This is an optimization exercise on Yosys and OpenROAD, whose aim is small area, a short achievable clock period and few clock cycles per item, not a production implementation.
Function was checked by simulation only, so behaviour that the tests miss may differ from the original.
The series may have gaps, and a smaller design here may also do less where the tests do not look.
Power is estimated from default activity; no workload was simulated.

[flow/flow/run.sh]
#!/bin/bash
# Standard layout, with timing repair aiming for a period of about 4.3 ns
# (setup margin 7.2 ns at the design's 11.5 ns clock).
set -euo pipefail
bash standard.sh SETUP_SLACK_MARGIN=7.2 finish > flow.log 2>&1
[flow/standard.sh]
#!/bin/bash
# synth_recipe.tcl (not shown) runs the flow's synth.tcl, then flattens the netlist and writes it again
# the make line also repeats each setting of config.mk as NAME=value (left out here)
make -C /OpenROAD-flow-scripts/flow DESIGN_CONFIG=/design/flow/config.mk WORK_HOME=/design/flow/orfs CLKGATE_MAP_FILE= SYNTH_SCRIPT=/design/flow/synth_recipe.tcl "${@:-finish}"
[flow/config.mk]
export PLATFORM = sky130hd
export DESIGN_NAME = geofence
export DESIGN_NICKNAME = geofence
export VERILOG_FILES = /design/flow/design.v
export SDC_FILE = /design/flow/constraint.sdc
export NUM_CORES = 4
export LEC_CHECK = 0
export CAP_MARGIN = 20
export CORE_MARGIN = 2
export CORE_UTILIZATION = 35
export SLEW_MARGIN = 20
[flow/constraint.sdc]
create_clock -name core_clock -period 11.5 [get_ports {clk}]
set_input_delay 2.3000 -clock core_clock [delete_from_list [all_inputs] [get_ports {clk}]]
set_output_delay 2.3000 -clock core_clock [all_outputs]
set_load 0.01 [all_outputs]
[flow/design.v]
module geofence (clk, reset, X, Y, valid, is_inside);
input clk;
input reset;
input [9:0] X;
input [9:0] Y;
output valid;
output is_inside;
reg [4:0] k;
reg [9:0] px, py;        
reg [11:0] ms, md;       
reg [21:0] q;            
reg [15:0] cq;           
reg [21:0] sa3, sb4;     
reg [21:0] r, l;         
reg [21:0] w, u;         
reg [15:0] occ;          
reg vld, ins;            
reg sur;                 
reg line;                
wire [10:0] dx = {1'b0, X} - {1'b0, px};
wire [10:0] dy = {1'b0, Y} - {1'b0, py};
wire ixs = dx[10];
wire iys = dy[10];
wire ixz = dx == 11'd0;
wire iyz = dy == 11'd0;
wire [11:0] ut = {2'b0, X} + {2'b0, Y} + ms;
wire [11:0] wt = {2'b0, Y} - {2'b0, X} + md;
wire u_neg = ut[11];
wire u_zero = ut == 12'd0;
wire w_neg = wt[11];
wire w_zero = wt == 12'd0;
wire xn = ixs, xz = ixz, xp = !ixs && !ixz;
wire yn = iys, yz = iyz, yp = !iys && !iyz;
wire un = u_neg, uz = u_zero, up = !u_neg && !u_zero;
wire wn = w_neg, wz = w_zero, wp = !w_neg && !w_zero;
wire [15:0] icls = {xp & yn & up, xp & yn & uz, xp & yn & un, xz & yn,
                    xn & yn & wn, xn & yn & wz, xn & yn & wp, yz & xn,
                    xn & yp & un, xn & yp & uz, xn & yp & up, xz & yp,
                    xp & yp & wp, xp & yp & wz, xp & yp & wn, yz & xp};
wire [21:0] iq = {ixs, iys, ixs ? px - X : dx[9:0], iys ? py - Y : dy[9:0]};
always @(posedge clk) begin
    q <= iq;
    cq <= icls;
end
always @(posedge clk) begin
    if (k == 5'd0) begin
        px <= X;
        py <= Y;
        ms <= 12'd0 - {2'b0, X} - {2'b0, Y};
        md <= {2'b0, X} - {2'b0, Y};
    end
end
wire done = vld;
always @(posedge clk) begin
    if (reset || done)
        k <= 5'd0;
    else
        k <= k + 5'd1;
end
wire ld_r = k == 5'd2 || k == 5'd4 || k == 5'd7 || k == 5'd10 || k == 5'd13;
wire ld_l = k == 5'd5 || k == 5'd8 || k == 5'd11 || k == 5'd14;
reg upd, upd1;           
always @(posedge clk) begin
    upd <= !reset && !done && (k == 5'd3 || k == 5'd6 || k == 5'd9 || k == 5'd12 || k == 5'd15);
    upd1 <= !reset && !done && k == 5'd3;
end
always @(posedge clk) begin
    if (k == 5'd5)
        sa3 <= q;
    else if (k == 5'd7)
        sa3 <= q;
    if (k == 5'd6)
        sb4 <= q;
end
always @(posedge clk) begin
    if (k == 5'd2)
        occ <= cq;
    else
        occ <= occ | cq;
end
wire [15:0] o = occ | cq;
wire [31:0] o2 = {o, o};
reg [15:0] succ, bad, tin, tout;
reg [7:0] fit;
integer c, m;
always @(*) begin
    for (c = 0; c < 16; c = c + 1)
        succ[c] = o2[c + 1 +: 7] != 7'd0;
    bad = o & ~succ;
end
wire [31:0] bad2 = {bad, bad};
always @(*) begin
    for (c = 0; c < 16; c = c + 1)
        tin[c] = succ[c] && bad2[c + 1 +: 8] == 8'd0;
    for (m = 0; m < 8; m = m + 1)
        fit[m] = o2[2 * m + 9 +: 7] == 7'd0;
    for (c = 0; c < 16; c = c + 1) begin
        tout[c] = 1'b0;
        for (m = 0; m < 8; m = m + 1)
            if (((c - 2 * m + 16) % 16) <= 8 && fit[m])
                tout[c] = 1'b1;
    end
end
wire wxs = w[21], wys = w[20], uxs = u[21], uys = u[20];
wire [9:0] wxm = w[19:10], wym = w[9:0], uxm = u[19:10], uym = u[9:0];
wire [20:0] ts, tc;
xtree tree (.wxm(wxm), .wym(wym), .uxm(uxm), .uym(uym), .s(ts), .c(tc));
reg [20:0] xs, xc;       
reg sa, sb, anz, bnz, opp;
always @(posedge clk) begin
    xs <= ts;
    xc <= tc;
    sa <= wxs ^ uys;
    sb <= wys ^ uxs;
    anz <= wxm != 10'd0 && uym != 10'd0;
    bnz <= wym != 10'd0 && uxm != 10'd0;
    opp <= (wxm != 10'd0 && uxm != 10'd0 && wxs != uxs) ||
           (wym != 10'd0 && uym != 10'd0 && wys != uys);
end
wire [20:0] d = xs + xc;
wire dz = d == 21'd0;
wire cn = (sa == sb) ? (sa ? !d[20] && !dz : d[20]) : (sa && (anz || bnz));
wire cp = (sa == sb) ? (sa ? d[20] : !d[20] && !dz) : (!sa && (anz || bnz));
reg crn, crp;            
always @(posedge clk) begin
    crn <= cn;
    crp <= cp;
end
wire rn = upd1 ? cn : crn;
wire rp = upd1 ? cp : crp;
reg [21:0] rnx, lnx;
reg surnx, linenx;
always @(*) begin
    rnx = r;
    lnx = l;
    surnx = sur;
    linenx = line;
    if (k == 5'd2) begin
        rnx = q;
        lnx = q;
        surnx = 1'b0;
        linenx = 1'b0;
    end else if (upd && !sur) begin
        if (line) begin
            linenx = 1'b0;
            if (rn) begin
                rnx = l;
                lnx = r;
            end
        end else if (rn && cp) begin
            surnx = 1'b1;
        end else if (!rn && cp) begin
            lnx = u;
        end else if (rn && !cp) begin
            rnx = u;
        end else if (!rn && !rp && !cn && !cp && opp) begin
            lnx = u;
            linenx = 1'b1;
        end
    end
end
always @(posedge clk) begin
    r <= rnx;
    l <= lnx;
    sur <= surnx;
    line <= linenx;
end
always @(posedge clk) begin
    if (ld_r)
        w <= rnx;
    else if (ld_l)
        w <= l;
    case (k)
    5'd2: u <= iq;
    5'd4: u <= q;
    5'd7: u <= sa3;
    5'd10: u <= sb4;
    5'd13: u <= sa3;
    default: ;
    endcase
end
wire q_valid = (icls & (tin | tout)) != 16'd0;
wire q_in = (icls & tin) != 16'd0;
always @(posedge clk) begin
    if (reset || vld) begin
        vld <= 1'b0;
        ins <= 1'b0;
    end else begin
        vld <= (k == 5'd6 && q_valid) || (k >= 5'd7 && surnx) || k == 5'd16;
        ins <= (k == 5'd6 && q_in) || (k >= 5'd7 && surnx);
    end
end
assign valid = vld;
assign is_inside = ins;
endmodule
module xtree (wxm, wym, uxm, uym, s, c);
input [9:0] wxm, wym, uxm, uym;
output [20:0] s, c;
wire t1 = (wxm[0] & uym[9]) ^ ~(wym[0] & uxm[9]) ^ (wxm[1] & uym[8]);
wire t2 = ((wxm[0] & uym[9]) & ~(wym[0] & uxm[9])) | ((wxm[0] & uym[9]) & (wxm[1] & uym[8])) | (~(wym[0] & uxm[9]) & (wxm[1] & uym[8]));
wire t3 = (wxm[1] & uym[9]) ^ ~(wym[1] & uxm[9]);
wire t4 = (wxm[1] & uym[9]) & ~(wym[1] & uxm[9]);
wire t5 = (wxm[0] & uym[6]) ^ ~(wym[0] & uxm[6]) ^ (wxm[1] & uym[5]);
wire t6 = ((wxm[0] & uym[6]) & ~(wym[0] & uxm[6])) | ((wxm[0] & uym[6]) & (wxm[1] & uym[5])) | (~(wym[0] & uxm[6]) & (wxm[1] & uym[5]));
wire t7 = (wxm[0] & uym[7]) ^ ~(wym[0] & uxm[7]) ^ (wxm[1] & uym[6]);
wire t8 = ((wxm[0] & uym[7]) & ~(wym[0] & uxm[7])) | ((wxm[0] & uym[7]) & (wxm[1] & uym[6])) | (~(wym[0] & uxm[7]) & (wxm[1] & uym[6]));
wire t9 = ~(wym[1] & uxm[6]) ^ (wxm[2] & uym[5]) ^ ~(wym[2] & uxm[5]);
wire t10 = (~(wym[1] & uxm[6]) & (wxm[2] & uym[5])) | (~(wym[1] & uxm[6]) & ~(wym[2] & uxm[5])) | ((wxm[2] & uym[5]) & ~(wym[2] & uxm[5]));
wire t11 = (wxm[3] & uym[4]) ^ ~(wym[3] & uxm[4]);
wire t12 = (wxm[3] & uym[4]) & ~(wym[3] & uxm[4]);
wire t13 = (wxm[0] & uym[8]) ^ ~(wym[0] & uxm[8]) ^ (wxm[1] & uym[7]);
wire t14 = ((wxm[0] & uym[8]) & ~(wym[0] & uxm[8])) | ((wxm[0] & uym[8]) & (wxm[1] & uym[7])) | (~(wym[0] & uxm[8]) & (wxm[1] & uym[7]));
wire t15 = ~(wym[1] & uxm[7]) ^ (wxm[2] & uym[6]) ^ ~(wym[2] & uxm[6]);
wire t16 = (~(wym[1] & uxm[7]) & (wxm[2] & uym[6])) | (~(wym[1] & uxm[7]) & ~(wym[2] & uxm[6])) | ((wxm[2] & uym[6]) & ~(wym[2] & uxm[6]));
wire t17 = (wxm[3] & uym[5]) ^ ~(wym[3] & uxm[5]) ^ (wxm[4] & uym[4]);
wire t18 = ((wxm[3] & uym[5]) & ~(wym[3] & uxm[5])) | ((wxm[3] & uym[5]) & (wxm[4] & uym[4])) | (~(wym[3] & uxm[5]) & (wxm[4] & uym[4]));
wire t19 = ~(wym[4] & uxm[4]) ^ (wxm[5] & uym[3]) ^ ~(wym[5] & uxm[3]);
wire t20 = (~(wym[4] & uxm[4]) & (wxm[5] & uym[3])) | (~(wym[4] & uxm[4]) & ~(wym[5] & uxm[3])) | ((wxm[5] & uym[3]) & ~(wym[5] & uxm[3]));
wire t21 = (wxm[6] & uym[2]) ^ ~(wym[6] & uxm[2]);
wire t22 = (wxm[6] & uym[2]) & ~(wym[6] & uxm[2]);
wire t23 = ~(wym[1] & uxm[8]) ^ (wxm[2] & uym[7]) ^ ~(wym[2] & uxm[7]);
wire t24 = (~(wym[1] & uxm[8]) & (wxm[2] & uym[7])) | (~(wym[1] & uxm[8]) & ~(wym[2] & uxm[7])) | ((wxm[2] & uym[7]) & ~(wym[2] & uxm[7]));
wire t25 = (wxm[3] & uym[6]) ^ ~(wym[3] & uxm[6]) ^ (wxm[4] & uym[5]);
wire t26 = ((wxm[3] & uym[6]) & ~(wym[3] & uxm[6])) | ((wxm[3] & uym[6]) & (wxm[4] & uym[5])) | (~(wym[3] & uxm[6]) & (wxm[4] & uym[5]));
wire t27 = ~(wym[4] & uxm[5]) ^ (wxm[5] & uym[4]) ^ ~(wym[5] & uxm[4]);
wire t28 = (~(wym[4] & uxm[5]) & (wxm[5] & uym[4])) | (~(wym[4] & uxm[5]) & ~(wym[5] & uxm[4])) | ((wxm[5] & uym[4]) & ~(wym[5] & uxm[4]));
wire t29 = (wxm[6] & uym[3]) ^ ~(wym[6] & uxm[3]) ^ (wxm[7] & uym[2]);
wire t30 = ((wxm[6] & uym[3]) & ~(wym[6] & uxm[3])) | ((wxm[6] & uym[3]) & (wxm[7] & uym[2])) | (~(wym[6] & uxm[3]) & (wxm[7] & uym[2]));
wire t31 = ~(wym[7] & uxm[2]) ^ (wxm[8] & uym[1]) ^ ~(wym[8] & uxm[1]);
wire t32 = (~(wym[7] & uxm[2]) & (wxm[8] & uym[1])) | (~(wym[7] & uxm[2]) & ~(wym[8] & uxm[1])) | ((wxm[8] & uym[1]) & ~(wym[8] & uxm[1]));
wire t33 = (wxm[9] & uym[0]) ^ ~(wym[9] & uxm[0]);
wire t34 = (wxm[9] & uym[0]) & ~(wym[9] & uxm[0]);
wire t35 = (wxm[2] & uym[8]) ^ ~(wym[2] & uxm[8]) ^ (wxm[3] & uym[7]);
wire t36 = ((wxm[2] & uym[8]) & ~(wym[2] & uxm[8])) | ((wxm[2] & uym[8]) & (wxm[3] & uym[7])) | (~(wym[2] & uxm[8]) & (wxm[3] & uym[7]));
wire t37 = ~(wym[3] & uxm[7]) ^ (wxm[4] & uym[6]) ^ ~(wym[4] & uxm[6]);
wire t38 = (~(wym[3] & uxm[7]) & (wxm[4] & uym[6])) | (~(wym[3] & uxm[7]) & ~(wym[4] & uxm[6])) | ((wxm[4] & uym[6]) & ~(wym[4] & uxm[6]));
wire t39 = (wxm[5] & uym[5]) ^ ~(wym[5] & uxm[5]) ^ (wxm[6] & uym[4]);
wire t40 = ((wxm[5] & uym[5]) & ~(wym[5] & uxm[5])) | ((wxm[5] & uym[5]) & (wxm[6] & uym[4])) | (~(wym[5] & uxm[5]) & (wxm[6] & uym[4]));
wire t41 = ~(wym[6] & uxm[4]) ^ (wxm[7] & uym[3]) ^ ~(wym[7] & uxm[3]);
wire t42 = (~(wym[6] & uxm[4]) & (wxm[7] & uym[3])) | (~(wym[6] & uxm[4]) & ~(wym[7] & uxm[3])) | ((wxm[7] & uym[3]) & ~(wym[7] & uxm[3]));
wire t43 = (wxm[8] & uym[2]) ^ ~(wym[8] & uxm[2]) ^ (wxm[9] & uym[1]);
wire t44 = ((wxm[8] & uym[2]) & ~(wym[8] & uxm[2])) | ((wxm[8] & uym[2]) & (wxm[9] & uym[1])) | (~(wym[8] & uxm[2]) & (wxm[9] & uym[1]));
wire t45 = ~(wym[9] & uxm[1]) ^ 1'b1 ^ t2;
wire t46 = (~(wym[9] & uxm[1]) & 1'b1) | (~(wym[9] & uxm[1]) & t2) | (1'b1 & t2);
wire t47 = (wxm[2] & uym[9]) ^ ~(wym[2] & uxm[9]) ^ (wxm[3] & uym[8]);
wire t48 = ((wxm[2] & uym[9]) & ~(wym[2] & uxm[9])) | ((wxm[2] & uym[9]) & (wxm[3] & uym[8])) | (~(wym[2] & uxm[9]) & (wxm[3] & uym[8]));
wire t49 = ~(wym[3] & uxm[8]) ^ (wxm[4] & uym[7]) ^ ~(wym[4] & uxm[7]);
wire t50 = (~(wym[3] & uxm[8]) & (wxm[4] & uym[7])) | (~(wym[3] & uxm[8]) & ~(wym[4] & uxm[7])) | ((wxm[4] & uym[7]) & ~(wym[4] & uxm[7]));
wire t51 = (wxm[5] & uym[6]) ^ ~(wym[5] & uxm[6]) ^ (wxm[6] & uym[5]);
wire t52 = ((wxm[5] & uym[6]) & ~(wym[5] & uxm[6])) | ((wxm[5] & uym[6]) & (wxm[6] & uym[5])) | (~(wym[5] & uxm[6]) & (wxm[6] & uym[5]));
wire t53 = ~(wym[6] & uxm[5]) ^ (wxm[7] & uym[4]) ^ ~(wym[7] & uxm[4]);
wire t54 = (~(wym[6] & uxm[5]) & (wxm[7] & uym[4])) | (~(wym[6] & uxm[5]) & ~(wym[7] & uxm[4])) | ((wxm[7] & uym[4]) & ~(wym[7] & uxm[4]));
wire t55 = (wxm[8] & uym[3]) ^ ~(wym[8] & uxm[3]) ^ (wxm[9] & uym[2]);
wire t56 = ((wxm[8] & uym[3]) & ~(wym[8] & uxm[3])) | ((wxm[8] & uym[3]) & (wxm[9] & uym[2])) | (~(wym[8] & uxm[3]) & (wxm[9] & uym[2]));
wire t57 = (wxm[3] & uym[9]) ^ ~(wym[3] & uxm[9]) ^ (wxm[4] & uym[8]);
wire t58 = ((wxm[3] & uym[9]) & ~(wym[3] & uxm[9])) | ((wxm[3] & uym[9]) & (wxm[4] & uym[8])) | (~(wym[3] & uxm[9]) & (wxm[4] & uym[8]));
wire t59 = ~(wym[4] & uxm[8]) ^ (wxm[5] & uym[7]) ^ ~(wym[5] & uxm[7]);
wire t60 = (~(wym[4] & uxm[8]) & (wxm[5] & uym[7])) | (~(wym[4] & uxm[8]) & ~(wym[5] & uxm[7])) | ((wxm[5] & uym[7]) & ~(wym[5] & uxm[7]));
wire t61 = (wxm[6] & uym[6]) ^ ~(wym[6] & uxm[6]) ^ (wxm[7] & uym[5]);
wire t62 = ((wxm[6] & uym[6]) & ~(wym[6] & uxm[6])) | ((wxm[6] & uym[6]) & (wxm[7] & uym[5])) | (~(wym[6] & uxm[6]) & (wxm[7] & uym[5]));
wire t63 = (wxm[4] & uym[9]) ^ ~(wym[4] & uxm[9]) ^ (wxm[5] & uym[8]);
wire t64 = ((wxm[4] & uym[9]) & ~(wym[4] & uxm[9])) | ((wxm[4] & uym[9]) & (wxm[5] & uym[8])) | (~(wym[4] & uxm[9]) & (wxm[5] & uym[8]));
wire t65 = (wxm[0] & uym[4]) ^ ~(wym[0] & uxm[4]) ^ (wxm[1] & uym[3]);
wire t66 = ((wxm[0] & uym[4]) & ~(wym[0] & uxm[4])) | ((wxm[0] & uym[4]) & (wxm[1] & uym[3])) | (~(wym[0] & uxm[4]) & (wxm[1] & uym[3]));
wire t67 = (wxm[0] & uym[5]) ^ ~(wym[0] & uxm[5]) ^ (wxm[1] & uym[4]);
wire t68 = ((wxm[0] & uym[5]) & ~(wym[0] & uxm[5])) | ((wxm[0] & uym[5]) & (wxm[1] & uym[4])) | (~(wym[0] & uxm[5]) & (wxm[1] & uym[4]));
wire t69 = ~(wym[1] & uxm[4]) ^ (wxm[2] & uym[3]) ^ ~(wym[2] & uxm[3]);
wire t70 = (~(wym[1] & uxm[4]) & (wxm[2] & uym[3])) | (~(wym[1] & uxm[4]) & ~(wym[2] & uxm[3])) | ((wxm[2] & uym[3]) & ~(wym[2] & uxm[3]));
wire t71 = (wxm[3] & uym[2]) ^ ~(wym[3] & uxm[2]);
wire t72 = (wxm[3] & uym[2]) & ~(wym[3] & uxm[2]);
wire t73 = ~(wym[1] & uxm[5]) ^ (wxm[2] & uym[4]) ^ ~(wym[2] & uxm[4]);
wire t74 = (~(wym[1] & uxm[5]) & (wxm[2] & uym[4])) | (~(wym[1] & uxm[5]) & ~(wym[2] & uxm[4])) | ((wxm[2] & uym[4]) & ~(wym[2] & uxm[4]));
wire t75 = (wxm[3] & uym[3]) ^ ~(wym[3] & uxm[3]) ^ (wxm[4] & uym[2]);
wire t76 = ((wxm[3] & uym[3]) & ~(wym[3] & uxm[3])) | ((wxm[3] & uym[3]) & (wxm[4] & uym[2])) | (~(wym[3] & uxm[3]) & (wxm[4] & uym[2]));
wire t77 = ~(wym[4] & uxm[2]) ^ (wxm[5] & uym[1]) ^ ~(wym[5] & uxm[1]);
wire t78 = (~(wym[4] & uxm[2]) & (wxm[5] & uym[1])) | (~(wym[4] & uxm[2]) & ~(wym[5] & uxm[1])) | ((wxm[5] & uym[1]) & ~(wym[5] & uxm[1]));
wire t79 = (wxm[6] & uym[0]) ^ ~(wym[6] & uxm[0]);
wire t80 = (wxm[6] & uym[0]) & ~(wym[6] & uxm[0]);
wire t81 = (wxm[4] & uym[3]) ^ ~(wym[4] & uxm[3]) ^ (wxm[5] & uym[2]);
wire t82 = ((wxm[4] & uym[3]) & ~(wym[4] & uxm[3])) | ((wxm[4] & uym[3]) & (wxm[5] & uym[2])) | (~(wym[4] & uxm[3]) & (wxm[5] & uym[2]));
wire t83 = ~(wym[5] & uxm[2]) ^ (wxm[6] & uym[1]) ^ ~(wym[6] & uxm[1]);
wire t84 = (~(wym[5] & uxm[2]) & (wxm[6] & uym[1])) | (~(wym[5] & uxm[2]) & ~(wym[6] & uxm[1])) | ((wxm[6] & uym[1]) & ~(wym[6] & uxm[1]));
wire t85 = (wxm[7] & uym[0]) ^ ~(wym[7] & uxm[0]) ^ 1'b1;
wire t86 = ((wxm[7] & uym[0]) & ~(wym[7] & uxm[0])) | ((wxm[7] & uym[0]) & 1'b1) | (~(wym[7] & uxm[0]) & 1'b1);
wire t87 = t6 ^ t7 ^ t9;
wire t88 = (t6 & t7) | (t6 & t9) | (t7 & t9);
wire t89 = (wxm[7] & uym[1]) ^ ~(wym[7] & uxm[1]) ^ (wxm[8] & uym[0]);
wire t90 = ((wxm[7] & uym[1]) & ~(wym[7] & uxm[1])) | ((wxm[7] & uym[1]) & (wxm[8] & uym[0])) | (~(wym[7] & uxm[1]) & (wxm[8] & uym[0]));
wire t91 = ~(wym[8] & uxm[0]) ^ 1'b1 ^ t8;
wire t92 = (~(wym[8] & uxm[0]) & 1'b1) | (~(wym[8] & uxm[0]) & t8) | (1'b1 & t8);
wire t93 = t10 ^ t12 ^ t13;
wire t94 = (t10 & t12) | (t10 & t13) | (t12 & t13);
wire t95 = t15 ^ t17 ^ t19;
wire t96 = (t15 & t17) | (t15 & t19) | (t17 & t19);
wire t97 = 1'b1 ^ t1 ^ t14;
wire t98 = (1'b1 & t1) | (1'b1 & t14) | (t1 & t14);
wire t99 = t16 ^ t18 ^ t20;
wire t100 = (t16 & t18) | (t16 & t20) | (t18 & t20);
wire t101 = t22 ^ t23 ^ t25;
wire t102 = (t22 & t23) | (t22 & t25) | (t23 & t25);
wire t103 = t27 ^ t29 ^ t31;
wire t104 = (t27 & t29) | (t27 & t31) | (t29 & t31);
wire t105 = t3 ^ t24 ^ t26;
wire t106 = (t3 & t24) | (t3 & t26) | (t24 & t26);
wire t107 = t28 ^ t30 ^ t32;
wire t108 = (t28 & t30) | (t28 & t32) | (t30 & t32);
wire t109 = t34 ^ t35 ^ t37;
wire t110 = (t34 & t35) | (t34 & t37) | (t35 & t37);
wire t111 = t39 ^ t41 ^ t43;
wire t112 = (t39 & t41) | (t39 & t43) | (t41 & t43);
wire t113 = ~(wym[9] & uxm[2]) ^ t4 ^ t36;
wire t114 = (~(wym[9] & uxm[2]) & t4) | (~(wym[9] & uxm[2]) & t36) | (t4 & t36);
wire t115 = t38 ^ t40 ^ t42;
wire t116 = (t38 & t40) | (t38 & t42) | (t40 & t42);
wire t117 = t44 ^ t46 ^ t47;
wire t118 = (t44 & t46) | (t44 & t47) | (t46 & t47);
wire t119 = t49 ^ t51 ^ t53;
wire t120 = (t49 & t51) | (t49 & t53) | (t51 & t53);
wire t121 = ~(wym[7] & uxm[5]) ^ (wxm[8] & uym[4]) ^ ~(wym[8] & uxm[4]);
wire t122 = (~(wym[7] & uxm[5]) & (wxm[8] & uym[4])) | (~(wym[7] & uxm[5]) & ~(wym[8] & uxm[4])) | ((wxm[8] & uym[4]) & ~(wym[8] & uxm[4]));
wire t123 = (wxm[9] & uym[3]) ^ ~(wym[9] & uxm[3]) ^ t48;
wire t124 = ((wxm[9] & uym[3]) & ~(wym[9] & uxm[3])) | ((wxm[9] & uym[3]) & t48) | (~(wym[9] & uxm[3]) & t48);
wire t125 = t50 ^ t52 ^ t54;
wire t126 = (t50 & t52) | (t50 & t54) | (t52 & t54);
wire t127 = t56 ^ t57 ^ t59;
wire t128 = (t56 & t57) | (t56 & t59) | (t57 & t59);
wire t129 = ~(wym[5] & uxm[8]) ^ (wxm[6] & uym[7]) ^ ~(wym[6] & uxm[7]);
wire t130 = (~(wym[5] & uxm[8]) & (wxm[6] & uym[7])) | (~(wym[5] & uxm[8]) & ~(wym[6] & uxm[7])) | ((wxm[6] & uym[7]) & ~(wym[6] & uxm[7]));
wire t131 = (wxm[7] & uym[6]) ^ ~(wym[7] & uxm[6]) ^ (wxm[8] & uym[5]);
wire t132 = ((wxm[7] & uym[6]) & ~(wym[7] & uxm[6])) | ((wxm[7] & uym[6]) & (wxm[8] & uym[5])) | (~(wym[7] & uxm[6]) & (wxm[8] & uym[5]));
wire t133 = ~(wym[8] & uxm[5]) ^ (wxm[9] & uym[4]) ^ ~(wym[9] & uxm[4]);
wire t134 = (~(wym[8] & uxm[5]) & (wxm[9] & uym[4])) | (~(wym[8] & uxm[5]) & ~(wym[9] & uxm[4])) | ((wxm[9] & uym[4]) & ~(wym[9] & uxm[4]));
wire t135 = t58 ^ t60 ^ t62;
wire t136 = (t58 & t60) | (t58 & t62) | (t60 & t62);
wire t137 = (wxm[5] & uym[9]) ^ ~(wym[5] & uxm[9]) ^ (wxm[6] & uym[8]);
wire t138 = ((wxm[5] & uym[9]) & ~(wym[5] & uxm[9])) | ((wxm[5] & uym[9]) & (wxm[6] & uym[8])) | (~(wym[5] & uxm[9]) & (wxm[6] & uym[8]));
wire t139 = ~(wym[6] & uxm[8]) ^ (wxm[7] & uym[7]) ^ ~(wym[7] & uxm[7]);
wire t140 = (~(wym[6] & uxm[8]) & (wxm[7] & uym[7])) | (~(wym[6] & uxm[8]) & ~(wym[7] & uxm[7])) | ((wxm[7] & uym[7]) & ~(wym[7] & uxm[7]));
wire t141 = (wxm[8] & uym[6]) ^ ~(wym[8] & uxm[6]) ^ (wxm[9] & uym[5]);
wire t142 = ((wxm[8] & uym[6]) & ~(wym[8] & uxm[6])) | ((wxm[8] & uym[6]) & (wxm[9] & uym[5])) | (~(wym[8] & uxm[6]) & (wxm[9] & uym[5]));
wire t143 = (wxm[6] & uym[9]) ^ ~(wym[6] & uxm[9]) ^ (wxm[7] & uym[8]);
wire t144 = ((wxm[6] & uym[9]) & ~(wym[6] & uxm[9])) | ((wxm[6] & uym[9]) & (wxm[7] & uym[8])) | (~(wym[6] & uxm[9]) & (wxm[7] & uym[8]));
wire t145 = (wxm[0] & uym[2]) ^ ~(wym[0] & uxm[2]);
wire t146 = (wxm[0] & uym[2]) & ~(wym[0] & uxm[2]);
wire t147 = (wxm[0] & uym[3]) ^ ~(wym[0] & uxm[3]) ^ (wxm[1] & uym[2]);
wire t148 = ((wxm[0] & uym[3]) & ~(wym[0] & uxm[3])) | ((wxm[0] & uym[3]) & (wxm[1] & uym[2])) | (~(wym[0] & uxm[3]) & (wxm[1] & uym[2]));
wire t149 = ~(wym[1] & uxm[2]) ^ (wxm[2] & uym[1]) ^ ~(wym[2] & uxm[1]);
wire t150 = (~(wym[1] & uxm[2]) & (wxm[2] & uym[1])) | (~(wym[1] & uxm[2]) & ~(wym[2] & uxm[1])) | ((wxm[2] & uym[1]) & ~(wym[2] & uxm[1]));
wire t151 = ~(wym[1] & uxm[3]) ^ (wxm[2] & uym[2]) ^ ~(wym[2] & uxm[2]);
wire t152 = (~(wym[1] & uxm[3]) & (wxm[2] & uym[2])) | (~(wym[1] & uxm[3]) & ~(wym[2] & uxm[2])) | ((wxm[2] & uym[2]) & ~(wym[2] & uxm[2]));
wire t153 = (wxm[3] & uym[1]) ^ ~(wym[3] & uxm[1]) ^ (wxm[4] & uym[0]);
wire t154 = ((wxm[3] & uym[1]) & ~(wym[3] & uxm[1])) | ((wxm[3] & uym[1]) & (wxm[4] & uym[0])) | (~(wym[3] & uxm[1]) & (wxm[4] & uym[0]));
wire t155 = ~(wym[4] & uxm[0]) ^ 1'b1;
wire t156 = ~(wym[4] & uxm[0]) & 1'b1;
wire t157 = (wxm[4] & uym[1]) ^ ~(wym[4] & uxm[1]) ^ (wxm[5] & uym[0]);
wire t158 = ((wxm[4] & uym[1]) & ~(wym[4] & uxm[1])) | ((wxm[4] & uym[1]) & (wxm[5] & uym[0])) | (~(wym[4] & uxm[1]) & (wxm[5] & uym[0]));
wire t159 = ~(wym[5] & uxm[0]) ^ 1'b1 ^ t66;
wire t160 = (~(wym[5] & uxm[0]) & 1'b1) | (~(wym[5] & uxm[0]) & t66) | (1'b1 & t66);
wire t161 = t67 ^ t69 ^ t71;
wire t162 = (t67 & t69) | (t67 & t71) | (t69 & t71);
wire t163 = 1'b1 ^ t5 ^ t68;
wire t164 = (1'b1 & t5) | (1'b1 & t68) | (t5 & t68);
wire t165 = t70 ^ t72 ^ t73;
wire t166 = (t70 & t72) | (t70 & t73) | (t72 & t73);
wire t167 = t75 ^ t77 ^ t79;
wire t168 = (t75 & t77) | (t75 & t79) | (t77 & t79);
wire t169 = t11 ^ t74 ^ t76;
wire t170 = (t11 & t74) | (t11 & t76) | (t74 & t76);
wire t171 = t78 ^ t80 ^ t81;
wire t172 = (t78 & t80) | (t78 & t81) | (t80 & t81);
wire t173 = t83 ^ t85 ^ t87;
wire t174 = (t83 & t85) | (t83 & t87) | (t85 & t87);
wire t175 = t21 ^ t82 ^ t84;
wire t176 = (t21 & t82) | (t21 & t84) | (t82 & t84);
wire t177 = t86 ^ t88 ^ t89;
wire t178 = (t86 & t88) | (t86 & t89) | (t88 & t89);
wire t179 = t91 ^ t93 ^ t95;
wire t180 = (t91 & t93) | (t91 & t95) | (t93 & t95);
wire t181 = t33 ^ t90 ^ t92;
wire t182 = (t33 & t90) | (t33 & t92) | (t90 & t92);
wire t183 = t94 ^ t96 ^ t97;
wire t184 = (t94 & t96) | (t94 & t97) | (t96 & t97);
wire t185 = t99 ^ t101 ^ t103;
wire t186 = (t99 & t101) | (t99 & t103) | (t101 & t103);
wire t187 = t45 ^ t98 ^ t100;
wire t188 = (t45 & t98) | (t45 & t100) | (t98 & t100);
wire t189 = t102 ^ t104 ^ t105;
wire t190 = (t102 & t104) | (t102 & t105) | (t104 & t105);
wire t191 = t107 ^ t109 ^ t111;
wire t192 = (t107 & t109) | (t107 & t111) | (t109 & t111);
wire t193 = t55 ^ t106 ^ t108;
wire t194 = (t55 & t106) | (t55 & t108) | (t106 & t108);
wire t195 = t110 ^ t112 ^ t113;
wire t196 = (t110 & t112) | (t110 & t113) | (t112 & t113);
wire t197 = t115 ^ t117 ^ t119;
wire t198 = (t115 & t117) | (t115 & t119) | (t117 & t119);
wire t199 = t61 ^ t114 ^ t116;
wire t200 = (t61 & t114) | (t61 & t116) | (t114 & t116);
wire t201 = t118 ^ t120 ^ t121;
wire t202 = (t118 & t120) | (t118 & t121) | (t120 & t121);
wire t203 = t123 ^ t125 ^ t127;
wire t204 = (t123 & t125) | (t123 & t127) | (t125 & t127);
wire t205 = t63 ^ t122 ^ t124;
wire t206 = (t63 & t122) | (t63 & t124) | (t122 & t124);
wire t207 = t126 ^ t128 ^ t129;
wire t208 = (t126 & t128) | (t126 & t129) | (t128 & t129);
wire t209 = t131 ^ t133 ^ t135;
wire t210 = (t131 & t133) | (t131 & t135) | (t133 & t135);
wire t211 = ~(wym[9] & uxm[5]) ^ t64 ^ t130;
wire t212 = (~(wym[9] & uxm[5]) & t64) | (~(wym[9] & uxm[5]) & t130) | (t64 & t130);
wire t213 = t132 ^ t134 ^ t136;
wire t214 = (t132 & t134) | (t132 & t136) | (t134 & t136);
wire t215 = t137 ^ t139 ^ t141;
wire t216 = (t137 & t139) | (t137 & t141) | (t139 & t141);
wire t217 = ~(wym[7] & uxm[8]) ^ (wxm[8] & uym[7]) ^ ~(wym[8] & uxm[7]);
wire t218 = (~(wym[7] & uxm[8]) & (wxm[8] & uym[7])) | (~(wym[7] & uxm[8]) & ~(wym[8] & uxm[7])) | ((wxm[8] & uym[7]) & ~(wym[8] & uxm[7]));
wire t219 = (wxm[9] & uym[6]) ^ ~(wym[9] & uxm[6]) ^ t138;
wire t220 = ((wxm[9] & uym[6]) & ~(wym[9] & uxm[6])) | ((wxm[9] & uym[6]) & t138) | (~(wym[9] & uxm[6]) & t138);
wire t221 = t140 ^ t142 ^ t143;
wire t222 = (t140 & t142) | (t140 & t143) | (t142 & t143);
wire t223 = (wxm[7] & uym[9]) ^ ~(wym[7] & uxm[9]) ^ (wxm[8] & uym[8]);
wire t224 = ((wxm[7] & uym[9]) & ~(wym[7] & uxm[9])) | ((wxm[7] & uym[9]) & (wxm[8] & uym[8])) | (~(wym[7] & uxm[9]) & (wxm[8] & uym[8]));
wire t225 = ~(wym[8] & uxm[8]) ^ (wxm[9] & uym[7]) ^ ~(wym[9] & uxm[7]);
wire t226 = (~(wym[8] & uxm[8]) & (wxm[9] & uym[7])) | (~(wym[8] & uxm[8]) & ~(wym[9] & uxm[7])) | ((wxm[9] & uym[7]) & ~(wym[9] & uxm[7]));
wire t227 = (wxm[0] & uym[1]) ^ ~(wym[0] & uxm[1]);
wire t228 = (wxm[0] & uym[1]) & ~(wym[0] & uxm[1]);
wire t229 = (wxm[1] & uym[1]) ^ ~(wym[1] & uxm[1]) ^ (wxm[2] & uym[0]);
wire t230 = ((wxm[1] & uym[1]) & ~(wym[1] & uxm[1])) | ((wxm[1] & uym[1]) & (wxm[2] & uym[0])) | (~(wym[1] & uxm[1]) & (wxm[2] & uym[0]));
wire t231 = ~(wym[2] & uxm[0]) ^ 1'b1;
wire t232 = ~(wym[2] & uxm[0]) & 1'b1;
wire t233 = (wxm[3] & uym[0]) ^ ~(wym[3] & uxm[0]) ^ 1'b1;
wire t234 = ((wxm[3] & uym[0]) & ~(wym[3] & uxm[0])) | ((wxm[3] & uym[0]) & 1'b1) | (~(wym[3] & uxm[0]) & 1'b1);
wire t235 = t146 ^ t147 ^ t149;
wire t236 = (t146 & t147) | (t146 & t149) | (t147 & t149);
wire t237 = t65 ^ t148 ^ t150;
wire t238 = (t65 & t148) | (t65 & t150) | (t148 & t150);
wire t239 = t151 ^ t153 ^ t155;
wire t240 = (t151 & t153) | (t151 & t155) | (t153 & t155);
wire t241 = t152 ^ t154 ^ t156;
wire t242 = (t152 & t154) | (t152 & t156) | (t154 & t156);
wire t243 = t157 ^ t159 ^ t161;
wire t244 = (t157 & t159) | (t157 & t161) | (t159 & t161);
wire t245 = t158 ^ t160 ^ t162;
wire t246 = (t158 & t160) | (t158 & t162) | (t160 & t162);
wire t247 = t163 ^ t165 ^ t167;
wire t248 = (t163 & t165) | (t163 & t167) | (t165 & t167);
wire t249 = t164 ^ t166 ^ t168;
wire t250 = (t164 & t166) | (t164 & t168) | (t166 & t168);
wire t251 = t169 ^ t171 ^ t173;
wire t252 = (t169 & t171) | (t169 & t173) | (t171 & t173);
wire t253 = t170 ^ t172 ^ t174;
wire t254 = (t170 & t172) | (t170 & t174) | (t172 & t174);
wire t255 = t175 ^ t177 ^ t179;
wire t256 = (t175 & t177) | (t175 & t179) | (t177 & t179);
wire t257 = t176 ^ t178 ^ t180;
wire t258 = (t176 & t178) | (t176 & t180) | (t178 & t180);
wire t259 = t181 ^ t183 ^ t185;
wire t260 = (t181 & t183) | (t181 & t185) | (t183 & t185);
wire t261 = t182 ^ t184 ^ t186;
wire t262 = (t182 & t184) | (t182 & t186) | (t184 & t186);
wire t263 = t187 ^ t189 ^ t191;
wire t264 = (t187 & t189) | (t187 & t191) | (t189 & t191);
wire t265 = t188 ^ t190 ^ t192;
wire t266 = (t188 & t190) | (t188 & t192) | (t190 & t192);
wire t267 = t193 ^ t195 ^ t197;
wire t268 = (t193 & t195) | (t193 & t197) | (t195 & t197);
wire t269 = t194 ^ t196 ^ t198;
wire t270 = (t194 & t196) | (t194 & t198) | (t196 & t198);
wire t271 = t199 ^ t201 ^ t203;
wire t272 = (t199 & t201) | (t199 & t203) | (t201 & t203);
wire t273 = t200 ^ t202 ^ t204;
wire t274 = (t200 & t202) | (t200 & t204) | (t202 & t204);
wire t275 = t205 ^ t207 ^ t209;
wire t276 = (t205 & t207) | (t205 & t209) | (t207 & t209);
wire t277 = t206 ^ t208 ^ t210;
wire t278 = (t206 & t208) | (t206 & t210) | (t208 & t210);
wire t279 = t211 ^ t213 ^ t215;
wire t280 = (t211 & t213) | (t211 & t215) | (t213 & t215);
wire t281 = t212 ^ t214 ^ t216;
wire t282 = (t212 & t214) | (t212 & t216) | (t214 & t216);
wire t283 = t217 ^ t219 ^ t221;
wire t284 = (t217 & t219) | (t217 & t221) | (t219 & t221);
wire t285 = t144 ^ t218 ^ t220;
wire t286 = (t144 & t218) | (t144 & t220) | (t218 & t220);
wire t287 = t222 ^ t223 ^ t225;
wire t288 = (t222 & t223) | (t222 & t225) | (t223 & t225);
wire t289 = (wxm[8] & uym[9]) ^ ~(wym[8] & uxm[9]) ^ (wxm[9] & uym[8]);
wire t290 = ((wxm[8] & uym[9]) & ~(wym[8] & uxm[9])) | ((wxm[8] & uym[9]) & (wxm[9] & uym[8])) | (~(wym[8] & uxm[9]) & (wxm[9] & uym[8]));
wire t291 = ~(wym[9] & uxm[8]) ^ t224 ^ t226;
wire t292 = (~(wym[9] & uxm[8]) & t224) | (~(wym[9] & uxm[8]) & t226) | (t224 & t226);
wire t293 = (wxm[1] & uym[0]) ^ ~(wym[1] & uxm[0]);
wire t294 = (wxm[1] & uym[0]) & ~(wym[1] & uxm[0]);
wire t295 = t145 ^ t228 ^ t229;
wire t296 = (t145 & t228) | (t145 & t229) | (t228 & t229);
wire t297 = t230 ^ t232 ^ t233;
wire t298 = (t230 & t232) | (t230 & t233) | (t232 & t233);
wire t299 = t234 ^ t236 ^ t237;
wire t300 = (t234 & t236) | (t234 & t237) | (t236 & t237);
wire t301 = t238 ^ t240 ^ t241;
wire t302 = (t238 & t240) | (t238 & t241) | (t240 & t241);
wire t303 = t242 ^ t244 ^ t245;
wire t304 = (t242 & t244) | (t242 & t245) | (t244 & t245);
wire t305 = t246 ^ t248 ^ t249;
wire t306 = (t246 & t248) | (t246 & t249) | (t248 & t249);
wire t307 = t250 ^ t252 ^ t253;
wire t308 = (t250 & t252) | (t250 & t253) | (t252 & t253);
wire t309 = t254 ^ t256 ^ t257;
wire t310 = (t254 & t256) | (t254 & t257) | (t256 & t257);
wire t311 = t258 ^ t260 ^ t261;
wire t312 = (t258 & t260) | (t258 & t261) | (t260 & t261);
wire t313 = t262 ^ t264 ^ t265;
wire t314 = (t262 & t264) | (t262 & t265) | (t264 & t265);
wire t315 = t266 ^ t268 ^ t269;
wire t316 = (t266 & t268) | (t266 & t269) | (t268 & t269);
wire t317 = t270 ^ t272 ^ t273;
wire t318 = (t270 & t272) | (t270 & t273) | (t272 & t273);
wire t319 = t274 ^ t276 ^ t277;
wire t320 = (t274 & t276) | (t274 & t277) | (t276 & t277);
wire t321 = t278 ^ t280 ^ t281;
wire t322 = (t278 & t280) | (t278 & t281) | (t280 & t281);
wire t323 = t282 ^ t284 ^ t285;
wire t324 = (t282 & t284) | (t282 & t285) | (t284 & t285);
wire t325 = t286 ^ t288 ^ t289;
wire t326 = (t286 & t288) | (t286 & t289) | (t288 & t289);
wire t327 = (wxm[9] & uym[9]) ^ ~(wym[9] & uxm[9]) ^ t290;
wire t328 = ((wxm[9] & uym[9]) & ~(wym[9] & uxm[9])) | ((wxm[9] & uym[9]) & t290) | (~(wym[9] & uxm[9]) & t290);
wire t329 = (wxm[0] & uym[0]) ^ ~(wym[0] & uxm[0]);
wire t330 = (wxm[0] & uym[0]) & ~(wym[0] & uxm[0]);
wire t331 = 1'b1 ^ t227 ^ t293;
wire t332 = (1'b1 & t227) | (1'b1 & t293) | (t227 & t293);
wire t333 = t231 ^ t294 ^ t295;
wire t334 = (t231 & t294) | (t231 & t295) | (t294 & t295);
wire t335 = t235 ^ t296 ^ t297;
wire t336 = (t235 & t296) | (t235 & t297) | (t296 & t297);
wire t337 = t239 ^ t298 ^ t299;
wire t338 = (t239 & t298) | (t239 & t299) | (t298 & t299);
wire t339 = t243 ^ t300 ^ t301;
wire t340 = (t243 & t300) | (t243 & t301) | (t300 & t301);
wire t341 = t247 ^ t302 ^ t303;
wire t342 = (t247 & t302) | (t247 & t303) | (t302 & t303);
wire t343 = t251 ^ t304 ^ t305;
wire t344 = (t251 & t304) | (t251 & t305) | (t304 & t305);
wire t345 = t255 ^ t306 ^ t307;
wire t346 = (t255 & t306) | (t255 & t307) | (t306 & t307);
wire t347 = t259 ^ t308 ^ t309;
wire t348 = (t259 & t308) | (t259 & t309) | (t308 & t309);
wire t349 = t263 ^ t310 ^ t311;
wire t350 = (t263 & t310) | (t263 & t311) | (t310 & t311);
wire t351 = t267 ^ t312 ^ t313;
wire t352 = (t267 & t312) | (t267 & t313) | (t312 & t313);
wire t353 = t271 ^ t314 ^ t315;
wire t354 = (t271 & t314) | (t271 & t315) | (t314 & t315);
wire t355 = t275 ^ t316 ^ t317;
wire t356 = (t275 & t316) | (t275 & t317) | (t316 & t317);
wire t357 = t279 ^ t318 ^ t319;
wire t358 = (t279 & t318) | (t279 & t319) | (t318 & t319);
wire t359 = t283 ^ t320 ^ t321;
wire t360 = (t283 & t320) | (t283 & t321) | (t320 & t321);
wire t361 = t287 ^ t322 ^ t323;
wire t362 = (t287 & t322) | (t287 & t323) | (t322 & t323);
wire t363 = t291 ^ t324 ^ t325;
wire t364 = (t291 & t324) | (t291 & t325) | (t324 & t325);
wire t365 = t292 ^ t326 ^ t327;
wire t366 = (t292 & t326) | (t292 & t327) | (t326 & t327);
assign s[0] = 1'b1;
assign c[0] = t329;
assign s[1] = t330;
assign c[1] = t331;
assign s[2] = t332;
assign c[2] = t333;
assign s[3] = t334;
assign c[3] = t335;
assign s[4] = t336;
assign c[4] = t337;
assign s[5] = t338;
assign c[5] = t339;
assign s[6] = t340;
assign c[6] = t341;
assign s[7] = t342;
assign c[7] = t343;
assign s[8] = t344;
assign c[8] = t345;
assign s[9] = t346;
assign c[9] = t347;
assign s[10] = t348;
assign c[10] = t349;
assign s[11] = t350;
assign c[11] = t351;
assign s[12] = t352;
assign c[12] = t353;
assign s[13] = t354;
assign c[13] = t355;
assign s[14] = t356;
assign c[14] = t357;
assign s[15] = t358;
assign c[15] = t359;
assign s[16] = t360;
assign c[16] = t361;
assign s[17] = t362;
assign c[17] = t363;
assign s[18] = t364;
assign c[18] = t365;
assign s[19] = t328;
assign c[19] = t366;
assign s[20] = 1'b1;
assign c[20] = 1'b0;
endmodule
Figure 1. Zoomed window (run 1).
Region (104, 104) to (154, 154) um. Cells in gray, sequential cells in the stronger gray; small squares are vias.
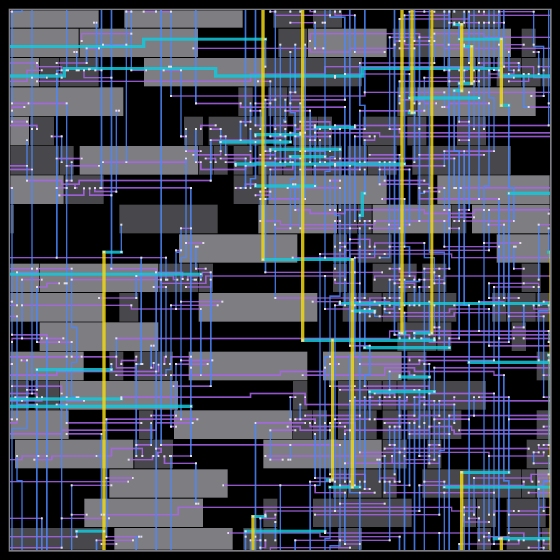
| layer | color |
|---|---|
| met3 | cyan |
| met4 | yellow |
| met1 | purple |
| met2 | blue |
netlist names of flops here include: u (8), r (6), l (5)
sequential cells in the window: 31
most frequent: edfxtp_1 (23), nor2_1 (20), nand2_1 (20)
cells with their middle in the window: 138

Figure 2. The metal 2 layer (run 1).
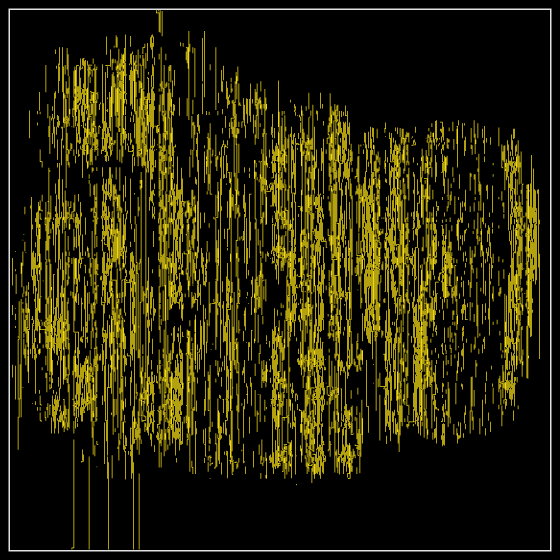
longest straight run: 104 um
nets with wire on the layer: 2401
share of all routed wire: 48%
wire length on this layer: 31.7 mm
DR vias: 18666
GR Util met2: 33.5%
Final Routed Wirelength: 65600 um

Figure 3. PDN straps and rails (run 1).
Pins as bars on the die edge.
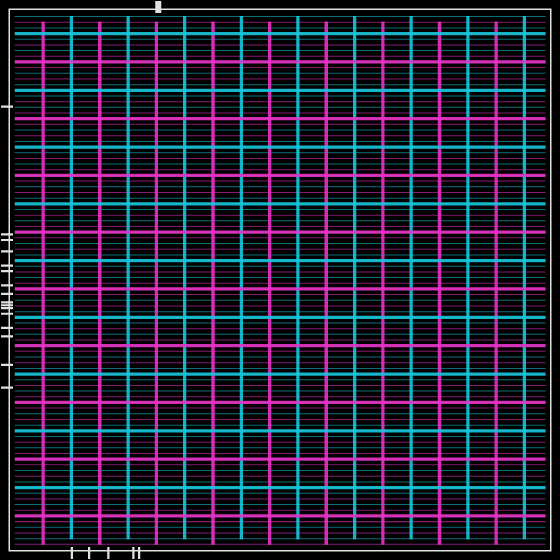
| net | color |
|---|---|
| VDD | cyan |
| VSS | magenta |
met4 straps: 18
met1 rails: 94
met5 straps: 18
rows: 93

Figure 4. Routed metal per tile (run 1).
The bar under the picture is 100 um long. 26 x 26 tiles, from dark blue (low) to red (high), scaled to the fullest tile. Values are wire area over tile area, all layers added.
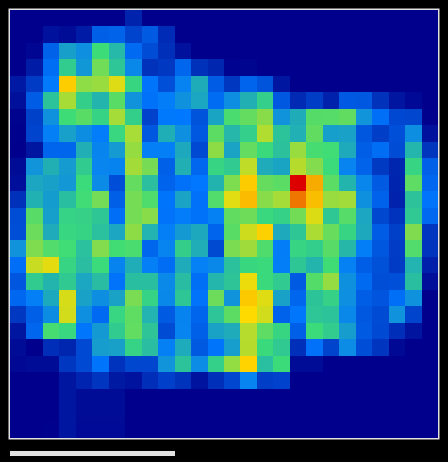
nearly empty tiles: 27%
tiles over half the peak: 15%
fullest tile: 0.64
emptiest ninth of the die: south-east
GRT Total Usage: 19.3%
final routed wire length divided by cell count: 19.3 um

==> results.json, run 1 <==
{
  "area_of_the_multi_input_gates_mm2": 0.0152,
  "yosysTopAreaCell": "sky130_fd_sc_hd__edfxtp_1",
  "fraction_of_area_in_multi_input_gates_pct": 56.4,
  "total_stage_count_of_the_critical_path": 24,
  "hold_path_start": "cq[3]",
  "largest_cells_by_area_after_synthesis": "sky130_fd_sc_hd__edfxtp_1 20%, sky130_fd_sc_hd__fa_1 16%, sky130_fd_sc_hd__dfxtp_1 12%, sky130_fd_sc_hd__ha_1 7.2%, sky130_fd_sc_hd__inv_1 4.4%",
  "yosysMostFrequentCell": "sky130_fd_sc_hd__inv_1",
  "timing.hold.worst_path_depth": 1,
  "seq_power_share_pct": 23.1,
  "fillCellCount": 6200,
  "die_h_um": 259,
  "leading_cell_types_in_the_layout_fill_and_taps_excluded": "253 x sky130_fd_sc_hd__nand2_1, 242 x sky130_fd_sc_hd__inv_1, 182 x sky130_fd_sc_hd__nor2_1",
  "grt_setup_unrepaired": "yes",
  "max-cap-violations": 0,
  "clkCellAreaFrac_pct": 4.24,
  "fraction_of_final_layout_cells_with_drive_strength_greater_than_1_pct": 16.1,
  "floorplan.core_area_mm2": 0.0643,
  "antennaDiodeCount": 0,
  "grt.met3_usage_pct": 2.88,
  "rr_endpoint": "xc[10]",
  "timing.final.crit_period_ns": 5.66,
  "layout_commonest_cell": "sky130_fd_sc_hd__nand2_1",
  "grt_pass1_wl_um": 104000,
  "clock_tree_from_tritoncts": "done",
  "power.switching_w": 0.00359,
  "cts_root_buffer": "sky130_fd_sc_hd__clkbuf_16",
  "postCtsSetupRepairBufs": 68,
  "worst_slew_pin_slew_ns": 1.03,
  "crit_path_max_incr_delay_ns": 0.42,
  "nets": 2853,
  "area.growth.synth_to_final_pct": 18.6,
  "multi_input_combinational_cell_count": 1796,
  "grt_max_degree": 78,
  "seqAreaFraction_pct": 26.8,
  "power_w": 0.00774,
  "netlist_area_mm2": 0.0227,
  "critPathMaxFanout": 6,
  "seq_cells": 285,
  "worst_setup_path_end_kind": "register",
  "clkTransAtPathRegs_ns": 0.06,
  "arrival_ns": 6.11,
  "grtUsageMet1_pct": 24.0,
  "final.clkbuf_count": 41,
  "rr_startpoint": "u[15]",
  "compound_gate_fraction_of_synth_area_pct": 16.4,
  "finalCritPeriodShare_pct": 49.2,
  "share_clk_of_total_power_pct": 14.3,
  "h_tree_depth": 2,
  "yosys.area_share.adder_pct": 23.2,
  "overflow": 0,
  "reg2reg_depth": 11,
  "placement.cell_area_mm2": 0.0239,
  "critical_path.startpoint": "X[1]",
  "cts_buffers": 35,
  "post_drt_via_cell_ratio": 5.49,
  "dpl.cell_count": 3239,
  "detailed_place_hpwl_um": 45600,
  "totalNegativeSetupSlack_ns": 0,
  "ant_nets": 0,
  "total_buffers_and_inverters_traversed_by_the_critical_path": 5,
  "setup.worst_path.start_class": "input port",
  "highest_layer": "met4",
  "synthXorXnorAreaFrac_pct": 2.93,
  "finalCoreUtilization_pct": 41.9,
  "grt_pass1_vias": 19146,
  "synthSimpleGateAreaFrac_pct": 17.3,
  "slack_of_the_worst_reg_to_reg_path_ns": 7.34,
  "clock_latency_ns": 0.56,
  "timing.hold.ws_ns": 0.432,
  "count_of_endpoints_failing_setup_in_the_final_report": 0,
  "timing_worst_setup_path_type": "in2reg",
  "cp_data_required_time_ns": 11.94,
  "inv_count": 265,
  "layout.buffer.nonclock.area_share_pct": 4.69,
  "final-hold-violation-count": 0,
  "ir_drop_v": 0.000144,
  "start_util_pct": 35.3,
  "critical-path-top-delay-family": "compound AO/OA/AOI/OAI gates",
  "slew_hr_pct": 30.9,
  "drc": 0,
  "drt_iter0_markers": 1829,
  "p_leak_nw": 10.9,
  "avgSynthCellArea_um2": 9.22,
  "synth_enable_flop_cells": 152,
  "die-width_um": 259,
  "die-area_mm2": 0.0670,
  "final_max_slew_viol_count": 0,
  "synth_top_family_by_area": "adder cells",
  "floorplan.tapcells": 855,
  "synth_seq_cells": 285,
  "gate_power_share_pct": 62.6,
  "routedLengthMet1_um": 27700,
  "ys.warnings.count": 1,
  "worstPathCellList": "buf_12 > clkinvlp_4 > fa_2 > a21oi_2 > nor2_1 > nor2_1 > o21bai_1 > a21oi_2 > o21bai_1 > a21oi_1 > xnor2_1 > ha_1 > a21o_1 > a41o_1 > buf_4 > a31oi_4 > nor4_4 > buf_4 > buf_6 > and2_4 > a21oi_1 > and4_1 > nand4_1 > a31o_2",
  "postCtsResizedCells": 229,
  "synth_flop_cell": "sky130_fd_sc_hd__edfxtp_1",
  "numClockSinks": 285,
  "port_buffers": 23,
  "setup_slack_ns": 5.84,
  "power_clock_w": 0.00111,
  "stdcell_count": 3400,
  "internal_power_of_the_cells_w": 0.00415,
  "met2_length_um": 31700,
  "ioPinCount": 24,
  "met3_wirelength_from_detailed_routing_um": 3690,
  "cpMaxStageDelayCell": "sky130_fd_sc_hd__fa_2",
  "sequential_cell_area_fraction_in_the_yosys_report_pct": 31.8,
  "postLayoutCellArea_mm2": 0.0270,
  "share_of_flip_flops_with_an_asynchronous_set_or_reset_after_synthesis_pct": 0,
  "final_clock_skew_ns": 0.0212,
  "netSwitchingFraction_pct": 46.4,
  "detailedPlace.worstSlack_ns": 3.85,
  "sequentialPower_w": 0.00179,
  "fmax_mhz": 177,
  "gpl.final_weighted_congestion": 0.908,
  "layout.cells.largest_class": "multi-input gates",
  "outcome": "no timing/DRC/antenna violations",
  "rows": 93,
  "drt_first_pass_iters": 6,
  "netlist-cell-type-count": 83,
  "cell_count_after_synthesis": 2466,
  "synthMuxAreaShare_pct": 1.73,
  "final.signal_buffer_count": 135
}
Testbench counts for the RTL of run 1, summed over its fixed seeds: cycles 15,062, items 1,600.
==> run 2, diff against run 1 <==
--- a/flow/config.mk
+++ b/flow/config.mk
@@ -6,4 +6,5 @@
 export NUM_CORES = 4
 export LEC_CHECK = 0
+export ABC_CLOCK_PERIOD_IN_PS = 4500
 export CAP_MARGIN = 20
 export CORE_MARGIN = 2
Figure 5. CTS result over the die (run 2).
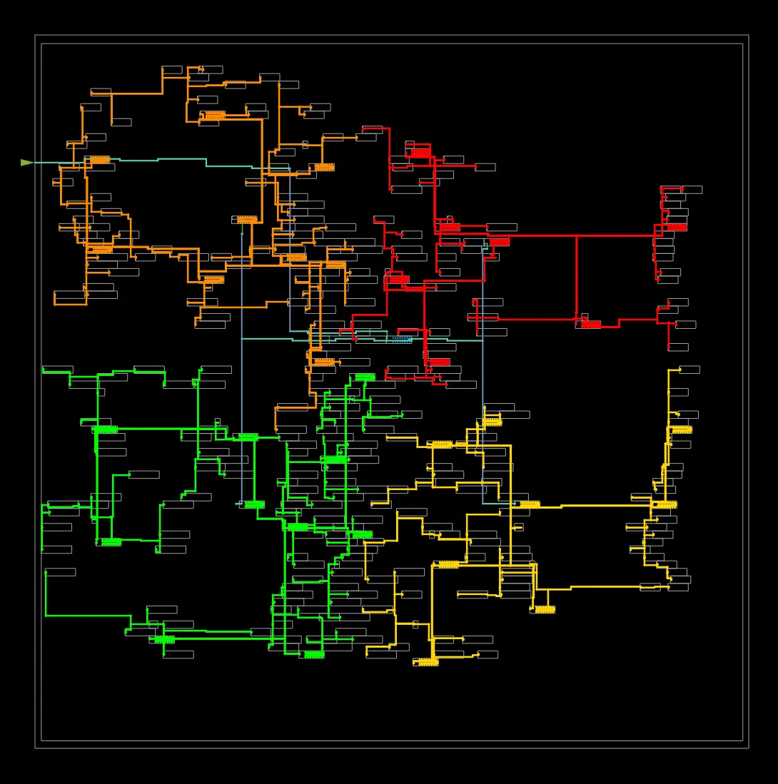
number of buffers created by CTS: 35
FF+latch count: 285
H-Tree Depth: 2
clock sinks: 285

==> results.json, run 2 <==
{
  "outcome": "no timing/DRC/antenna violations",
  "critPathMaxFanout": 6,
  "ioPinCount": 24,
  "drt_first_pass_iters": 6,
  "timing.final.crit_period_ns": 5.66,
  "post_drt_via_cell_ratio": 5.49,
  "worstPathCellList": "buf_12 > clkinvlp_4 > fa_2 > a21oi_2 > nor2_1 > nor2_1 > o21bai_1 > a21oi_2 > o21bai_1 > a21oi_1 > xnor2_1 > ha_1 > a21o_1 > a41o_1 > buf_4 > a31oi_4 > nor4_4 > buf_4 > buf_6 > and2_4 > a21oi_1 > and4_1 > nand4_1 > a31o_2",
  "cts_root_buffer": "sky130_fd_sc_hd__clkbuf_16",
  "hold_path_start": "cq[3]",
  "rows": 93,
  "slack_of_the_worst_reg_to_reg_path_ns": 7.34,
  "grt_setup_unrepaired": "yes",
  "grt.total_usage_pct": 19.3,
  "grtUsageMet1_pct": 24.0,
  "gpl.final_weighted_congestion": 0.908,
  "p_leak_nw": 10.9,
  "stdcell_count": 3400,
  "netlist-cell-type-count": 83,
  "detailedPlace.worstSlack_ns": 3.85,
  "synthMuxAreaShare_pct": 1.73,
  "postCtsSetupRepairBufs": 68,
  "rr_endpoint": "xc[10]",
  "final-hold-violation-count": 0,
  "crit_path_max_incr_delay_ns": 0.42,
  "netlist_area_mm2": 0.0227,
  "synthSimpleGateAreaFrac_pct": 17.3,
  "die-area_mm2": 0.0670,
  "drt_iter0_markers": 1829,
  "total_stage_count_of_the_critical_path": 24,
  "finalCoreUtilization_pct": 41.9,
  "total_buffers_and_inverters_traversed_by_the_critical_path": 5,
  "final_clock_skew_ns": 0.0212,
  "detailed_place_hpwl_um": 45600,
  "rr_startpoint": "u[15]",
  "yosys.area_share.adder_pct": 23.2,
  "internal_power_of_the_cells_w": 0.00415,
  "post_drt_wl_per_cell_um": 19.3,
  "inv_count": 265,
  "sequentialPower_w": 0.00179,
  "avgSynthCellArea_um2": 9.22,
  "share_clk_of_total_power_pct": 14.3,
  "fmax_mhz": 177,
  "nets": 2853,
  "critical_path.startpoint": "X[1]",
  "power.switching_w": 0.00359,
  "dpl.cell_count": 3239,
  "finalCritPeriodShare_pct": 49.2,
  "met3_wirelength_from_detailed_routing_um": 3690,
  "met2_usage_pct": 33.5,
  "totalNegativeSetupSlack_ns": 0,
  "leading_cell_types_in_the_layout_fill_and_taps_excluded": "253 x sky130_fd_sc_hd__nand2_1, 242 x sky130_fd_sc_hd__inv_1, 182 x sky130_fd_sc_hd__nor2_1",
  "sequential_cell_area_fraction_in_the_yosys_report_pct": 31.8,
  "area_of_the_multi_input_gates_mm2": 0.0152,
  "final.clkbuf_count": 41,
  "cp_data_required_time_ns": 11.94,
  "antennaDiodeCount": 0,
  "floorplan.tapcells": 855,
  "gate_power_share_pct": 62.6,
  "yosysTopAreaCell": "sky130_fd_sc_hd__edfxtp_1",
  "setup_slack_ns": 5.84,
  "share_of_flip_flops_with_an_asynchronous_set_or_reset_after_synthesis_pct": 0,
  "area.growth.synth_to_final_pct": 18.6,
  "seqAreaFraction_pct": 26.8,
  "port_buffers": 23,
  "vias": 18666,
  "max-cap-violations": 0,
  "slew_hr_pct": 30.9,
  "layout.area.seq_mm2": 0.00723,
  "worst_setup_path_end_kind": "register",
  "seq_power_share_pct": 23.1,
  "final.signal_buffer_count": 135,
  "die_h_um": 259,
  "layout.buffer.nonclock.area_share_pct": 4.69,
  "timing_worst_setup_path_type": "in2reg",
  "grt.met3_usage_pct": 2.88,
  "postCtsResizedCells": 229,
  "setup.worst_path.start_class": "input port",
  "power_w": 0.00774,
  "clkCellAreaFrac_pct": 4.24,
  "reg2reg_depth": 11,
  "overflow": 0,
  "layout_commonest_cell": "sky130_fd_sc_hd__nand2_1",
  "clock_tree_from_tritoncts": "done",
  "met2_length_um": 31700,
  "largest_cells_by_area_after_synthesis": "sky130_fd_sc_hd__edfxtp_1 20%, sky130_fd_sc_hd__fa_1 16%, sky130_fd_sc_hd__dfxtp_1 12%, sky130_fd_sc_hd__ha_1 7.2%, sky130_fd_sc_hd__inv_1 4.4%",
  "synth_enable_flop_cells": 152,
  "critical-path-top-delay-family": "compound AO/OA/AOI/OAI gates",
  "routedLengthMet1_um": 27700,
  "layout.cells.largest_class": "multi-input gates",
  "cpMaxStageDelayCell": "sky130_fd_sc_hd__fa_2",
  "clock_latency_ns": 0.56,
  "arrival_ns": 6.11,
  "highest_layer": "met4",
  "yosysMostFrequentCell": "sky130_fd_sc_hd__inv_1",
  "count_of_endpoints_failing_setup_in_the_final_report": 0,
  "clkTransAtPathRegs_ns": 0.06,
  "synth_seq_cells": 285,
  "timing.hold.worst_path_depth": 1,
  "cell_count_after_synthesis": 2466,
  "fraction_of_final_layout_cells_with_drive_strength_greater_than_1_pct": 16.1,
  "synth_top_family_by_area": "adder cells",
  "fraction_of_area_in_multi_input_gates_pct": 56.4,
  "worst_slew_pin_slew_ns": 1.03
}
==> run 3, diff against run 2 <==
==> flow/flow/run.sh (replaced) <==
#!/bin/bash
# Standard layout, with timing repair aiming for a period of about 5.0 ns
# (setup margin 6.5 ns at the design's 11.5 ns clock).
set -euo pipefail
bash standard.sh SETUP_SLACK_MARGIN=6.5 finish > flow.log 2>&1
--- a/flow/config.mk
+++ b/flow/config.mk
@@ -6,7 +6,7 @@
 export NUM_CORES = 4
 export LEC_CHECK = 0
-export ABC_CLOCK_PERIOD_IN_PS = 4500
+export ABC_CLOCK_PERIOD_IN_PS = 5500
 export CAP_MARGIN = 20
 export CORE_MARGIN = 2
-export CORE_UTILIZATION = 35
+export CORE_UTILIZATION = 50
 export SLEW_MARGIN = 20
Figure 6. PDN straps and rails (run 3).
Pins as bars on the die edge.
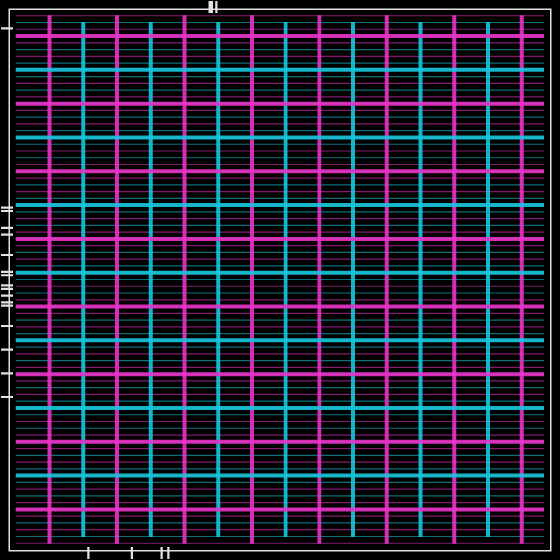
| net | color |
|---|---|
| VSS | magenta |
| VDD | cyan |
met5 straps: 15
rows: 78
met1 rails: 79
signal pins: 24
met4 straps: 15

Figure 7. The metal 2 layer (run 3).
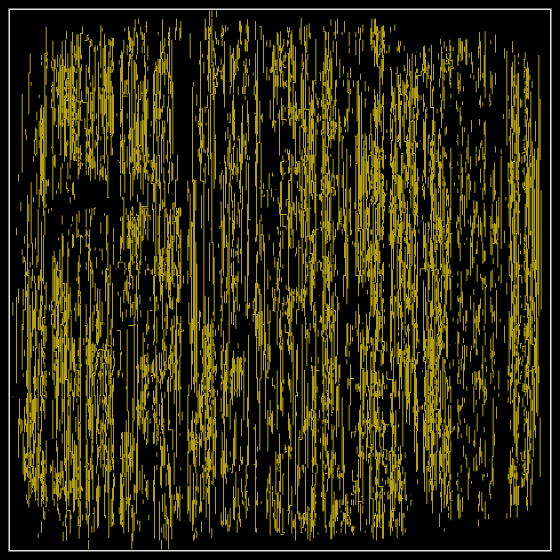
longest straight run: 105 um
nets with wire on the layer: 2322
wire length on this layer: 32.0 mm

==> results.json, run 3 <==
{
  "outcome": "no timing/DRC/antenna violations",
  "share_of_flip_flops_with_an_asynchronous_set_or_reset_after_synthesis_pct": 0,
  "fraction_of_area_in_multi_input_gates_pct": 57.2,
  "stdcell_count": 3088,
  "rows": 78,
  "area.growth.synth_to_final_pct": 11.6,
  "fraction_of_final_layout_cells_with_drive_strength_greater_than_1_pct": 9.36,
  "met2_length_um": 32000,
  "worst_setup_path_end_kind": "register",
  "layout.area.seq_mm2": 0.00723,
  "yosysTopAreaCell": "sky130_fd_sc_hd__edfxtp_1",
  "met2_usage_pct": 48.2,
  "critPathMaxFanout": 3,
  "final.clkbuf_count": 50,
  "grt_setup_unrepaired": "yes",
  "layout.buffer.nonclock.area_share_pct": 2.80,
  "grt.met3_usage_pct": 3.75,
  "layout.cells.largest_class": "multi-input gates",
  "totalNegativeSetupSlack_ns": 0,
  "floorplan.tapcells": 600,
  "clkCellAreaFrac_pct": 4.51,
  "synth_enable_flop_cells": 152,
  "timing.hold.worst_path_depth": 1,
  "die-area_mm2": 0.0472,
  "dpl.cell_count": 2985,
  "total_stage_count_of_the_critical_path": 26,
  "clock_tree_from_tritoncts": "done",
  "yosysMostFrequentCell": "sky130_fd_sc_hd__inv_1",
  "grt.total_usage_pct": 26.9,
  "setup.worst_path.start_class": "input port",
  "max-cap-violations": 0,
  "inv_count": 265,
  "sequentialPower_w": 0.00178,
  "avgSynthCellArea_um2": 9.22,
  "detailedPlace.worstSlack_ns": 3.89,
  "synth_seq_cells": 285,
  "reg2reg_depth": 12,
  "slack_of_the_worst_reg_to_reg_path_ns": 6.47,
  "postCtsResizedCells": 103,
  "timing_worst_setup_path_type": "in2reg",
  "netlist_area_mm2": 0.0227,
  "cts_buffers": 35,
  "timing.final.crit_period_ns": 5.75,
  "power.switching_w": 0.00342,
  "hold_path_start": "cq[3]",
  "final-hold-violation-count": 0,
  "final_clock_skew_ns": 0.0155,
  "cts_root_buffer": "sky130_fd_sc_hd__clkbuf_16",
  "numClockSinks": 285,
  "gpl.final_weighted_congestion": 0.907,
  "internal_power_of_the_cells_w": 0.00399,
  "leading_cell_types_in_the_layout_fill_and_taps_excluded": "256 x sky130_fd_sc_hd__inv_1, 255 x sky130_fd_sc_hd__nand2_1, 185 x sky130_fd_sc_hd__nor2_1",
  "setup_slack_ns": 5.75,
  "seqAreaFraction_pct": 28.5,
  "cpMaxStageDelayCell": "sky130_fd_sc_hd__or4_4",
  "seq_cells": 285,
  "drt_first_pass_iters": 6,
  "critical_path.startpoint": "X[1]",
  "nets": 2797,
  "port_buffers": 23,
  "routedLengthMet1_um": 25600,
  "finalCritPeriodShare_pct": 50.0,
  "worst_slew_pin_slew_ns": 1.00,
  "cell_count_after_synthesis": 2466,
  "ioPinCount": 24,
  "synth_top_family_by_area": "adder cells",
  "cp_data_required_time_ns": 11.99,
  "clkTransAtPathRegs_ns": 0.05,
  "die_h_um": 217,
  "post_drt_via_cell_ratio": 5.90,
  "post_drt_wl_per_cell_um": 20.5,
  "met3_wirelength_from_detailed_routing_um": 3320,
  "finalCoreUtilization_pct": 56.2,
  "grtUsageMet1_pct": 32.6,
  "final.signal_buffer_count": 82,
  "rr_startpoint": "xs[13]",
  "arrival_ns": 6.24,
  "power_w": 0.00741,
  "slew_hr_pct": 33.0,
  "p_leak_nw": 10.5,
  "overflow": 0,
  "clock_latency_ns": 0.55,
  "drt_iter0_markers": 1245,
  "vias": 18230,
  "critical-path-top-delay-family": "compound AO/OA/AOI/OAI gates",
  "postCtsSetupRepairBufs": 26,
  "netlist-cell-type-count": 83
}
==> run 4, diff against run 3 <==
--- a/flow/design.v
+++ b/flow/design.v
@@ -10,9 +10,9 @@
 reg [11:0] ms, md;       
 reg [21:0] q;            
-reg [15:0] cq;           
+reg [7:0] cq;            
 reg [21:0] sa3, sb4;     
 reg [21:0] r, l;         
 reg [21:0] w, u;         
-reg [15:0] occ;          
+reg [7:0] occ;           
 reg vld, ins;            
 reg sur;                 
@@ -20,23 +20,19 @@
 wire [10:0] dx = {1'b0, X} - {1'b0, px};
 wire [10:0] dy = {1'b0, Y} - {1'b0, py};
-wire ixs = dx[10];
-wire iys = dy[10];
-wire ixz = dx == 11'd0;
-wire iyz = dy == 11'd0;
+wire [10:0] nx = {1'b0, px} - {1'b0, X};
+wire [10:0] ny = {1'b0, py} - {1'b0, Y};
+wire [11:0] ms1 = ms - 12'd1;
+wire [11:0] md1 = md - 12'd1;
 wire [11:0] ut = {2'b0, X} + {2'b0, Y} + ms;
+wire [11:0] ut1 = {2'b0, X} + {2'b0, Y} + ms1;
 wire [11:0] wt = {2'b0, Y} - {2'b0, X} + md;
-wire u_neg = ut[11];
-wire u_zero = ut == 12'd0;
-wire w_neg = wt[11];
-wire w_zero = wt == 12'd0;
-wire xn = ixs, xz = ixz, xp = !ixs && !ixz;
-wire yn = iys, yz = iyz, yp = !iys && !iyz;
-wire un = u_neg, uz = u_zero, up = !u_neg && !u_zero;
-wire wn = w_neg, wz = w_zero, wp = !w_neg && !w_zero;
-wire [15:0] icls = {xp & yn & up, xp & yn & uz, xp & yn & un, xz & yn,
-                    xn & yn & wn, xn & yn & wz, xn & yn & wp, yz & xn,
-                    xn & yp & un, xn & yp & uz, xn & yp & up, xz & yp,
-                    xp & yp & wp, xp & yp & wz, xp & yp & wn, yz & xp};
-wire [21:0] iq = {ixs, iys, ixs ? px - X : dx[9:0], iys ? py - Y : dy[9:0]};
+wire [11:0] wt1 = {2'b0, Y} - {2'b0, X} + md1;
+wire xneg = dx[10], xpos = nx[10];
+wire yneg = dy[10], ypos = ny[10];
+wire uneg = ut[11], upos = !ut1[11];
+wire wneg = wt[11], wpos = !wt1[11];
+wire [7:0] icls = {yneg & !uneg, !xneg & uneg, xneg & !wpos, !ypos & wpos,
+                   ypos & !upos, !xpos & upos, xpos & !wneg, !yneg & wneg};
+wire [21:0] iq = {xneg, yneg, xneg ? nx[9:0] : dx[9:0], yneg ? ny[9:0] : dy[9:0]};
 always @(posedge clk) begin
     q <= iq;
@@ -79,25 +75,23 @@
         occ <= occ | cq;
 end
-wire [15:0] o = occ | cq;
-wire [31:0] o2 = {o, o};
-reg [15:0] succ, bad, tin, tout;
-reg [7:0] fit;
-integer c, m;
+wire [7:0] o = occ | cq;
+wire [15:0] o2 = {o, o};
+reg [7:0] succ, bad, tin, tout, fit;
+integer c;
 always @(*) begin
-    for (c = 0; c < 16; c = c + 1)
-        succ[c] = o2[c + 1 +: 7] != 7'd0;
+    for (c = 0; c < 8; c = c + 1)
+        succ[c] = o2[c + 1 +: 3] != 3'd0;
     bad = o & ~succ;
 end
-wire [31:0] bad2 = {bad, bad};
+wire [15:0] bad2 = {bad, bad};
 always @(*) begin
-    for (c = 0; c < 16; c = c + 1)
-        tin[c] = succ[c] && bad2[c + 1 +: 8] == 8'd0;
-    for (m = 0; m < 8; m = m + 1)
-        fit[m] = o2[2 * m + 9 +: 7] == 7'd0;
-    for (c = 0; c < 16; c = c + 1) begin
-        tout[c] = 1'b0;
-        for (m = 0; m < 8; m = m + 1)
-            if (((c - 2 * m + 16) % 16) <= 8 && fit[m])
-                tout[c] = 1'b1;
+    for (c = 0; c < 8; c = c + 1)
+        fit[c] = o2[c + 4 +: 4] == 4'd0;
+end
+wire [15:0] fit2 = {fit, fit};
+always @(*) begin
+    for (c = 0; c < 8; c = c + 1) begin
+        tin[c] = succ[c] && bad2[c + 1 +: 4] == 4'd0;
+        tout[c] = fit2[c + 5 +: 4] != 4'd0;
     end
 end
@@ -118,8 +112,9 @@
            (wym != 10'd0 && uym != 10'd0 && wys != uys);
 end
-wire [20:0] d = xs + xc;
-wire dz = d == 21'd0;
-wire cn = (sa == sb) ? (sa ? !d[20] && !dz : d[20]) : (sa && (anz || bnz));
-wire cp = (sa == sb) ? (sa ? d[20] : !d[20] && !dz) : (!sa && (anz || bnz));
+wire [20:0] cy = {1'b0, xs[19:0]} + {1'b0, xc[19:0]};
+wire dneg = xs[20] ^ xc[20] ^ cy[20];
+wire dz = (xs ^ xc) == {xs[19:0] | xc[19:0], 1'b0};
+wire cn = (sa == sb) ? (sa ? !dneg && !dz : dneg) : (sa && (anz || bnz));
+wire cp = (sa == sb) ? (sa ? dneg : !dneg && !dz) : (!sa && (anz || bnz));
 reg crn, crp;            
 always @(posedge clk) begin
@@ -180,6 +175,6 @@
     endcase
 end
-wire q_valid = (icls & (tin | tout)) != 16'd0;
-wire q_in = (icls & tin) != 16'd0;
+wire q_valid = (icls & (tin | tout)) != 8'd0;
+wire q_in = (icls & tin) != 8'd0;
 always @(posedge clk) begin
     if (reset || vld) begin
==> flow/flow/run.sh (replaced) <==
#!/bin/bash
# Standard layout, with timing repair aiming for a period of about 4.0 ns
# (setup margin 7.5 ns at the design's 11.5 ns clock).
set -euo pipefail
bash standard.sh SETUP_SLACK_MARGIN=7.5 finish > flow.log 2>&1
--- a/flow/config.mk
+++ b/flow/config.mk
@@ -6,5 +6,4 @@
 export NUM_CORES = 4
 export LEC_CHECK = 0
-export ABC_CLOCK_PERIOD_IN_PS = 5500
 export CAP_MARGIN = 20
 export CORE_MARGIN = 2
Figure 8. Zoomed window (run 4).
Region (80, 80) to (130, 130) um. Cells in gray, sequential cells in the stronger gray; small squares are vias.
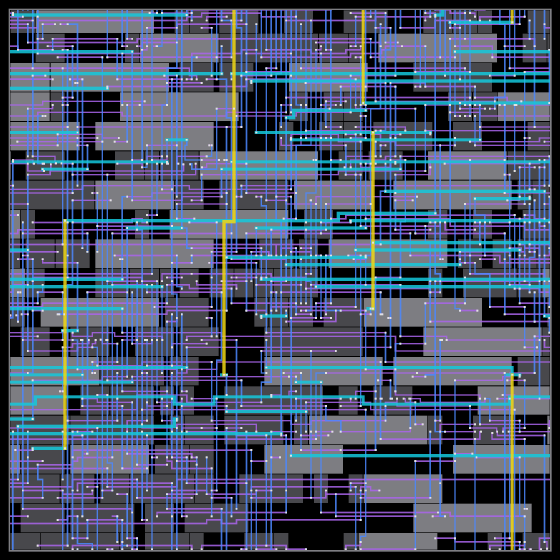
| layer | color |
|---|---|
| met3 | cyan |
| met2 | blue |
| met4 | yellow |
| met1 | purple |
most frequent: edfxtp_1 (20), buf_4 (16), nand2_1 (14)
netlist names of flops here include: u (8), q (6), r (4)
sequential cells in the window: 30
cells with their middle in the window: 151

Figure 9. Routed metal per tile (run 4).
The bar under the picture is 50 um long. 21 x 21 tiles, from dark blue (low) to red (high), scaled to the fullest tile. Values are wire area over tile area, all layers added.
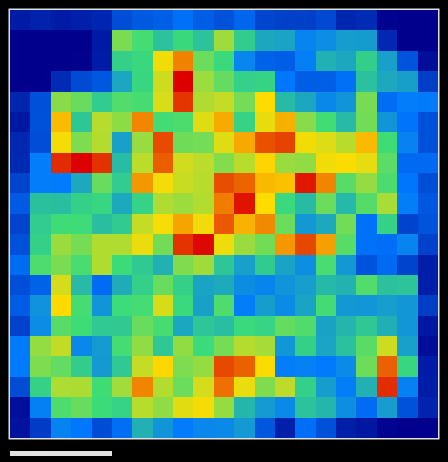
densest ninth of the die: center
fullest tile: 0.51
nearly empty tiles: 4.1%
mean over tiles: 0.22
tiles over half the peak: 40%

==> results.json, run 4 <==
{
  "outcome": "no timing/DRC/antenna violations",
  "grt_setup_unrepaired": "yes",
  "die-area_mm2": 0.0444,
  "sequentialPower_w": 0.00165,
  "cell_count_after_synthesis": 2222,
  "setup.worst_path.start_class": "input port",
  "area.growth.synth_to_final_pct": 22.5,
  "layout.area.seq_mm2": 0.00691,
  "final_clock_skew_ns": 0.0112,
  "postCtsSetupRepairBufs": 105,
  "avgSynthCellArea_um2": 9.62,
  "yosysMostFrequentCell": "sky130_fd_sc_hd__inv_1",
  "critical_path.startpoint": "X[1]",
  "detailedPlace.worstSlack_ns": 3.68,
  "rows": 75,
  "inv_count": 354,
  "vias": 16860,
  "seqAreaFraction_pct": 26.4,
  "fraction_of_area_in_multi_input_gates_pct": 53.7,
  "total_stage_count_of_the_critical_path": 23,
  "max-cap-violations": 0,
  "critPathMaxFanout": 8,
  "netlist-cell-type-count": 76,
  "gpl.final_weighted_congestion": 0.885,
  "met2_usage_pct": 43.8,
  "fraction_of_final_layout_cells_with_drive_strength_greater_than_1_pct": 21.7,
  "power_w": 0.00674,
  "cts_root_buffer": "sky130_fd_sc_hd__clkbuf_16",
  "final.clkbuf_count": 50,
  "setup_slack_ns": 5.54,
  "routedLengthMet1_um": 27800,
  "slew_hr_pct": 44.5,
  "postCtsResizedCells": 202,
  "clkCellAreaFrac_pct": 4.26,
  "final.signal_buffer_count": 234,
  "finalCritPeriodShare_pct": 51.8,
  "ioPinCount": 24,
  "totalNegativeSetupSlack_ns": 0,
  "grt.total_usage_pct": 27.4,
  "share_of_flip_flops_with_an_asynchronous_set_or_reset_after_synthesis_pct": 0,
  "post_drt_wl_per_cell_um": 20.6,
  "synth_top_family_by_area": "adder cells",
  "met2_length_um": 27800,
  "hold_path_start": "cq[3]",
  "dpl.cell_count": 2703,
  "drt_first_pass_iters": 6,
  "netlist_area_mm2": 0.0214,
  "synth_enable_flop_cells": 152,
  "met3_wirelength_from_detailed_routing_um": 4370,
  "layout.cells.largest_class": "multi-input gates",
  "overflow": 0,
  "slack_of_the_worst_reg_to_reg_path_ns": 7.63,
  "stdcell_count": 2959,
  "rr_startpoint": "u[9]",
  "cts_buffers": 34,
  "yosysTopAreaCell": "sky130_fd_sc_hd__edfxtp_1",
  "cp_data_required_time_ns": 11.91,
  "finalCoreUtilization_pct": 62.3,
  "synth_seq_cells": 269,
  "die_h_um": 211,
  "grtUsageMet1_pct": 39.7,
  "port_buffers": 23,
  "floorplan.tapcells": 539,
  "timing.hold.worst_path_depth": 1,
  "power.switching_w": 0.00293,
  "timing_worst_setup_path_type": "in2reg",
  "seq_cells": 269,
  "final-hold-violation-count": 0,
  "worst_slew_pin_slew_ns": 0.833,
  "arrival_ns": 6.37,
  "clock_latency_ns": 0.55,
  "cpMaxStageDelayCell": "sky130_fd_sc_hd__a2111o_1",
  "internal_power_of_the_cells_w": 0.00380,
  "timing.final.crit_period_ns": 5.96
}
Testbench counts for the RTL of run 4, summed over its fixed seeds: cycles 15,151, items 1,600.
==> run 5, diff against run 4 <==
==> flow/flow/run.sh (replaced) <==
#!/bin/bash
# Standard layout, with timing repair aiming for a period of about 4.3 ns
# (setup margin 7.2 ns at the design's 11.5 ns clock).
set -euo pipefail
bash standard.sh SETUP_SLACK_MARGIN=7.2 finish > flow.log 2>&1
--- a/flow/config.mk
+++ b/flow/config.mk
@@ -8,4 +8,4 @@
 export CAP_MARGIN = 20
 export CORE_MARGIN = 2
-export CORE_UTILIZATION = 50
+export CORE_UTILIZATION = 35
 export SLEW_MARGIN = 20
Figure 10. Routed metal per tile (run 5).
The bar under the picture is 100 um long. 25 x 25 tiles, from dark blue (low) to red (high), scaled to the fullest tile. Values are wire area over tile area, all layers added.
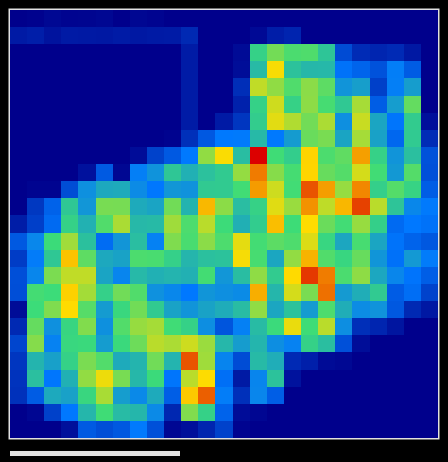
mean over tiles: 0.15
tiles over half the peak: 24%
nearly empty tiles: 29%
emptiest ninth of the die: north-west
fullest tile: 0.54

Figure 11. PDN straps and rails (run 5).
Pins as bars on the die edge.
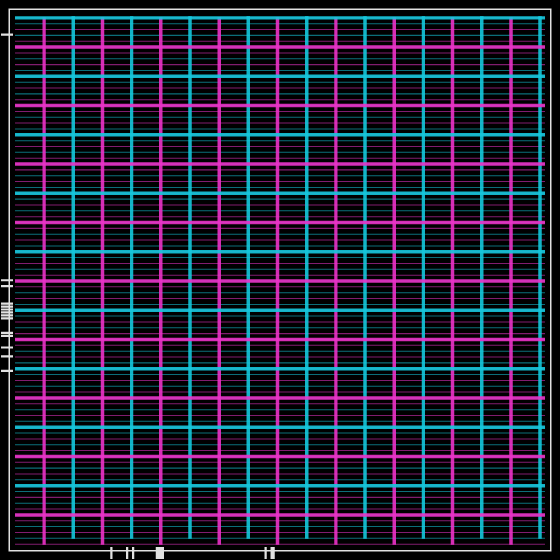
| net | color |
|---|---|
| VSS | magenta |
| VDD | cyan |
rows: 90
met5 straps: 18
signal pins: 24

==> results.json, run 5 <==
{
  "outcome": "no timing/DRC/antenna violations",
  "yosysMostFrequentCell": "sky130_fd_sc_hd__inv_1",
  "arrival_ns": 6.39,
  "share_of_flip_flops_with_an_asynchronous_set_or_reset_after_synthesis_pct": 0,
  "cp_data_required_time_ns": 11.93,
  "slew_hr_pct": 23.0,
  "final-hold-violation-count": 0,
  "totalNegativeSetupSlack_ns": 0,
  "worst_slew_pin_slew_ns": 1.15,
  "floorplan.tapcells": 782,
  "cts_root_buffer": "sky130_fd_sc_hd__clkbuf_16",
  "setup_slack_ns": 5.54,
  "grt.total_usage_pct": 18.8,
  "overflow": 0,
  "min-delay-path-class": "reg2reg",
  "max-cap-violations": 0,
  "fraction_of_final_layout_cells_with_drive_strength_greater_than_1_pct": 16.4,
  "critPathMaxFanout": 3,
  "final_clock_skew_ns": 0.0267,
  "port_buffers": 23,
  "seq_cells": 269,
  "setup.worst_path.start_class": "input port",
  "layout.cells.largest_class": "multi-input gates",
  "inv_count": 354,
  "gpl.final_weighted_congestion": 0.903,
  "vias": 16314,
  "ioPinCount": 24,
  "stdcell_count": 3086,
  "post_drt_wl_per_cell_um": 19.3,
  "netlist-cell-type-count": 76,
  "routedLengthMet1_um": 25000,
  "power_w": 0.00665,
  "detailedPlace.worstSlack_ns": 3.68,
  "cpMaxStageDelayCell": "sky130_fd_sc_hd__a311oi_4",
  "postCtsResizedCells": 203,
  "grt_setup_unrepaired": "yes",
  "synth_top_family_by_area": "adder cells",
  "dpl.cell_count": 2945,
  "seqAreaFraction_pct": 27.3,
  "finalCoreUtilization_pct": 41.9,
  "sequentialPower_w": 0.00171,
  "timing_worst_setup_path_type": "in2reg",
  "final.clkbuf_count": 48,
  "finalCritPeriodShare_pct": 51.8,
  "rows": 90,
  "met3_wirelength_from_detailed_routing_um": 3350,
  "clkCellAreaFrac_pct": 4.66,
  "total_stage_count_of_the_critical_path": 25,
  "die_h_um": 251,
  "postCtsSetupRepairBufs": 49,
  "synth_enable_flop_cells": 152,
  "worst_setup_path_end_kind": "register",
  "final.signal_buffer_count": 118,
  "power.switching_w": 0.00290,
  "timing.hold.ws_ns": 0.455,
  "cell_count_after_synthesis": 2222,
  "drt_first_pass_iters": 6,
  "avgSynthCellArea_um2": 9.62,
  "met2_length_um": 29100,
  "cts_buffers": 34,
  "area.growth.synth_to_final_pct": 18.3,
  "met2_usage_pct": 32.3,
  "netlist_area_mm2": 0.0214,
  "grtUsageMet1_pct": 23.7,
  "critical_path.startpoint": "X[1]",
  "ir_drop_v": 0.000173,
  "area_share_of_the_leading_cell_type_in_the_synthesized_netlist_pct": 21.3,
  "clock_latency_ns": 0.56,
  "layout.area.seq_mm2": 0.00691,
  "timing.hold.worst_path_depth": 1,
  "slack_of_the_worst_reg_to_reg_path_ns": 7.40
}
==> run 6, diff against run 5 <==
--- a/flow/design.v
+++ b/flow/design.v
@@ -10,9 +10,11 @@
 reg [11:0] ms, md;       
 reg [21:0] q;            
-reg [7:0] cq;            
+reg [7:0] sg;            
 reg [21:0] sa3, sb4;     
 reg [21:0] r, l;         
 reg [21:0] w, u;         
 reg [7:0] occ;           
+reg [7:0] vin, vout;     
+reg k7;                  
 reg vld, ins;            
 reg sur;                 
@@ -32,10 +34,8 @@
 wire uneg = ut[11], upos = !ut1[11];
 wire wneg = wt[11], wpos = !wt1[11];
-wire [7:0] icls = {yneg & !uneg, !xneg & uneg, xneg & !wpos, !ypos & wpos,
-                   ypos & !upos, !xpos & upos, xpos & !wneg, !yneg & wneg};
 wire [21:0] iq = {xneg, yneg, xneg ? nx[9:0] : dx[9:0], yneg ? ny[9:0] : dy[9:0]};
 always @(posedge clk) begin
     q <= iq;
-    cq <= icls;
+    sg <= {xneg, xpos, yneg, ypos, uneg, upos, wneg, wpos};
 end
 always @(posedge clk) begin
@@ -47,5 +47,5 @@
     end
 end
-wire done = vld;
+wire done = valid;
 always @(posedge clk) begin
     if (reset || done)
@@ -69,4 +69,8 @@
         sb4 <= q;
 end
+wire gxn = sg[7], gxp = sg[6], gyn = sg[5], gyp = sg[4];
+wire gun = sg[3], gup = sg[2], gwn = sg[1], gwp = sg[0];
+wire [7:0] cq = {gyn & !gun, !gxn & gun, gxn & !gwp, !gyp & gwp,
+                 gyp & !gup, !gxp & gup, gxp & !gwn, !gyn & gwn};
 always @(posedge clk) begin
     if (k == 5'd2)
@@ -96,4 +100,9 @@
     end
 end
+always @(posedge clk) begin
+    vin <= tin;
+    vout <= tin | tout;
+    k7 <= !reset && !done && k == 5'd6;
+end
 wire wxs = w[21], wys = w[20], uxs = u[21], uys = u[20];
 wire [9:0] wxm = w[19:10], wym = w[9:0], uxm = u[19:10], uym = u[9:0];
@@ -175,17 +184,17 @@
     endcase
 end
-wire q_valid = (icls & (tin | tout)) != 8'd0;
-wire q_in = (icls & tin) != 8'd0;
+wire q_valid = k7 && (cq & vout) != 8'd0;
+wire q_in = k7 && (cq & vin) != 8'd0;
 always @(posedge clk) begin
-    if (reset || vld) begin
+    if (reset || done) begin
         vld <= 1'b0;
         ins <= 1'b0;
     end else begin
-        vld <= (k == 5'd6 && q_valid) || (k >= 5'd7 && surnx) || k == 5'd16;
-        ins <= (k == 5'd6 && q_in) || (k >= 5'd7 && surnx);
+        vld <= (k >= 5'd7 && surnx) || k == 5'd16;
+        ins <= k >= 5'd7 && surnx;
     end
 end
-assign valid = vld;
-assign is_inside = ins;
+assign valid = vld || q_valid;
+assign is_inside = ins || q_in;
 endmodule
 module xtree (wxm, wym, uxm, uym, s, c);
Figure 12. CTS result over the die (run 6).
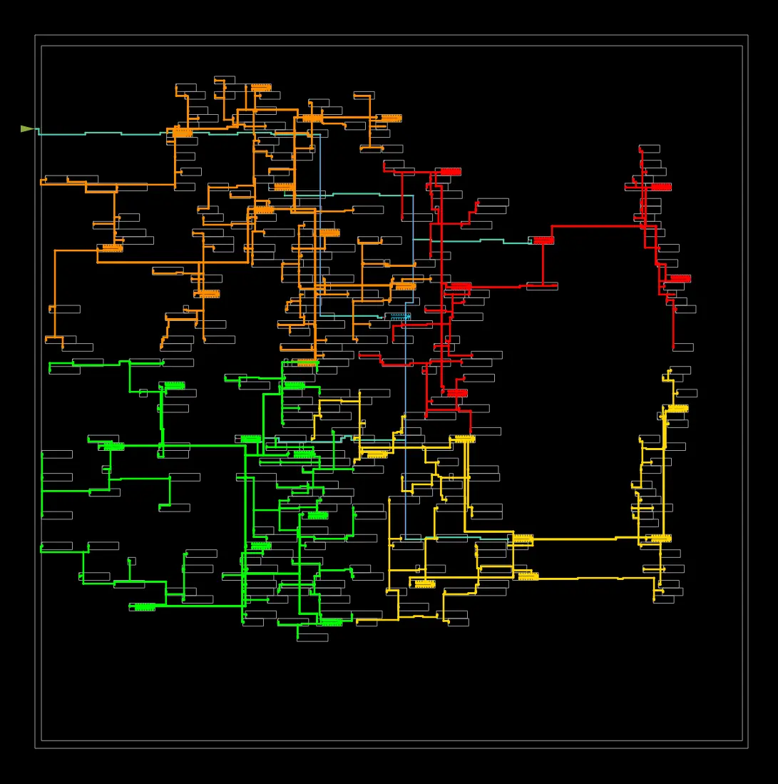
clock sinks: 284
number of buffers created by CTS: 34

Figure 13. Routed metal per tile (run 6).
The bar under the picture is 100 um long. 25 x 25 tiles, from dark blue (low) to red (high), scaled to the fullest tile. Values are wire area over tile area, all layers added.
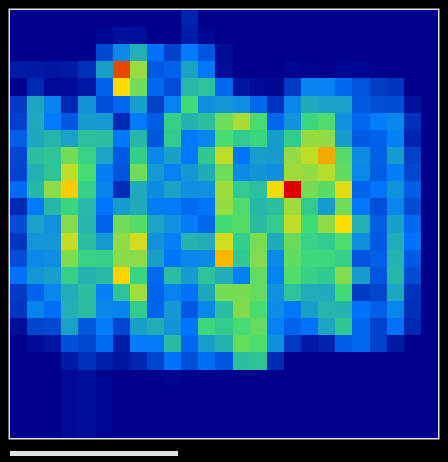
emptiest ninth of the die: south-east
mean over tiles: 0.14
nearly empty tiles: 32%
fullest tile: 0.64
tiles over half the peak: 12%

==> results.json, run 6 <==
{
  "ys.warnings.count": 1,
  "power.largest_group": "combinational cells",
  "critical_path.startpoint": "X[1]",
  "drt_first_pass_iters": 6,
  "routedLengthMet1_um": 23800,
  "postCtsResizedCells": 228,
  "cts_root_buffer": "sky130_fd_sc_hd__clkbuf_16",
  "netSwitchingFraction_pct": 41.6,
  "synth_top_family_by_area": "adder cells",
  "post_drt_wl_per_cell_um": 18.2,
  "power_w": 0.00585,
  "worst_setup_path_end_kind": "register",
  "postCtsSetupRepairBufs": 53,
  "netlist-cell-type-count": 66,
  "die-width_um": 254,
  "timing.hold.ws_ns": 0.459,
  "final.signal_buffer_count": 118,
  "ir_drop_v": 0.000110,
  "yosys.area_share.adder_pct": 27.0,
  "synthXorXnorAreaFrac_pct": 3.12,
  "final-hold-violation-count": 0,
  "clock_latency_ns": 0.57,
  "met2_length_um": 28300,
  "grtUsageMet1_pct": 22.1,
  "area_share_of_the_leading_cell_type_in_the_synthesized_netlist_pct": 20.9,
  "drt-total-wl_um": 57200,
  "leading_cell_types_in_the_layout_fill_and_taps_excluded": "355 x sky130_fd_sc_hd__inv_1, 184 x sky130_fd_sc_hd__nand2_1, 166 x sky130_fd_sc_hd__fa_1, 166 x sky130_fd_sc_hd__ha_1, 152 x sky130_fd_sc_hd__edfxtp_1",
  "inv_count": 379,
  "area.growth.synth_to_final_pct": 17.7,
  "postLayoutCellArea_mm2": 0.0258,
  "worstHoldEndpoint": "occ[1]",
  "stdcell_count": 3133,
  "dpl.cell_count": 2993,
  "met3_wirelength_from_detailed_routing_um": 3370,
  "met2_usage_pct": 31.4,
  "final_clock_skew_ns": 0.0310,
  "layout.area.seq_mm2": 0.00721,
  "cpMaxStageDelayCell": "sky130_fd_sc_hd__fa_2",
  "rows": 91,
  "clkCellAreaFrac_pct": 4.36,
  "grt_setup_unrepaired": "yes",
  "synth_flop_cell": "sky130_fd_sc_hd__edfxtp_1",
  "min-delay-path-class": "reg2reg",
  "final.clkbuf_count": 47,
  "count_of_endpoints_failing_setup_in_the_final_report": 0,
  "cts.path.max_buffers": 3,
  "slack_of_the_worst_reg_to_reg_path_ns": 7.40,
  "fillCellCount": 5875,
  "power_clock_w": 0.00109,
  "sequentialPower_w": 0.00163,
  "start_util_pct": 35.4,
  "grt.met3_usage_pct": 2.97,
  "die_h_um": 254,
  "ant_nets": 0,
  "finalCoreUtilization_pct": 41.7,
  "grt_pass1_vias": 17220,
  "power.switching_w": 0.00244,
  "floorplan.core_area_mm2": 0.0618,
  "layout.cells.largest_class": "multi-input gates",
  "grt.total_usage_pct": 17.8,
  "timing_worst_setup_path_type": "in2reg",
  "total_stage_count_of_the_critical_path": 19,
  "arrival_ns": 5.22,
  "share_clk_of_total_power_pct": 18.6,
  "yosysMostFrequentCell": "sky130_fd_sc_hd__inv_1",
  "setup.worst_path.start_class": "input port",
  "seqAreaFraction_pct": 28.0,
  "hold_path_start": "occ[1]",
  "share_of_flip_flops_with_an_asynchronous_set_or_reset_after_synthesis_pct": 0,
  "die-area_mm2": 0.0646,
  "multi_input_combinational_cell_count": 1453,
  "power.density_cell_area_mw_per_mm2": 227,
  "critPathMaxFanout": 3,
  "vias": 16215,
  "floorplan.tapcells": 837,
  "outcome": "no timing/DRC/antenna violations",
  "fraction_of_area_in_multi_input_gates_pct": 53.9,
  "cp_data_required_time_ns": 11.96,
  "worst_slew_pin_slew_ns": 1.12,
  "setup_slack_ns": 6.75,
  "overflow": 0,
  "slew_hr_pct": 25.2,
  "cell_count_after_synthesis": 2224,
  "max-cap-violations": 0,
  "antenna_found_initial": 0,
  "synth_enable_flop_cells": 152,
  "clock_tree_from_tritoncts": "done",
  "finalCritPeriodShare_pct": 41.3,
  "avgSynthCellArea_um2": 9.84,
  "fraction_of_final_layout_cells_with_drive_strength_greater_than_1_pct": 17.9,
  "ioPinCount": 24,
  "gpl.final_weighted_congestion": 0.883,
  "netlist_area_mm2": 0.0219,
  "detailedPlace.worstSlack_ns": 5.02,
  "totalNegativeSetupSlack_ns": 0,
  "timing.hold.worst_path_depth": 1,
  "port_buffers": 23,
  "seq_cells": 284,
  "fmax_mhz": 210
}
Testbench counts for the RTL of run 6, summed over its fixed seeds: cycles 15,151, items 1,600.
==> run 7, diff against run 6 <==
==> flow/flow/run.sh (replaced) <==
#!/bin/bash
# Standard layout, with timing repair aiming for a period of about 3.9 ns
# (setup margin 7.6 ns at the design's 11.5 ns clock).
set -euo pipefail
bash standard.sh SETUP_SLACK_MARGIN=7.6 finish > flow.log 2>&1
--- a/flow/config.mk
+++ b/flow/config.mk
@@ -8,4 +8,4 @@
 export CAP_MARGIN = 20
 export CORE_MARGIN = 2
-export CORE_UTILIZATION = 35
+export CORE_UTILIZATION = 40
 export SLEW_MARGIN = 20
Figure 14. The metal 2 layer (run 7).
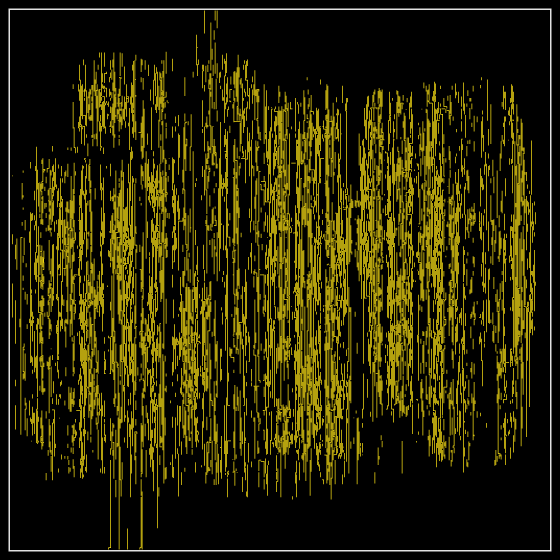
main direction: vertical
share of all routed wire: 50%
DR vias: 16487
GR Util met2: 37.2%
Final Routed Wirelength: 59800 um

Figure 15. CTS result over the die (run 7).
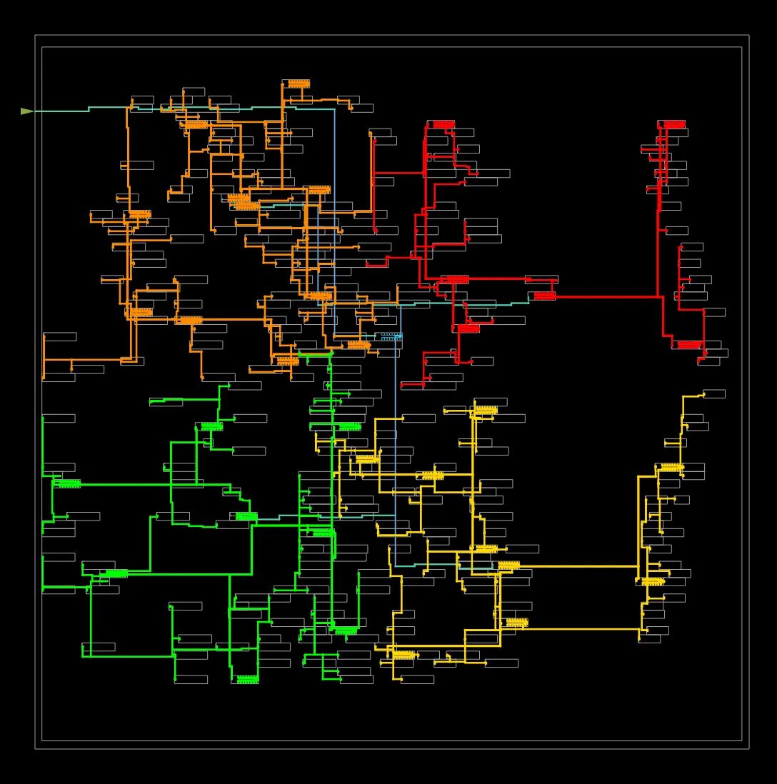
Root Buffer Master: sky130_fd_sc_hd__clkbuf_16
FF+latch count: 284
number of buffers created by CTS: 35

==> results.json, run 7 <==
{
  "avgSynthCellArea_um2": 9.84,
  "netlist-cell-type-count": 66,
  "multi_input_combinational_cell_count": 1454,
  "max-cap-violations": 0,
  "floorplan.tapcells": 696,
  "setup_slack_ns": 6.80,
  "layout.area.seq_mm2": 0.00721,
  "final.clkbuf_count": 49,
  "synthXorXnorAreaFrac_pct": 3.12,
  "totalNegativeSetupSlack_ns": 0,
  "stdcell_count": 3098,
  "slack_of_the_worst_reg_to_reg_path_ns": 7.63,
  "power_clock_w": 0.00115,
  "cpMaxStageDelayCell": "sky130_fd_sc_hd__fa_2",
  "final.signal_buffer_count": 221,
  "gpl.final_weighted_congestion": 0.877,
  "fraction_of_final_layout_cells_with_drive_strength_greater_than_1_pct": 23.2,
  "timing.hold.worst_path_depth": 1,
  "grt_pass1_vias": 17326,
  "overflow": 0,
  "timing_worst_setup_path_type": "in2reg",
  "yosys.area_share.adder_pct": 27.0,
  "slew_hr_pct": 23.3,
  "worst_setup_path_end_kind": "register",
  "worstPathCellList": "buf_12 > ha_4 > fa_2 > nand2b_1 > a21oi_2 > nor2_2 > o21bai_1 > a21oi_2 > o21bai_1 > a21oi_2 > xor2_1 > inv_1 > ha_4 > inv_2 > ha_4 > o21ai_2 > nand2b_1 > a31oi_1 > xnor2_1",
  "cts.path.max_buffers": 3,
  "die_h_um": 238,
  "port_buffers": 23,
  "power.largest_group": "combinational cells",
  "min-delay-path-class": "reg2reg",
  "count_of_endpoints_failing_setup_in_the_final_report": 0,
  "arrival_ns": 5.20,
  "seqAreaFraction_pct": 27.1,
  "hold_path_start": "occ[1]",
  "layout.cells.largest_class": "multi-input gates",
  "clock_latency_ns": 0.57,
  "antenna_found_initial": 0,
  "floorplan.core_area_mm2": 0.0539,
  "postLayoutCellArea_mm2": 0.0266,
  "ant_nets": 0,
  "netSwitchingFraction_pct": 41.3,
  "grt.met3_usage_pct": 3.33,
  "clock_tree_from_tritoncts": "done",
  "h_tree_depth": 2,
  "cell_count_after_synthesis": 2224,
  "leading_cell_types_in_the_layout_fill_and_taps_excluded": "346 x sky130_fd_sc_hd__inv_1, 185 x sky130_fd_sc_hd__nand2_1, 172 x sky130_fd_sc_hd__buf_4",
  "grt.total_usage_pct": 21.1,
  "fmax_mhz": 213,
  "fillCellCount": 4850,
  "area_share_of_the_leading_cell_type_in_the_synthesized_netlist_pct": 20.9,
  "fraction_of_area_in_multi_input_gates_pct": 52.6,
  "outcome": "no timing/DRC/antenna violations",
  "setup.worst_path.start_class": "input port",
  "synth_enable_flop_cells": 152,
  "power.density_cell_area_mw_per_mm2": 229,
  "share_clk_of_total_power_pct": 18.8,
  "critical_path.startpoint": "Y[0]",
  "layout_commonest_cell": "sky130_fd_sc_hd__inv_1",
  "detailed_place_hpwl_um": 39700,
  "synth_flop_cell": "sky130_fd_sc_hd__edfxtp_1",
  "met3_wirelength_from_detailed_routing_um": 3030,
  "post_drt_wl_per_cell_um": 19.3,
  "share_of_flip_flops_with_an_asynchronous_set_or_reset_after_synthesis_pct": 0,
  "final-hold-violation-count": 0,
  "routedLengthMet1_um": 25200,
  "yosysMostFrequentCell": "sky130_fd_sc_hd__inv_1",
  "drt_first_pass_iters": 7,
  "die-width_um": 238,
  "finalCoreUtilization_pct": 49.3,
  "postCtsResizedCells": 241,
  "critPathMaxFanout": 5,
  "detailedPlace.worstSlack_ns": 5.00,
  "ir_drop_v": 0.000136,
  "area.growth.synth_to_final_pct": 21.6,
  "rows": 85,
  "grt_setup_unrepaired": "yes",
  "ys.warnings.count": 1,
  "numClockSinks": 284,
  "die-area_mm2": 0.0566,
  "timing.hold.ws_ns": 0.452,
  "met2_length_um": 29600,
  "dpl.cell_count": 2850,
  "synth_top_family_by_area": "adder cells",
  "sequentialPower_w": 0.00158,
  "worstHoldEndpoint": "occ[1]",
  "ioPinCount": 24,
  "power_w": 0.00609,
  "final_clock_skew_ns": 0.0192,
  "start_util_pct": 40.6,
  "clkCellAreaFrac_pct": 4.51,
  "worst_slew_pin_slew_ns": 1.15
}
==> run 8, diff against run 7 <==
--- a/flow/design.v
+++ b/flow/design.v
@@ -25,13 +25,14 @@
 wire [10:0] ny = {1'b0, py} - {1'b0, Y};
 wire [11:0] ms1 = ms - 12'd1;
-wire [11:0] md1 = md - 12'd1;
-wire [11:0] ut = {2'b0, X} + {2'b0, Y} + ms;
-wire [11:0] ut1 = {2'b0, X} + {2'b0, Y} + ms1;
-wire [11:0] wt = {2'b0, Y} - {2'b0, X} + md;
-wire [11:0] wt1 = {2'b0, Y} - {2'b0, X} + md1;
+wire [11:0] mdp = md + 12'd1;
+wire uneg, un1, wneg, wn1;
+sgn3 s_u (.a({2'b0, X}), .b({2'b0, Y}), .c(ms), .s(uneg));
+sgn3 s_u1 (.a({2'b0, X}), .b({2'b0, Y}), .c(ms1), .s(un1));
+sgn3 s_w (.a({2'b0, Y}), .b(~{2'b0, X}), .c(mdp), .s(wneg));
+sgn3 s_w1 (.a({2'b0, Y}), .b(~{2'b0, X}), .c(md), .s(wn1));
 wire xneg = dx[10], xpos = nx[10];
 wire yneg = dy[10], ypos = ny[10];
-wire uneg = ut[11], upos = !ut1[11];
-wire wneg = wt[11], wpos = !wt1[11];
+wire upos = !un1;
+wire wpos = !wn1;
 wire [21:0] iq = {xneg, yneg, xneg ? nx[9:0] : dx[9:0], yneg ? ny[9:0] : dy[9:0]};
 always @(posedge clk) begin
@@ -198,4 +199,10 @@
 assign is_inside = ins || q_in;
 endmodule
+module sgn3 (a, b, c, s);
+input [11:0] a, b, c;
+output s;
+wire [11:0] t = a + b + c;
+assign s = t[11];
+endmodule
 module xtree (wxm, wym, uxm, uym, s, c);
 input [9:0] wxm, wym, uxm, uym;
--- a/flow/config.mk
+++ b/flow/config.mk
@@ -8,4 +8,6 @@
 export CAP_MARGIN = 20
 export CORE_MARGIN = 2
-export CORE_UTILIZATION = 40
+export CORE_UTILIZATION = 35
 export SLEW_MARGIN = 20
+export SYNTH_HIERARCHICAL = 1
+export SYNTH_MINIMUM_KEEP_SIZE = 0
Figure 16. CTS result over the die (run 8).
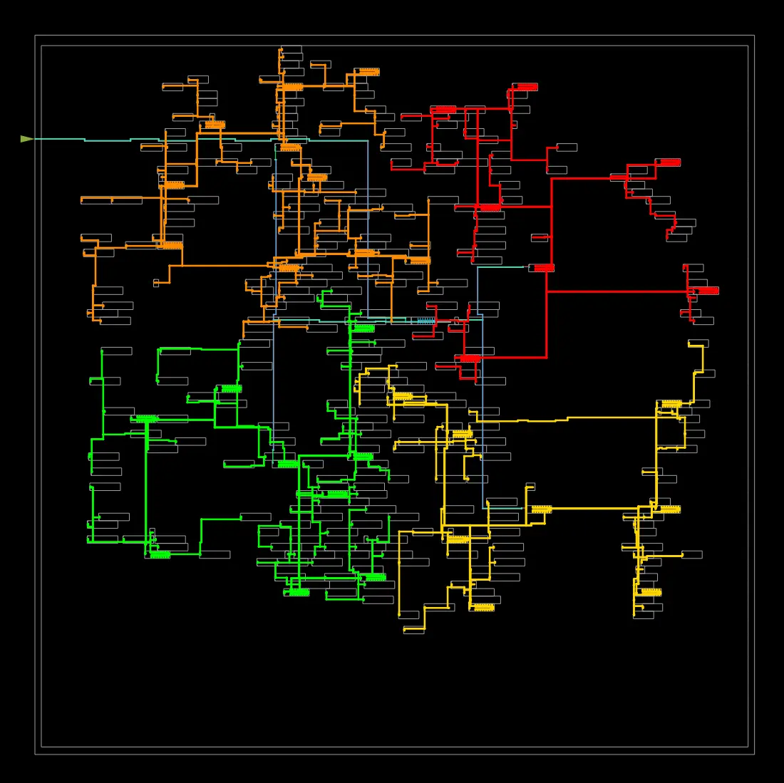
FF+latch count: 287
clock sinks: 287

Figure 17. Routed metal per tile (run 8).
The bar under the picture is 100 um long. 26 x 26 tiles, from dark blue (low) to red (high), scaled to the fullest tile. Values are wire area over tile area, all layers added.
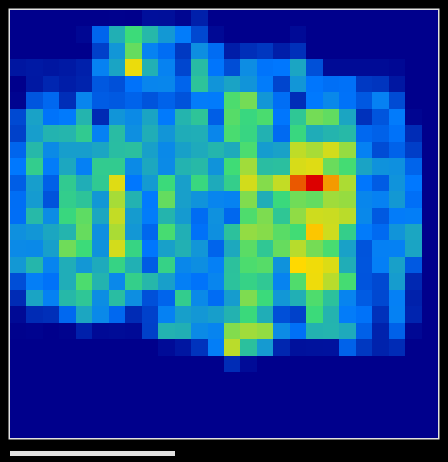
densest ninth of the die: center
nearly empty tiles: 33%
emptiest ninth of the die: south-west
fullest tile: 0.65
mean over tiles: 0.14
tiles over half the peak: 11%
GRT Total Usage: 18.0%
final routed wire length divided by cell count: 18.3 um
Final Routed Wirelength: 61400 um

==> results.json, run 8 <==
{
  "port_buffers": 23,
  "netlist-cell-type-count": 70,
  "crit_path_max_incr_delay_ns": 0.36,
  "stdcell_count": 3352,
  "synth_enable_flop_cells": 152,
  "yosysMostFrequentCell": "sky130_fd_sc_hd__inv_1",
  "met2_usage_pct": 32.1,
  "floorplan.tapcells": 855,
  "cpMaxStageDelayCell": "sky130_fd_sc_hd__fa_2",
  "timing.hold.worst_path_depth": 1,
  "area_share_of_the_leading_cell_type_in_the_synthesized_netlist_pct": 20.0,
  "met2_length_um": 30700,
  "die-width_um": 259,
  "die-area_mm2": 0.0673,
  "power_w": 0.00705,
  "timing.final.crit_period_ns": 4.45,
  "leading_cell_types_in_the_layout_fill_and_taps_excluded": "312 x sky130_fd_sc_hd__inv_1, 213 x sky130_fd_sc_hd__nand2_1, 184 x sky130_fd_sc_hd__buf_4",
  "count_of_endpoints_failing_setup_in_the_final_report": 0,
  "cts_root_buffer": "sky130_fd_sc_hd__clkbuf_16",
  "yosys.area_share.adder_pct": 27.4,
  "floorplan.core_area_mm2": 0.0645,
  "ant_nets": 0,
  "setup_slack_ns": 7.05,
  "clkCellAreaFrac_pct": 4.11,
  "worstPathCellList": "buf_12 > inv_4 > ha_4 > fa_2 > nor2b_2 > o21ai_2 > a211oi_4 > nor3b_4 > buf_6 > mux2_4 > o221ai_4 > a41oi_2 > xnor2_2 > o21a_1",
  "timing.hold.ws_ns": 0.459,
  "critical_path.startpoint": "Y[0]",
  "grt_setup_unrepaired": "yes",
  "synth_top_family_by_area": "adder cells",
  "multi_input_combinational_cell_count": 1539,
  "fmax_mhz": 225,
  "cts.path.max_buffers": 3,
  "detailed_place_hpwl_um": 41400,
  "avgSynthCellArea_um2": 9.95,
  "routedLengthMet1_um": 26100,
  "setup.worst_path.start_class": "input port",
  "grt_pass1_vias": 17894,
  "cell_count_after_synthesis": 2295,
  "min-delay-path-class": "reg2reg",
  "final-hold-violation-count": 0,
  "overflow": 0,
  "final_clock_skew_ns": 0.0167,
  "detailedPlace.worstSlack_ns": 5.10,
  "synth_flop_cell": "sky130_fd_sc_hd__edfxtp_1",
  "worst_setup_path_end_kind": "register",
  "share_clk_of_total_power_pct": 15.8,
  "power.density_cell_area_mw_per_mm2": 253,
  "h_tree_depth": 2,
  "vias": 17020,
  "worstHoldEndpoint": "occ[6]",
  "ir_drop_v": 0.000192,
  "worst_slew_pin_slew_ns": 0.867,
  "outcome": "no timing/DRC/antenna violations",
  "dpl.cell_count": 3075,
  "seqAreaFraction_pct": 26.1,
  "max-cap-violations": 0,
  "antenna_found_initial": 1,
  "postCtsResizedCells": 333,
  "critPathMaxFanout": 3,
  "slew_hr_pct": 42.1,
  "drt_first_pass_iters": 5,
  "comb_power_w": 0.00424,
  "gpl.final_weighted_congestion": 0.854,
  "die_h_um": 259,
  "clock_tree_from_tritoncts": "done",
  "arrival_ns": 4.76,
  "grt.met3_usage_pct": 2.37,
  "final.clkbuf_count": 51,
  "power.largest_group": "combinational cells",
  "sequentialPower_w": 0.00170,
  "fraction_of_final_layout_cells_with_drive_strength_greater_than_1_pct": 24.8,
  "slack_of_the_worst_reg_to_reg_path_ns": 7.54,
  "ys.warnings.count": 7,
  "area.growth.synth_to_final_pct": 22.0,
  "totalNegativeSetupSlack_ns": 0,
  "layout_commonest_cell": "sky130_fd_sc_hd__inv_1",
  "cts_buffers": 35,
  "fraction_of_area_in_multi_input_gates_pct": 52.6,
  "power_clock_w": 0.00111,
  "layout.cells.largest_class": "multi-input gates",
  "clock_latency_ns": 0.56,
  "postLayoutCellArea_mm2": 0.0279,
  "timing_worst_setup_path_type": "in2reg",
  "synthXorXnorAreaFrac_pct": 3.60
}
Testbench counts for the RTL of run 8, summed over its fixed seeds: cycles 15,151, items 1,600.
==> run 9, diff against run 8 <==
==> flow/flow/run.sh (replaced) <==
#!/bin/bash
# Standard layout, with timing repair aiming for a period of about 4.3 ns
# (setup margin 7.2 ns at the design's 11.5 ns clock).
set -euo pipefail
bash standard.sh SETUP_SLACK_MARGIN=7.2 finish > flow.log 2>&1
Figure 18. Zoomed window (run 9).
Region (105, 105) to (155, 155) um. Cells in gray, sequential cells in the stronger gray; small squares are vias.
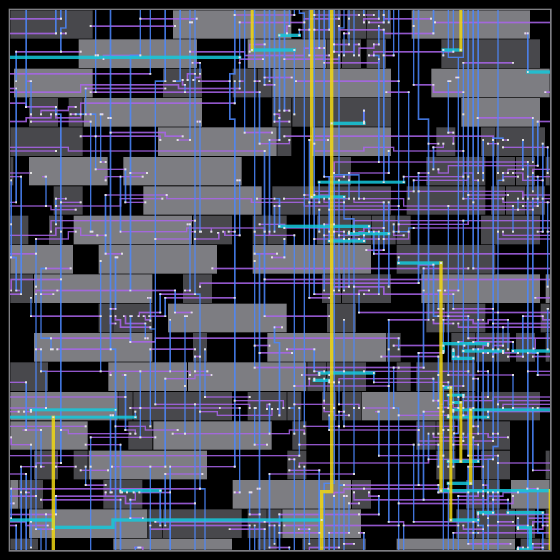
| layer | color |
|---|---|
| met1 | purple |
| met2 | blue |
| met3 | cyan |
| met4 | yellow |
most frequent: edfxtp_1 (23), nand2_1 (19), nand3_1 (18)
cells with their middle in the window: 127
sequential cells in the window: 33
netlist names of flops here include: q (6), sb4 (6), u (6)

Figure 19. Routed metal per tile (run 9).
The bar under the picture is 100 um long. 26 x 26 tiles, from dark blue (low) to red (high), scaled to the fullest tile. Values are wire area over tile area, all layers added.
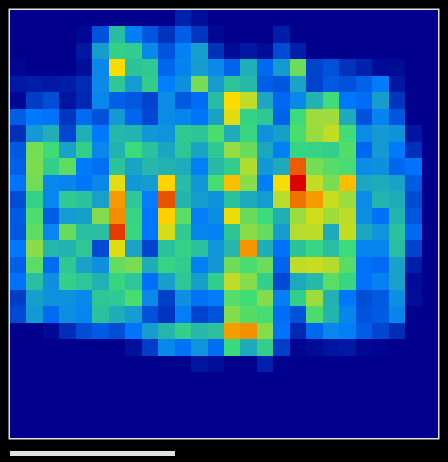
densest ninth of the die: center
tiles over half the peak: 14%
emptiest ninth of the die: south-east
nearly empty tiles: 33%
mean over tiles: 0.14

==> results.json, run 9 <==
{
  "yosysTopAreaCell": "sky130_fd_sc_hd__edfxtp_1",
  "start_util_pct": 35.4,
  "power.largest_group": "combinational cells",
  "count_of_endpoints_failing_setup_in_the_final_report": 0,
  "grt_max_degree": 49,
  "postCtsSetupRepairBufs": 28,
  "area.growth.synth_to_final_pct": 14.3,
  "ant_nets": 0,
  "grt_pass1_wl_um": 92100,
  "finalCritPeriodShare_pct": 38.5,
  "die-area_mm2": 0.0673,
  "synth_top_family_by_area": "adder cells",
  "stdcell_count": 3220,
  "layout_commonest_cell": "sky130_fd_sc_hd__inv_1",
  "clkCellAreaFrac_pct": 4.64,
  "floorplan.core_area_mm2": 0.0645,
  "power.switching_w": 0.00287,
  "comb_power_w": 0.00379,
  "ioPinCount": 24,
  "floorplan.tapcells": 855,
  "netSwitchingFraction_pct": 42.8,
  "port_buffers": 23,
  "share_clk_of_total_power_pct": 17.5,
  "number_of_buffers_inserted_by_hold_repair_at_cts": 0,
  "slew_hr_pct": 38.4,
  "p_leak_nw": 11.2,
  "power_w": 0.00670,
  "layout.area.seq_mm2": 0.00727,
  "drc": 0,
  "totalNegativeSetupSlack_ns": 0,
  "drt-total-wl_um": 57200,
  "final-hold-violation-count": 0,
  "fmax_mhz": 226,
  "share_of_flip_flops_with_an_asynchronous_set_or_reset_after_synthesis_pct": 0,
  "netlist_area_mm2": 0.0228,
  "netlist-cell-type-count": 70,
  "crit_path_max_incr_delay_ns": 0.30,
  "final_clock_skew_ns": 0.0209,
  "numClockSinks": 287,
  "ys.warnings.count": 7,
  "synth_flop_cell": "sky130_fd_sc_hd__edfxtp_1",
  "grt_pass1_vias": 17259,
  "seqAreaFraction_pct": 27.9,
  "synthMuxAreaShare_pct": 3.40,
  "rr_startpoint": "u[13]",
  "grtUsageMet1_pct": 21.7,
  "compound_gate_fraction_of_synth_area_pct": 9.96,
  "worst_slew_pin_slew_ns": 0.923,
  "cell_count_after_synthesis": 2295,
  "min-delay-path-class": "reg2reg",
  "cts_root_buffer": "sky130_fd_sc_hd__clkbuf_16",
  "slack_of_the_worst_reg_to_reg_path_ns": 7.31,
  "synth_enable_flop_cells": 152,
  "post_drt_wl_per_cell_um": 17.8,
  "grt_busiest_layer": "met2",
  "drt_iter0_markers": 1209,
  "seq_power_share_pct": 25.8,
  "power.density_cell_area_mw_per_mm2": 257,
  "met2_length_um": 28100,
  "inv_count": 355,
  "arrival_ns": 4.75,
  "critPathMaxFanout": 8,
  "hold_path_start": "occ[6]",
  "postLayoutCellArea_mm2": 0.0261,
  "routedLengthMet1_um": 24500,
  "clkTransAtPathRegs_ns": 0.06,
  "sequential_cell_area_fraction_in_the_yosys_report_pct": 31.8,
  "endpoint": "u[19]",
  "post_drt_via_cell_ratio": 5.07,
  "highest_layer": "met4",
  "yosys.area_share.adder_pct": 27.4,
  "gpl.final_weighted_congestion": 0.875,
  "grt.total_usage_pct": 17.1,
  "grt_setup_unrepaired": "yes",
  "detailed_place_hpwl_um": 41300,
  "total_buffers_and_inverters_traversed_by_the_critical_path": 3,
  "critical_path.startpoint": "X[5]",
  "reg2reg_depth": 8,
  "final.clkbuf_count": 44,
  "dpl.cell_count": 3077,
  "finalCoreUtilization_pct": 40.5,
  "timing.final.crit_period_ns": 4.43,
  "nets": 2733,
  "total_stage_count_of_the_critical_path": 12,
  "worstHoldEndpoint": "occ[6]",
  "layout.buffer.nonclock.area_share_pct": 4.18,
  "worst_setup_path_end_kind": "register",
  "grt.met3_usage_pct": 2.39,
  "area_of_the_multi_input_gates_mm2": 0.0141,
  "fraction_of_final_layout_cells_with_drive_strength_greater_than_1_pct": 14.1,
  "final_max_slew_viol_count": 0,
  "placement.cell_area_mm2": 0.0237,
  "avgSynthCellArea_um2": 9.95,
  "layout.cells.largest_class": "multi-input gates",
  "cts.path.max_buffers": 3,
  "rows": 93,
  "met2_usage_pct": 29.8,
  "setup_slack_ns": 7.07,
  "outcome": "no timing/DRC/antenna violations",
  "largest_cells_by_area_after_synthesis": "sky130_fd_sc_hd__edfxtp_1 20%, sky130_fd_sc_hd__fa_1 18%, sky130_fd_sc_hd__dfxtp_1 12%, sky130_fd_sc_hd__ha_1 9.0%, sky130_fd_sc_hd__inv_1 5.8%",
  "synth_common_cells": "355 x sky130_fd_sc_hd__inv_1, 221 x sky130_fd_sc_hd__nand2_1, 209 x sky130_fd_sc_hd__fa_1",
  "timing.hold.ws_ns": 0.457,
  "die-width_um": 259,
  "drt_first_pass_iters": 5,
  "area_share_of_the_leading_cell_type_in_the_synthesized_netlist_pct": 20.0,
  "cts_buffers": 36,
  "power_clock_w": 0.00117,
  "worstPathCellList": "clkdlybuf4s18_2 > inv_2 > ha_4 > and2_1 > o21ai_2 > nand3_4 > buf_6 > mux2i_2 > a221oi_2 > o221ai_2 > xor2_1 > o21a_1",
  "timing_worst_setup_path_type": "in2reg",
  "internal_power_of_the_cells_w": 0.00383,
  "seq_cells": 287,
  "synth_seq_cells": 287,
  "setup.worst_path.start_class": "input port",
  "antennaDiodeCount": 0,
  "gate_power_share_pct": 56.6,
  "leading_cell_types_in_the_layout_fill_and_taps_excluded": "340 x sky130_fd_sc_hd__inv_1, 220 x sky130_fd_sc_hd__nand2_1, 206 x sky130_fd_sc_hd__fa_1",
  "clock_tree_from_tritoncts": "done",
  "ir_drop_v": 0.000165,
  "die_h_um": 259,
  "synthXorXnorAreaFrac_pct": 3.60,
  "fraction_of_area_in_multi_input_gates_pct": 54.0,
  "rr_endpoint": "xc[9]",
  "h_tree_depth": 2,
  "antenna_found_initial": 0,
  "sequentialPower_w": 0.00173,
  "clock_latency_ns": 0.57,
  "cpMaxStageDelayCell": "sky130_fd_sc_hd__clkdlybuf4s18_2",
  "met3_wirelength_from_detailed_routing_um": 2580,
  "final.signal_buffer_count": 118,
  "timing.hold.worst_path_depth": 1,
  "vias": 16341,
  "max-cap-violations": 0,
  "cp_data_required_time_ns": 11.82,
  "fillCellCount": 6208,
  "critical-path-top-delay-family": "compound AO/OA/AOI/OAI gates",
  "synthSimpleGateAreaFrac_pct": 14.3,
  "multi_input_combinational_cell_count": 1539,
  "detailedPlace.worstSlack_ns": 5.20,
  "overflow": 0,
  "postCtsResizedCells": 166,
  "yosysMostFrequentCell": "sky130_fd_sc_hd__inv_1"
}
==> run 10, diff against run 9 <==
--- a/flow/design.v
+++ b/flow/design.v
@@ -20,8 +20,8 @@
 reg sur;                 
 reg line;                
-wire [10:0] dx = {1'b0, X} - {1'b0, px};
-wire [10:0] dy = {1'b0, Y} - {1'b0, py};
-wire [10:0] nx = {1'b0, px} - {1'b0, X};
-wire [10:0] ny = {1'b0, py} - {1'b0, Y};
+wire xneg, xpos, yneg, ypos;
+wire [9:0] xmag, ymag;
+absd a_x (.a(X), .b(px), .neg(xneg), .pos(xpos), .mag(xmag));
+absd a_y (.a(Y), .b(py), .neg(yneg), .pos(ypos), .mag(ymag));
 wire [11:0] ms1 = ms - 12'd1;
 wire [11:0] mdp = md + 12'd1;
@@ -31,9 +31,7 @@
 sgn3 s_w (.a({2'b0, Y}), .b(~{2'b0, X}), .c(mdp), .s(wneg));
 sgn3 s_w1 (.a({2'b0, Y}), .b(~{2'b0, X}), .c(md), .s(wn1));
-wire xneg = dx[10], xpos = nx[10];
-wire yneg = dy[10], ypos = ny[10];
 wire upos = !un1;
 wire wpos = !wn1;
-wire [21:0] iq = {xneg, yneg, xneg ? nx[9:0] : dx[9:0], yneg ? ny[9:0] : dy[9:0]};
+wire [21:0] iq = {xneg, yneg, xmag, ymag};
 always @(posedge clk) begin
     q <= iq;
@@ -205,4 +203,14 @@
 assign s = t[11];
 endmodule
+module absd (a, b, neg, pos, mag);
+input [9:0] a, b;
+output neg, pos;
+output [9:0] mag;
+wire [10:0] d = {1'b0, a} - {1'b0, b};
+wire [10:0] n = {1'b0, b} - {1'b0, a};
+assign neg = d[10];
+assign pos = n[10];
+assign mag = neg ? n[9:0] : d[9:0];
+endmodule
 module xtree (wxm, wym, uxm, uym, s, c);
 input [9:0] wxm, wym, uxm, uym;
Figure 20. The metal 2 layer (run 10).
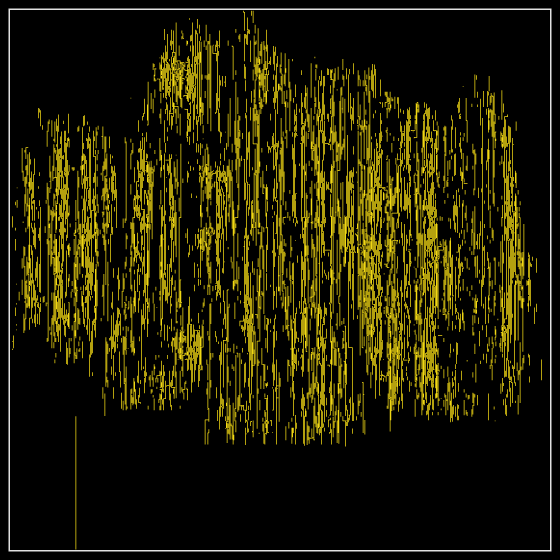
nets with wire on the layer: 2180
wire length on this layer: 25.7 mm
share of all routed wire: 49%

Figure 21. Routed metal per tile (run 10).
The bar under the picture is 100 um long. 26 x 26 tiles, from dark blue (low) to red (high), scaled to the fullest tile. Values are wire area over tile area, all layers added.
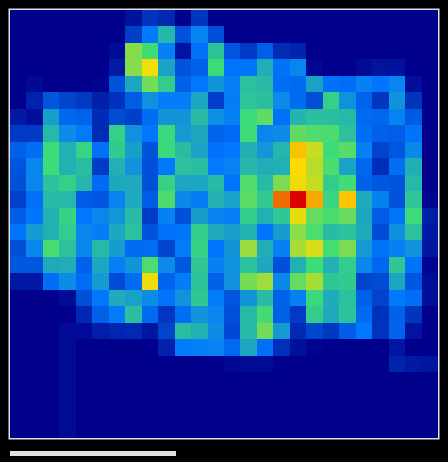
mean over tiles: 0.12
emptiest ninth of the die: south-west
nearly empty tiles: 34%
fullest tile: 0.62
tiles over half the peak: 7.0%

==> results.json, run 10 <==
{
  "seq_cells": 287,
  "floorplan.tapcells": 855,
  "synthXorXnorAreaFrac_pct": 3.64,
  "setup.worst_path.start_class": "register",
  "p_leak_nw": 10.9,
  "totalNegativeSetupSlack_ns": 0,
  "yosysTopAreaCell": "sky130_fd_sc_hd__edfxtp_1",
  "fillCellCount": 6158,
  "power_clock_w": 0.00103,
  "numClockSinks": 287,
  "area.growth.synth_to_final_pct": 10.8,
  "finalCoreUtilization_pct": 39.0,
  "dpl.cell_count": 2970,
  "grt_max_degree": 52,
  "timing.hold.worst_path_depth": 1,
  "layout.buffer.nonclock.area_share_pct": 2.99,
  "power_w": 0.00568,
  "grt_pass1_wl_um": 84800,
  "nets": 2604,
  "post_drt_wl_per_cell_um": 16.9,
  "timing.final.crit_period_ns": 4.20,
  "overflow": 0,
  "cts.path.max_buffers": 3,
  "power.switching_w": 0.00234,
  "hold_path_start": "occ[3]",
  "synthMuxAreaShare_pct": 3.98,
  "h_tree_depth": 2,
  "synth_enable_flop_cells": 152,
  "cpMaxStageDelayCell": "sky130_fd_sc_hd__edfxtp_1",
  "outcome": "no timing/DRC/antenna violations",
  "timing_worst_setup_path_type": "reg2reg",
  "met3_wirelength_from_detailed_routing_um": 2220,
  "die_h_um": 258,
  "count_of_endpoints_failing_setup_in_the_final_report": 0,
  "timing.hold.ws_ns": 0.475,
  "ioPinCount": 24,
  "detailed_place_hpwl_um": 38100,
  "slew_hr_pct": 35.5,
  "multi_input_combinational_cell_count": 1433,
  "die-width_um": 258,
  "final-hold-violation-count": 0,
  "rr_endpoint": "xc[9]",
  "area_of_the_multi_input_gates_mm2": 0.0135,
  "final_max_slew_viol_count": 0,
  "share_of_flip_flops_with_an_asynchronous_set_or_reset_after_synthesis_pct": 0,
  "placement.cell_area_mm2": 0.0233,
  "met2_usage_pct": 27.9,
  "grtUsageMet1_pct": 19.8,
  "die-area_mm2": 0.0665,
  "gate_power_share_pct": 52.9,
  "grt_setup_unrepaired": "yes",
  "synth_seq_cells": 287,
  "clkCellAreaFrac_pct": 4.19,
  "crit_path_max_incr_delay_ns": 0.74,
  "gpl.final_weighted_congestion": 0.888,
  "critical-path-top-delay-family": "adder cells",
  "postLayoutCellArea_mm2": 0.0250,
  "postCtsSetupRepairBufs": 13,
  "seq_power_share_pct": 29.0,
  "floorplan.core_area_mm2": 0.0641,
  "endpoint": "xc[9]",
  "synth_common_cells": "360 x sky130_fd_sc_hd__inv_1, 209 x sky130_fd_sc_hd__fa_1, 198 x sky130_fd_sc_hd__nand2_1",
  "cpMostUsedCell": "sky130_fd_sc_hd__fa_1",
  "netSwitchingFraction_pct": 41.2,
  "total_stage_count_of_the_critical_path": 8,
  "comb_power_w": 0.00300,
  "layout.cells.largest_class": "multi-input gates",
  "synth_top_family_by_area": "adder cells",
  "routedLengthMet1_um": 22500,
  "ir_drop_v": 0.000122,
  "rows": 93,
  "largest_cells_by_area_after_synthesis": "sky130_fd_sc_hd__edfxtp_1 20%, sky130_fd_sc_hd__fa_1 19%, sky130_fd_sc_hd__dfxtp_1 12%, sky130_fd_sc_hd__ha_1 9.2%, sky130_fd_sc_hd__inv_1 6.0%",
  "ant_nets": 0,
  "fmax_mhz": 238,
  "fraction_of_area_in_multi_input_gates_pct": 54.0,
  "met2_length_um": 25700,
  "min-delay-path-class": "reg2reg",
  "leading_cell_types_in_the_layout_fill_and_taps_excluded": "358 x sky130_fd_sc_hd__inv_1, 206 x sky130_fd_sc_hd__fa_1, 198 x sky130_fd_sc_hd__nand2_1",
  "setup_slack_ns": 7.30,
  "synthSimpleGateAreaFrac_pct": 12.1,
  "vias": 15268,
  "stdcell_count": 3088,
  "number_of_buffers_inserted_by_hold_repair_at_cts": 0,
  "layout.area.seq_mm2": 0.00727,
  "worst_slew_pin_slew_ns": 0.968,
  "inv_count": 360,
  "worstPathCellList": "nand2_1 > fa_1 > fa_1 > fa_1 > fa_1 > fa_1 > inv_1 > fa_1",
  "layout_commonest_cell": "sky130_fd_sc_hd__inv_1",
  "grt.total_usage_pct": 15.8,
  "reg2reg_depth": 8,
  "worst_setup_path_end_kind": "register",
  "postCtsResizedCells": 95,
  "antenna_found_initial": 0,
  "antennaDiodeCount": 0,
  "power.density_cell_area_mw_per_mm2": 227,
  "grt_busiest_layer": "met2",
  "port_buffers": 23,
  "cp_data_required_time_ns": 11.91,
  "cts_buffers": 34,
  "grt_pass1_vias": 16053,
  "fraction_of_final_layout_cells_with_drive_strength_greater_than_1_pct": 14.2,
  "total_buffers_and_inverters_traversed_by_the_critical_path": 1,
  "highest_layer": "met4",
  "clock_latency_ns": 0.54,
  "sequentialPower_w": 0.00165,
  "slack_of_the_worst_reg_to_reg_path_ns": 7.30,
  "yosys.area_share.adder_pct": 27.7,
  "yosysMostFrequentCell": "sky130_fd_sc_hd__inv_1",
  "final_clock_skew_ns": 0.0168,
  "seqAreaFraction_pct": 29.1,
  "drt_iter0_markers": 1003,
  "netlist_area_mm2": 0.0226,
  "cts_root_buffer": "sky130_fd_sc_hd__clkbuf_16",
  "clkTransAtPathRegs_ns": 0.06,
  "clock_tree_from_tritoncts": "done",
  "ys.warnings.count": 7,
  "internal_power_of_the_cells_w": 0.00334,
  "arrival_ns": 4.60,
  "cell_count_after_synthesis": 2179,
  "critical_path.startpoint": "u[3]",
  "critPathMaxFanout": 13,
  "final.signal_buffer_count": 92,
  "power.largest_group": "combinational cells",
  "share_clk_of_total_power_pct": 18.1,
  "area_share_of_the_leading_cell_type_in_the_synthesized_netlist_pct": 20.2,
  "sequential_cell_area_fraction_in_the_yosys_report_pct": 32.2,
  "drc": 0,
  "compound_gate_fraction_of_synth_area_pct": 10.9,
  "rr_startpoint": "u[3]",
  "final.clkbuf_count": 49,
  "max-cap-violations": 0,
  "finalCritPeriodShare_pct": 36.5,
  "drt-total-wl_um": 52100,
  "netlist-cell-type-count": 73,
  "start_util_pct": 35.2,
  "synth_flop_cell": "sky130_fd_sc_hd__edfxtp_1",
  "drt_first_pass_iters": 5,
  "worstHoldEndpoint": "occ[3]",
  "avgSynthCellArea_um2": 10.4,
  "detailedPlace.worstSlack_ns": 5.71,
  "grt.met3_usage_pct": 2.23,
  "post_drt_via_cell_ratio": 4.94
}
Testbench counts for the RTL of run 10, summed over its fixed seeds: cycles 15,151, items 1,600.
==> run 11, diff against run 10 <==
--- a/flow/config.mk
+++ b/flow/config.mk
@@ -8,5 +8,5 @@
 export CAP_MARGIN = 20
 export CORE_MARGIN = 2
-export CORE_UTILIZATION = 35
+export CORE_UTILIZATION = 45
 export SLEW_MARGIN = 20
 export SYNTH_HIERARCHICAL = 1
Figure 22. PDN straps and rails (run 11).
Pins as bars on the die edge.
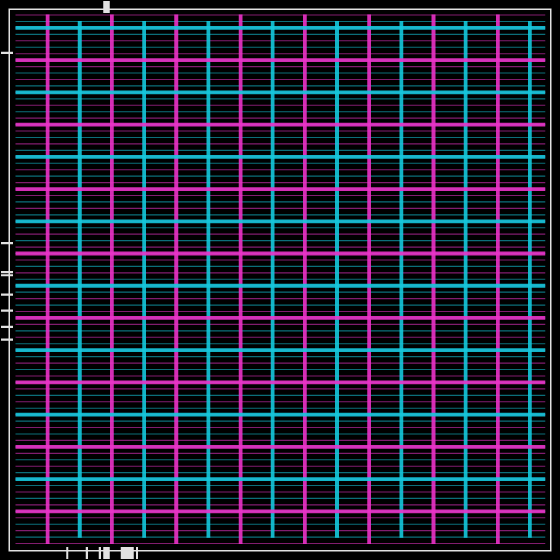
| net | color |
|---|---|
| VSS | magenta |
| VDD | cyan |
signal pins: 24
met4 straps: 16

Figure 23. The metal 2 layer (run 11).
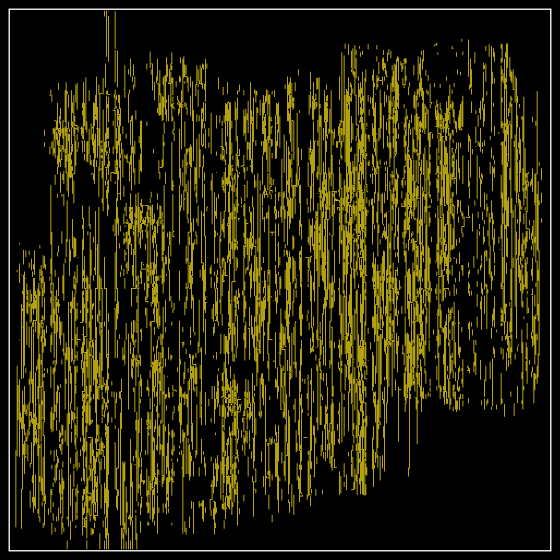
nets with wire on the layer: 2189
longest straight run: 107 um
wire length on this layer: 27.0 mm
share of all routed wire: 50%
main direction: vertical
Final Routed Wirelength: 53800 um
DR vias: 15390
GR Util met2: 37.6%

==> results.json, run 11 <==
{
  "ioPinCount": 24,
  "critPathMaxFanout": 10,
  "total_buffers_and_inverters_traversed_by_the_critical_path": 3,
  "power_w": 0.00584,
  "clkCellAreaFrac_pct": 4.78,
  "postCtsResizedCells": 93,
  "inv_count": 360,
  "p_leak_nw": 11.1,
  "sequential_cell_area_fraction_in_the_yosys_report_pct": 32.2,
  "die-width_um": 228,
  "post_drt_via_cell_ratio": 5.25,
  "grt_setup_unrepaired": "yes",
  "number_of_buffers_inserted_by_hold_repair_at_cts": 0,
  "ir_drop_v": 0.000122,
  "port_buffers": 23,
  "synth_seq_cells": 287,
  "worstHoldEndpoint": "occ[5]",
  "comb_power_w": 0.00305,
  "finalCoreUtilization_pct": 50.3,
  "critical_path.startpoint": "X[6]",
  "synthMuxAreaShare_pct": 3.98,
  "synthXorXnorAreaFrac_pct": 3.64,
  "power_clock_w": 0.00114,
  "largest_cells_by_area_after_synthesis": "sky130_fd_sc_hd__edfxtp_1 20%, sky130_fd_sc_hd__fa_1 19%, sky130_fd_sc_hd__dfxtp_1 12%, sky130_fd_sc_hd__ha_1 9.2%, sky130_fd_sc_hd__inv_1 6.0%",
  "cts_buffers": 36,
  "clkTransAtPathRegs_ns": 0.06,
  "synth_enable_flop_cells": 152,
  "drc": 0,
  "netSwitchingFraction_pct": 40.9,
  "synthSimpleGateAreaFrac_pct": 12.1,
  "internal_power_of_the_cells_w": 0.00345,
  "grt_max_degree": 55,
  "met2_length_um": 27000,
  "final_max_slew_viol_count": 0,
  "timing.final.crit_period_ns": 4.20,
  "worst_setup_path_end_kind": "register",
  "power.density_cell_area_mw_per_mm2": 233,
  "multi_input_combinational_cell_count": 1432,
  "floorplan.tapcells": 672,
  "grtUsageMet1_pct": 26.0,
  "fraction_of_final_layout_cells_with_drive_strength_greater_than_1_pct": 15.2,
  "reg2reg_depth": 9,
  "routedLengthMet1_um": 22700,
  "hold_path_start": "occ[5]",
  "grt_busiest_layer": "met2",
  "power.switching_w": 0.00239,
  "antenna_found_initial": 0,
  "seqAreaFraction_pct": 29.0,
  "endpoint": "sg[0]",
  "cpMaxStageDelayCell": "sky130_fd_sc_hd__fa_1",
  "synth_flop_cell": "sky130_fd_sc_hd__edfxtp_1",
  "share_of_flip_flops_with_an_asynchronous_set_or_reset_after_synthesis_pct": 0,
  "met3_wirelength_from_detailed_routing_um": 2430,
  "numClockSinks": 287,
  "rows": 82,
  "highest_layer": "met4",
  "rr_endpoint": "xc[11]",
  "postCtsSetupRepairBufs": 14,
  "total_stage_count_of_the_critical_path": 9,
  "slew_hr_pct": 25.7,
  "final_clock_skew_ns": 0.0236,
  "gate_power_share_pct": 52.2,
  "clock_tree_from_tritoncts": "done",
  "antennaDiodeCount": 1,
  "seq_cells": 287,
  "gpl.final_weighted_congestion": 0.854,
  "cts.path.max_buffers": 3,
  "slack_of_the_worst_reg_to_reg_path_ns": 7.34,
  "postLayoutCellArea_mm2": 0.0251,
  "netlist_area_mm2": 0.0226,
  "layout.buffer.nonclock.area_share_pct": 3.71,
  "avgSynthCellArea_um2": 10.4,
  "cts_root_buffer": "sky130_fd_sc_hd__clkbuf_16",
  "die_h_um": 228,
  "share_clk_of_total_power_pct": 19.6,
  "dpl.cell_count": 2789,
  "sequentialPower_w": 0.00164,
  "cp_data_required_time_ns": 11.95,
  "worst_slew_pin_slew_ns": 1.11,
  "fraction_of_area_in_multi_input_gates_pct": 53.7,
  "grt.total_usage_pct": 21.0,
  "worstPathCellList": "clkdlybuf4s18_2 > inv_1 > fa_1 > ha_1 > and3_1 > a221oi_1 > o221ai_2 > xnor2_1 > inv_1",
  "min-delay-path-class": "reg2reg",
  "power.largest_group": "combinational cells",
  "detailedPlace.worstSlack_ns": 5.73,
  "synth_top_family_by_area": "adder cells",
  "critical-path-top-delay-family": "adder cells",
  "yosysMostFrequentCell": "sky130_fd_sc_hd__inv_1",
  "finalCritPeriodShare_pct": 36.5,
  "timing.hold.worst_path_depth": 1,
  "start_util_pct": 45.2,
  "final.signal_buffer_count": 113,
  "seq_power_share_pct": 28.1,
  "layout_commonest_cell": "sky130_fd_sc_hd__inv_1",
  "overflow": 0,
  "compound_gate_fraction_of_synth_area_pct": 10.9,
  "grt.met3_usage_pct": 2.63,
  "max-cap-violations": 0,
  "setup.worst_path.start_class": "input port",
  "stdcell_count": 2931,
  "leading_cell_types_in_the_layout_fill_and_taps_excluded": "358 x sky130_fd_sc_hd__inv_1, 206 x sky130_fd_sc_hd__fa_1, 198 x sky130_fd_sc_hd__nand2_1",
  "arrival_ns": 4.65,
  "detailed_place_hpwl_um": 38700,
  "synth_common_cells": "360 x sky130_fd_sc_hd__inv_1, 209 x sky130_fd_sc_hd__fa_1, 198 x sky130_fd_sc_hd__nand2_1",
  "grt_pass1_wl_um": 87100,
  "area_share_of_the_leading_cell_type_in_the_synthesized_netlist_pct": 20.2,
  "final.clkbuf_count": 48,
  "crit_path_max_incr_delay_ns": 0.50,
  "setup_slack_ns": 7.30,
  "floorplan.core_area_mm2": 0.0499,
  "yosysTopAreaCell": "sky130_fd_sc_hd__edfxtp_1",
  "outcome": "no timing/DRC/antenna violations",
  "ant_nets": 0,
  "layout.cells.largest_class": "multi-input gates",
  "cell_count_after_synthesis": 2179,
  "fmax_mhz": 238,
  "cpMostUsedCell": "sky130_fd_sc_hd__inv_1",
  "yosys.area_share.adder_pct": 27.7,
  "area.growth.synth_to_final_pct": 11.1,
  "totalNegativeSetupSlack_ns": 0,
  "h_tree_depth": 2,
  "nets": 2626,
  "final-hold-violation-count": 0
}
==> run 12, diff against run 11 <==
==> flow/flow/run.sh (replaced) <==
#!/bin/bash
# Standard layout, with timing repair aiming for a period of about 4.1 ns
# (setup margin 7.4 ns at the design's 11.5 ns clock).
set -euo pipefail
bash standard.sh SETUP_SLACK_MARGIN=7.4 finish > flow.log 2>&1
--- a/flow/config.mk
+++ b/flow/config.mk
@@ -8,5 +8,5 @@
 export CAP_MARGIN = 20
 export CORE_MARGIN = 2
-export CORE_UTILIZATION = 45
+export CORE_UTILIZATION = 35
 export SLEW_MARGIN = 20
 export SYNTH_HIERARCHICAL = 1
Figure 24. The metal 2 layer (run 12).
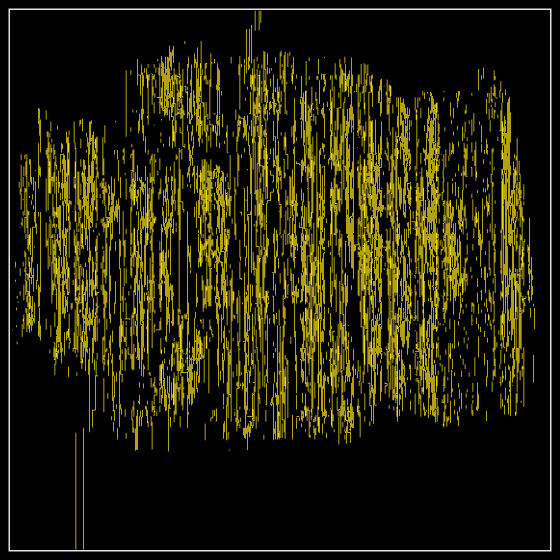
longest straight run: 78.2 um
wire length on this layer: 27.4 mm
share of all routed wire: 50%
main direction: vertical
nets with wire on the layer: 2278
DR vias: 15772
GR Util met2: 28.8%
Final Routed Wirelength: 54800 um

Figure 25. Zoomed window (run 12).
Region (104, 104) to (154, 154) um. Cells in gray, sequential cells in the stronger gray; small squares are vias.
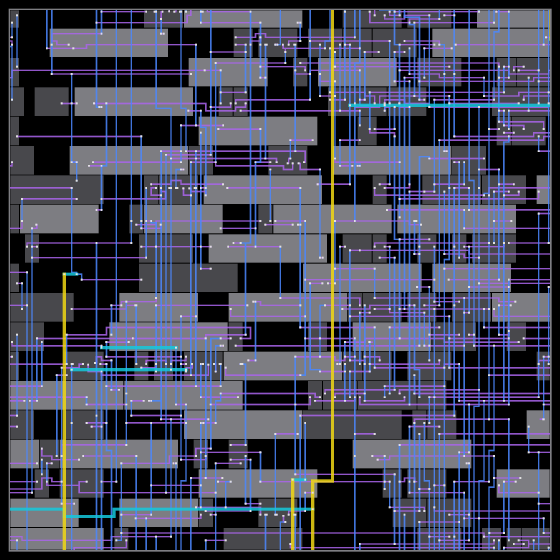
| layer | color |
|---|---|
| met3 | cyan |
| met1 | purple |
| met4 | yellow |
| met2 | blue |
sequential cells in the window: 32
cells with their middle in the window: 115
most frequent: edfxtp_1 (24), nor2_1 (11), a21oi_1 (11)
netlist names of flops here include: sb4 (7), sa3 (6), l (5)

==> results.json, run 12 <==
{
  "floorplan.tapcells": 855,
  "gate_power_share_pct": 53.7,
  "synth_common_cells": "360 x sky130_fd_sc_hd__inv_1, 209 x sky130_fd_sc_hd__fa_1, 198 x sky130_fd_sc_hd__nand2_1",
  "final-hold-violation-count": 0,
  "met2_length_um": 27400,
  "h_tree_depth": 2,
  "gpl.final_weighted_congestion": 0.854,
  "seq_power_share_pct": 27.5,
  "setup.worst_path.start_class": "input port",
  "finalCritPeriodShare_pct": 36.1,
  "power_clock_w": 0.00111,
  "layout.cells.largest_class": "multi-input gates",
  "detailedPlace.worstSlack_ns": 5.66,
  "endpoint": "u[12]",
  "timing.hold.worst_path_depth": 1,
  "arrival_ns": 4.44,
  "timing.final.crit_period_ns": 4.15,
  "floorplan.core_area_mm2": 0.0641,
  "inv_count": 360,
  "netSwitchingFraction_pct": 40.8,
  "sequential_cell_area_fraction_in_the_yosys_report_pct": 32.2,
  "power.density_cell_area_mw_per_mm2": 225,
  "critPathMaxFanout": 5,
  "die_h_um": 258,
  "grt_pass1_wl_um": 87300,
  "worst_slew_pin_slew_ns": 0.983,
  "grtUsageMet1_pct": 20.1,
  "seq_cells": 287,
  "netlist_area_mm2": 0.0226,
  "grt.met3_usage_pct": 2.51,
  "cts_buffers": 34,
  "highest_layer": "met4",
  "power.largest_group": "combinational cells",
  "worstPathCellList": "buf_12 > buf_12 > inv_12 > ha_4 > fa_2 > and2b_2 > o21bai_4 > a311oi_4 > buf_4 > nor2_4 > mux2_4 > xnor2_2 > nand2_1 > nand2_1",
  "total_buffers_and_inverters_traversed_by_the_critical_path": 4,
  "ir_drop_v": 0.000111,
  "cp_data_required_time_ns": 11.78,
  "critical_path.startpoint": "X[0]",
  "total_stage_count_of_the_critical_path": 14,
  "share_of_flip_flops_with_an_asynchronous_set_or_reset_after_synthesis_pct": 0,
  "min-delay-path-class": "reg2reg",
  "clkTransAtPathRegs_ns": 0.06,
  "final_clock_skew_ns": 0.0193,
  "yosysTopAreaCell": "sky130_fd_sc_hd__edfxtp_1",
  "share_clk_of_total_power_pct": 18.8,
  "synth_seq_cells": 287,
  "fmax_mhz": 241,
  "cpMaxStageDelayCell": "sky130_fd_sc_hd__fa_2",
  "postCtsSetupRepairBufs": 88,
  "grt_setup_unrepaired": "yes",
  "cell_count_after_synthesis": 2179,
  "detailed_place_hpwl_um": 38700,
  "synthSimpleGateAreaFrac_pct": 12.1,
  "layout_commonest_cell": "sky130_fd_sc_hd__inv_1",
  "avgSynthCellArea_um2": 10.4,
  "die-width_um": 258,
  "stdcell_count": 3174,
  "antennaDiodeCount": 0,
  "synthMuxAreaShare_pct": 3.98,
  "area_share_of_the_leading_cell_type_in_the_synthesized_netlist_pct": 20.2,
  "critical-path-top-delay-family": "adder cells",
  "sequentialPower_w": 0.00163,
  "totalNegativeSetupSlack_ns": 0,
  "grt.total_usage_pct": 16.4,
  "post_drt_via_cell_ratio": 4.97,
  "drc": 0,
  "final.signal_buffer_count": 178,
  "number_of_buffers_inserted_by_hold_repair_at_cts": 0,
  "slack_of_the_worst_reg_to_reg_path_ns": 7.46,
  "outcome": "no timing/DRC/antenna violations",
  "grt_max_degree": 55,
  "antenna_found_initial": 0,
  "slew_hr_pct": 34.4,
  "synthXorXnorAreaFrac_pct": 3.64,
  "p_leak_nw": 11.5,
  "largest_cells_by_area_after_synthesis": "sky130_fd_sc_hd__edfxtp_1 20%, sky130_fd_sc_hd__fa_1 19%, sky130_fd_sc_hd__dfxtp_1 12%, sky130_fd_sc_hd__ha_1 9.2%, sky130_fd_sc_hd__inv_1 6.0%",
  "cts.path.max_buffers": 3,
  "fraction_of_area_in_multi_input_gates_pct": 52.6,
  "dpl.cell_count": 2973,
  "worst_setup_path_end_kind": "register",
  "ioPinCount": 24,
  "internal_power_of_the_cells_w": 0.00351
}
==> run 13, diff against run 12 <==
==> flow/run.sh (new file) <==
#!/bin/bash
# synth_recipe.tcl (not shown) runs the flow's synth.tcl, then flattens the netlist and writes it again
# the make line also repeats each setting of config.mk as NAME=value (left out here)
make -C /OpenROAD-flow-scripts/flow DESIGN_CONFIG=/design/flow/config.mk WORK_HOME=/design/flow/orfs CLKGATE_MAP_FILE= SYNTH_SCRIPT=/design/flow/synth_recipe.tcl finish
--- a/flow/config.mk
+++ b/flow/config.mk
@@ -9,4 +9,5 @@
 export CORE_MARGIN = 2
 export CORE_UTILIZATION = 35
+export SETUP_SLACK_MARGIN = 5
 export SLEW_MARGIN = 20
 export SYNTH_HIERARCHICAL = 1
removed: flow/flow/run.sh
removed: flow/standard.sh
Figure 26. Routed metal per tile (run 13).
The bar under the picture is 100 um long. 26 x 26 tiles, from dark blue (low) to red (high), scaled to the fullest tile. Values are wire area over tile area, all layers added.
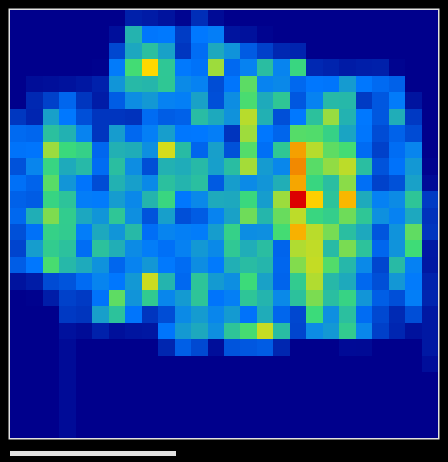
mean over tiles: 0.12
nearly empty tiles: 32%
emptiest ninth of the die: south-west
GRT Total Usage: 16.0%
final routed wire length divided by cell count: 17.2 um

Figure 27. The metal 2 layer (run 13).
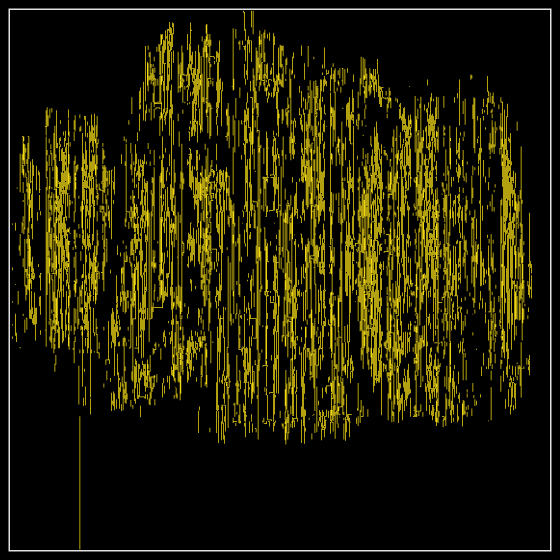
longest straight run: 145 um
main direction: vertical
nets with wire on the layer: 2148
DR vias: 15022
GR Util met2: 28.6%
Final Routed Wirelength: 52300 um

==> results.json, run 13 <==
{
  "synthXorXnorAreaFrac_pct": 3.64,
  "largest_cells_by_area_after_synthesis": "sky130_fd_sc_hd__edfxtp_1 20%, sky130_fd_sc_hd__fa_1 19%, sky130_fd_sc_hd__dfxtp_1 12%, sky130_fd_sc_hd__ha_1 9.2%, sky130_fd_sc_hd__inv_1 6.0%",
  "synth_common_cells": "360 x sky130_fd_sc_hd__inv_1, 209 x sky130_fd_sc_hd__fa_1, 198 x sky130_fd_sc_hd__nand2_1",
  "clkTransAtPathRegs_ns": 0.06,
  "avgSynthCellArea_um2": 10.4,
  "met2_length_um": 26300,
  "cts_buffers": 35,
  "critical-path-top-delay-family": "compound AO/OA/AOI/OAI gates",
  "timing.hold.worst_path_depth": 0,
  "min-delay-path-class": "reg2reg",
  "total_buffers_and_inverters_traversed_by_the_critical_path": 2,
  "fraction_of_area_in_multi_input_gates_pct": 54.1,
  "share_clk_of_total_power_pct": 20.4,
  "finalCritPeriodShare_pct": 48.2,
  "critical_path.startpoint": "X[1]",
  "sequential_cell_area_fraction_in_the_yosys_report_pct": 32.2,
  "gate_power_share_pct": 50.4,
  "final_clock_skew_ns": 0.0144,
  "final-hold-violation-count": 0,
  "outcome": "no timing/DRC/antenna violations",
  "power.density_cell_area_mw_per_mm2": 234,
  "endpoint": "ms[11]",
  "synth_seq_cells": 287,
  "synthMuxAreaShare_pct": 3.98,
  "netSwitchingFraction_pct": 40.6,
  "grtUsageMet1_pct": 19.8,
  "netlist_area_mm2": 0.0226,
  "grt.met3_usage_pct": 1.93,
  "timing.final.crit_period_ns": 5.54,
  "drc": 0,
  "arrival_ns": 5.84,
  "power.largest_group": "combinational cells",
  "layout.cells.largest_class": "multi-input gates",
  "antennaDiodeCount": 0,
  "ioPinCount": 24,
  "postCtsSetupRepairBufs": 0,
  "detailed_place_hpwl_um": 38800,
  "grt_setup_unrepaired": "no",
  "layout_commonest_cell": "sky130_fd_sc_hd__inv_1",
  "post_drt_via_cell_ratio": 4.95,
  "grt_pass1_wl_um": 85400,
  "internal_power_of_the_cells_w": 0.00340,
  "worst_setup_path_end_kind": "register",
  "p_leak_nw": 10.6,
  "h_tree_depth": 2,
  "die_h_um": 258,
  "dpl.cell_count": 2970,
  "cell_count_after_synthesis": 2179,
  "slew_hr_pct": 29.2,
  "yosysTopAreaCell": "sky130_fd_sc_hd__edfxtp_1",
  "floorplan.tapcells": 855,
  "cp_data_required_time_ns": 11.79,
  "detailedPlace.worstSlack_ns": 5.37,
  "cts.path.max_buffers": 3,
  "floorplan.core_area_mm2": 0.0641,
  "area_share_of_the_leading_cell_type_in_the_synthesized_netlist_pct": 20.2,
  "highest_layer": "met4",
  "inv_count": 360,
  "grt_max_degree": 53,
  "critPathMaxFanout": 10,
  "comb_power_w": 0.00289,
  "ir_drop_v": 0.000135,
  "crit_path_max_incr_delay_ns": 0.78,
  "die-width_um": 258,
  "gpl.final_weighted_congestion": 0.855,
  "number_of_buffers_inserted_by_hold_repair_at_cts": 0,
  "seq_power_share_pct": 29.2,
  "worstPathCellList": "clkdlybuf4s50_1 > inv_1 > ha_1 > xnor2_1 > ha_1 > o21ai_0 > a21boi_0 > o21ai_0 > a21boi_0 > o21ai_0 > a21boi_0 > o21ai_0 > a21boi_0 > o21ai_0",
  "antenna_found_initial": 0,
  "total_stage_count_of_the_critical_path": 14,
  "worst_slew_pin_slew_ns": 1.06,
  "fmax_mhz": 180
}
==> run 14, diff against run 13 <==
==> flow/flow/run.sh (new file) <==
#!/bin/bash
# Standard layout, with timing repair aiming for a period of about 4.5 ns
# (setup margin 7.0 ns at the design's 11.5 ns clock).
set -euo pipefail
bash standard.sh SETUP_SLACK_MARGIN=7.0 finish > flow.log 2>&1
==> flow/standard.sh (new file) <==
#!/bin/bash
# synth_recipe.tcl (not shown) runs the flow's synth.tcl, then flattens the netlist and writes it again
# the make line also repeats each setting of config.mk as NAME=value (left out here)
make -C /OpenROAD-flow-scripts/flow DESIGN_CONFIG=/design/flow/config.mk WORK_HOME=/design/flow/orfs CLKGATE_MAP_FILE= SYNTH_SCRIPT=/design/flow/synth_recipe.tcl "${@:-finish}"
--- a/flow/config.mk
+++ b/flow/config.mk
@@ -9,5 +9,4 @@
 export CORE_MARGIN = 2
 export CORE_UTILIZATION = 35
-export SETUP_SLACK_MARGIN = 5
 export SLEW_MARGIN = 20
 export SYNTH_HIERARCHICAL = 1
removed: flow/run.sh
Figure 28. The metal 2 layer (run 14).
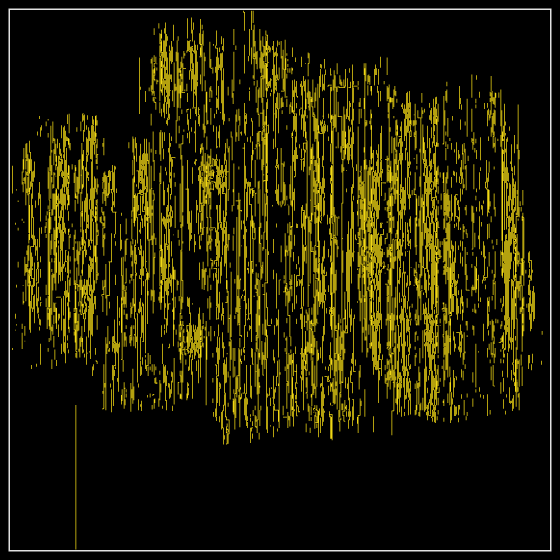
nets with wire on the layer: 2133
share of all routed wire: 50%
wire length on this layer: 26.0 mm

Figure 29. PDN straps and rails (run 14).
Pins as bars on the die edge.
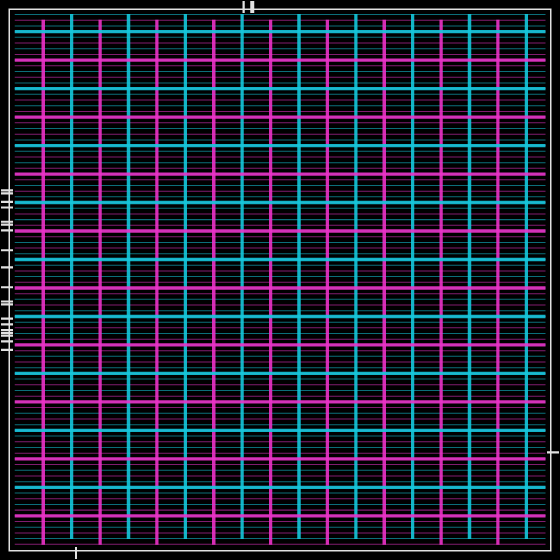
| net | color |
|---|---|
| VDD | cyan |
| VSS | magenta |
rows: 93
met4 straps: 18
met1 rails: 94

==> results.json, run 14 <==
{
  "outcome": "no timing/DRC/antenna violations",
  "critical_path.startpoint": "sg[0]",
  "total_buffers_and_inverters_traversed_by_the_critical_path": 1,
  "layout.cells.largest_class": "multi-input gates",
  "final_max_slew_viol_count": 0,
  "antennaDiodeCount": 0,
  "power.largest_group": "combinational cells",
  "rr_startpoint": "u[16]",
  "rows": 93,
  "synth_enable_flop_cells": 152,
  "die-width_um": 258,
  "drc": 0,
  "cp_data_required_time_ns": 9.20,
  "final.signal_buffer_count": 47,
  "start_util_pct": 35.2,
  "comb_power_w": 0.00298,
  "worst_setup_path_end_kind": "output port",
  "nets": 2554,
  "fraction_of_area_in_multi_input_gates_pct": 54.7,
  "yosysMostFrequentCell": "sky130_fd_sc_hd__inv_1",
  "dpl.cell_count": 2970,
  "power_w": 0.00570,
  "grt_pass1_wl_um": 85200,
  "endpoint": "is_inside",
  "setup_slack_ns": 7.10,
  "timing.final.crit_period_ns": 4.40,
  "netlist-cell-type-count": 73,
  "rr_endpoint": "xc[11]",
  "slack_of_the_worst_reg_to_reg_path_ns": 7.21,
  "floorplan.core_area_mm2": 0.0641,
  "seq_power_share_pct": 29.5,
  "synth_flop_cell": "sky130_fd_sc_hd__edfxtp_1",
  "grt.total_usage_pct": 15.7,
  "met3_wirelength_from_detailed_routing_um": 2020,
  "grt_busiest_layer": "met2",
  "sequentialPower_w": 0.00168,
  "gate_power_share_pct": 52.3,
  "clock_latency_ns": 0.60,
  "synth_seq_cells": 287,
  "sequential_cell_area_fraction_in_the_yosys_report_pct": 32.2,
  "ioPinCount": 24,
  "grt_pass1_vias": 16286,
  "worst_slew_pin_slew_ns": 0.948,
  "netlist_area_mm2": 0.0226,
  "die_h_um": 258,
  "clkCellAreaFrac_pct": 4.30,
  "p_leak_nw": 10.7,
  "critPathMaxFanout": 5,
  "gpl.final_weighted_congestion": 0.879,
  "postCtsSetupRepairBufs": 3,
  "final_clock_skew_ns": 0.0111,
  "compound_gate_fraction_of_synth_area_pct": 10.9,
  "ir_drop_v": 0.000143,
  "cts_buffers": 31,
  "vias": 15005,
  "total_stage_count_of_the_critical_path": 5,
  "routedLengthMet1_um": 22500,
  "antenna_found_initial": 0,
  "inv_count": 360,
  "grt_setup_unrepaired": "no",
  "grtUsageMet1_pct": 19.5,
  "floorplan.tapcells": 855,
  "h_tree_depth": 1,
  "count_of_endpoints_failing_setup_in_the_final_report": 0,
  "met2_usage_pct": 28.5,
  "share_of_flip_flops_with_an_asynchronous_set_or_reset_after_synthesis_pct": 0,
  "post_drt_wl_per_cell_um": 17.2,
  "totalNegativeSetupSlack_ns": 0,
  "share_clk_of_total_power_pct": 18.3,
  "die-area_mm2": 0.0665,
  "ant_nets": 0,
  "met2_length_um": 26000,
  "cts.path.max_buffers": 3,
  "grt.met3_usage_pct": 1.92,
  "drt_first_pass_iters": 8,
  "grt_max_degree": 51,
  "number_of_buffers_inserted_by_hold_repair_at_cts": 0,
  "synthMuxAreaShare_pct": 3.98,
  "cell_count_after_synthesis": 2179,
  "worstHoldEndpoint": "occ[5]",
  "power.switching_w": 0.00236,
  "crit_path_max_incr_delay_ns": 0.47,
  "power_clock_w": 0.00104,
  "postCtsResizedCells": 58,
  "numClockSinks": 287,
  "avgSynthCellArea_um2": 10.4,
  "area.growth.synth_to_final_pct": 8.74,
  "critical-path-top-delay-family": "buffers and inverters",
  "finalCritPeriodShare_pct": 38.2,
  "area_share_of_the_leading_cell_type_in_the_synthesized_netlist_pct": 20.2,
  "timing.hold.worst_path_depth": 1,
  "worstPathCellList": "nor2b_4 > a22oi_1 > nand4_1 > a21o_1 > clkdlybuf4s50_1",
  "timing.hold.ws_ns": 0.467,
  "drt-total-wl_um": 52100,
  "overflow": 0,
  "final-hold-violation-count": 0,
  "postLayoutCellArea_mm2": 0.0245,
  "finalCoreUtilization_pct": 38.3,
  "highest_layer": "met4",
  "fillCellCount": 6236,
  "fmax_mhz": 227,
  "port_buffers": 23,
  "ys.warnings.count": 7,
  "yosysTopAreaCell": "sky130_fd_sc_hd__edfxtp_1",
  "multi_input_combinational_cell_count": 1431,
  "synthXorXnorAreaFrac_pct": 3.64,
  "power.density_cell_area_mw_per_mm2": 232,
  "layout.area.seq_mm2": 0.00727,
  "layout.buffer.nonclock.area_share_pct": 1.47,
  "yosys.area_share.adder_pct": 27.7,
  "min-delay-path-class": "reg2reg",
  "fraction_of_final_layout_cells_with_drive_strength_greater_than_1_pct": 11.3,
  "arrival_ns": 2.10,
  "detailedPlace.worstSlack_ns": 5.48,
  "clkTransAtPathRegs_ns": 0.06,
  "post_drt_via_cell_ratio": 4.94,
  "layout_commonest_cell": "sky130_fd_sc_hd__inv_1",
  "netSwitchingFraction_pct": 41.4,
  "detailed_place_hpwl_um": 38600,
  "stdcell_count": 3038,
  "slew_hr_pct": 36.8,
  "internal_power_of_the_cells_w": 0.00334,
  "largest_cells_by_area_after_synthesis": "sky130_fd_sc_hd__edfxtp_1 20%, sky130_fd_sc_hd__fa_1 19%, sky130_fd_sc_hd__dfxtp_1 12%, sky130_fd_sc_hd__ha_1 9.2%, sky130_fd_sc_hd__inv_1 6.0%",
  "synth_common_cells": "360 x sky130_fd_sc_hd__inv_1, 209 x sky130_fd_sc_hd__fa_1, 198 x sky130_fd_sc_hd__nand2_1"
}
==> run 15, diff against run 14 <==
--- a/flow/design.v
+++ b/flow/design.v
@@ -24,13 +24,9 @@
 absd a_x (.a(X), .b(px), .neg(xneg), .pos(xpos), .mag(xmag));
 absd a_y (.a(Y), .b(py), .neg(yneg), .pos(ypos), .mag(ymag));
-wire [11:0] ms1 = ms - 12'd1;
-wire [11:0] mdp = md + 12'd1;
-wire uneg, un1, wneg, wn1;
-sgn3 s_u (.a({2'b0, X}), .b({2'b0, Y}), .c(ms), .s(uneg));
-sgn3 s_u1 (.a({2'b0, X}), .b({2'b0, Y}), .c(ms1), .s(un1));
-sgn3 s_w (.a({2'b0, Y}), .b(~{2'b0, X}), .c(mdp), .s(wneg));
-sgn3 s_w1 (.a({2'b0, Y}), .b(~{2'b0, X}), .c(md), .s(wn1));
-wire upos = !un1;
-wire wpos = !wn1;
+wire uneg, unp, wneg, wnp;
+sgn3 s_u (.a({2'b0, X}), .b({2'b0, Y}), .c(ms), .neg(uneg), .nonpos(unp));
+sgn3 s_w (.a({2'b0, Y}), .b(~{2'b0, X}), .c(md), .neg(wneg), .nonpos(wnp));
+wire upos = !unp;
+wire wpos = !wnp;
 wire [21:0] iq = {xneg, yneg, xmag, ymag};
 always @(posedge clk) begin
@@ -43,5 +39,5 @@
         py <= Y;
         ms <= 12'd0 - {2'b0, X} - {2'b0, Y};
-        md <= {2'b0, X} - {2'b0, Y};
+        md <= {2'b0, X} - {2'b0, Y} + 12'd1;
     end
 end
@@ -197,9 +193,12 @@
 assign is_inside = ins || q_in;
 endmodule
-module sgn3 (a, b, c, s);
+module sgn3 (a, b, c, neg, nonpos);
 input [11:0] a, b, c;
-output s;
-wire [11:0] t = a + b + c;
-assign s = t[11];
+output neg, nonpos;
+wire [11:0] s = a ^ b ^ c;
+wire [11:0] k = {(a[10:0] & b[10:0]) | (a[10:0] & c[10:0]) | (b[10:0] & c[10:0]), 1'b0};
+wire [11:0] cy = {1'b0, s[10:0]} + {1'b0, k[10:0]};
+assign neg = s[11] ^ k[11] ^ cy[11];
+assign nonpos = neg || (s ^ k) == {s[10:0] | k[10:0], 1'b0};
 endmodule
 module absd (a, b, neg, pos, mag);
==> flow/flow/run.sh (replaced) <==
#!/bin/bash
# Standard layout, with timing repair aiming for a period of about 4.3 ns
# (setup margin 7.2 ns at the design's 11.5 ns clock).
set -euo pipefail
bash standard.sh SETUP_SLACK_MARGIN=7.2 finish > flow.log 2>&1
Figure 30. Zoomed window (run 15).
Region (104, 104) to (154, 154) um. Cells in gray, sequential cells in the stronger gray; small squares are vias.
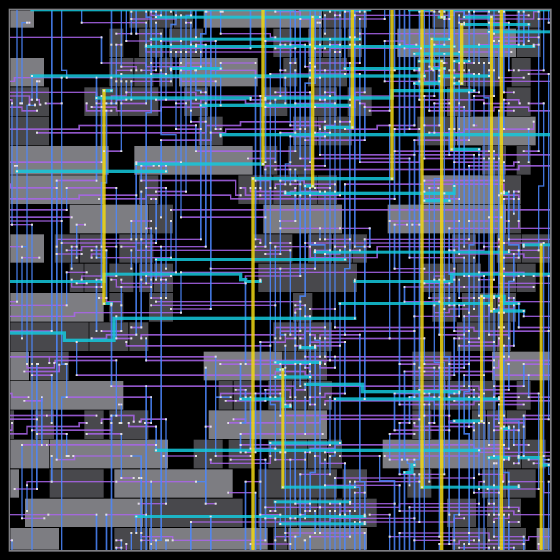
| layer | color |
|---|---|
| met4 | yellow |
| met2 | blue |
| met3 | cyan |
| met1 | purple |
netlist names of flops here include: l (8), r (8), u (4)
sequential cells in the window: 22
most frequent: a21oi_1 (18), nand2_1 (17), a31oi_1 (15)
cells with their middle in the window: 154

Figure 31. The metal 2 layer (run 15).
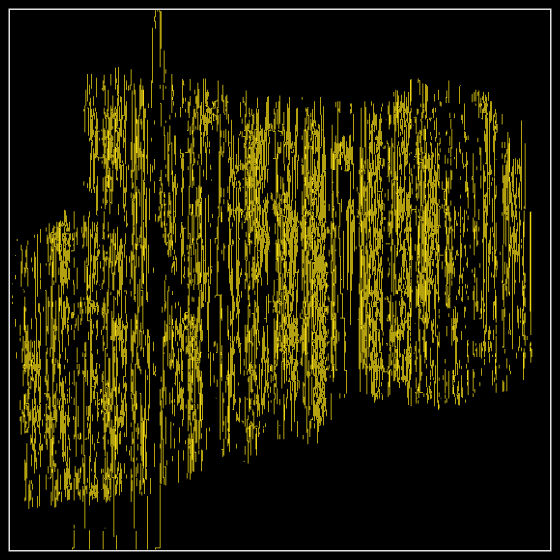
nets with wire on the layer: 2251
share of all routed wire: 49%
GR Util met2: 30.3%
Final Routed Wirelength: 58200 um
DR vias: 16541

==> results.json, run 15 <==
{
  "outcome": "no timing/DRC/antenna violations",
  "numClockSinks": 289,
  "layout_commonest_cell": "sky130_fd_sc_hd__inv_1",
  "synth_seq_cells": 289,
  "internal_power_of_the_cells_w": 0.00349,
  "finalCritPeriodShare_pct": 37.1,
  "fraction_of_area_in_multi_input_gates_pct": 53.0,
  "grt_pass1_wl_um": 92700,
  "critPathMaxFanout": 4,
  "dpl.cell_count": 3039,
  "share_clk_of_total_power_pct": 18.5,
  "final_clock_skew_ns": 0.0188,
  "synthXorXnorAreaFrac_pct": 3.81,
  "yosysTopAreaCell": "sky130_fd_sc_hd__edfxtp_1",
  "sequentialPower_w": 0.00170,
  "layout.cells.largest_class": "multi-input gates",
  "total_stage_count_of_the_critical_path": 15,
  "highest_layer": "met4",
  "compound_gate_fraction_of_synth_area_pct": 12.5,
  "die-area_mm2": 0.0662,
  "fraction_of_final_layout_cells_with_drive_strength_greater_than_1_pct": 11.8,
  "endpoint": "md[11]",
  "die-width_um": 257,
  "detailed_place_hpwl_um": 40800,
  "grt_pass1_vias": 17292,
  "timing.final.crit_period_ns": 4.27,
  "clkTransAtPathRegs_ns": 0.06,
  "antennaDiodeCount": 0,
  "final-hold-violation-count": 0,
  "area_share_of_the_leading_cell_type_in_the_synthesized_netlist_pct": 20.6,
  "comb_power_w": 0.00325,
  "rr_endpoint": "xc[10]",
  "h_tree_depth": 2,
  "post_drt_via_cell_ratio": 5.21,
  "ant_nets": 0,
  "grt_busiest_layer": "met2",
  "synth_flop_cell": "sky130_fd_sc_hd__edfxtp_1",
  "final_max_slew_viol_count": 0,
  "postLayoutCellArea_mm2": 0.0253,
  "yosys.area_share.adder_pct": 26.2,
  "grt_setup_unrepaired": "yes",
  "power.density_cell_area_mw_per_mm2": 240,
  "gpl.final_weighted_congestion": 0.867,
  "drc": 0,
  "floorplan.core_area_mm2": 0.0632,
  "fmax_mhz": 234,
  "rr_startpoint": "u[16]",
  "stdcell_count": 3172,
  "min-delay-path-class": "reg2reg",
  "power_clock_w": 0.00112,
  "critical_path.startpoint": "X[0]",
  "largest_cells_by_area_after_synthesis": "sky130_fd_sc_hd__edfxtp_1 21%, sky130_fd_sc_hd__fa_1 17%, sky130_fd_sc_hd__dfxtp_1 12%, sky130_fd_sc_hd__ha_1 9.1%, sky130_fd_sc_hd__inv_1 5.8%",
  "slack_of_the_worst_reg_to_reg_path_ns": 7.30,
  "power.largest_group": "combinational cells",
  "worst_setup_path_end_kind": "register",
  "netlist_area_mm2": 0.0224,
  "final.signal_buffer_count": 110,
  "ioPinCount": 24,
  "clock_latency_ns": 0.57,
  "seq_power_share_pct": 28.0,
  "total_buffers_and_inverters_traversed_by_the_critical_path": 4,
  "nets": 2677,
  "arrival_ns": 4.60,
  "ir_drop_v": 0.000134,
  "timing.hold.worst_path_depth": 1,
  "yosysMostFrequentCell": "sky130_fd_sc_hd__inv_1",
  "drt_first_pass_iters": 6,
  "netSwitchingFraction_pct": 42.5,
  "grt.met3_usage_pct": 2.93,
  "number_of_buffers_inserted_by_hold_repair_at_cts": 0
}
Testbench counts for the RTL of run 15, summed over its fixed seeds: cycles 15,151, items 1,600.
==> run 16, diff against run 15 <==
--- a/flow/config.mk
+++ b/flow/config.mk
@@ -8,5 +8,5 @@
 export CAP_MARGIN = 20
 export CORE_MARGIN = 2
-export CORE_UTILIZATION = 35
+export CORE_UTILIZATION = 45
 export SLEW_MARGIN = 20
 export SYNTH_HIERARCHICAL = 1
Figure 32. PDN straps and rails (run 16).
Pins as bars on the die edge.
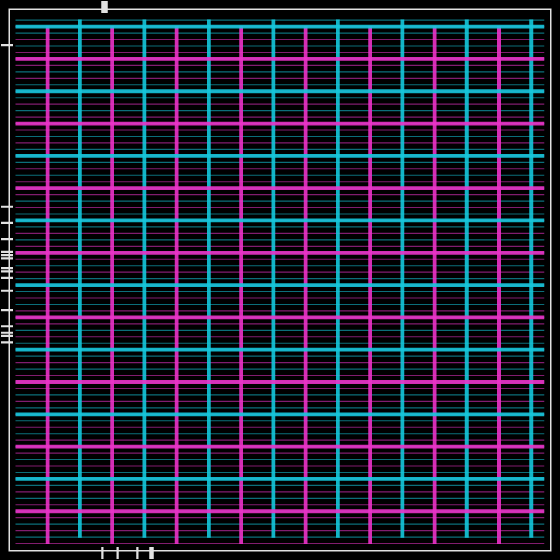
| net | color |
|---|---|
| VDD | cyan |
| VSS | magenta |
signal pins: 24
met1 rails: 82
rows: 81
met4 straps: 16

Figure 33. CTS result over the die (run 16).
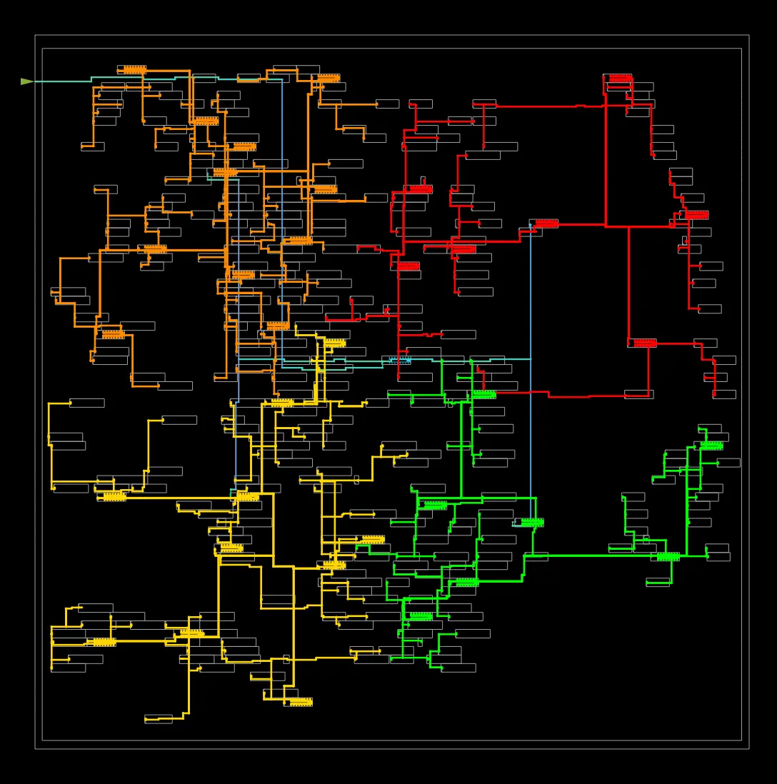
clock sinks: 289
number of buffers created by CTS: 36
FF+latch count: 289

==> results.json, run 16 <==
{
  "outcome": "no timing/DRC/antenna violations",
  "yosysMostFrequentCell": "sky130_fd_sc_hd__inv_1",
  "gpl.final_weighted_congestion": 0.888,
  "final_clock_skew_ns": 0.0243,
  "dpl.cell_count": 2854,
  "rr_startpoint": "w[14]",
  "largest_cells_by_area_after_synthesis": "sky130_fd_sc_hd__edfxtp_1 21%, sky130_fd_sc_hd__fa_1 17%, sky130_fd_sc_hd__dfxtp_1 12%, sky130_fd_sc_hd__ha_1 9.1%, sky130_fd_sc_hd__inv_1 5.8%",
  "layout_commonest_cell": "sky130_fd_sc_hd__inv_1",
  "detailed_place_hpwl_um": 39300,
  "yosys.area_share.adder_pct": 26.2,
  "total_buffers_and_inverters_traversed_by_the_critical_path": 4,
  "share_clk_of_total_power_pct": 19.3,
  "grt_setup_unrepaired": "yes",
  "stdcell_count": 2994,
  "drt-total-wl_um": 55900,
  "die_h_um": 227,
  "comb_power_w": 0.00319,
  "number_of_buffers_inserted_by_hold_repair_at_cts": 0,
  "ioPinCount": 24,
  "layout.cells.largest_class": "multi-input gates",
  "highest_layer": "met4",
  "synthSimpleGateAreaFrac_pct": 13.3,
  "nets": 2679,
  "ant_nets": 0,
  "endpoint": "md[11]",
  "final_max_slew_viol_count": 0,
  "floorplan.core_area_mm2": 0.0491,
  "postLayoutCellArea_mm2": 0.0251,
  "clock_tree_from_tritoncts": "done",
  "antenna_found_initial": 0,
  "fmax_mhz": 231,
  "cpMaxStageDelayCell": "sky130_fd_sc_hd__fa_2",
  "clkTransAtPathRegs_ns": 0.06,
  "synth_seq_cells": 289,
  "grt_pass1_wl_um": 88900,
  "inv_count": 345,
  "timing.hold.worst_path_depth": 1,
  "rr_endpoint": "xc[11]",
  "setup_slack_ns": 7.17,
  "clock_latency_ns": 0.57,
  "worst_setup_path_end_kind": "register",
  "fillCellCount": 4534,
  "grt.met3_usage_pct": 2.88,
  "sequentialPower_w": 0.00169,
  "multi_input_combinational_cell_count": 1522,
  "fraction_of_area_in_multi_input_gates_pct": 53.4,
  "power.largest_group": "combinational cells",
  "critPathMaxFanout": 4,
  "total_stage_count_of_the_critical_path": 15,
  "min-delay-path-class": "reg2reg",
  "drc": 0,
  "slack_of_the_worst_reg_to_reg_path_ns": 7.33,
  "arrival_ns": 4.65,
  "h_tree_depth": 2,
  "seq_power_share_pct": 28.0,
  "critical_path.startpoint": "X[0]",
  "post_drt_via_cell_ratio": 5.47,
  "timing.final.crit_period_ns": 4.33,
  "setup.worst_path.start_class": "input port",
  "met2_usage_pct": 38.7,
  "postCtsSetupRepairBufs": 18,
  "synth_flop_cell": "sky130_fd_sc_hd__edfxtp_1",
  "area_of_the_multi_input_gates_mm2": 0.0134,
  "final-hold-violation-count": 0,
  "area_share_of_the_leading_cell_type_in_the_synthesized_netlist_pct": 20.6,
  "vias": 16384,
  "netlist_area_mm2": 0.0224,
  "finalCritPeriodShare_pct": 37.7,
  "die-area_mm2": 0.0517,
  "antennaDiodeCount": 0,
  "grt_max_degree": 98,
  "fraction_of_final_layout_cells_with_drive_strength_greater_than_1_pct": 12.0,
  "netSwitchingFraction_pct": 41.9,
  "grt_pass1_vias": 16919,
  "power.density_cell_area_mw_per_mm2": 241,
  "max-cap-violations": 0,
  "seqAreaFraction_pct": 29.3,
  "synthXorXnorAreaFrac_pct": 3.81,
  "ir_drop_v": 0.000129,
  "final.signal_buffer_count": 108,
  "internal_power_of_the_cells_w": 0.00351,
  "p_leak_nw": 10.8,
  "power_clock_w": 0.00117,
  "die-width_um": 227,
  "yosysTopAreaCell": "sky130_fd_sc_hd__edfxtp_1",
  "compound_gate_fraction_of_synth_area_pct": 12.5,
  "grt_busiest_layer": "met2"
}
==> run 17, diff against run 16 <==
--- a/flow/design.v
+++ b/flow/design.v
@@ -24,9 +24,13 @@
 absd a_x (.a(X), .b(px), .neg(xneg), .pos(xpos), .mag(xmag));
 absd a_y (.a(Y), .b(py), .neg(yneg), .pos(ypos), .mag(ymag));
-wire uneg, unp, wneg, wnp;
-sgn3 s_u (.a({2'b0, X}), .b({2'b0, Y}), .c(ms), .neg(uneg), .nonpos(unp));
-sgn3 s_w (.a({2'b0, Y}), .b(~{2'b0, X}), .c(md), .neg(wneg), .nonpos(wnp));
-wire upos = !unp;
-wire wpos = !wnp;
+wire [11:0] ms1 = ms - 12'd1;
+wire [11:0] mdp = md + 12'd1;
+wire uneg, un1, wneg, wn1;
+sgn3 s_u (.a({2'b0, X}), .b({2'b0, Y}), .c(ms), .s(uneg));
+sgn3 s_u1 (.a({2'b0, X}), .b({2'b0, Y}), .c(ms1), .s(un1));
+sgn3 s_w (.a({2'b0, Y}), .b(~{2'b0, X}), .c(mdp), .s(wneg));
+sgn3 s_w1 (.a({2'b0, Y}), .b(~{2'b0, X}), .c(md), .s(wn1));
+wire upos = !un1;
+wire wpos = !wn1;
 wire [21:0] iq = {xneg, yneg, xmag, ymag};
 always @(posedge clk) begin
@@ -39,5 +43,5 @@
         py <= Y;
         ms <= 12'd0 - {2'b0, X} - {2'b0, Y};
-        md <= {2'b0, X} - {2'b0, Y} + 12'd1;
+        md <= {2'b0, X} - {2'b0, Y};
     end
 end
@@ -49,15 +53,14 @@
         k <= k + 5'd1;
 end
-wire ld_r = k == 5'd2 || k == 5'd4 || k == 5'd7 || k == 5'd10 || k == 5'd13;
-wire ld_l = k == 5'd5 || k == 5'd8 || k == 5'd11 || k == 5'd14;
-reg upd, upd1;           
+wire ld_r = k == 5'd2 || k == 5'd6 || k == 5'd9 || k == 5'd12;
+wire ld_l = k == 5'd7 || k == 5'd10 || k == 5'd13;
+reg upd, upd1, upd2;     
 always @(posedge clk) begin
-    upd <= !reset && !done && (k == 5'd3 || k == 5'd6 || k == 5'd9 || k == 5'd12 || k == 5'd15);
+    upd <= !reset && !done && (k == 5'd3 || k == 5'd5 || k == 5'd8 || k == 5'd11 || k == 5'd14);
     upd1 <= !reset && !done && k == 5'd3;
+    upd2 <= !reset && !done && k == 5'd5;
 end
 always @(posedge clk) begin
-    if (k == 5'd5)
-        sa3 <= q;
-    else if (k == 5'd7)
+    if (k == 5'd3 || k == 5'd5 || k == 5'd7)
         sa3 <= q;
     if (k == 5'd6)
@@ -126,6 +129,16 @@
     crp <= cp;
 end
-wire rn = upd1 ? cn : crn;
-wire rp = upd1 ? cp : crp;
+reg rsw;
+wire cur_r = upd1 || (upd2 && rsw);
+wire cur_l = !(upd2 && rsw);
+wire rn = cur_r ? cn : crn;
+wire rp = cur_r ? cp : crp;
+wire ln = cur_l ? cn : crn;
+wire lp = cur_l ? cp : crp;
+wire [21:0] v = upd1 ? sa3 : u;    
+always @(posedge clk) begin
+    if (upd1)
+        rsw <= rn && !lp;
+end
 reg [21:0] rnx, lnx;
 reg surnx, linenx;
@@ -147,12 +160,12 @@
                 lnx = r;
             end
-        end else if (rn && cp) begin
+        end else if (rn && lp) begin
             surnx = 1'b1;
-        end else if (!rn && cp) begin
-            lnx = u;
-        end else if (rn && !cp) begin
-            rnx = u;
-        end else if (!rn && !rp && !cn && !cp && opp) begin
-            lnx = u;
+        end else if (!rn && lp) begin
+            lnx = v;
+        end else if (rn && !lp) begin
+            rnx = v;
+        end else if (!rn && !rp && !ln && !lp && opp) begin
+            lnx = v;
             linenx = 1'b1;
         end
@@ -170,10 +183,10 @@
     else if (ld_l)
         w <= l;
+    else if (k == 5'd4)
+        w <= sa3;
     case (k)
-    5'd2: u <= iq;
-    5'd4: u <= q;
-    5'd7: u <= sa3;
-    5'd10: u <= sb4;
-    5'd13: u <= sa3;
+    5'd2, 5'd3: u <= iq;
+    5'd6, 5'd12: u <= sa3;
+    5'd9: u <= sb4;
     default: ;
     endcase
@@ -186,5 +199,5 @@
         ins <= 1'b0;
     end else begin
-        vld <= (k >= 5'd7 && surnx) || k == 5'd16;
+        vld <= (k >= 5'd7 && surnx) || k == 5'd15;
         ins <= k >= 5'd7 && surnx;
     end
@@ -193,12 +206,9 @@
 assign is_inside = ins || q_in;
 endmodule
-module sgn3 (a, b, c, neg, nonpos);
+module sgn3 (a, b, c, s);
 input [11:0] a, b, c;
-output neg, nonpos;
-wire [11:0] s = a ^ b ^ c;
-wire [11:0] k = {(a[10:0] & b[10:0]) | (a[10:0] & c[10:0]) | (b[10:0] & c[10:0]), 1'b0};
-wire [11:0] cy = {1'b0, s[10:0]} + {1'b0, k[10:0]};
-assign neg = s[11] ^ k[11] ^ cy[11];
-assign nonpos = neg || (s ^ k) == {s[10:0] | k[10:0], 1'b0};
+output s;
+wire [11:0] t = a + b + c;
+assign s = t[11];
 endmodule
 module absd (a, b, neg, pos, mag);
--- a/flow/config.mk
+++ b/flow/config.mk
@@ -8,5 +8,5 @@
 export CAP_MARGIN = 20
 export CORE_MARGIN = 2
-export CORE_UTILIZATION = 45
+export CORE_UTILIZATION = 35
 export SLEW_MARGIN = 20
 export SYNTH_HIERARCHICAL = 1
Figure 34. PDN straps and rails (run 17).
Pins as bars on the die edge.
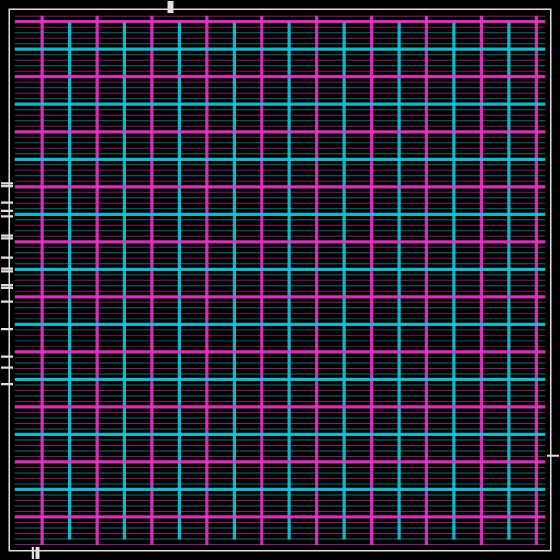
| net | color |
|---|---|
| VSS | magenta |
| VDD | cyan |
met4 straps: 19
met5 straps: 19
rows: 96
signal pins: 24

Figure 35. Routed metal per tile (run 17).
The bar under the picture is 100 um long. 27 x 27 tiles, from dark blue (low) to red (high), scaled to the fullest tile. Values are wire area over tile area, all layers added.
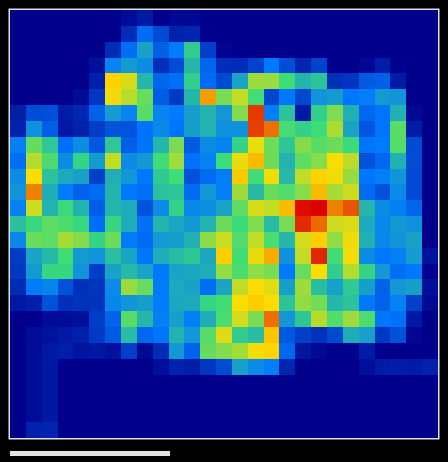
emptiest ninth of the die: south-west
fullest tile: 0.55
tiles over half the peak: 18%
nearly empty tiles: 31%
mean over tiles: 0.14
DR vias: 17480
Final Routed Wirelength: 60400 um

==> results.json, run 17 <==
{
  "rr_endpoint": "xc[8]",
  "critical-path-top-delay-family": "compound AO/OA/AOI/OAI gates",
  "netSwitchingFraction_pct": 42.3,
  "final-hold-violation-count": 0,
  "power_clock_w": 0.00110,
  "timing.hold.worst_path_depth": 1,
  "final.signal_buffer_count": 97,
  "layout.buffer.nonclock.area_share_pct": 3.08,
  "placement.cell_area_mm2": 0.0248,
  "port_buffers": 23,
  "grt_setup_unrepaired": "yes",
  "clkTransAtPathRegs_ns": 0.06,
  "reg2reg_depth": 11,
  "setup.worst_path.start_class": "input port",
  "cts_buffers": 35,
  "clock_latency_ns": 0.55,
  "numClockSinks": 289,
  "synth_enable_flop_cells": 153,
  "postCtsSetupRepairBufs": 5,
  "critical_path.startpoint": "X[1]",
  "fraction_of_final_layout_cells_with_drive_strength_greater_than_1_pct": 11.6,
  "power.switching_w": 0.00258,
  "ioPinCount": 24,
  "comb_power_w": 0.00328,
  "synth_top_family_by_area": "adder cells",
  "postCtsResizedCells": 92,
  "layout.area.seq_mm2": 0.00732,
  "detailedPlace.worstSlack_ns": 5.58,
  "cpMaxStageDelayCell": "sky130_fd_sc_hd__ha_1",
  "synth_flop_cell": "sky130_fd_sc_hd__edfxtp_1",
  "die_h_um": 267,
  "synth_seq_cells": 289,
  "inv_count": 360,
  "overflow": 0,
  "worst_setup_path_end_kind": "register",
  "max-cap-violations": 0,
  "fillCellCount": 6727,
  "timing.final.crit_period_ns": 4.21,
  "start_util_pct": 35.3,
  "timing.hold.ws_ns": 0.459,
  "worstPathCellList": "buf_6 > clkinvlp_4 > ha_4 > xnor2_1 > ha_1 > a21o_1 > a21oi_2 > o21ai_1 > a21oi_1 > nand2b_1 > a21boi_1 > o21ai_1 > nand2_1 > a21oi_2 > xnor2_1",
  "cts_root_buffer": "sky130_fd_sc_hd__clkbuf_16",
  "yosys.area_share.adder_pct": 25.8,
  "ant_nets": 0,
  "hold_path_start": "occ[4]",
  "share_clk_of_total_power_pct": 18.1,
  "seq_power_share_pct": 28.0,
  "totalNegativeSetupSlack_ns": 0,
  "fmax_mhz": 238,
  "min-delay-path-class": "reg2reg",
  "finalCritPeriodShare_pct": 36.6,
  "leading_cell_types_in_the_layout_fill_and_taps_excluded": "358 x sky130_fd_sc_hd__inv_1, 250 x sky130_fd_sc_hd__nand2_1, 206 x sky130_fd_sc_hd__fa_1",
  "slew_hr_pct": 25.2,
  "yosysTopAreaCell": "sky130_fd_sc_hd__edfxtp_1",
  "detailed_place_hpwl_um": 43500,
  "fraction_of_area_in_multi_input_gates_pct": 55.7,
  "routedLengthMet1_um": 26000,
  "layout_commonest_cell": "sky130_fd_sc_hd__inv_1",
  "die-area_mm2": 0.0712,
  "grt_pass1_vias": 18275,
  "area_of_the_multi_input_gates_mm2": 0.0147,
  "h_tree_depth": 2,
  "total_buffers_and_inverters_traversed_by_the_critical_path": 2,
  "drc": 0,
  "die-width_um": 267,
  "layout.cells.largest_class": "multi-input gates",
  "largest_cells_by_area_after_synthesis": "sky130_fd_sc_hd__edfxtp_1 19%, sky130_fd_sc_hd__fa_1 17%, sky130_fd_sc_hd__dfxtp_1 11%, sky130_fd_sc_hd__ha_1 8.5%, sky130_fd_sc_hd__inv_1 5.6%",
  "antennaDiodeCount": 0,
  "highest_layer": "met4",
  "nets": 2856,
  "post_drt_via_cell_ratio": 5.19,
  "ir_drop_v": 0.000128,
  "cts.path.max_buffers": 3,
  "share_of_flip_flops_with_an_asynchronous_set_or_reset_after_synthesis_pct": 0,
  "total_stage_count_of_the_critical_path": 15,
  "crit_path_max_incr_delay_ns": 0.34,
  "p_leak_nw": 11.3,
  "seq_cells": 289,
  "number_of_buffers_inserted_by_hold_repair_at_cts": 0,
  "avgSynthCellArea_um2": 9.87,
  "floorplan.core_area_mm2": 0.0685,
  "met2_length_um": 29100,
  "power.density_cell_area_mw_per_mm2": 230,
  "setup_slack_ns": 7.29,
  "cp_data_required_time_ns": 11.81,
  "multi_input_combinational_cell_count": 1677,
  "seqAreaFraction_pct": 27.6,
  "area.growth.synth_to_final_pct": 9.51,
  "ys.warnings.count": 7,
  "critPathMaxFanout": 10,
  "power_w": 0.00609,
  "floorplan.tapcells": 882,
  "outcome": "no timing/DRC/antenna violations",
  "grt.met3_usage_pct": 2.21,
  "synth_common_cells": "360 x sky130_fd_sc_hd__inv_1, 250 x sky130_fd_sc_hd__nand2_1, 209 x sky130_fd_sc_hd__fa_1",
  "internal_power_of_the_cells_w": 0.00351,
  "rr_startpoint": "w[2]",
  "grt.total_usage_pct": 17.2,
  "postLayoutCellArea_mm2": 0.0265,
  "compound_gate_fraction_of_synth_area_pct": 13.0,
  "drt_first_pass_iters": 6,
  "gate_power_share_pct": 53.9,
  "clock_tree_from_tritoncts": "done",
  "met3_wirelength_from_detailed_routing_um": 3460,
  "dpl.cell_count": 3247,
  "post_drt_wl_per_cell_um": 17.9,
  "area_share_of_the_leading_cell_type_in_the_synthesized_netlist_pct": 19.0,
  "met2_usage_pct": 29.5,
  "grt_max_degree": 72,
  "clkCellAreaFrac_pct": 4.31,
  "synthSimpleGateAreaFrac_pct": 15.5,
  "final_max_slew_viol_count": 0,
  "grt_pass1_wl_um": 97700,
  "gpl.final_weighted_congestion": 0.877,
  "slack_of_the_worst_reg_to_reg_path_ns": 7.30,
  "netlist_area_mm2": 0.0242,
  "endpoint": "ms[10]",
  "finalCoreUtilization_pct": 38.7,
  "antenna_found_initial": 0,
  "arrival_ns": 4.52,
  "sequentialPower_w": 0.00170,
  "synthMuxAreaShare_pct": 1.87,
  "yosysMostFrequentCell": "sky130_fd_sc_hd__inv_1",
  "stdcell_count": 3369,
  "drt_iter0_markers": 1366,
  "power.largest_group": "combinational cells",
  "rows": 96,
  "final_clock_skew_ns": 0.0242,
  "synthXorXnorAreaFrac_pct": 3.54,
  "grt_busiest_layer": "met2",
  "worst_slew_pin_slew_ns": 1.12,
  "count_of_endpoints_failing_setup_in_the_final_report": 0
}
Testbench counts for the RTL of run 17, summed over its fixed seeds: cycles 14,865, items 1,600.
==> run 18, diff against run 17 <==
--- a/flow/config.mk
+++ b/flow/config.mk
@@ -8,5 +8,5 @@
 export CAP_MARGIN = 20
 export CORE_MARGIN = 2
-export CORE_UTILIZATION = 35
+export CORE_UTILIZATION = 45
 export SLEW_MARGIN = 20
 export SYNTH_HIERARCHICAL = 1
Figure 36. Routed metal per tile (run 18).
The bar under the picture is 50 um long. 24 x 24 tiles, from dark blue (low) to red (high), scaled to the fullest tile. Values are wire area over tile area, all layers added.
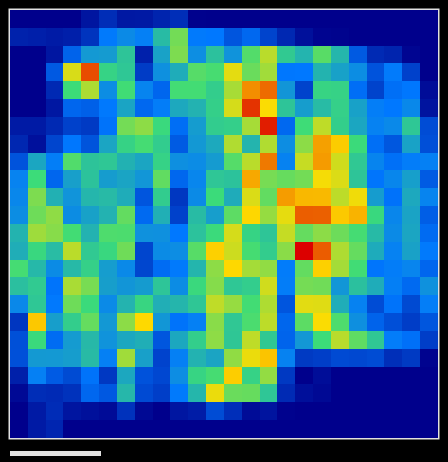
emptiest ninth of the die: south-east
tiles over half the peak: 24%
mean over tiles: 0.17
fullest tile: 0.54

Figure 37. CTS result over the die (run 18).
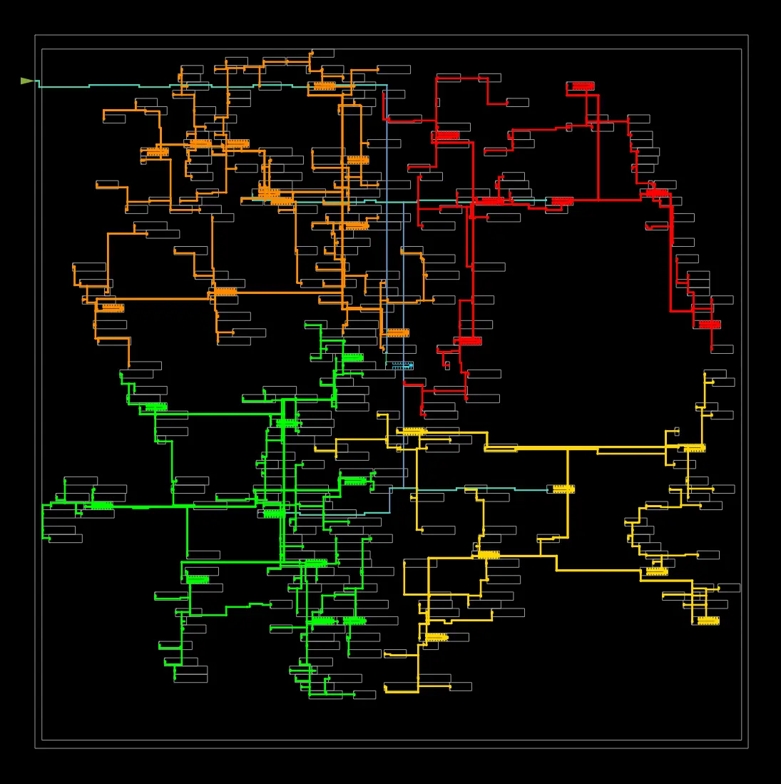

==> results.json, run 18 <==
{
  "outcome": "no timing/DRC/antenna violations",
  "rr_startpoint": "u[12]",
  "final_clock_skew_ns": 0.0244,
  "area_share_of_the_leading_cell_type_in_the_synthesized_netlist_pct": 19.0,
  "setup.worst_path.start_class": "register",
  "synth_enable_flop_cells": 153,
  "met3_wirelength_from_detailed_routing_um": 3360,
  "post_drt_wl_per_cell_um": 19.2,
  "hold_path_start": "q[16]",
  "overflow": 0,
  "comb_power_w": 0.00334,
  "yosysTopAreaCell": "sky130_fd_sc_hd__edfxtp_1",
  "dpl.cell_count": 3053,
  "power.largest_group": "combinational cells",
  "grt_busiest_layer": "met2",
  "postCtsSetupRepairBufs": 4,
  "cp_data_required_time_ns": 11.92,
  "finalCritPeriodShare_pct": 36.7,
  "vias": 17335,
  "floorplan.tapcells": 688,
  "seq_power_share_pct": 27.5,
  "ioPinCount": 24,
  "stdcell_count": 3170,
  "yosysMostFrequentCell": "sky130_fd_sc_hd__inv_1",
  "timing.final.crit_period_ns": 4.22,
  "synth_seq_cells": 289,
  "grt_max_degree": 72,
  "multi_input_combinational_cell_count": 1678,
  "cts_root_buffer": "sky130_fd_sc_hd__clkbuf_16",
  "slack_of_the_worst_reg_to_reg_path_ns": 7.28,
  "grt.met3_usage_pct": 3.38,
  "power.switching_w": 0.00264,
  "grt_pass1_vias": 17989,
  "postLayoutCellArea_mm2": 0.0263,
  "power.density_cell_area_mw_per_mm2": 236,
  "number_of_buffers_inserted_by_hold_repair_at_cts": 0,
  "rows": 84,
  "critical_path.startpoint": "u[12]",
  "start_util_pct": 45.8,
  "ant_nets": 0,
  "reg2reg_depth": 9,
  "share_of_flip_flops_with_an_asynchronous_set_or_reset_after_synthesis_pct": 0,
  "fraction_of_final_layout_cells_with_drive_strength_greater_than_1_pct": 11.5,
  "layout.cells.largest_class": "multi-input gates",
  "fraction_of_area_in_multi_input_gates_pct": 56.2,
  "grt_setup_unrepaired": "yes",
  "die-area_mm2": 0.0556,
  "power_clock_w": 0.00116,
  "slew_hr_pct": 25.8,
  "setup_slack_ns": 7.28,
  "met2_usage_pct": 38.6,
  "placement.cell_area_mm2": 0.0245,
  "compound_gate_fraction_of_synth_area_pct": 13.0,
  "met2_length_um": 30200,
  "max-cap-violations": 0,
  "min-delay-path-class": "reg2reg",
  "yosys.area_share.adder_pct": 25.8,
  "avgSynthCellArea_um2": 9.87,
  "floorplan.core_area_mm2": 0.0529,
  "total_buffers_and_inverters_traversed_by_the_critical_path": 2,
  "synth_top_family_by_area": "adder cells",
  "clkTransAtPathRegs_ns": 0.06,
  "gate_power_share_pct": 53.8,
  "netSwitchingFraction_pct": 42.4,
  "highest_layer": "met4",
  "endpoint": "xc[11]",
  "detailedPlace.worstSlack_ns": 5.63,
  "drt-total-wl_um": 61000,
  "sequentialPower_w": 0.00171,
  "final_max_slew_viol_count": 0,
  "clock_tree_from_tritoncts": "done",
  "synth_flop_cell": "sky130_fd_sc_hd__edfxtp_1",
  "routedLengthMet1_um": 25800,
  "layout.area.seq_mm2": 0.00733,
  "antenna_found_initial": 1,
  "area.growth.synth_to_final_pct": 8.61,
  "seq_cells": 289,
  "grt_pass1_wl_um": 98400,
  "total_stage_count_of_the_critical_path": 9,
  "antennaDiodeCount": 0,
  "synthXorXnorAreaFrac_pct": 3.54,
  "cts.path.max_buffers": 3,
  "inv_count": 360,
  "final.signal_buffer_count": 89,
  "gpl.final_weighted_congestion": 0.856,
  "clock_latency_ns": 0.57,
  "h_tree_depth": 2,
  "worst_setup_path_end_kind": "register",
  "worst_slew_pin_slew_ns": 1.11,
  "numClockSinks": 289,
  "count_of_endpoints_failing_setup_in_the_final_report": 0,
  "postCtsResizedCells": 93,
  "area_of_the_multi_input_gates_mm2": 0.0148,
  "cpMaxStageDelayCell": "sky130_fd_sc_hd__edfxtp_1",
  "synthSimpleGateAreaFrac_pct": 15.5,
  "drt_iter0_markers": 1326,
  "layout_commonest_cell": "sky130_fd_sc_hd__inv_1",
  "detailed_place_hpwl_um": 43900,
  "clkCellAreaFrac_pct": 4.59,
  "share_clk_of_total_power_pct": 18.7,
  "critPathMaxFanout": 12,
  "ys.warnings.count": 7,
  "port_buffers": 23,
  "nets": 2850,
  "leading_cell_types_in_the_layout_fill_and_taps_excluded": "357 x sky130_fd_sc_hd__inv_1, 250 x sky130_fd_sc_hd__nand2_1, 206 x sky130_fd_sc_hd__fa_1",
  "power_w": 0.00621,
  "synth_common_cells": "360 x sky130_fd_sc_hd__inv_1, 250 x sky130_fd_sc_hd__nand2_1, 209 x sky130_fd_sc_hd__fa_1",
  "fillCellCount": 4903,
  "seqAreaFraction_pct": 27.9,
  "netlist_area_mm2": 0.0242,
  "final-hold-violation-count": 0,
  "die-width_um": 236,
  "die_h_um": 236,
  "grtUsageMet1_pct": 28.0,
  "largest_cells_by_area_after_synthesis": "sky130_fd_sc_hd__edfxtp_1 19%, sky130_fd_sc_hd__fa_1 17%, sky130_fd_sc_hd__dfxtp_1 11%, sky130_fd_sc_hd__ha_1 8.5%, sky130_fd_sc_hd__inv_1 5.6%",
  "finalCoreUtilization_pct": 49.7,
  "grt.total_usage_pct": 22.1,
  "p_leak_nw": 11.3,
  "timing.hold.ws_ns": 0.451,
  "crit_path_max_incr_delay_ns": 0.77,
  "critical-path-top-delay-family": "adder cells",
  "fmax_mhz": 237,
  "post_drt_via_cell_ratio": 5.47,
  "timing.hold.worst_path_depth": 0,
  "totalNegativeSetupSlack_ns": 0,
  "rr_endpoint": "xc[11]",
  "layout.buffer.nonclock.area_share_pct": 2.82,
  "internal_power_of_the_cells_w": 0.00358,
  "cts_buffers": 36,
  "worstPathCellList": "nand2_1 > fa_1 > inv_1 > fa_1 > fa_1 > fa_1 > fa_1 > inv_1 > fa_1",
  "ir_drop_v": 0.000143,
  "drc": 0,
  "arrival_ns": 4.64,
  "synthMuxAreaShare_pct": 1.87,
  "drt_first_pass_iters": 5
}
==> run 19, diff against run 18 <==
--- a/flow/design.v
+++ b/flow/design.v
@@ -38,10 +38,12 @@
     sg <= {xneg, xpos, yneg, ypos, uneg, upos, wneg, wpos};
 end
+wire [11:0] ims, imd;
+pcon pc (.x(X), .y(Y), .ms(ims), .md(imd));
 always @(posedge clk) begin
     if (k == 5'd0) begin
         px <= X;
         py <= Y;
-        ms <= 12'd0 - {2'b0, X} - {2'b0, Y};
-        md <= {2'b0, X} - {2'b0, Y};
+        ms <= ims;
+        md <= imd;
     end
 end
@@ -222,4 +224,10 @@
 assign mag = neg ? n[9:0] : d[9:0];
 endmodule
+module pcon (x, y, ms, md);
+input [9:0] x, y;
+output [11:0] ms, md;
+assign ms = 12'd0 - {2'b0, x} - {2'b0, y};
+assign md = {2'b0, x} - {2'b0, y};
+endmodule
 module xtree (wxm, wym, uxm, uym, s, c);
 input [9:0] wxm, wym, uxm, uym;
--- a/flow/config.mk
+++ b/flow/config.mk
@@ -8,5 +8,5 @@
 export CAP_MARGIN = 20
 export CORE_MARGIN = 2
-export CORE_UTILIZATION = 45
+export CORE_UTILIZATION = 35
 export SLEW_MARGIN = 20
 export SYNTH_HIERARCHICAL = 1
Figure 38. Routed metal per tile (run 19).
The bar under the picture is 100 um long. 27 x 27 tiles, from dark blue (low) to red (high), scaled to the fullest tile. Values are wire area over tile area, all layers added.
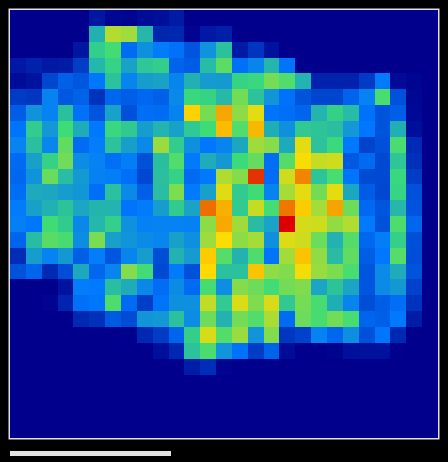
fullest tile: 0.60
nearly empty tiles: 35%
densest ninth of the die: center
mean over tiles: 0.14
emptiest ninth of the die: south-west
tiles over half the peak: 16%

Figure 39. CTS result over the die (run 19).
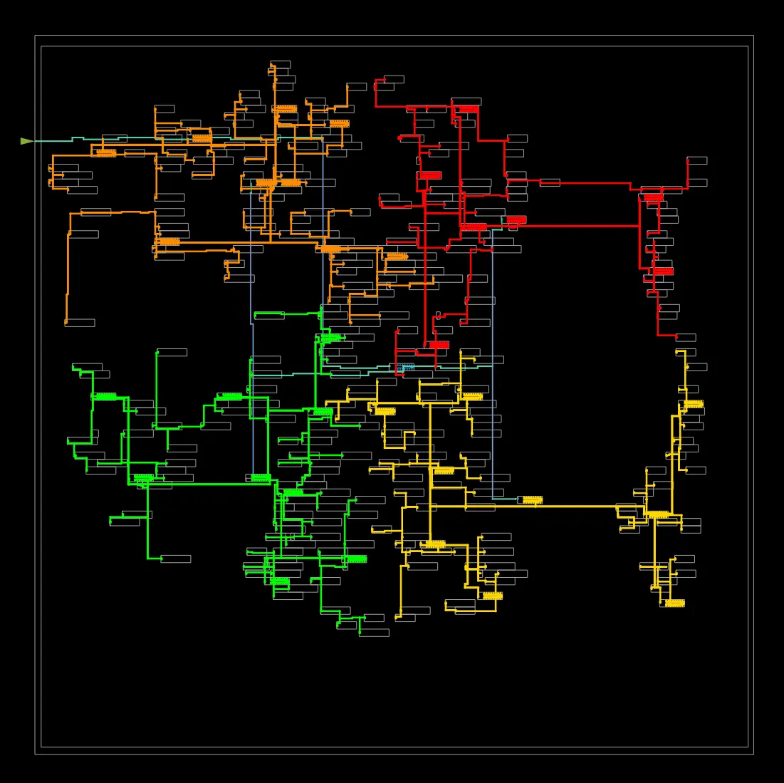
clock sinks: 291
FF+latch count: 291
number of buffers created by CTS: 35

==> results.json, run 19 <==
{
  "outcome": "no timing/DRC/antenna violations",
  "fraction_of_area_in_multi_input_gates_pct": 55.7,
  "compound_gate_fraction_of_synth_area_pct": 11.2,
  "clkTransAtPathRegs_ns": 0.06,
  "grt.met3_usage_pct": 2.36,
  "clkCellAreaFrac_pct": 4.11,
  "slack_of_the_worst_reg_to_reg_path_ns": 7.28,
  "die-width_um": 265,
  "number_of_buffers_inserted_by_hold_repair_at_cts": 0,
  "max-cap-violations": 0,
  "post_drt_via_cell_ratio": 5.18,
  "rr_startpoint": "xs[15]",
  "drt_first_pass_iters": 6,
  "final-hold-violation-count": 0,
  "nets": 2868,
  "placement.cell_area_mm2": 0.0246,
  "timing.hold.worst_path_depth": 1,
  "grt_setup_unrepaired": "yes",
  "ioPinCount": 24,
  "worst_setup_path_end_kind": "register",
  "port_buffers": 23,
  "cp_data_required_time_ns": 11.77,
  "gpl.final_weighted_congestion": 0.899,
  "cpMaxStageDelayCell": "sky130_fd_sc_hd__ha_1",
  "gate_power_share_pct": 55.5,
  "final_max_slew_viol_count": 0,
  "postCtsResizedCells": 83,
  "drt_iter0_markers": 1392,
  "netlist-cell-type-count": 87,
  "synth_flop_cell": "sky130_fd_sc_hd__edfxtp_1",
  "area.growth.synth_to_final_pct": 9.60,
  "endpoint": "ms[10]",
  "start_util_pct": 35.4,
  "stdcell_count": 3370,
  "critical-path-top-delay-family": "compound AO/OA/AOI/OAI gates",
  "cell_count_after_synthesis": 2477,
  "met3_wirelength_from_detailed_routing_um": 3380,
  "grt_pass1_vias": 18344,
  "fmax_mhz": 235,
  "power.density_cell_area_mw_per_mm2": 242,
  "detailedPlace.worstSlack_ns": 6.01,
  "clock_latency_ns": 0.55,
  "synth_seq_cells": 291,
  "synthSimpleGateAreaFrac_pct": 14.6,
  "detailed_place_hpwl_um": 43800,
  "ir_drop_v": 0.000147,
  "hold_path_start": "occ[2]",
  "min-delay-path-class": "reg2reg",
  "final.clkbuf_count": 53,
  "ant_nets": 0,
  "sequentialPower_w": 0.00176,
  "fillCellCount": 6591,
  "avgSynthCellArea_um2": 9.64,
  "layout.buffer.nonclock.area_share_pct": 2.66,
  "synth_enable_flop_cells": 155,
  "synthXorXnorAreaFrac_pct": 3.84,
  "crit_path_max_incr_delay_ns": 0.36,
  "totalNegativeSetupSlack_ns": 0,
  "synthMuxAreaShare_pct": 3.76,
  "floorplan.tapcells": 873,
  "antenna_found_initial": 0,
  "layout_commonest_cell": "sky130_fd_sc_hd__inv_1",
  "h_tree_depth": 2,
  "count_of_endpoints_failing_setup_in_the_final_report": 0,
  "setup_slack_ns": 7.25,
  "grt_max_degree": 57,
  "timing.hold.ws_ns": 0.454,
  "seqAreaFraction_pct": 28.2,
  "timing.final.crit_period_ns": 4.25,
  "met2_usage_pct": 30.9,
  "worstPathCellList": "clkbuf_4 > inv_2 > ha_2 > nor3b_4 > xnor2_1 > ha_1 > a21oi_1 > o22ai_1 > nor2_1 > o21ai_1 > a21oi_1 > xnor2_1",
  "sequential_cell_area_fraction_in_the_yosys_report_pct": 30.9,
  "yosys.area_share.adder_pct": 26.2,
  "share_of_flip_flops_with_an_asynchronous_set_or_reset_after_synthesis_pct": 0,
  "grt.total_usage_pct": 17.5,
  "multi_input_combinational_cell_count": 1705,
  "fraction_of_final_layout_cells_with_drive_strength_greater_than_1_pct": 9.65,
  "netlist_area_mm2": 0.0239,
  "yosysTopAreaCell": "sky130_fd_sc_hd__edfxtp_1",
  "critPathMaxFanout": 10,
  "dpl.cell_count": 3263,
  "netSwitchingFraction_pct": 42.7,
  "postCtsSetupRepairBufs": 4,
  "cts_root_buffer": "sky130_fd_sc_hd__clkbuf_16",
  "synth_common_cells": "358 x sky130_fd_sc_hd__inv_1, 312 x sky130_fd_sc_hd__nand2_1, 209 x sky130_fd_sc_hd__fa_1",
  "worstHoldEndpoint": "occ[2]",
  "power_w": 0.00633,
  "die-area_mm2": 0.0703,
  "total_buffers_and_inverters_traversed_by_the_critical_path": 2,
  "layout.cells.largest_class": "multi-input gates",
  "finalCoreUtilization_pct": 38.8,
  "inv_count": 358,
  "cts.path.max_buffers": 3,
  "slew_hr_pct": 25.2,
  "layout.area.seq_mm2": 0.00739,
  "timing_worst_setup_path_type": "in2reg",
  "finalCritPeriodShare_pct": 37.0,
  "leading_cell_types_in_the_layout_fill_and_taps_excluded": "356 x sky130_fd_sc_hd__inv_1, 311 x sky130_fd_sc_hd__nand2_1, 207 x sky130_fd_sc_hd__fa_1",
  "postLayoutCellArea_mm2": 0.0262,
  "p_leak_nw": 11.4,
  "vias": 17469,
  "highest_layer": "met4",
  "grt_busiest_layer": "met2",
  "comb_power_w": 0.00351,
  "ys.warnings.count": 7,
  "post_drt_wl_per_cell_um": 18.2,
  "clock_tree_from_tritoncts": "done",
  "rr_endpoint": "l[17]",
  "synth_top_family_by_area": "adder cells",
  "antennaDiodeCount": 0,
  "share_clk_of_total_power_pct": 16.7,
  "met2_length_um": 30300,
  "total_stage_count_of_the_critical_path": 12,
  "rows": 95,
  "routedLengthMet1_um": 25300,
  "drt-total-wl_um": 61200,
  "area_share_of_the_leading_cell_type_in_the_synthesized_netlist_pct": 19.5,
  "die_h_um": 265,
  "critical_path.startpoint": "X[1]",
  "yosysMostFrequentCell": "sky130_fd_sc_hd__inv_1",
  "overflow": 0,
  "seq_power_share_pct": 27.8,
  "drc": 0,
  "floorplan.core_area_mm2": 0.0674,
  "setup.worst_path.start_class": "input port",
  "final_clock_skew_ns": 0.0208,
  "area_of_the_multi_input_gates_mm2": 0.0146,
  "arrival_ns": 4.52,
  "reg2reg_depth": 12,
  "power.switching_w": 0.00270,
  "largest_cells_by_area_after_synthesis": "sky130_fd_sc_hd__edfxtp_1 19%, sky130_fd_sc_hd__fa_1 18%, sky130_fd_sc_hd__dfxtp_1 11%, sky130_fd_sc_hd__ha_1 8.6%, sky130_fd_sc_hd__inv_1 5.6%",
  "grtUsageMet1_pct": 21.6,
  "power.largest_group": "combinational cells",
  "final.signal_buffer_count": 81,
  "power_clock_w": 0.00106,
  "internal_power_of_the_cells_w": 0.00362,
  "grt_pass1_wl_um": 97900,
  "worst_slew_pin_slew_ns": 1.12
}
Testbench counts for the RTL of run 19, summed over its fixed seeds: cycles 14,865, items 1,600.
==> run 20, diff against run 19 <==
--- a/flow/design.v
+++ b/flow/design.v
@@ -64,5 +64,5 @@
 end
 always @(posedge clk) begin
-    if (k == 5'd3 || k == 5'd5 || k == 5'd7)
+    if (k == 5'd5 || k == 5'd7)
         sa3 <= q;
     if (k == 5'd6)
@@ -132,11 +132,9 @@
 end
 reg rsw;
-wire cur_r = upd1 || (upd2 && rsw);
-wire cur_l = !(upd2 && rsw);
-wire rn = cur_r ? cn : crn;
-wire rp = cur_r ? cp : crp;
-wire ln = cur_l ? cn : crn;
-wire lp = cur_l ? cp : crp;
-wire [21:0] v = upd1 ? sa3 : u;    
+wire rn = upd1 ? cn : upd2 ? (rsw ? crp : cp) : crn;
+wire rp = upd1 ? cp : upd2 ? (rsw ? crn : cn) : crp;
+wire ln = upd1 ? cn : upd2 ? (rsw ? cp : crp) : cn;
+wire lp = upd1 ? cp : upd2 ? (rsw ? cn : crn) : cp;
+wire [21:0] v = u;       
 always @(posedge clk) begin
     if (upd1)
@@ -185,8 +183,10 @@
     else if (ld_l)
         w <= l;
-    else if (k == 5'd4)
-        w <= sa3;
+    else if (k == 5'd3)
+        w <= iq;
     case (k)
-    5'd2, 5'd3: u <= iq;
+    5'd2: u <= iq;
+    5'd4: u <= r;
+    5'd5: u <= w;
     5'd6, 5'd12: u <= sa3;
     5'd9: u <= sb4;
Figure 40. PDN straps and rails (run 20).
Pins as bars on the die edge.
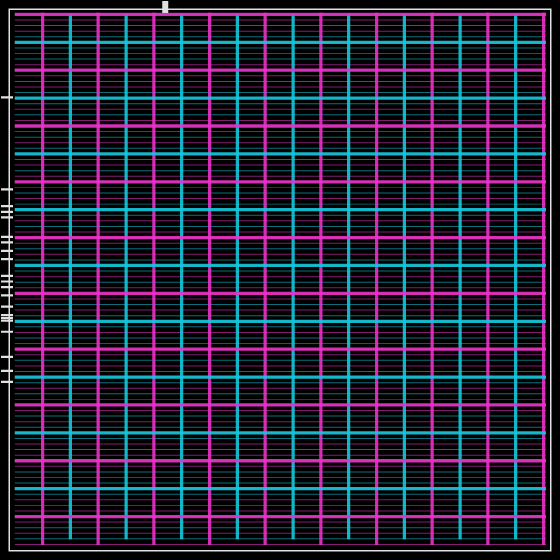
| net | color |
|---|---|
| VDD | cyan |
| VSS | magenta |
signal pins: 24
met1 rails: 96
met4 straps: 19
rows: 95
worst vdd rail ir drop: 0.000133 V
width of the chip: 263 um

Figure 41. Routed metal per tile (run 20).
The bar under the picture is 100 um long. 26 x 26 tiles, from dark blue (low) to red (high), scaled to the fullest tile. Values are wire area over tile area, all layers added.
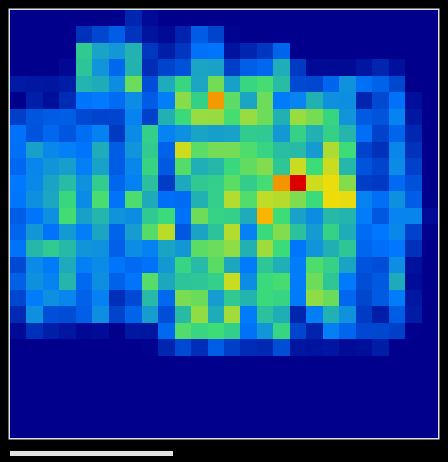
fullest tile: 0.68
nearly empty tiles: 33%
tiles over half the peak: 10%
densest ninth of the die: center
mean over tiles: 0.14
emptiest ninth of the die: south-west

==> results.json, run 20 <==
{
  "outcome": "no timing/DRC/antenna violations",
  "arrival_ns": 4.75,
  "power.switching_w": 0.00291,
  "vias": 17020,
  "stdcell_count": 3316,
  "grt_max_degree": 49,
  "finalCritPeriodShare_pct": 37.8,
  "inv_count": 366,
  "postLayoutCellArea_mm2": 0.0268,
  "synth_top_family_by_area": "adder cells",
  "share_of_flip_flops_with_an_asynchronous_set_or_reset_after_synthesis_pct": 0,
  "synth_seq_cells": 291,
  "clkCellAreaFrac_pct": 4.44,
  "grt_pass1_wl_um": 96600,
  "cts_buffers": 36,
  "placement.cell_area_mm2": 0.0243,
  "comb_power_w": 0.00390,
  "sequential_cell_area_fraction_in_the_yosys_report_pct": 31.4,
  "timing_worst_setup_path_type": "in2reg",
  "antennaDiodeCount": 0,
  "share_clk_of_total_power_pct": 16.7,
  "drt_iter0_markers": 1357,
  "area_of_the_multi_input_gates_mm2": 0.0145,
  "fmax_mhz": 230,
  "cpMaxStageDelayCell": "sky130_fd_sc_hd__fa_2",
  "clock_tree_from_tritoncts": "done",
  "total_stage_count_of_the_critical_path": 14,
  "seqAreaFraction_pct": 27.6,
  "final.signal_buffer_count": 129,
  "highest_layer": "met4",
  "timing.final.crit_period_ns": 4.35,
  "slew_hr_pct": 31.0,
  "count_of_endpoints_failing_setup_in_the_final_report": 0,
  "avgSynthCellArea_um2": 9.93,
  "final-hold-violation-count": 0,
  "overflow": 0,
  "p_leak_nw": 11.4,
  "rr_startpoint": "u[18]",
  "multi_input_combinational_cell_count": 1592,
  "area_share_of_the_leading_cell_type_in_the_synthesized_netlist_pct": 19.8,
  "post_drt_wl_per_cell_um": 18.6,
  "critical-path-top-delay-family": "compound AO/OA/AOI/OAI gates",
  "synth_flop_cell": "sky130_fd_sc_hd__edfxtp_1",
  "min-delay-path-class": "reg2reg",
  "netSwitchingFraction_pct": 42.9,
  "ys.warnings.count": 7,
  "power.largest_group": "combinational cells",
  "largest_cells_by_area_after_synthesis": "sky130_fd_sc_hd__edfxtp_1 20%, sky130_fd_sc_hd__fa_1 18%, sky130_fd_sc_hd__dfxtp_1 12%, sky130_fd_sc_hd__ha_1 8.8%, sky130_fd_sc_hd__inv_1 5.8%",
  "drt-total-wl_um": 61700,
  "grt.total_usage_pct": 17.6,
  "number_of_buffers_inserted_by_hold_repair_at_cts": 0,
  "layout.area.seq_mm2": 0.00738,
  "timing.hold.worst_path_depth": 0,
  "worstHoldEndpoint": "sb4[14]",
  "drc": 0,
  "leading_cell_types_in_the_layout_fill_and_taps_excluded": "360 x sky130_fd_sc_hd__inv_1, 222 x sky130_fd_sc_hd__nand2_1, 207 x sky130_fd_sc_hd__fa_1",
  "power_w": 0.00677,
  "met3_wirelength_from_detailed_routing_um": 3470,
  "dpl.cell_count": 3158,
  "seq_power_share_pct": 25.7,
  "final_max_slew_viol_count": 0,
  "antenna_found_initial": 0,
  "fraction_of_area_in_multi_input_gates_pct": 54.3,
  "area.growth.synth_to_final_pct": 13.8,
  "timing.hold.ws_ns": 0.450,
  "start_util_pct": 35.2,
  "critical_path.startpoint": "X[0]",
  "worst_setup_path_end_kind": "register",
  "internal_power_of_the_cells_w": 0.00386,
  "worstPathCellList": "buf_12 > inv_12 > ha_4 > fa_2 > and2b_2 > o21bai_4 > a311oi_4 > nor2_4 > buf_4 > mux2i_1 > xor2_1 > mux2i_1 > o21ai_0 > o21bai_1",
  "power_clock_w": 0.00113,
  "grt_setup_unrepaired": "yes",
  "port_buffers": 23,
  "floorplan.core_area_mm2": 0.0669,
  "routedLengthMet1_um": 25200,
  "rr_endpoint": "xc[9]",
  "setup_slack_ns": 7.15,
  "layout.cells.largest_class": "multi-input gates",
  "max-cap-violations": 0,
  "synthSimpleGateAreaFrac_pct": 12.2,
  "fillCellCount": 6462,
  "reg2reg_depth": 9,
  "met2_usage_pct": 31.3,
  "h_tree_depth": 2,
  "setup.worst_path.start_class": "input port",
  "met2_length_um": 30700,
  "hold_path_start": "q[14]",
  "synthMuxAreaShare_pct": 3.81,
  "floorplan.tapcells": 873,
  "sequentialPower_w": 0.00174,
  "clkTransAtPathRegs_ns": 0.06,
  "post_drt_via_cell_ratio": 5.13,
  "crit_path_max_incr_delay_ns": 0.34,
  "nets": 2812,
  "drt_first_pass_iters": 8,
  "layout.buffer.nonclock.area_share_pct": 4.42,
  "critPathMaxFanout": 7,
  "seq_cells": 291,
  "rows": 95
}
Testbench counts for the RTL of run 20, summed over its fixed seeds: cycles 14,865, items 1,600.
==> run 21, diff against run 20 <==
--- a/flow/design.v
+++ b/flow/design.v
@@ -38,12 +38,10 @@
     sg <= {xneg, xpos, yneg, ypos, uneg, upos, wneg, wpos};
 end
-wire [11:0] ims, imd;
-pcon pc (.x(X), .y(Y), .ms(ims), .md(imd));
 always @(posedge clk) begin
     if (k == 5'd0) begin
         px <= X;
         py <= Y;
-        ms <= ims;
-        md <= imd;
+        ms <= 12'd0 - {2'b0, X} - {2'b0, Y};
+        md <= {2'b0, X} - {2'b0, Y};
     end
 end
@@ -55,14 +53,15 @@
         k <= k + 5'd1;
 end
-wire ld_r = k == 5'd2 || k == 5'd6 || k == 5'd9 || k == 5'd12;
-wire ld_l = k == 5'd7 || k == 5'd10 || k == 5'd13;
-reg upd, upd1, upd2;     
+wire ld_r = k == 5'd2 || k == 5'd4 || k == 5'd7 || k == 5'd10 || k == 5'd13;
+wire ld_l = k == 5'd5 || k == 5'd8 || k == 5'd11 || k == 5'd14;
+reg upd, upd1;           
 always @(posedge clk) begin
-    upd <= !reset && !done && (k == 5'd3 || k == 5'd5 || k == 5'd8 || k == 5'd11 || k == 5'd14);
+    upd <= !reset && !done && (k == 5'd3 || k == 5'd6 || k == 5'd9 || k == 5'd12 || k == 5'd15);
     upd1 <= !reset && !done && k == 5'd3;
-    upd2 <= !reset && !done && k == 5'd5;
 end
 always @(posedge clk) begin
-    if (k == 5'd5 || k == 5'd7)
+    if (k == 5'd5)
+        sa3 <= q;
+    else if (k == 5'd7)
         sa3 <= q;
     if (k == 5'd6)
@@ -107,11 +106,12 @@
 wire wxs = w[21], wys = w[20], uxs = u[21], uys = u[20];
 wire [9:0] wxm = w[19:10], wym = w[9:0], uxm = u[19:10], uym = u[9:0];
-wire [20:0] ts, tc;
-xtree tree (.wxm(wxm), .wym(wym), .uxm(uxm), .uym(uym), .s(ts), .c(tc));
-reg [20:0] xs, xc;       
+wire [20:0] ts, tc, te;
+xtree tree (.wxm(wxm), .wym(wym), .uxm(uxm), .uym(uym), .s(ts), .c(tc), .e(te));
+reg [20:0] xs, xc, xe;   
 reg sa, sb, anz, bnz, opp;
 always @(posedge clk) begin
     xs <= ts;
     xc <= tc;
+    xe <= te;
     sa <= wxs ^ uys;
     sb <= wys ^ uxs;
@@ -121,7 +121,6 @@
            (wym != 10'd0 && uym != 10'd0 && wys != uys);
 end
-wire [20:0] cy = {1'b0, xs[19:0]} + {1'b0, xc[19:0]};
-wire dneg = xs[20] ^ xc[20] ^ cy[20];
-wire dz = (xs ^ xc) == {xs[19:0] | xc[19:0], 1'b0};
+wire dneg, dz;
+signz sz (.a(xs), .b(xc), .c(xe), .neg(dneg), .zero(dz));
 wire cn = (sa == sb) ? (sa ? !dneg && !dz : dneg) : (sa && (anz || bnz));
 wire cp = (sa == sb) ? (sa ? dneg : !dneg && !dz) : (!sa && (anz || bnz));
@@ -131,14 +130,6 @@
     crp <= cp;
 end
-reg rsw;
-wire rn = upd1 ? cn : upd2 ? (rsw ? crp : cp) : crn;
-wire rp = upd1 ? cp : upd2 ? (rsw ? crn : cn) : crp;
-wire ln = upd1 ? cn : upd2 ? (rsw ? cp : crp) : cn;
-wire lp = upd1 ? cp : upd2 ? (rsw ? cn : crn) : cp;
-wire [21:0] v = u;       
-always @(posedge clk) begin
-    if (upd1)
-        rsw <= rn && !lp;
-end
+wire rn = upd1 ? cn : crn;
+wire rp = upd1 ? cp : crp;
 reg [21:0] rnx, lnx;
 reg surnx, linenx;
@@ -160,12 +151,12 @@
                 lnx = r;
             end
-        end else if (rn && lp) begin
+        end else if (rn && cp) begin
             surnx = 1'b1;
-        end else if (!rn && lp) begin
-            lnx = v;
-        end else if (rn && !lp) begin
-            rnx = v;
-        end else if (!rn && !rp && !ln && !lp && opp) begin
-            lnx = v;
+        end else if (!rn && cp) begin
+            lnx = u;
+        end else if (rn && !cp) begin
+            rnx = u;
+        end else if (!rn && !rp && !cn && !cp && opp) begin
+            lnx = u;
             linenx = 1'b1;
         end
@@ -183,12 +174,10 @@
     else if (ld_l)
         w <= l;
-    else if (k == 5'd3)
-        w <= iq;
     case (k)
     5'd2: u <= iq;
-    5'd4: u <= r;
-    5'd5: u <= w;
-    5'd6, 5'd12: u <= sa3;
-    5'd9: u <= sb4;
+    5'd4: u <= q;
+    5'd7: u <= sa3;
+    5'd10: u <= sb4;
+    5'd13: u <= sa3;
     default: ;
     endcase
@@ -201,5 +190,5 @@
         ins <= 1'b0;
     end else begin
-        vld <= (k >= 5'd7 && surnx) || k == 5'd15;
+        vld <= (k >= 5'd7 && surnx) || k == 5'd16;
         ins <= k >= 5'd7 && surnx;
     end
@@ -224,13 +213,16 @@
 assign mag = neg ? n[9:0] : d[9:0];
 endmodule
-module pcon (x, y, ms, md);
-input [9:0] x, y;
-output [11:0] ms, md;
-assign ms = 12'd0 - {2'b0, x} - {2'b0, y};
-assign md = {2'b0, x} - {2'b0, y};
+module signz (a, b, c, neg, zero);
+input [20:0] a, b, c;
+output neg, zero;
+wire [20:0] s = a ^ b ^ c;
+wire [20:0] k = {(a[19:0] & b[19:0]) | (a[19:0] & c[19:0]) | (b[19:0] & c[19:0]), 1'b0};
+wire [20:0] cy = {1'b0, s[19:0]} + {1'b0, k[19:0]};
+assign neg = s[20] ^ k[20] ^ cy[20];
+assign zero = (s ^ k) == {s[19:0] | k[19:0], 1'b0};
 endmodule
-module xtree (wxm, wym, uxm, uym, s, c);
+module xtree (wxm, wym, uxm, uym, s, c, e);
 input [9:0] wxm, wym, uxm, uym;
-output [20:0] s, c;
+output [20:0] s, c, e;
 wire t1 = (wxm[0] & uym[9]) ^ ~(wym[0] & uxm[9]) ^ (wxm[1] & uym[8]);
 wire t2 = ((wxm[0] & uym[9]) & ~(wym[0] & uxm[9])) | ((wxm[0] & uym[9]) & (wxm[1] & uym[8])) | (~(wym[0] & uxm[9]) & (wxm[1] & uym[8]));
@@ -561,83 +553,66 @@
 wire t327 = (wxm[9] & uym[9]) ^ ~(wym[9] & uxm[9]) ^ t290;
 wire t328 = ((wxm[9] & uym[9]) & ~(wym[9] & uxm[9])) | ((wxm[9] & uym[9]) & t290) | (~(wym[9] & uxm[9]) & t290);
-wire t329 = (wxm[0] & uym[0]) ^ ~(wym[0] & uxm[0]);
-wire t330 = (wxm[0] & uym[0]) & ~(wym[0] & uxm[0]);
-wire t331 = 1'b1 ^ t227 ^ t293;
-wire t332 = (1'b1 & t227) | (1'b1 & t293) | (t227 & t293);
-wire t333 = t231 ^ t294 ^ t295;
-wire t334 = (t231 & t294) | (t231 & t295) | (t294 & t295);
-wire t335 = t235 ^ t296 ^ t297;
-wire t336 = (t235 & t296) | (t235 & t297) | (t296 & t297);
-wire t337 = t239 ^ t298 ^ t299;
-wire t338 = (t239 & t298) | (t239 & t299) | (t298 & t299);
-wire t339 = t243 ^ t300 ^ t301;
-wire t340 = (t243 & t300) | (t243 & t301) | (t300 & t301);
-wire t341 = t247 ^ t302 ^ t303;
-wire t342 = (t247 & t302) | (t247 & t303) | (t302 & t303);
-wire t343 = t251 ^ t304 ^ t305;
-wire t344 = (t251 & t304) | (t251 & t305) | (t304 & t305);
-wire t345 = t255 ^ t306 ^ t307;
-wire t346 = (t255 & t306) | (t255 & t307) | (t306 & t307);
-wire t347 = t259 ^ t308 ^ t309;
-wire t348 = (t259 & t308) | (t259 & t309) | (t308 & t309);
-wire t349 = t263 ^ t310 ^ t311;
-wire t350 = (t263 & t310) | (t263 & t311) | (t310 & t311);
-wire t351 = t267 ^ t312 ^ t313;
-wire t352 = (t267 & t312) | (t267 & t313) | (t312 & t313);
-wire t353 = t271 ^ t314 ^ t315;
-wire t354 = (t271 & t314) | (t271 & t315) | (t314 & t315);
-wire t355 = t275 ^ t316 ^ t317;
-wire t356 = (t275 & t316) | (t275 & t317) | (t316 & t317);
-wire t357 = t279 ^ t318 ^ t319;
-wire t358 = (t279 & t318) | (t279 & t319) | (t318 & t319);
-wire t359 = t283 ^ t320 ^ t321;
-wire t360 = (t283 & t320) | (t283 & t321) | (t320 & t321);
-wire t361 = t287 ^ t322 ^ t323;
-wire t362 = (t287 & t322) | (t287 & t323) | (t322 & t323);
-wire t363 = t291 ^ t324 ^ t325;
-wire t364 = (t291 & t324) | (t291 & t325) | (t324 & t325);
-wire t365 = t292 ^ t326 ^ t327;
-wire t366 = (t292 & t326) | (t292 & t327) | (t326 & t327);
-assign s[0] = 1'b1;
-assign c[0] = t329;
-assign s[1] = t330;
-assign c[1] = t331;
-assign s[2] = t332;
-assign c[2] = t333;
-assign s[3] = t334;
-assign c[3] = t335;
-assign s[4] = t336;
-assign c[4] = t337;
-assign s[5] = t338;
-assign c[5] = t339;
-assign s[6] = t340;
-assign c[6] = t341;
-assign s[7] = t342;
-assign c[7] = t343;
-assign s[8] = t344;
-assign c[8] = t345;
-assign s[9] = t346;
-assign c[9] = t347;
-assign s[10] = t348;
-assign c[10] = t349;
-assign s[11] = t350;
-assign c[11] = t351;
-assign s[12] = t352;
-assign c[12] = t353;
-assign s[13] = t354;
-assign c[13] = t355;
-assign s[14] = t356;
-assign c[14] = t357;
-assign s[15] = t358;
-assign c[15] = t359;
-assign s[16] = t360;
-assign c[16] = t361;
-assign s[17] = t362;
-assign c[17] = t363;
-assign s[18] = t364;
-assign c[18] = t365;
+assign s[0] = (wxm[0] & uym[0]);
+assign c[0] = ~(wym[0] & uxm[0]);
+assign e[0] = 1'b1;
+assign s[1] = 1'b1;
+assign c[1] = t227;
+assign e[1] = t293;
+assign s[2] = t231;
+assign c[2] = t294;
+assign e[2] = t295;
+assign s[3] = t235;
+assign c[3] = t296;
+assign e[3] = t297;
+assign s[4] = t239;
+assign c[4] = t298;
+assign e[4] = t299;
+assign s[5] = t243;
+assign c[5] = t300;
+assign e[5] = t301;
+assign s[6] = t247;
+assign c[6] = t302;
+assign e[6] = t303;
+assign s[7] = t251;
+assign c[7] = t304;
+assign e[7] = t305;
+assign s[8] = t255;
+assign c[8] = t306;
+assign e[8] = t307;
+assign s[9] = t259;
+assign c[9] = t308;
+assign e[9] = t309;
+assign s[10] = t263;
+assign c[10] = t310;
+assign e[10] = t311;
+assign s[11] = t267;
+assign c[11] = t312;
+assign e[11] = t313;
+assign s[12] = t271;
+assign c[12] = t314;
+assign e[12] = t315;
+assign s[13] = t275;
+assign c[13] = t316;
+assign e[13] = t317;
+assign s[14] = t279;
+assign c[14] = t318;
+assign e[14] = t319;
+assign s[15] = t283;
+assign c[15] = t320;
+assign e[15] = t321;
+assign s[16] = t287;
+assign c[16] = t322;
+assign e[16] = t323;
+assign s[17] = t291;
+assign c[17] = t324;
+assign e[17] = t325;
+assign s[18] = t292;
+assign c[18] = t326;
+assign e[18] = t327;
 assign s[19] = t328;
-assign c[19] = t366;
+assign c[19] = 1'b0;
+assign e[19] = 1'b0;
 assign s[20] = 1'b1;
 assign c[20] = 1'b0;
+assign e[20] = 1'b0;
 endmodule
==> flow/flow/run.sh (replaced) <==
#!/bin/bash
# Standard layout, with timing repair aiming for a period of about 4.0 ns
# (setup margin 7.5 ns at the design's 11.5 ns clock).
set -euo pipefail
bash standard.sh SETUP_SLACK_MARGIN=7.5 finish > flow.log 2>&1
Figure 42. CTS result over the die (run 21).
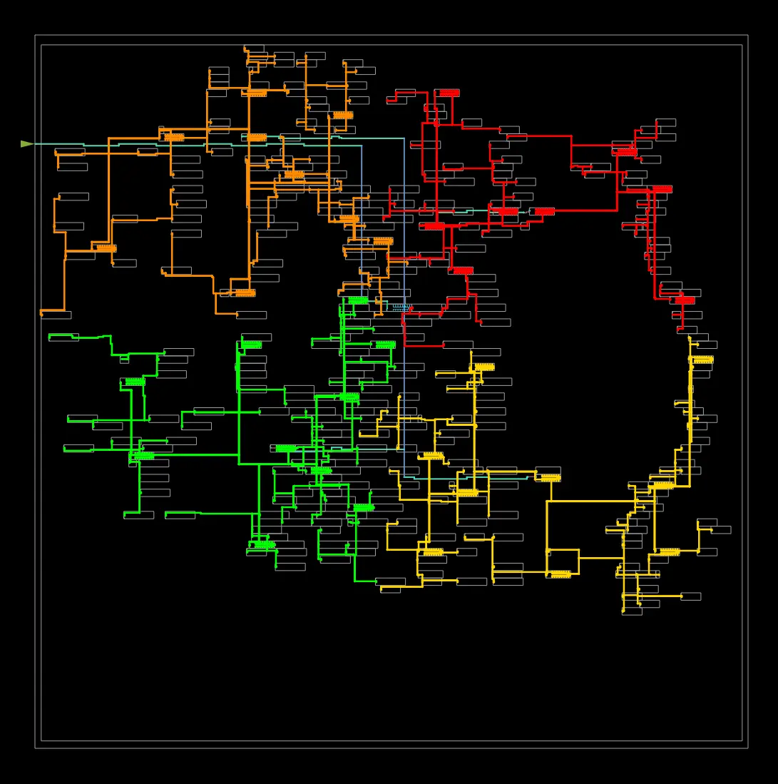
clock sinks: 308
FF+latch count: 308
number of buffers created by CTS: 37

Figure 43. PDN straps and rails (run 21).
Pins as bars on the die edge.
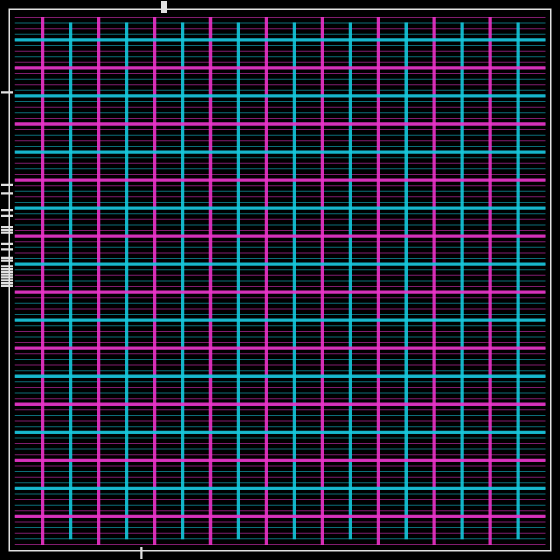
| net | color |
|---|---|
| VSS | magenta |
| VDD | cyan |
rows: 94
signal pins: 24

==> results.json, run 21 <==
{
  "power.switching_w": 0.00264,
  "setup_slack_ns": 7.05,
  "power_w": 0.00653,
  "max-cap-violations": 0,
  "overflow": 0,
  "nets": 2694,
  "drt_iter0_markers": 1090,
  "post_drt_via_cell_ratio": 5.04,
  "power_clock_w": 0.00118,
  "final-hold-violation-count": 0,
  "largest_cells_by_area_after_synthesis": "sky130_fd_sc_hd__edfxtp_1 20%, sky130_fd_sc_hd__fa_1 18%, sky130_fd_sc_hd__dfxtp_1 13%, sky130_fd_sc_hd__ha_1 8.6%, sky130_fd_sc_hd__inv_1 5.5%",
  "timing_worst_setup_path_type": "reg2reg",
  "seqAreaFraction_pct": 28.3,
  "port_buffers": 23,
  "seq_power_share_pct": 27.5,
  "layout.buffer.nonclock.area_share_pct": 4.41,
  "number_of_buffers_inserted_by_hold_repair_at_cts": 0,
  "detailedPlace.worstSlack_ns": 5.85,
  "routedLengthMet1_um": 24600,
  "clkTransAtPathRegs_ns": 0.06,
  "hold_path_start": "occ[5]",
  "reg2reg_depth": 16,
  "area_share_of_the_leading_cell_type_in_the_synthesized_netlist_pct": 19.6,
  "antennaDiodeCount": 0,
  "die-width_um": 262,
  "grt_setup_unrepaired": "yes",
  "met2_length_um": 29400,
  "timing.final.crit_period_ns": 4.45,
  "crit_path_max_incr_delay_ns": 0.56,
  "area_of_the_multi_input_gates_mm2": 0.0147,
  "area.growth.synth_to_final_pct": 16.7,
  "critical_path.startpoint": "xc[12]",
  "cpMaxStageDelayCell": "sky130_fd_sc_hd__or4b_4",
  "placement.cell_area_mm2": 0.0242,
  "rows": 94,
  "share_of_flip_flops_with_an_asynchronous_set_or_reset_after_synthesis_pct": 0,
  "synth_flop_cell": "sky130_fd_sc_hd__dfxtp_1",
  "finalCritPeriodShare_pct": 38.7,
  "internal_power_of_the_cells_w": 0.00389,
  "grt.met3_usage_pct": 2.50,
  "met2_usage_pct": 31.2,
  "drt-total-wl_um": 57900,
  "postCtsSetupRepairBufs": 61,
  "fmax_mhz": 225,
  "avgSynthCellArea_um2": 10.3,
  "slew_hr_pct": 28.3,
  "worstPathCellList": "fa_1 > ha_4 > nand4_4 > nor4_4 > or4b_4 > nand3_4 > xor2_4 > inv_2 > o31a_4 > a21oi_4 > buf_12 > buf_6 > buf_6 > o21ai_4 > o21ai_4 > clkbuf_16",
  "critPathMaxFanout": 5,
  "rr_startpoint": "xc[12]",
  "layout.cells.largest_class": "multi-input gates",
  "floorplan.core_area_mm2": 0.0659,
  "worstHoldEndpoint": "occ[5]",
  "fraction_of_area_in_multi_input_gates_pct": 53.9,
  "outcome": "no timing/DRC/antenna violations",
  "leading_cell_types_in_the_layout_fill_and_taps_excluded": "324 x sky130_fd_sc_hd__inv_1, 211 x sky130_fd_sc_hd__nand2_1, 202 x sky130_fd_sc_hd__fa_1",
  "worst_setup_path_end_kind": "register",
  "share_clk_of_total_power_pct": 18.1,
  "h_tree_depth": 2,
  "highest_layer": "met4",
  "min-delay-path-class": "reg2reg",
  "total_stage_count_of_the_critical_path": 16,
  "ir_drop_v": 0.000111,
  "timing.hold.ws_ns": 0.465,
  "start_util_pct": 35.4,
  "timing.hold.worst_path_depth": 1,
  "count_of_endpoints_failing_setup_in_the_final_report": 0,
  "final.signal_buffer_count": 117,
  "drt_first_pass_iters": 5,
  "setup.worst_path.start_class": "register",
  "power.largest_group": "combinational cells",
  "grt_pass1_wl_um": 93400,
  "clkCellAreaFrac_pct": 4.55,
  "floorplan.tapcells": 864,
  "clock_tree_from_tritoncts": "done",
  "netSwitchingFraction_pct": 40.5,
  "stdcell_count": 3192,
  "sequentialPower_w": 0.00180,
  "grt.total_usage_pct": 17.2,
  "endpoint": "l[21]",
  "synthMuxAreaShare_pct": 3.88,
  "critical-path-top-delay-family": "simple AND/OR/NAND/NOR gates",
  "synth_seq_cells": 308,
  "fillCellCount": 6328,
  "dpl.cell_count": 3041,
  "comb_power_w": 0.00355,
  "rr_endpoint": "l[21]",
  "grt_max_degree": 45,
  "layout.area.seq_mm2": 0.00770,
  "arrival_ns": 4.71,
  "met3_wirelength_from_detailed_routing_um": 2280,
  "sequential_cell_area_fraction_in_the_yosys_report_pct": 33.0,
  "antenna_found_initial": 0
}
Testbench counts for the RTL of run 21, summed over its fixed seeds: cycles 15,151, items 1,600.
==> run 22, diff against run 21 <==
==> flow/flow/run.sh (replaced) <==
#!/bin/bash
# Standard layout, with timing repair aiming for a period of about 4.3 ns
# (setup margin 7.2 ns at the design's 11.5 ns clock).
set -euo pipefail
bash standard.sh SETUP_SLACK_MARGIN=7.2 finish > flow.log 2>&1
Figure 44. Routed metal per tile (run 22).
The bar under the picture is 100 um long. 26 x 26 tiles, from dark blue (low) to red (high), scaled to the fullest tile. Values are wire area over tile area, all layers added.
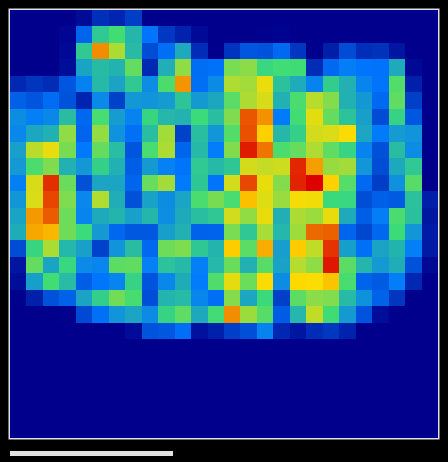
tiles over half the peak: 21%
fullest tile: 0.50
nearly empty tiles: 36%

Figure 45. PDN straps and rails (run 22).
Pins as bars on the die edge.
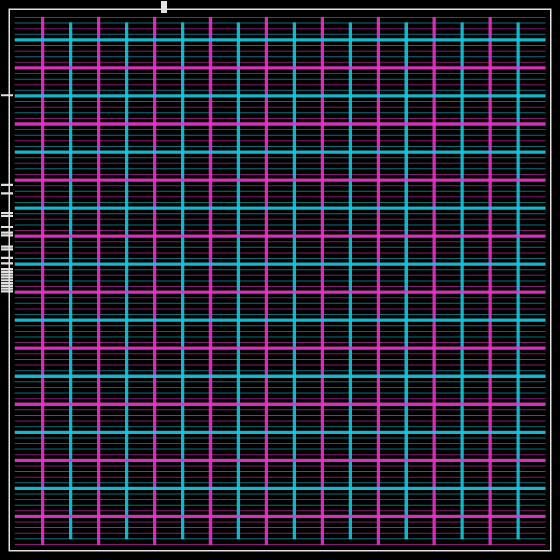
| net | color |
|---|---|
| VSS | magenta |
| VDD | cyan |
met5 straps: 18
met1 rails: 95
signal pins: 24
met4 straps: 18
worst vdd rail ir drop: 0.000147 V
area inside the core boundary: 0.0659 mm2
overall die height: 262 um

==> results.json, run 22 <==
{
  "comb_power_w": 0.00357,
  "synthXorXnorAreaFrac_pct": 3.86,
  "met3_wirelength_from_detailed_routing_um": 2370,
  "reg2reg_depth": 17,
  "leading_cell_types_in_the_layout_fill_and_taps_excluded": "334 x sky130_fd_sc_hd__inv_1, 216 x sky130_fd_sc_hd__nand2_1, 204 x sky130_fd_sc_hd__fa_1",
  "sequential_cell_area_fraction_in_the_yosys_report_pct": 33.0,
  "vias": 15915,
  "setup_slack_ns": 7.10,
  "timing_worst_setup_path_type": "reg2reg",
  "timing.hold.ws_ns": 0.452,
  "crit_path_max_incr_delay_ns": 0.61,
  "layout_commonest_cell": "sky130_fd_sc_hd__inv_1",
  "fraction_of_area_in_multi_input_gates_pct": 53.7,
  "routedLengthMet1_um": 23700,
  "worstHoldEndpoint": "occ[1]",
  "power_w": 0.00649,
  "met2_usage_pct": 29.7,
  "rr_startpoint": "xe[9]",
  "endpoint": "w[15]",
  "yosysTopAreaCell": "sky130_fd_sc_hd__edfxtp_1",
  "critical-path-top-delay-family": "compound AO/OA/AOI/OAI gates",
  "grt.total_usage_pct": 16.7,
  "fraction_of_final_layout_cells_with_drive_strength_greater_than_1_pct": 13.3,
  "dpl.cell_count": 3039,
  "timing.final.crit_period_ns": 4.40,
  "rows": 94,
  "grtUsageMet1_pct": 20.4,
  "seq_power_share_pct": 27.7,
  "drt-total-wl_um": 56500,
  "ant_nets": 0,
  "clock_tree_from_tritoncts": "done",
  "antennaDiodeCount": 0,
  "fmax_mhz": 227,
  "clkCellAreaFrac_pct": 4.36,
  "share_clk_of_total_power_pct": 17.3,
  "arrival_ns": 4.78,
  "drt_iter0_markers": 1089,
  "grt_setup_unrepaired": "yes",
  "h_tree_depth": 2,
  "area_of_the_multi_input_gates_mm2": 0.0141,
  "synthMuxAreaShare_pct": 3.88,
  "area_share_of_the_leading_cell_type_in_the_synthesized_netlist_pct": 19.6,
  "die-width_um": 262,
  "floorplan.tapcells": 864,
  "layout.cells.largest_class": "multi-input gates",
  "met2_length_um": 28200,
  "number_of_buffers_inserted_by_hold_repair_at_cts": 0,
  "slew_hr_pct": 27.2,
  "clkTransAtPathRegs_ns": 0.06,
  "final_max_slew_viol_count": 0,
  "power.density_cell_area_mw_per_mm2": 247,
  "final.signal_buffer_count": 86,
  "slack_of_the_worst_reg_to_reg_path_ns": 7.10,
  "cts_buffers": 35,
  "detailedPlace.worstSlack_ns": 5.92,
  "power.switching_w": 0.00263,
  "worstPathCellList": "fa_1 > ha_4 > a21oi_1 > o21ai_0 > a222oi_1 > nand3_4 > xor2_4 > buf_6 > or4_4 > o311ai_4 > a211oi_4 > buf_12 > buf_12 > clkbuf_16 > mux2i_1 > a211o_1 > o211ai_2",
  "grt.met3_usage_pct": 2.53,
  "placement.cell_area_mm2": 0.0239,
  "outcome": "no timing/DRC/antenna violations",
  "layout.area.seq_mm2": 0.00771,
  "hold_path_start": "occ[1]",
  "nets": 2659,
  "numClockSinks": 308,
  "total_stage_count_of_the_critical_path": 17,
  "power_clock_w": 0.00112,
  "seq_cells": 308,
  "min-delay-path-class": "reg2reg",
  "start_util_pct": 35.4,
  "netlist_area_mm2": 0.0233,
  "fillCellCount": 6304,
  "cp_data_required_time_ns": 11.88,
  "detailed_place_hpwl_um": 40400,
  "largest_cells_by_area_after_synthesis": "sky130_fd_sc_hd__edfxtp_1 20%, sky130_fd_sc_hd__fa_1 18%, sky130_fd_sc_hd__dfxtp_1 13%, sky130_fd_sc_hd__ha_1 8.6%, sky130_fd_sc_hd__inv_1 5.5%",
  "compound_gate_fraction_of_synth_area_pct": 10.8,
  "overflow": 0,
  "max-cap-violations": 0,
  "drt_first_pass_iters": 5,
  "port_buffers": 23,
  "total_buffers_and_inverters_traversed_by_the_critical_path": 4,
  "critical_path.startpoint": "xe[9]",
  "stdcell_count": 3154,
  "grt_max_degree": 45,
  "layout.buffer.nonclock.area_share_pct": 3.57,
  "timing.hold.worst_path_depth": 1,
  "synth_seq_cells": 308,
  "postCtsSetupRepairBufs": 36,
  "cpMaxStageDelayCell": "sky130_fd_sc_hd__fa_1",
  "sequentialPower_w": 0.00180,
  "synth_flop_cell": "sky130_fd_sc_hd__dfxtp_1",
  "share_of_flip_flops_with_an_asynchronous_set_or_reset_after_synthesis_pct": 0,
  "worst_setup_path_end_kind": "register",
  "finalCritPeriodShare_pct": 38.2,
  "postCtsResizedCells": 193,
  "netSwitchingFraction_pct": 40.4,
  "cell_count_after_synthesis": 2261,
  "antenna_found_initial": 0,
  "internal_power_of_the_cells_w": 0.00387,
  "critPathMaxFanout": 5,
  "count_of_endpoints_failing_setup_in_the_final_report": 0,
  "totalNegativeSetupSlack_ns": 0,
  "final-hold-violation-count": 0,
  "grt_pass1_wl_um": 91100,
  "highest_layer": "met4",
  "power.largest_group": "combinational cells",
  "seqAreaFraction_pct": 29.4,
  "setup.worst_path.start_class": "register",
  "rr_endpoint": "w[15]",
  "post_drt_via_cell_ratio": 5.05,
  "avgSynthCellArea_um2": 10.3,
  "area.growth.synth_to_final_pct": 12.6
}

[static timing again, ports no longer ideal]
No port has a modelled driver above. Below, the same layouts with a new extraction and two added sets of constraints.
Step 1, drivers: a clkbuf_16 drives clk and a buf_2 each remaining input, both assumed.
Step 2 times the ports against the registers' clock, not the clock port: input delays grow and output delays shrink by t, the midpoint of the rising clock arrivals with the driver on.
Slacks: no drivers / after step 1 / after step 2; pairs: no drivers / after step 1.
run	t, ns	setup slack, ns	hold slack, ns	clock arrival spread, ns	cell pins on the clock port's net
run 1	0.603	5.839 / 5.830 / 5.226	0.432 / 0.432 / 0.432	0.023 / 0.023	1
run 2	0.603	5.839 / 5.830 / 5.226	0.432 / 0.432 / 0.432	0.023 / 0.023	1
run 3	0.597	5.748 / 5.768 / 5.171	0.427 / 0.427 / 0.427	0.016 / 0.015	1
run 4	0.601	5.543 / 5.519 / 4.918	0.451 / 0.451 / 0.451	0.011 / 0.012	1
run 5	0.603	5.542 / 5.517 / 4.914	0.455 / 0.455 / 0.455	0.027 / 0.027	1
run 6	0.611	6.748 / 6.731 / 6.119	0.459 / 0.459 / 0.459	0.032 / 0.033	1
run 7	0.616	6.802 / 6.756 / 6.140	0.452 / 0.452 / 0.452	0.023 / 0.022	1
run 8	0.605	7.049 / 7.028 / 6.423	0.459 / 0.459 / 0.459	0.019 / 0.018	1
run 9	0.616	7.069 / 7.097 / 6.481	0.457 / 0.457 / 0.457	0.022 / 0.022	1
run 10	0.595	7.304 / 7.248 / 6.727	0.475 / 0.475 / 0.475	0.022 / 0.022	1
run 11	0.602	7.298 / 7.281 / 6.721	0.472 / 0.472 / 0.472	0.024 / 0.024	1
run 12	0.592	7.347 / 7.319 / 6.727	0.476 / 0.476 / 0.476	0.019 / 0.020	1
run 13	0.600	5.956 / 5.960 / 5.360	0.486 / 0.486 / 0.486	0.014 / 0.014	1
run 14	0.657	7.102 / 7.041 / 6.507	0.467 / 0.467 / 0.467	0.015 / 0.015	1
run 15	0.627	7.231 / 7.243 / 6.629	0.482 / 0.482 / 0.482	0.021 / 0.021	1
run 16	0.613	7.168 / 7.190 / 6.578	0.476 / 0.476 / 0.476	0.025 / 0.025	1
run 17	0.603	7.293 / 7.266 / 6.709	0.459 / 0.459 / 0.459	0.030 / 0.030	1
run 18	0.613	7.280 / 7.243 / 6.682	0.451 / 0.451 / 0.451	0.024 / 0.025	1
run 19	0.595	7.250 / 7.253 / 6.693	0.454 / 0.454 / 0.454	0.021 / 0.021	1
run 20	0.598	7.151 / 7.141 / 6.543	0.450 / 0.450 / 0.450	0.015 / 0.016	1
run 21	0.601	7.047 / 7.047 / 6.752	0.465 / 0.465 / 0.465	0.030 / 0.030	1
run 22	0.599	7.103 / 7.103 / 6.710	0.452 / 0.452 / 0.452	0.027 / 0.027	1
After both steps every run listed still meets setup and hold. The setup slack of run 7, which loses most, moves by -0.046 ns with the drivers and by -0.662 ns with both steps.
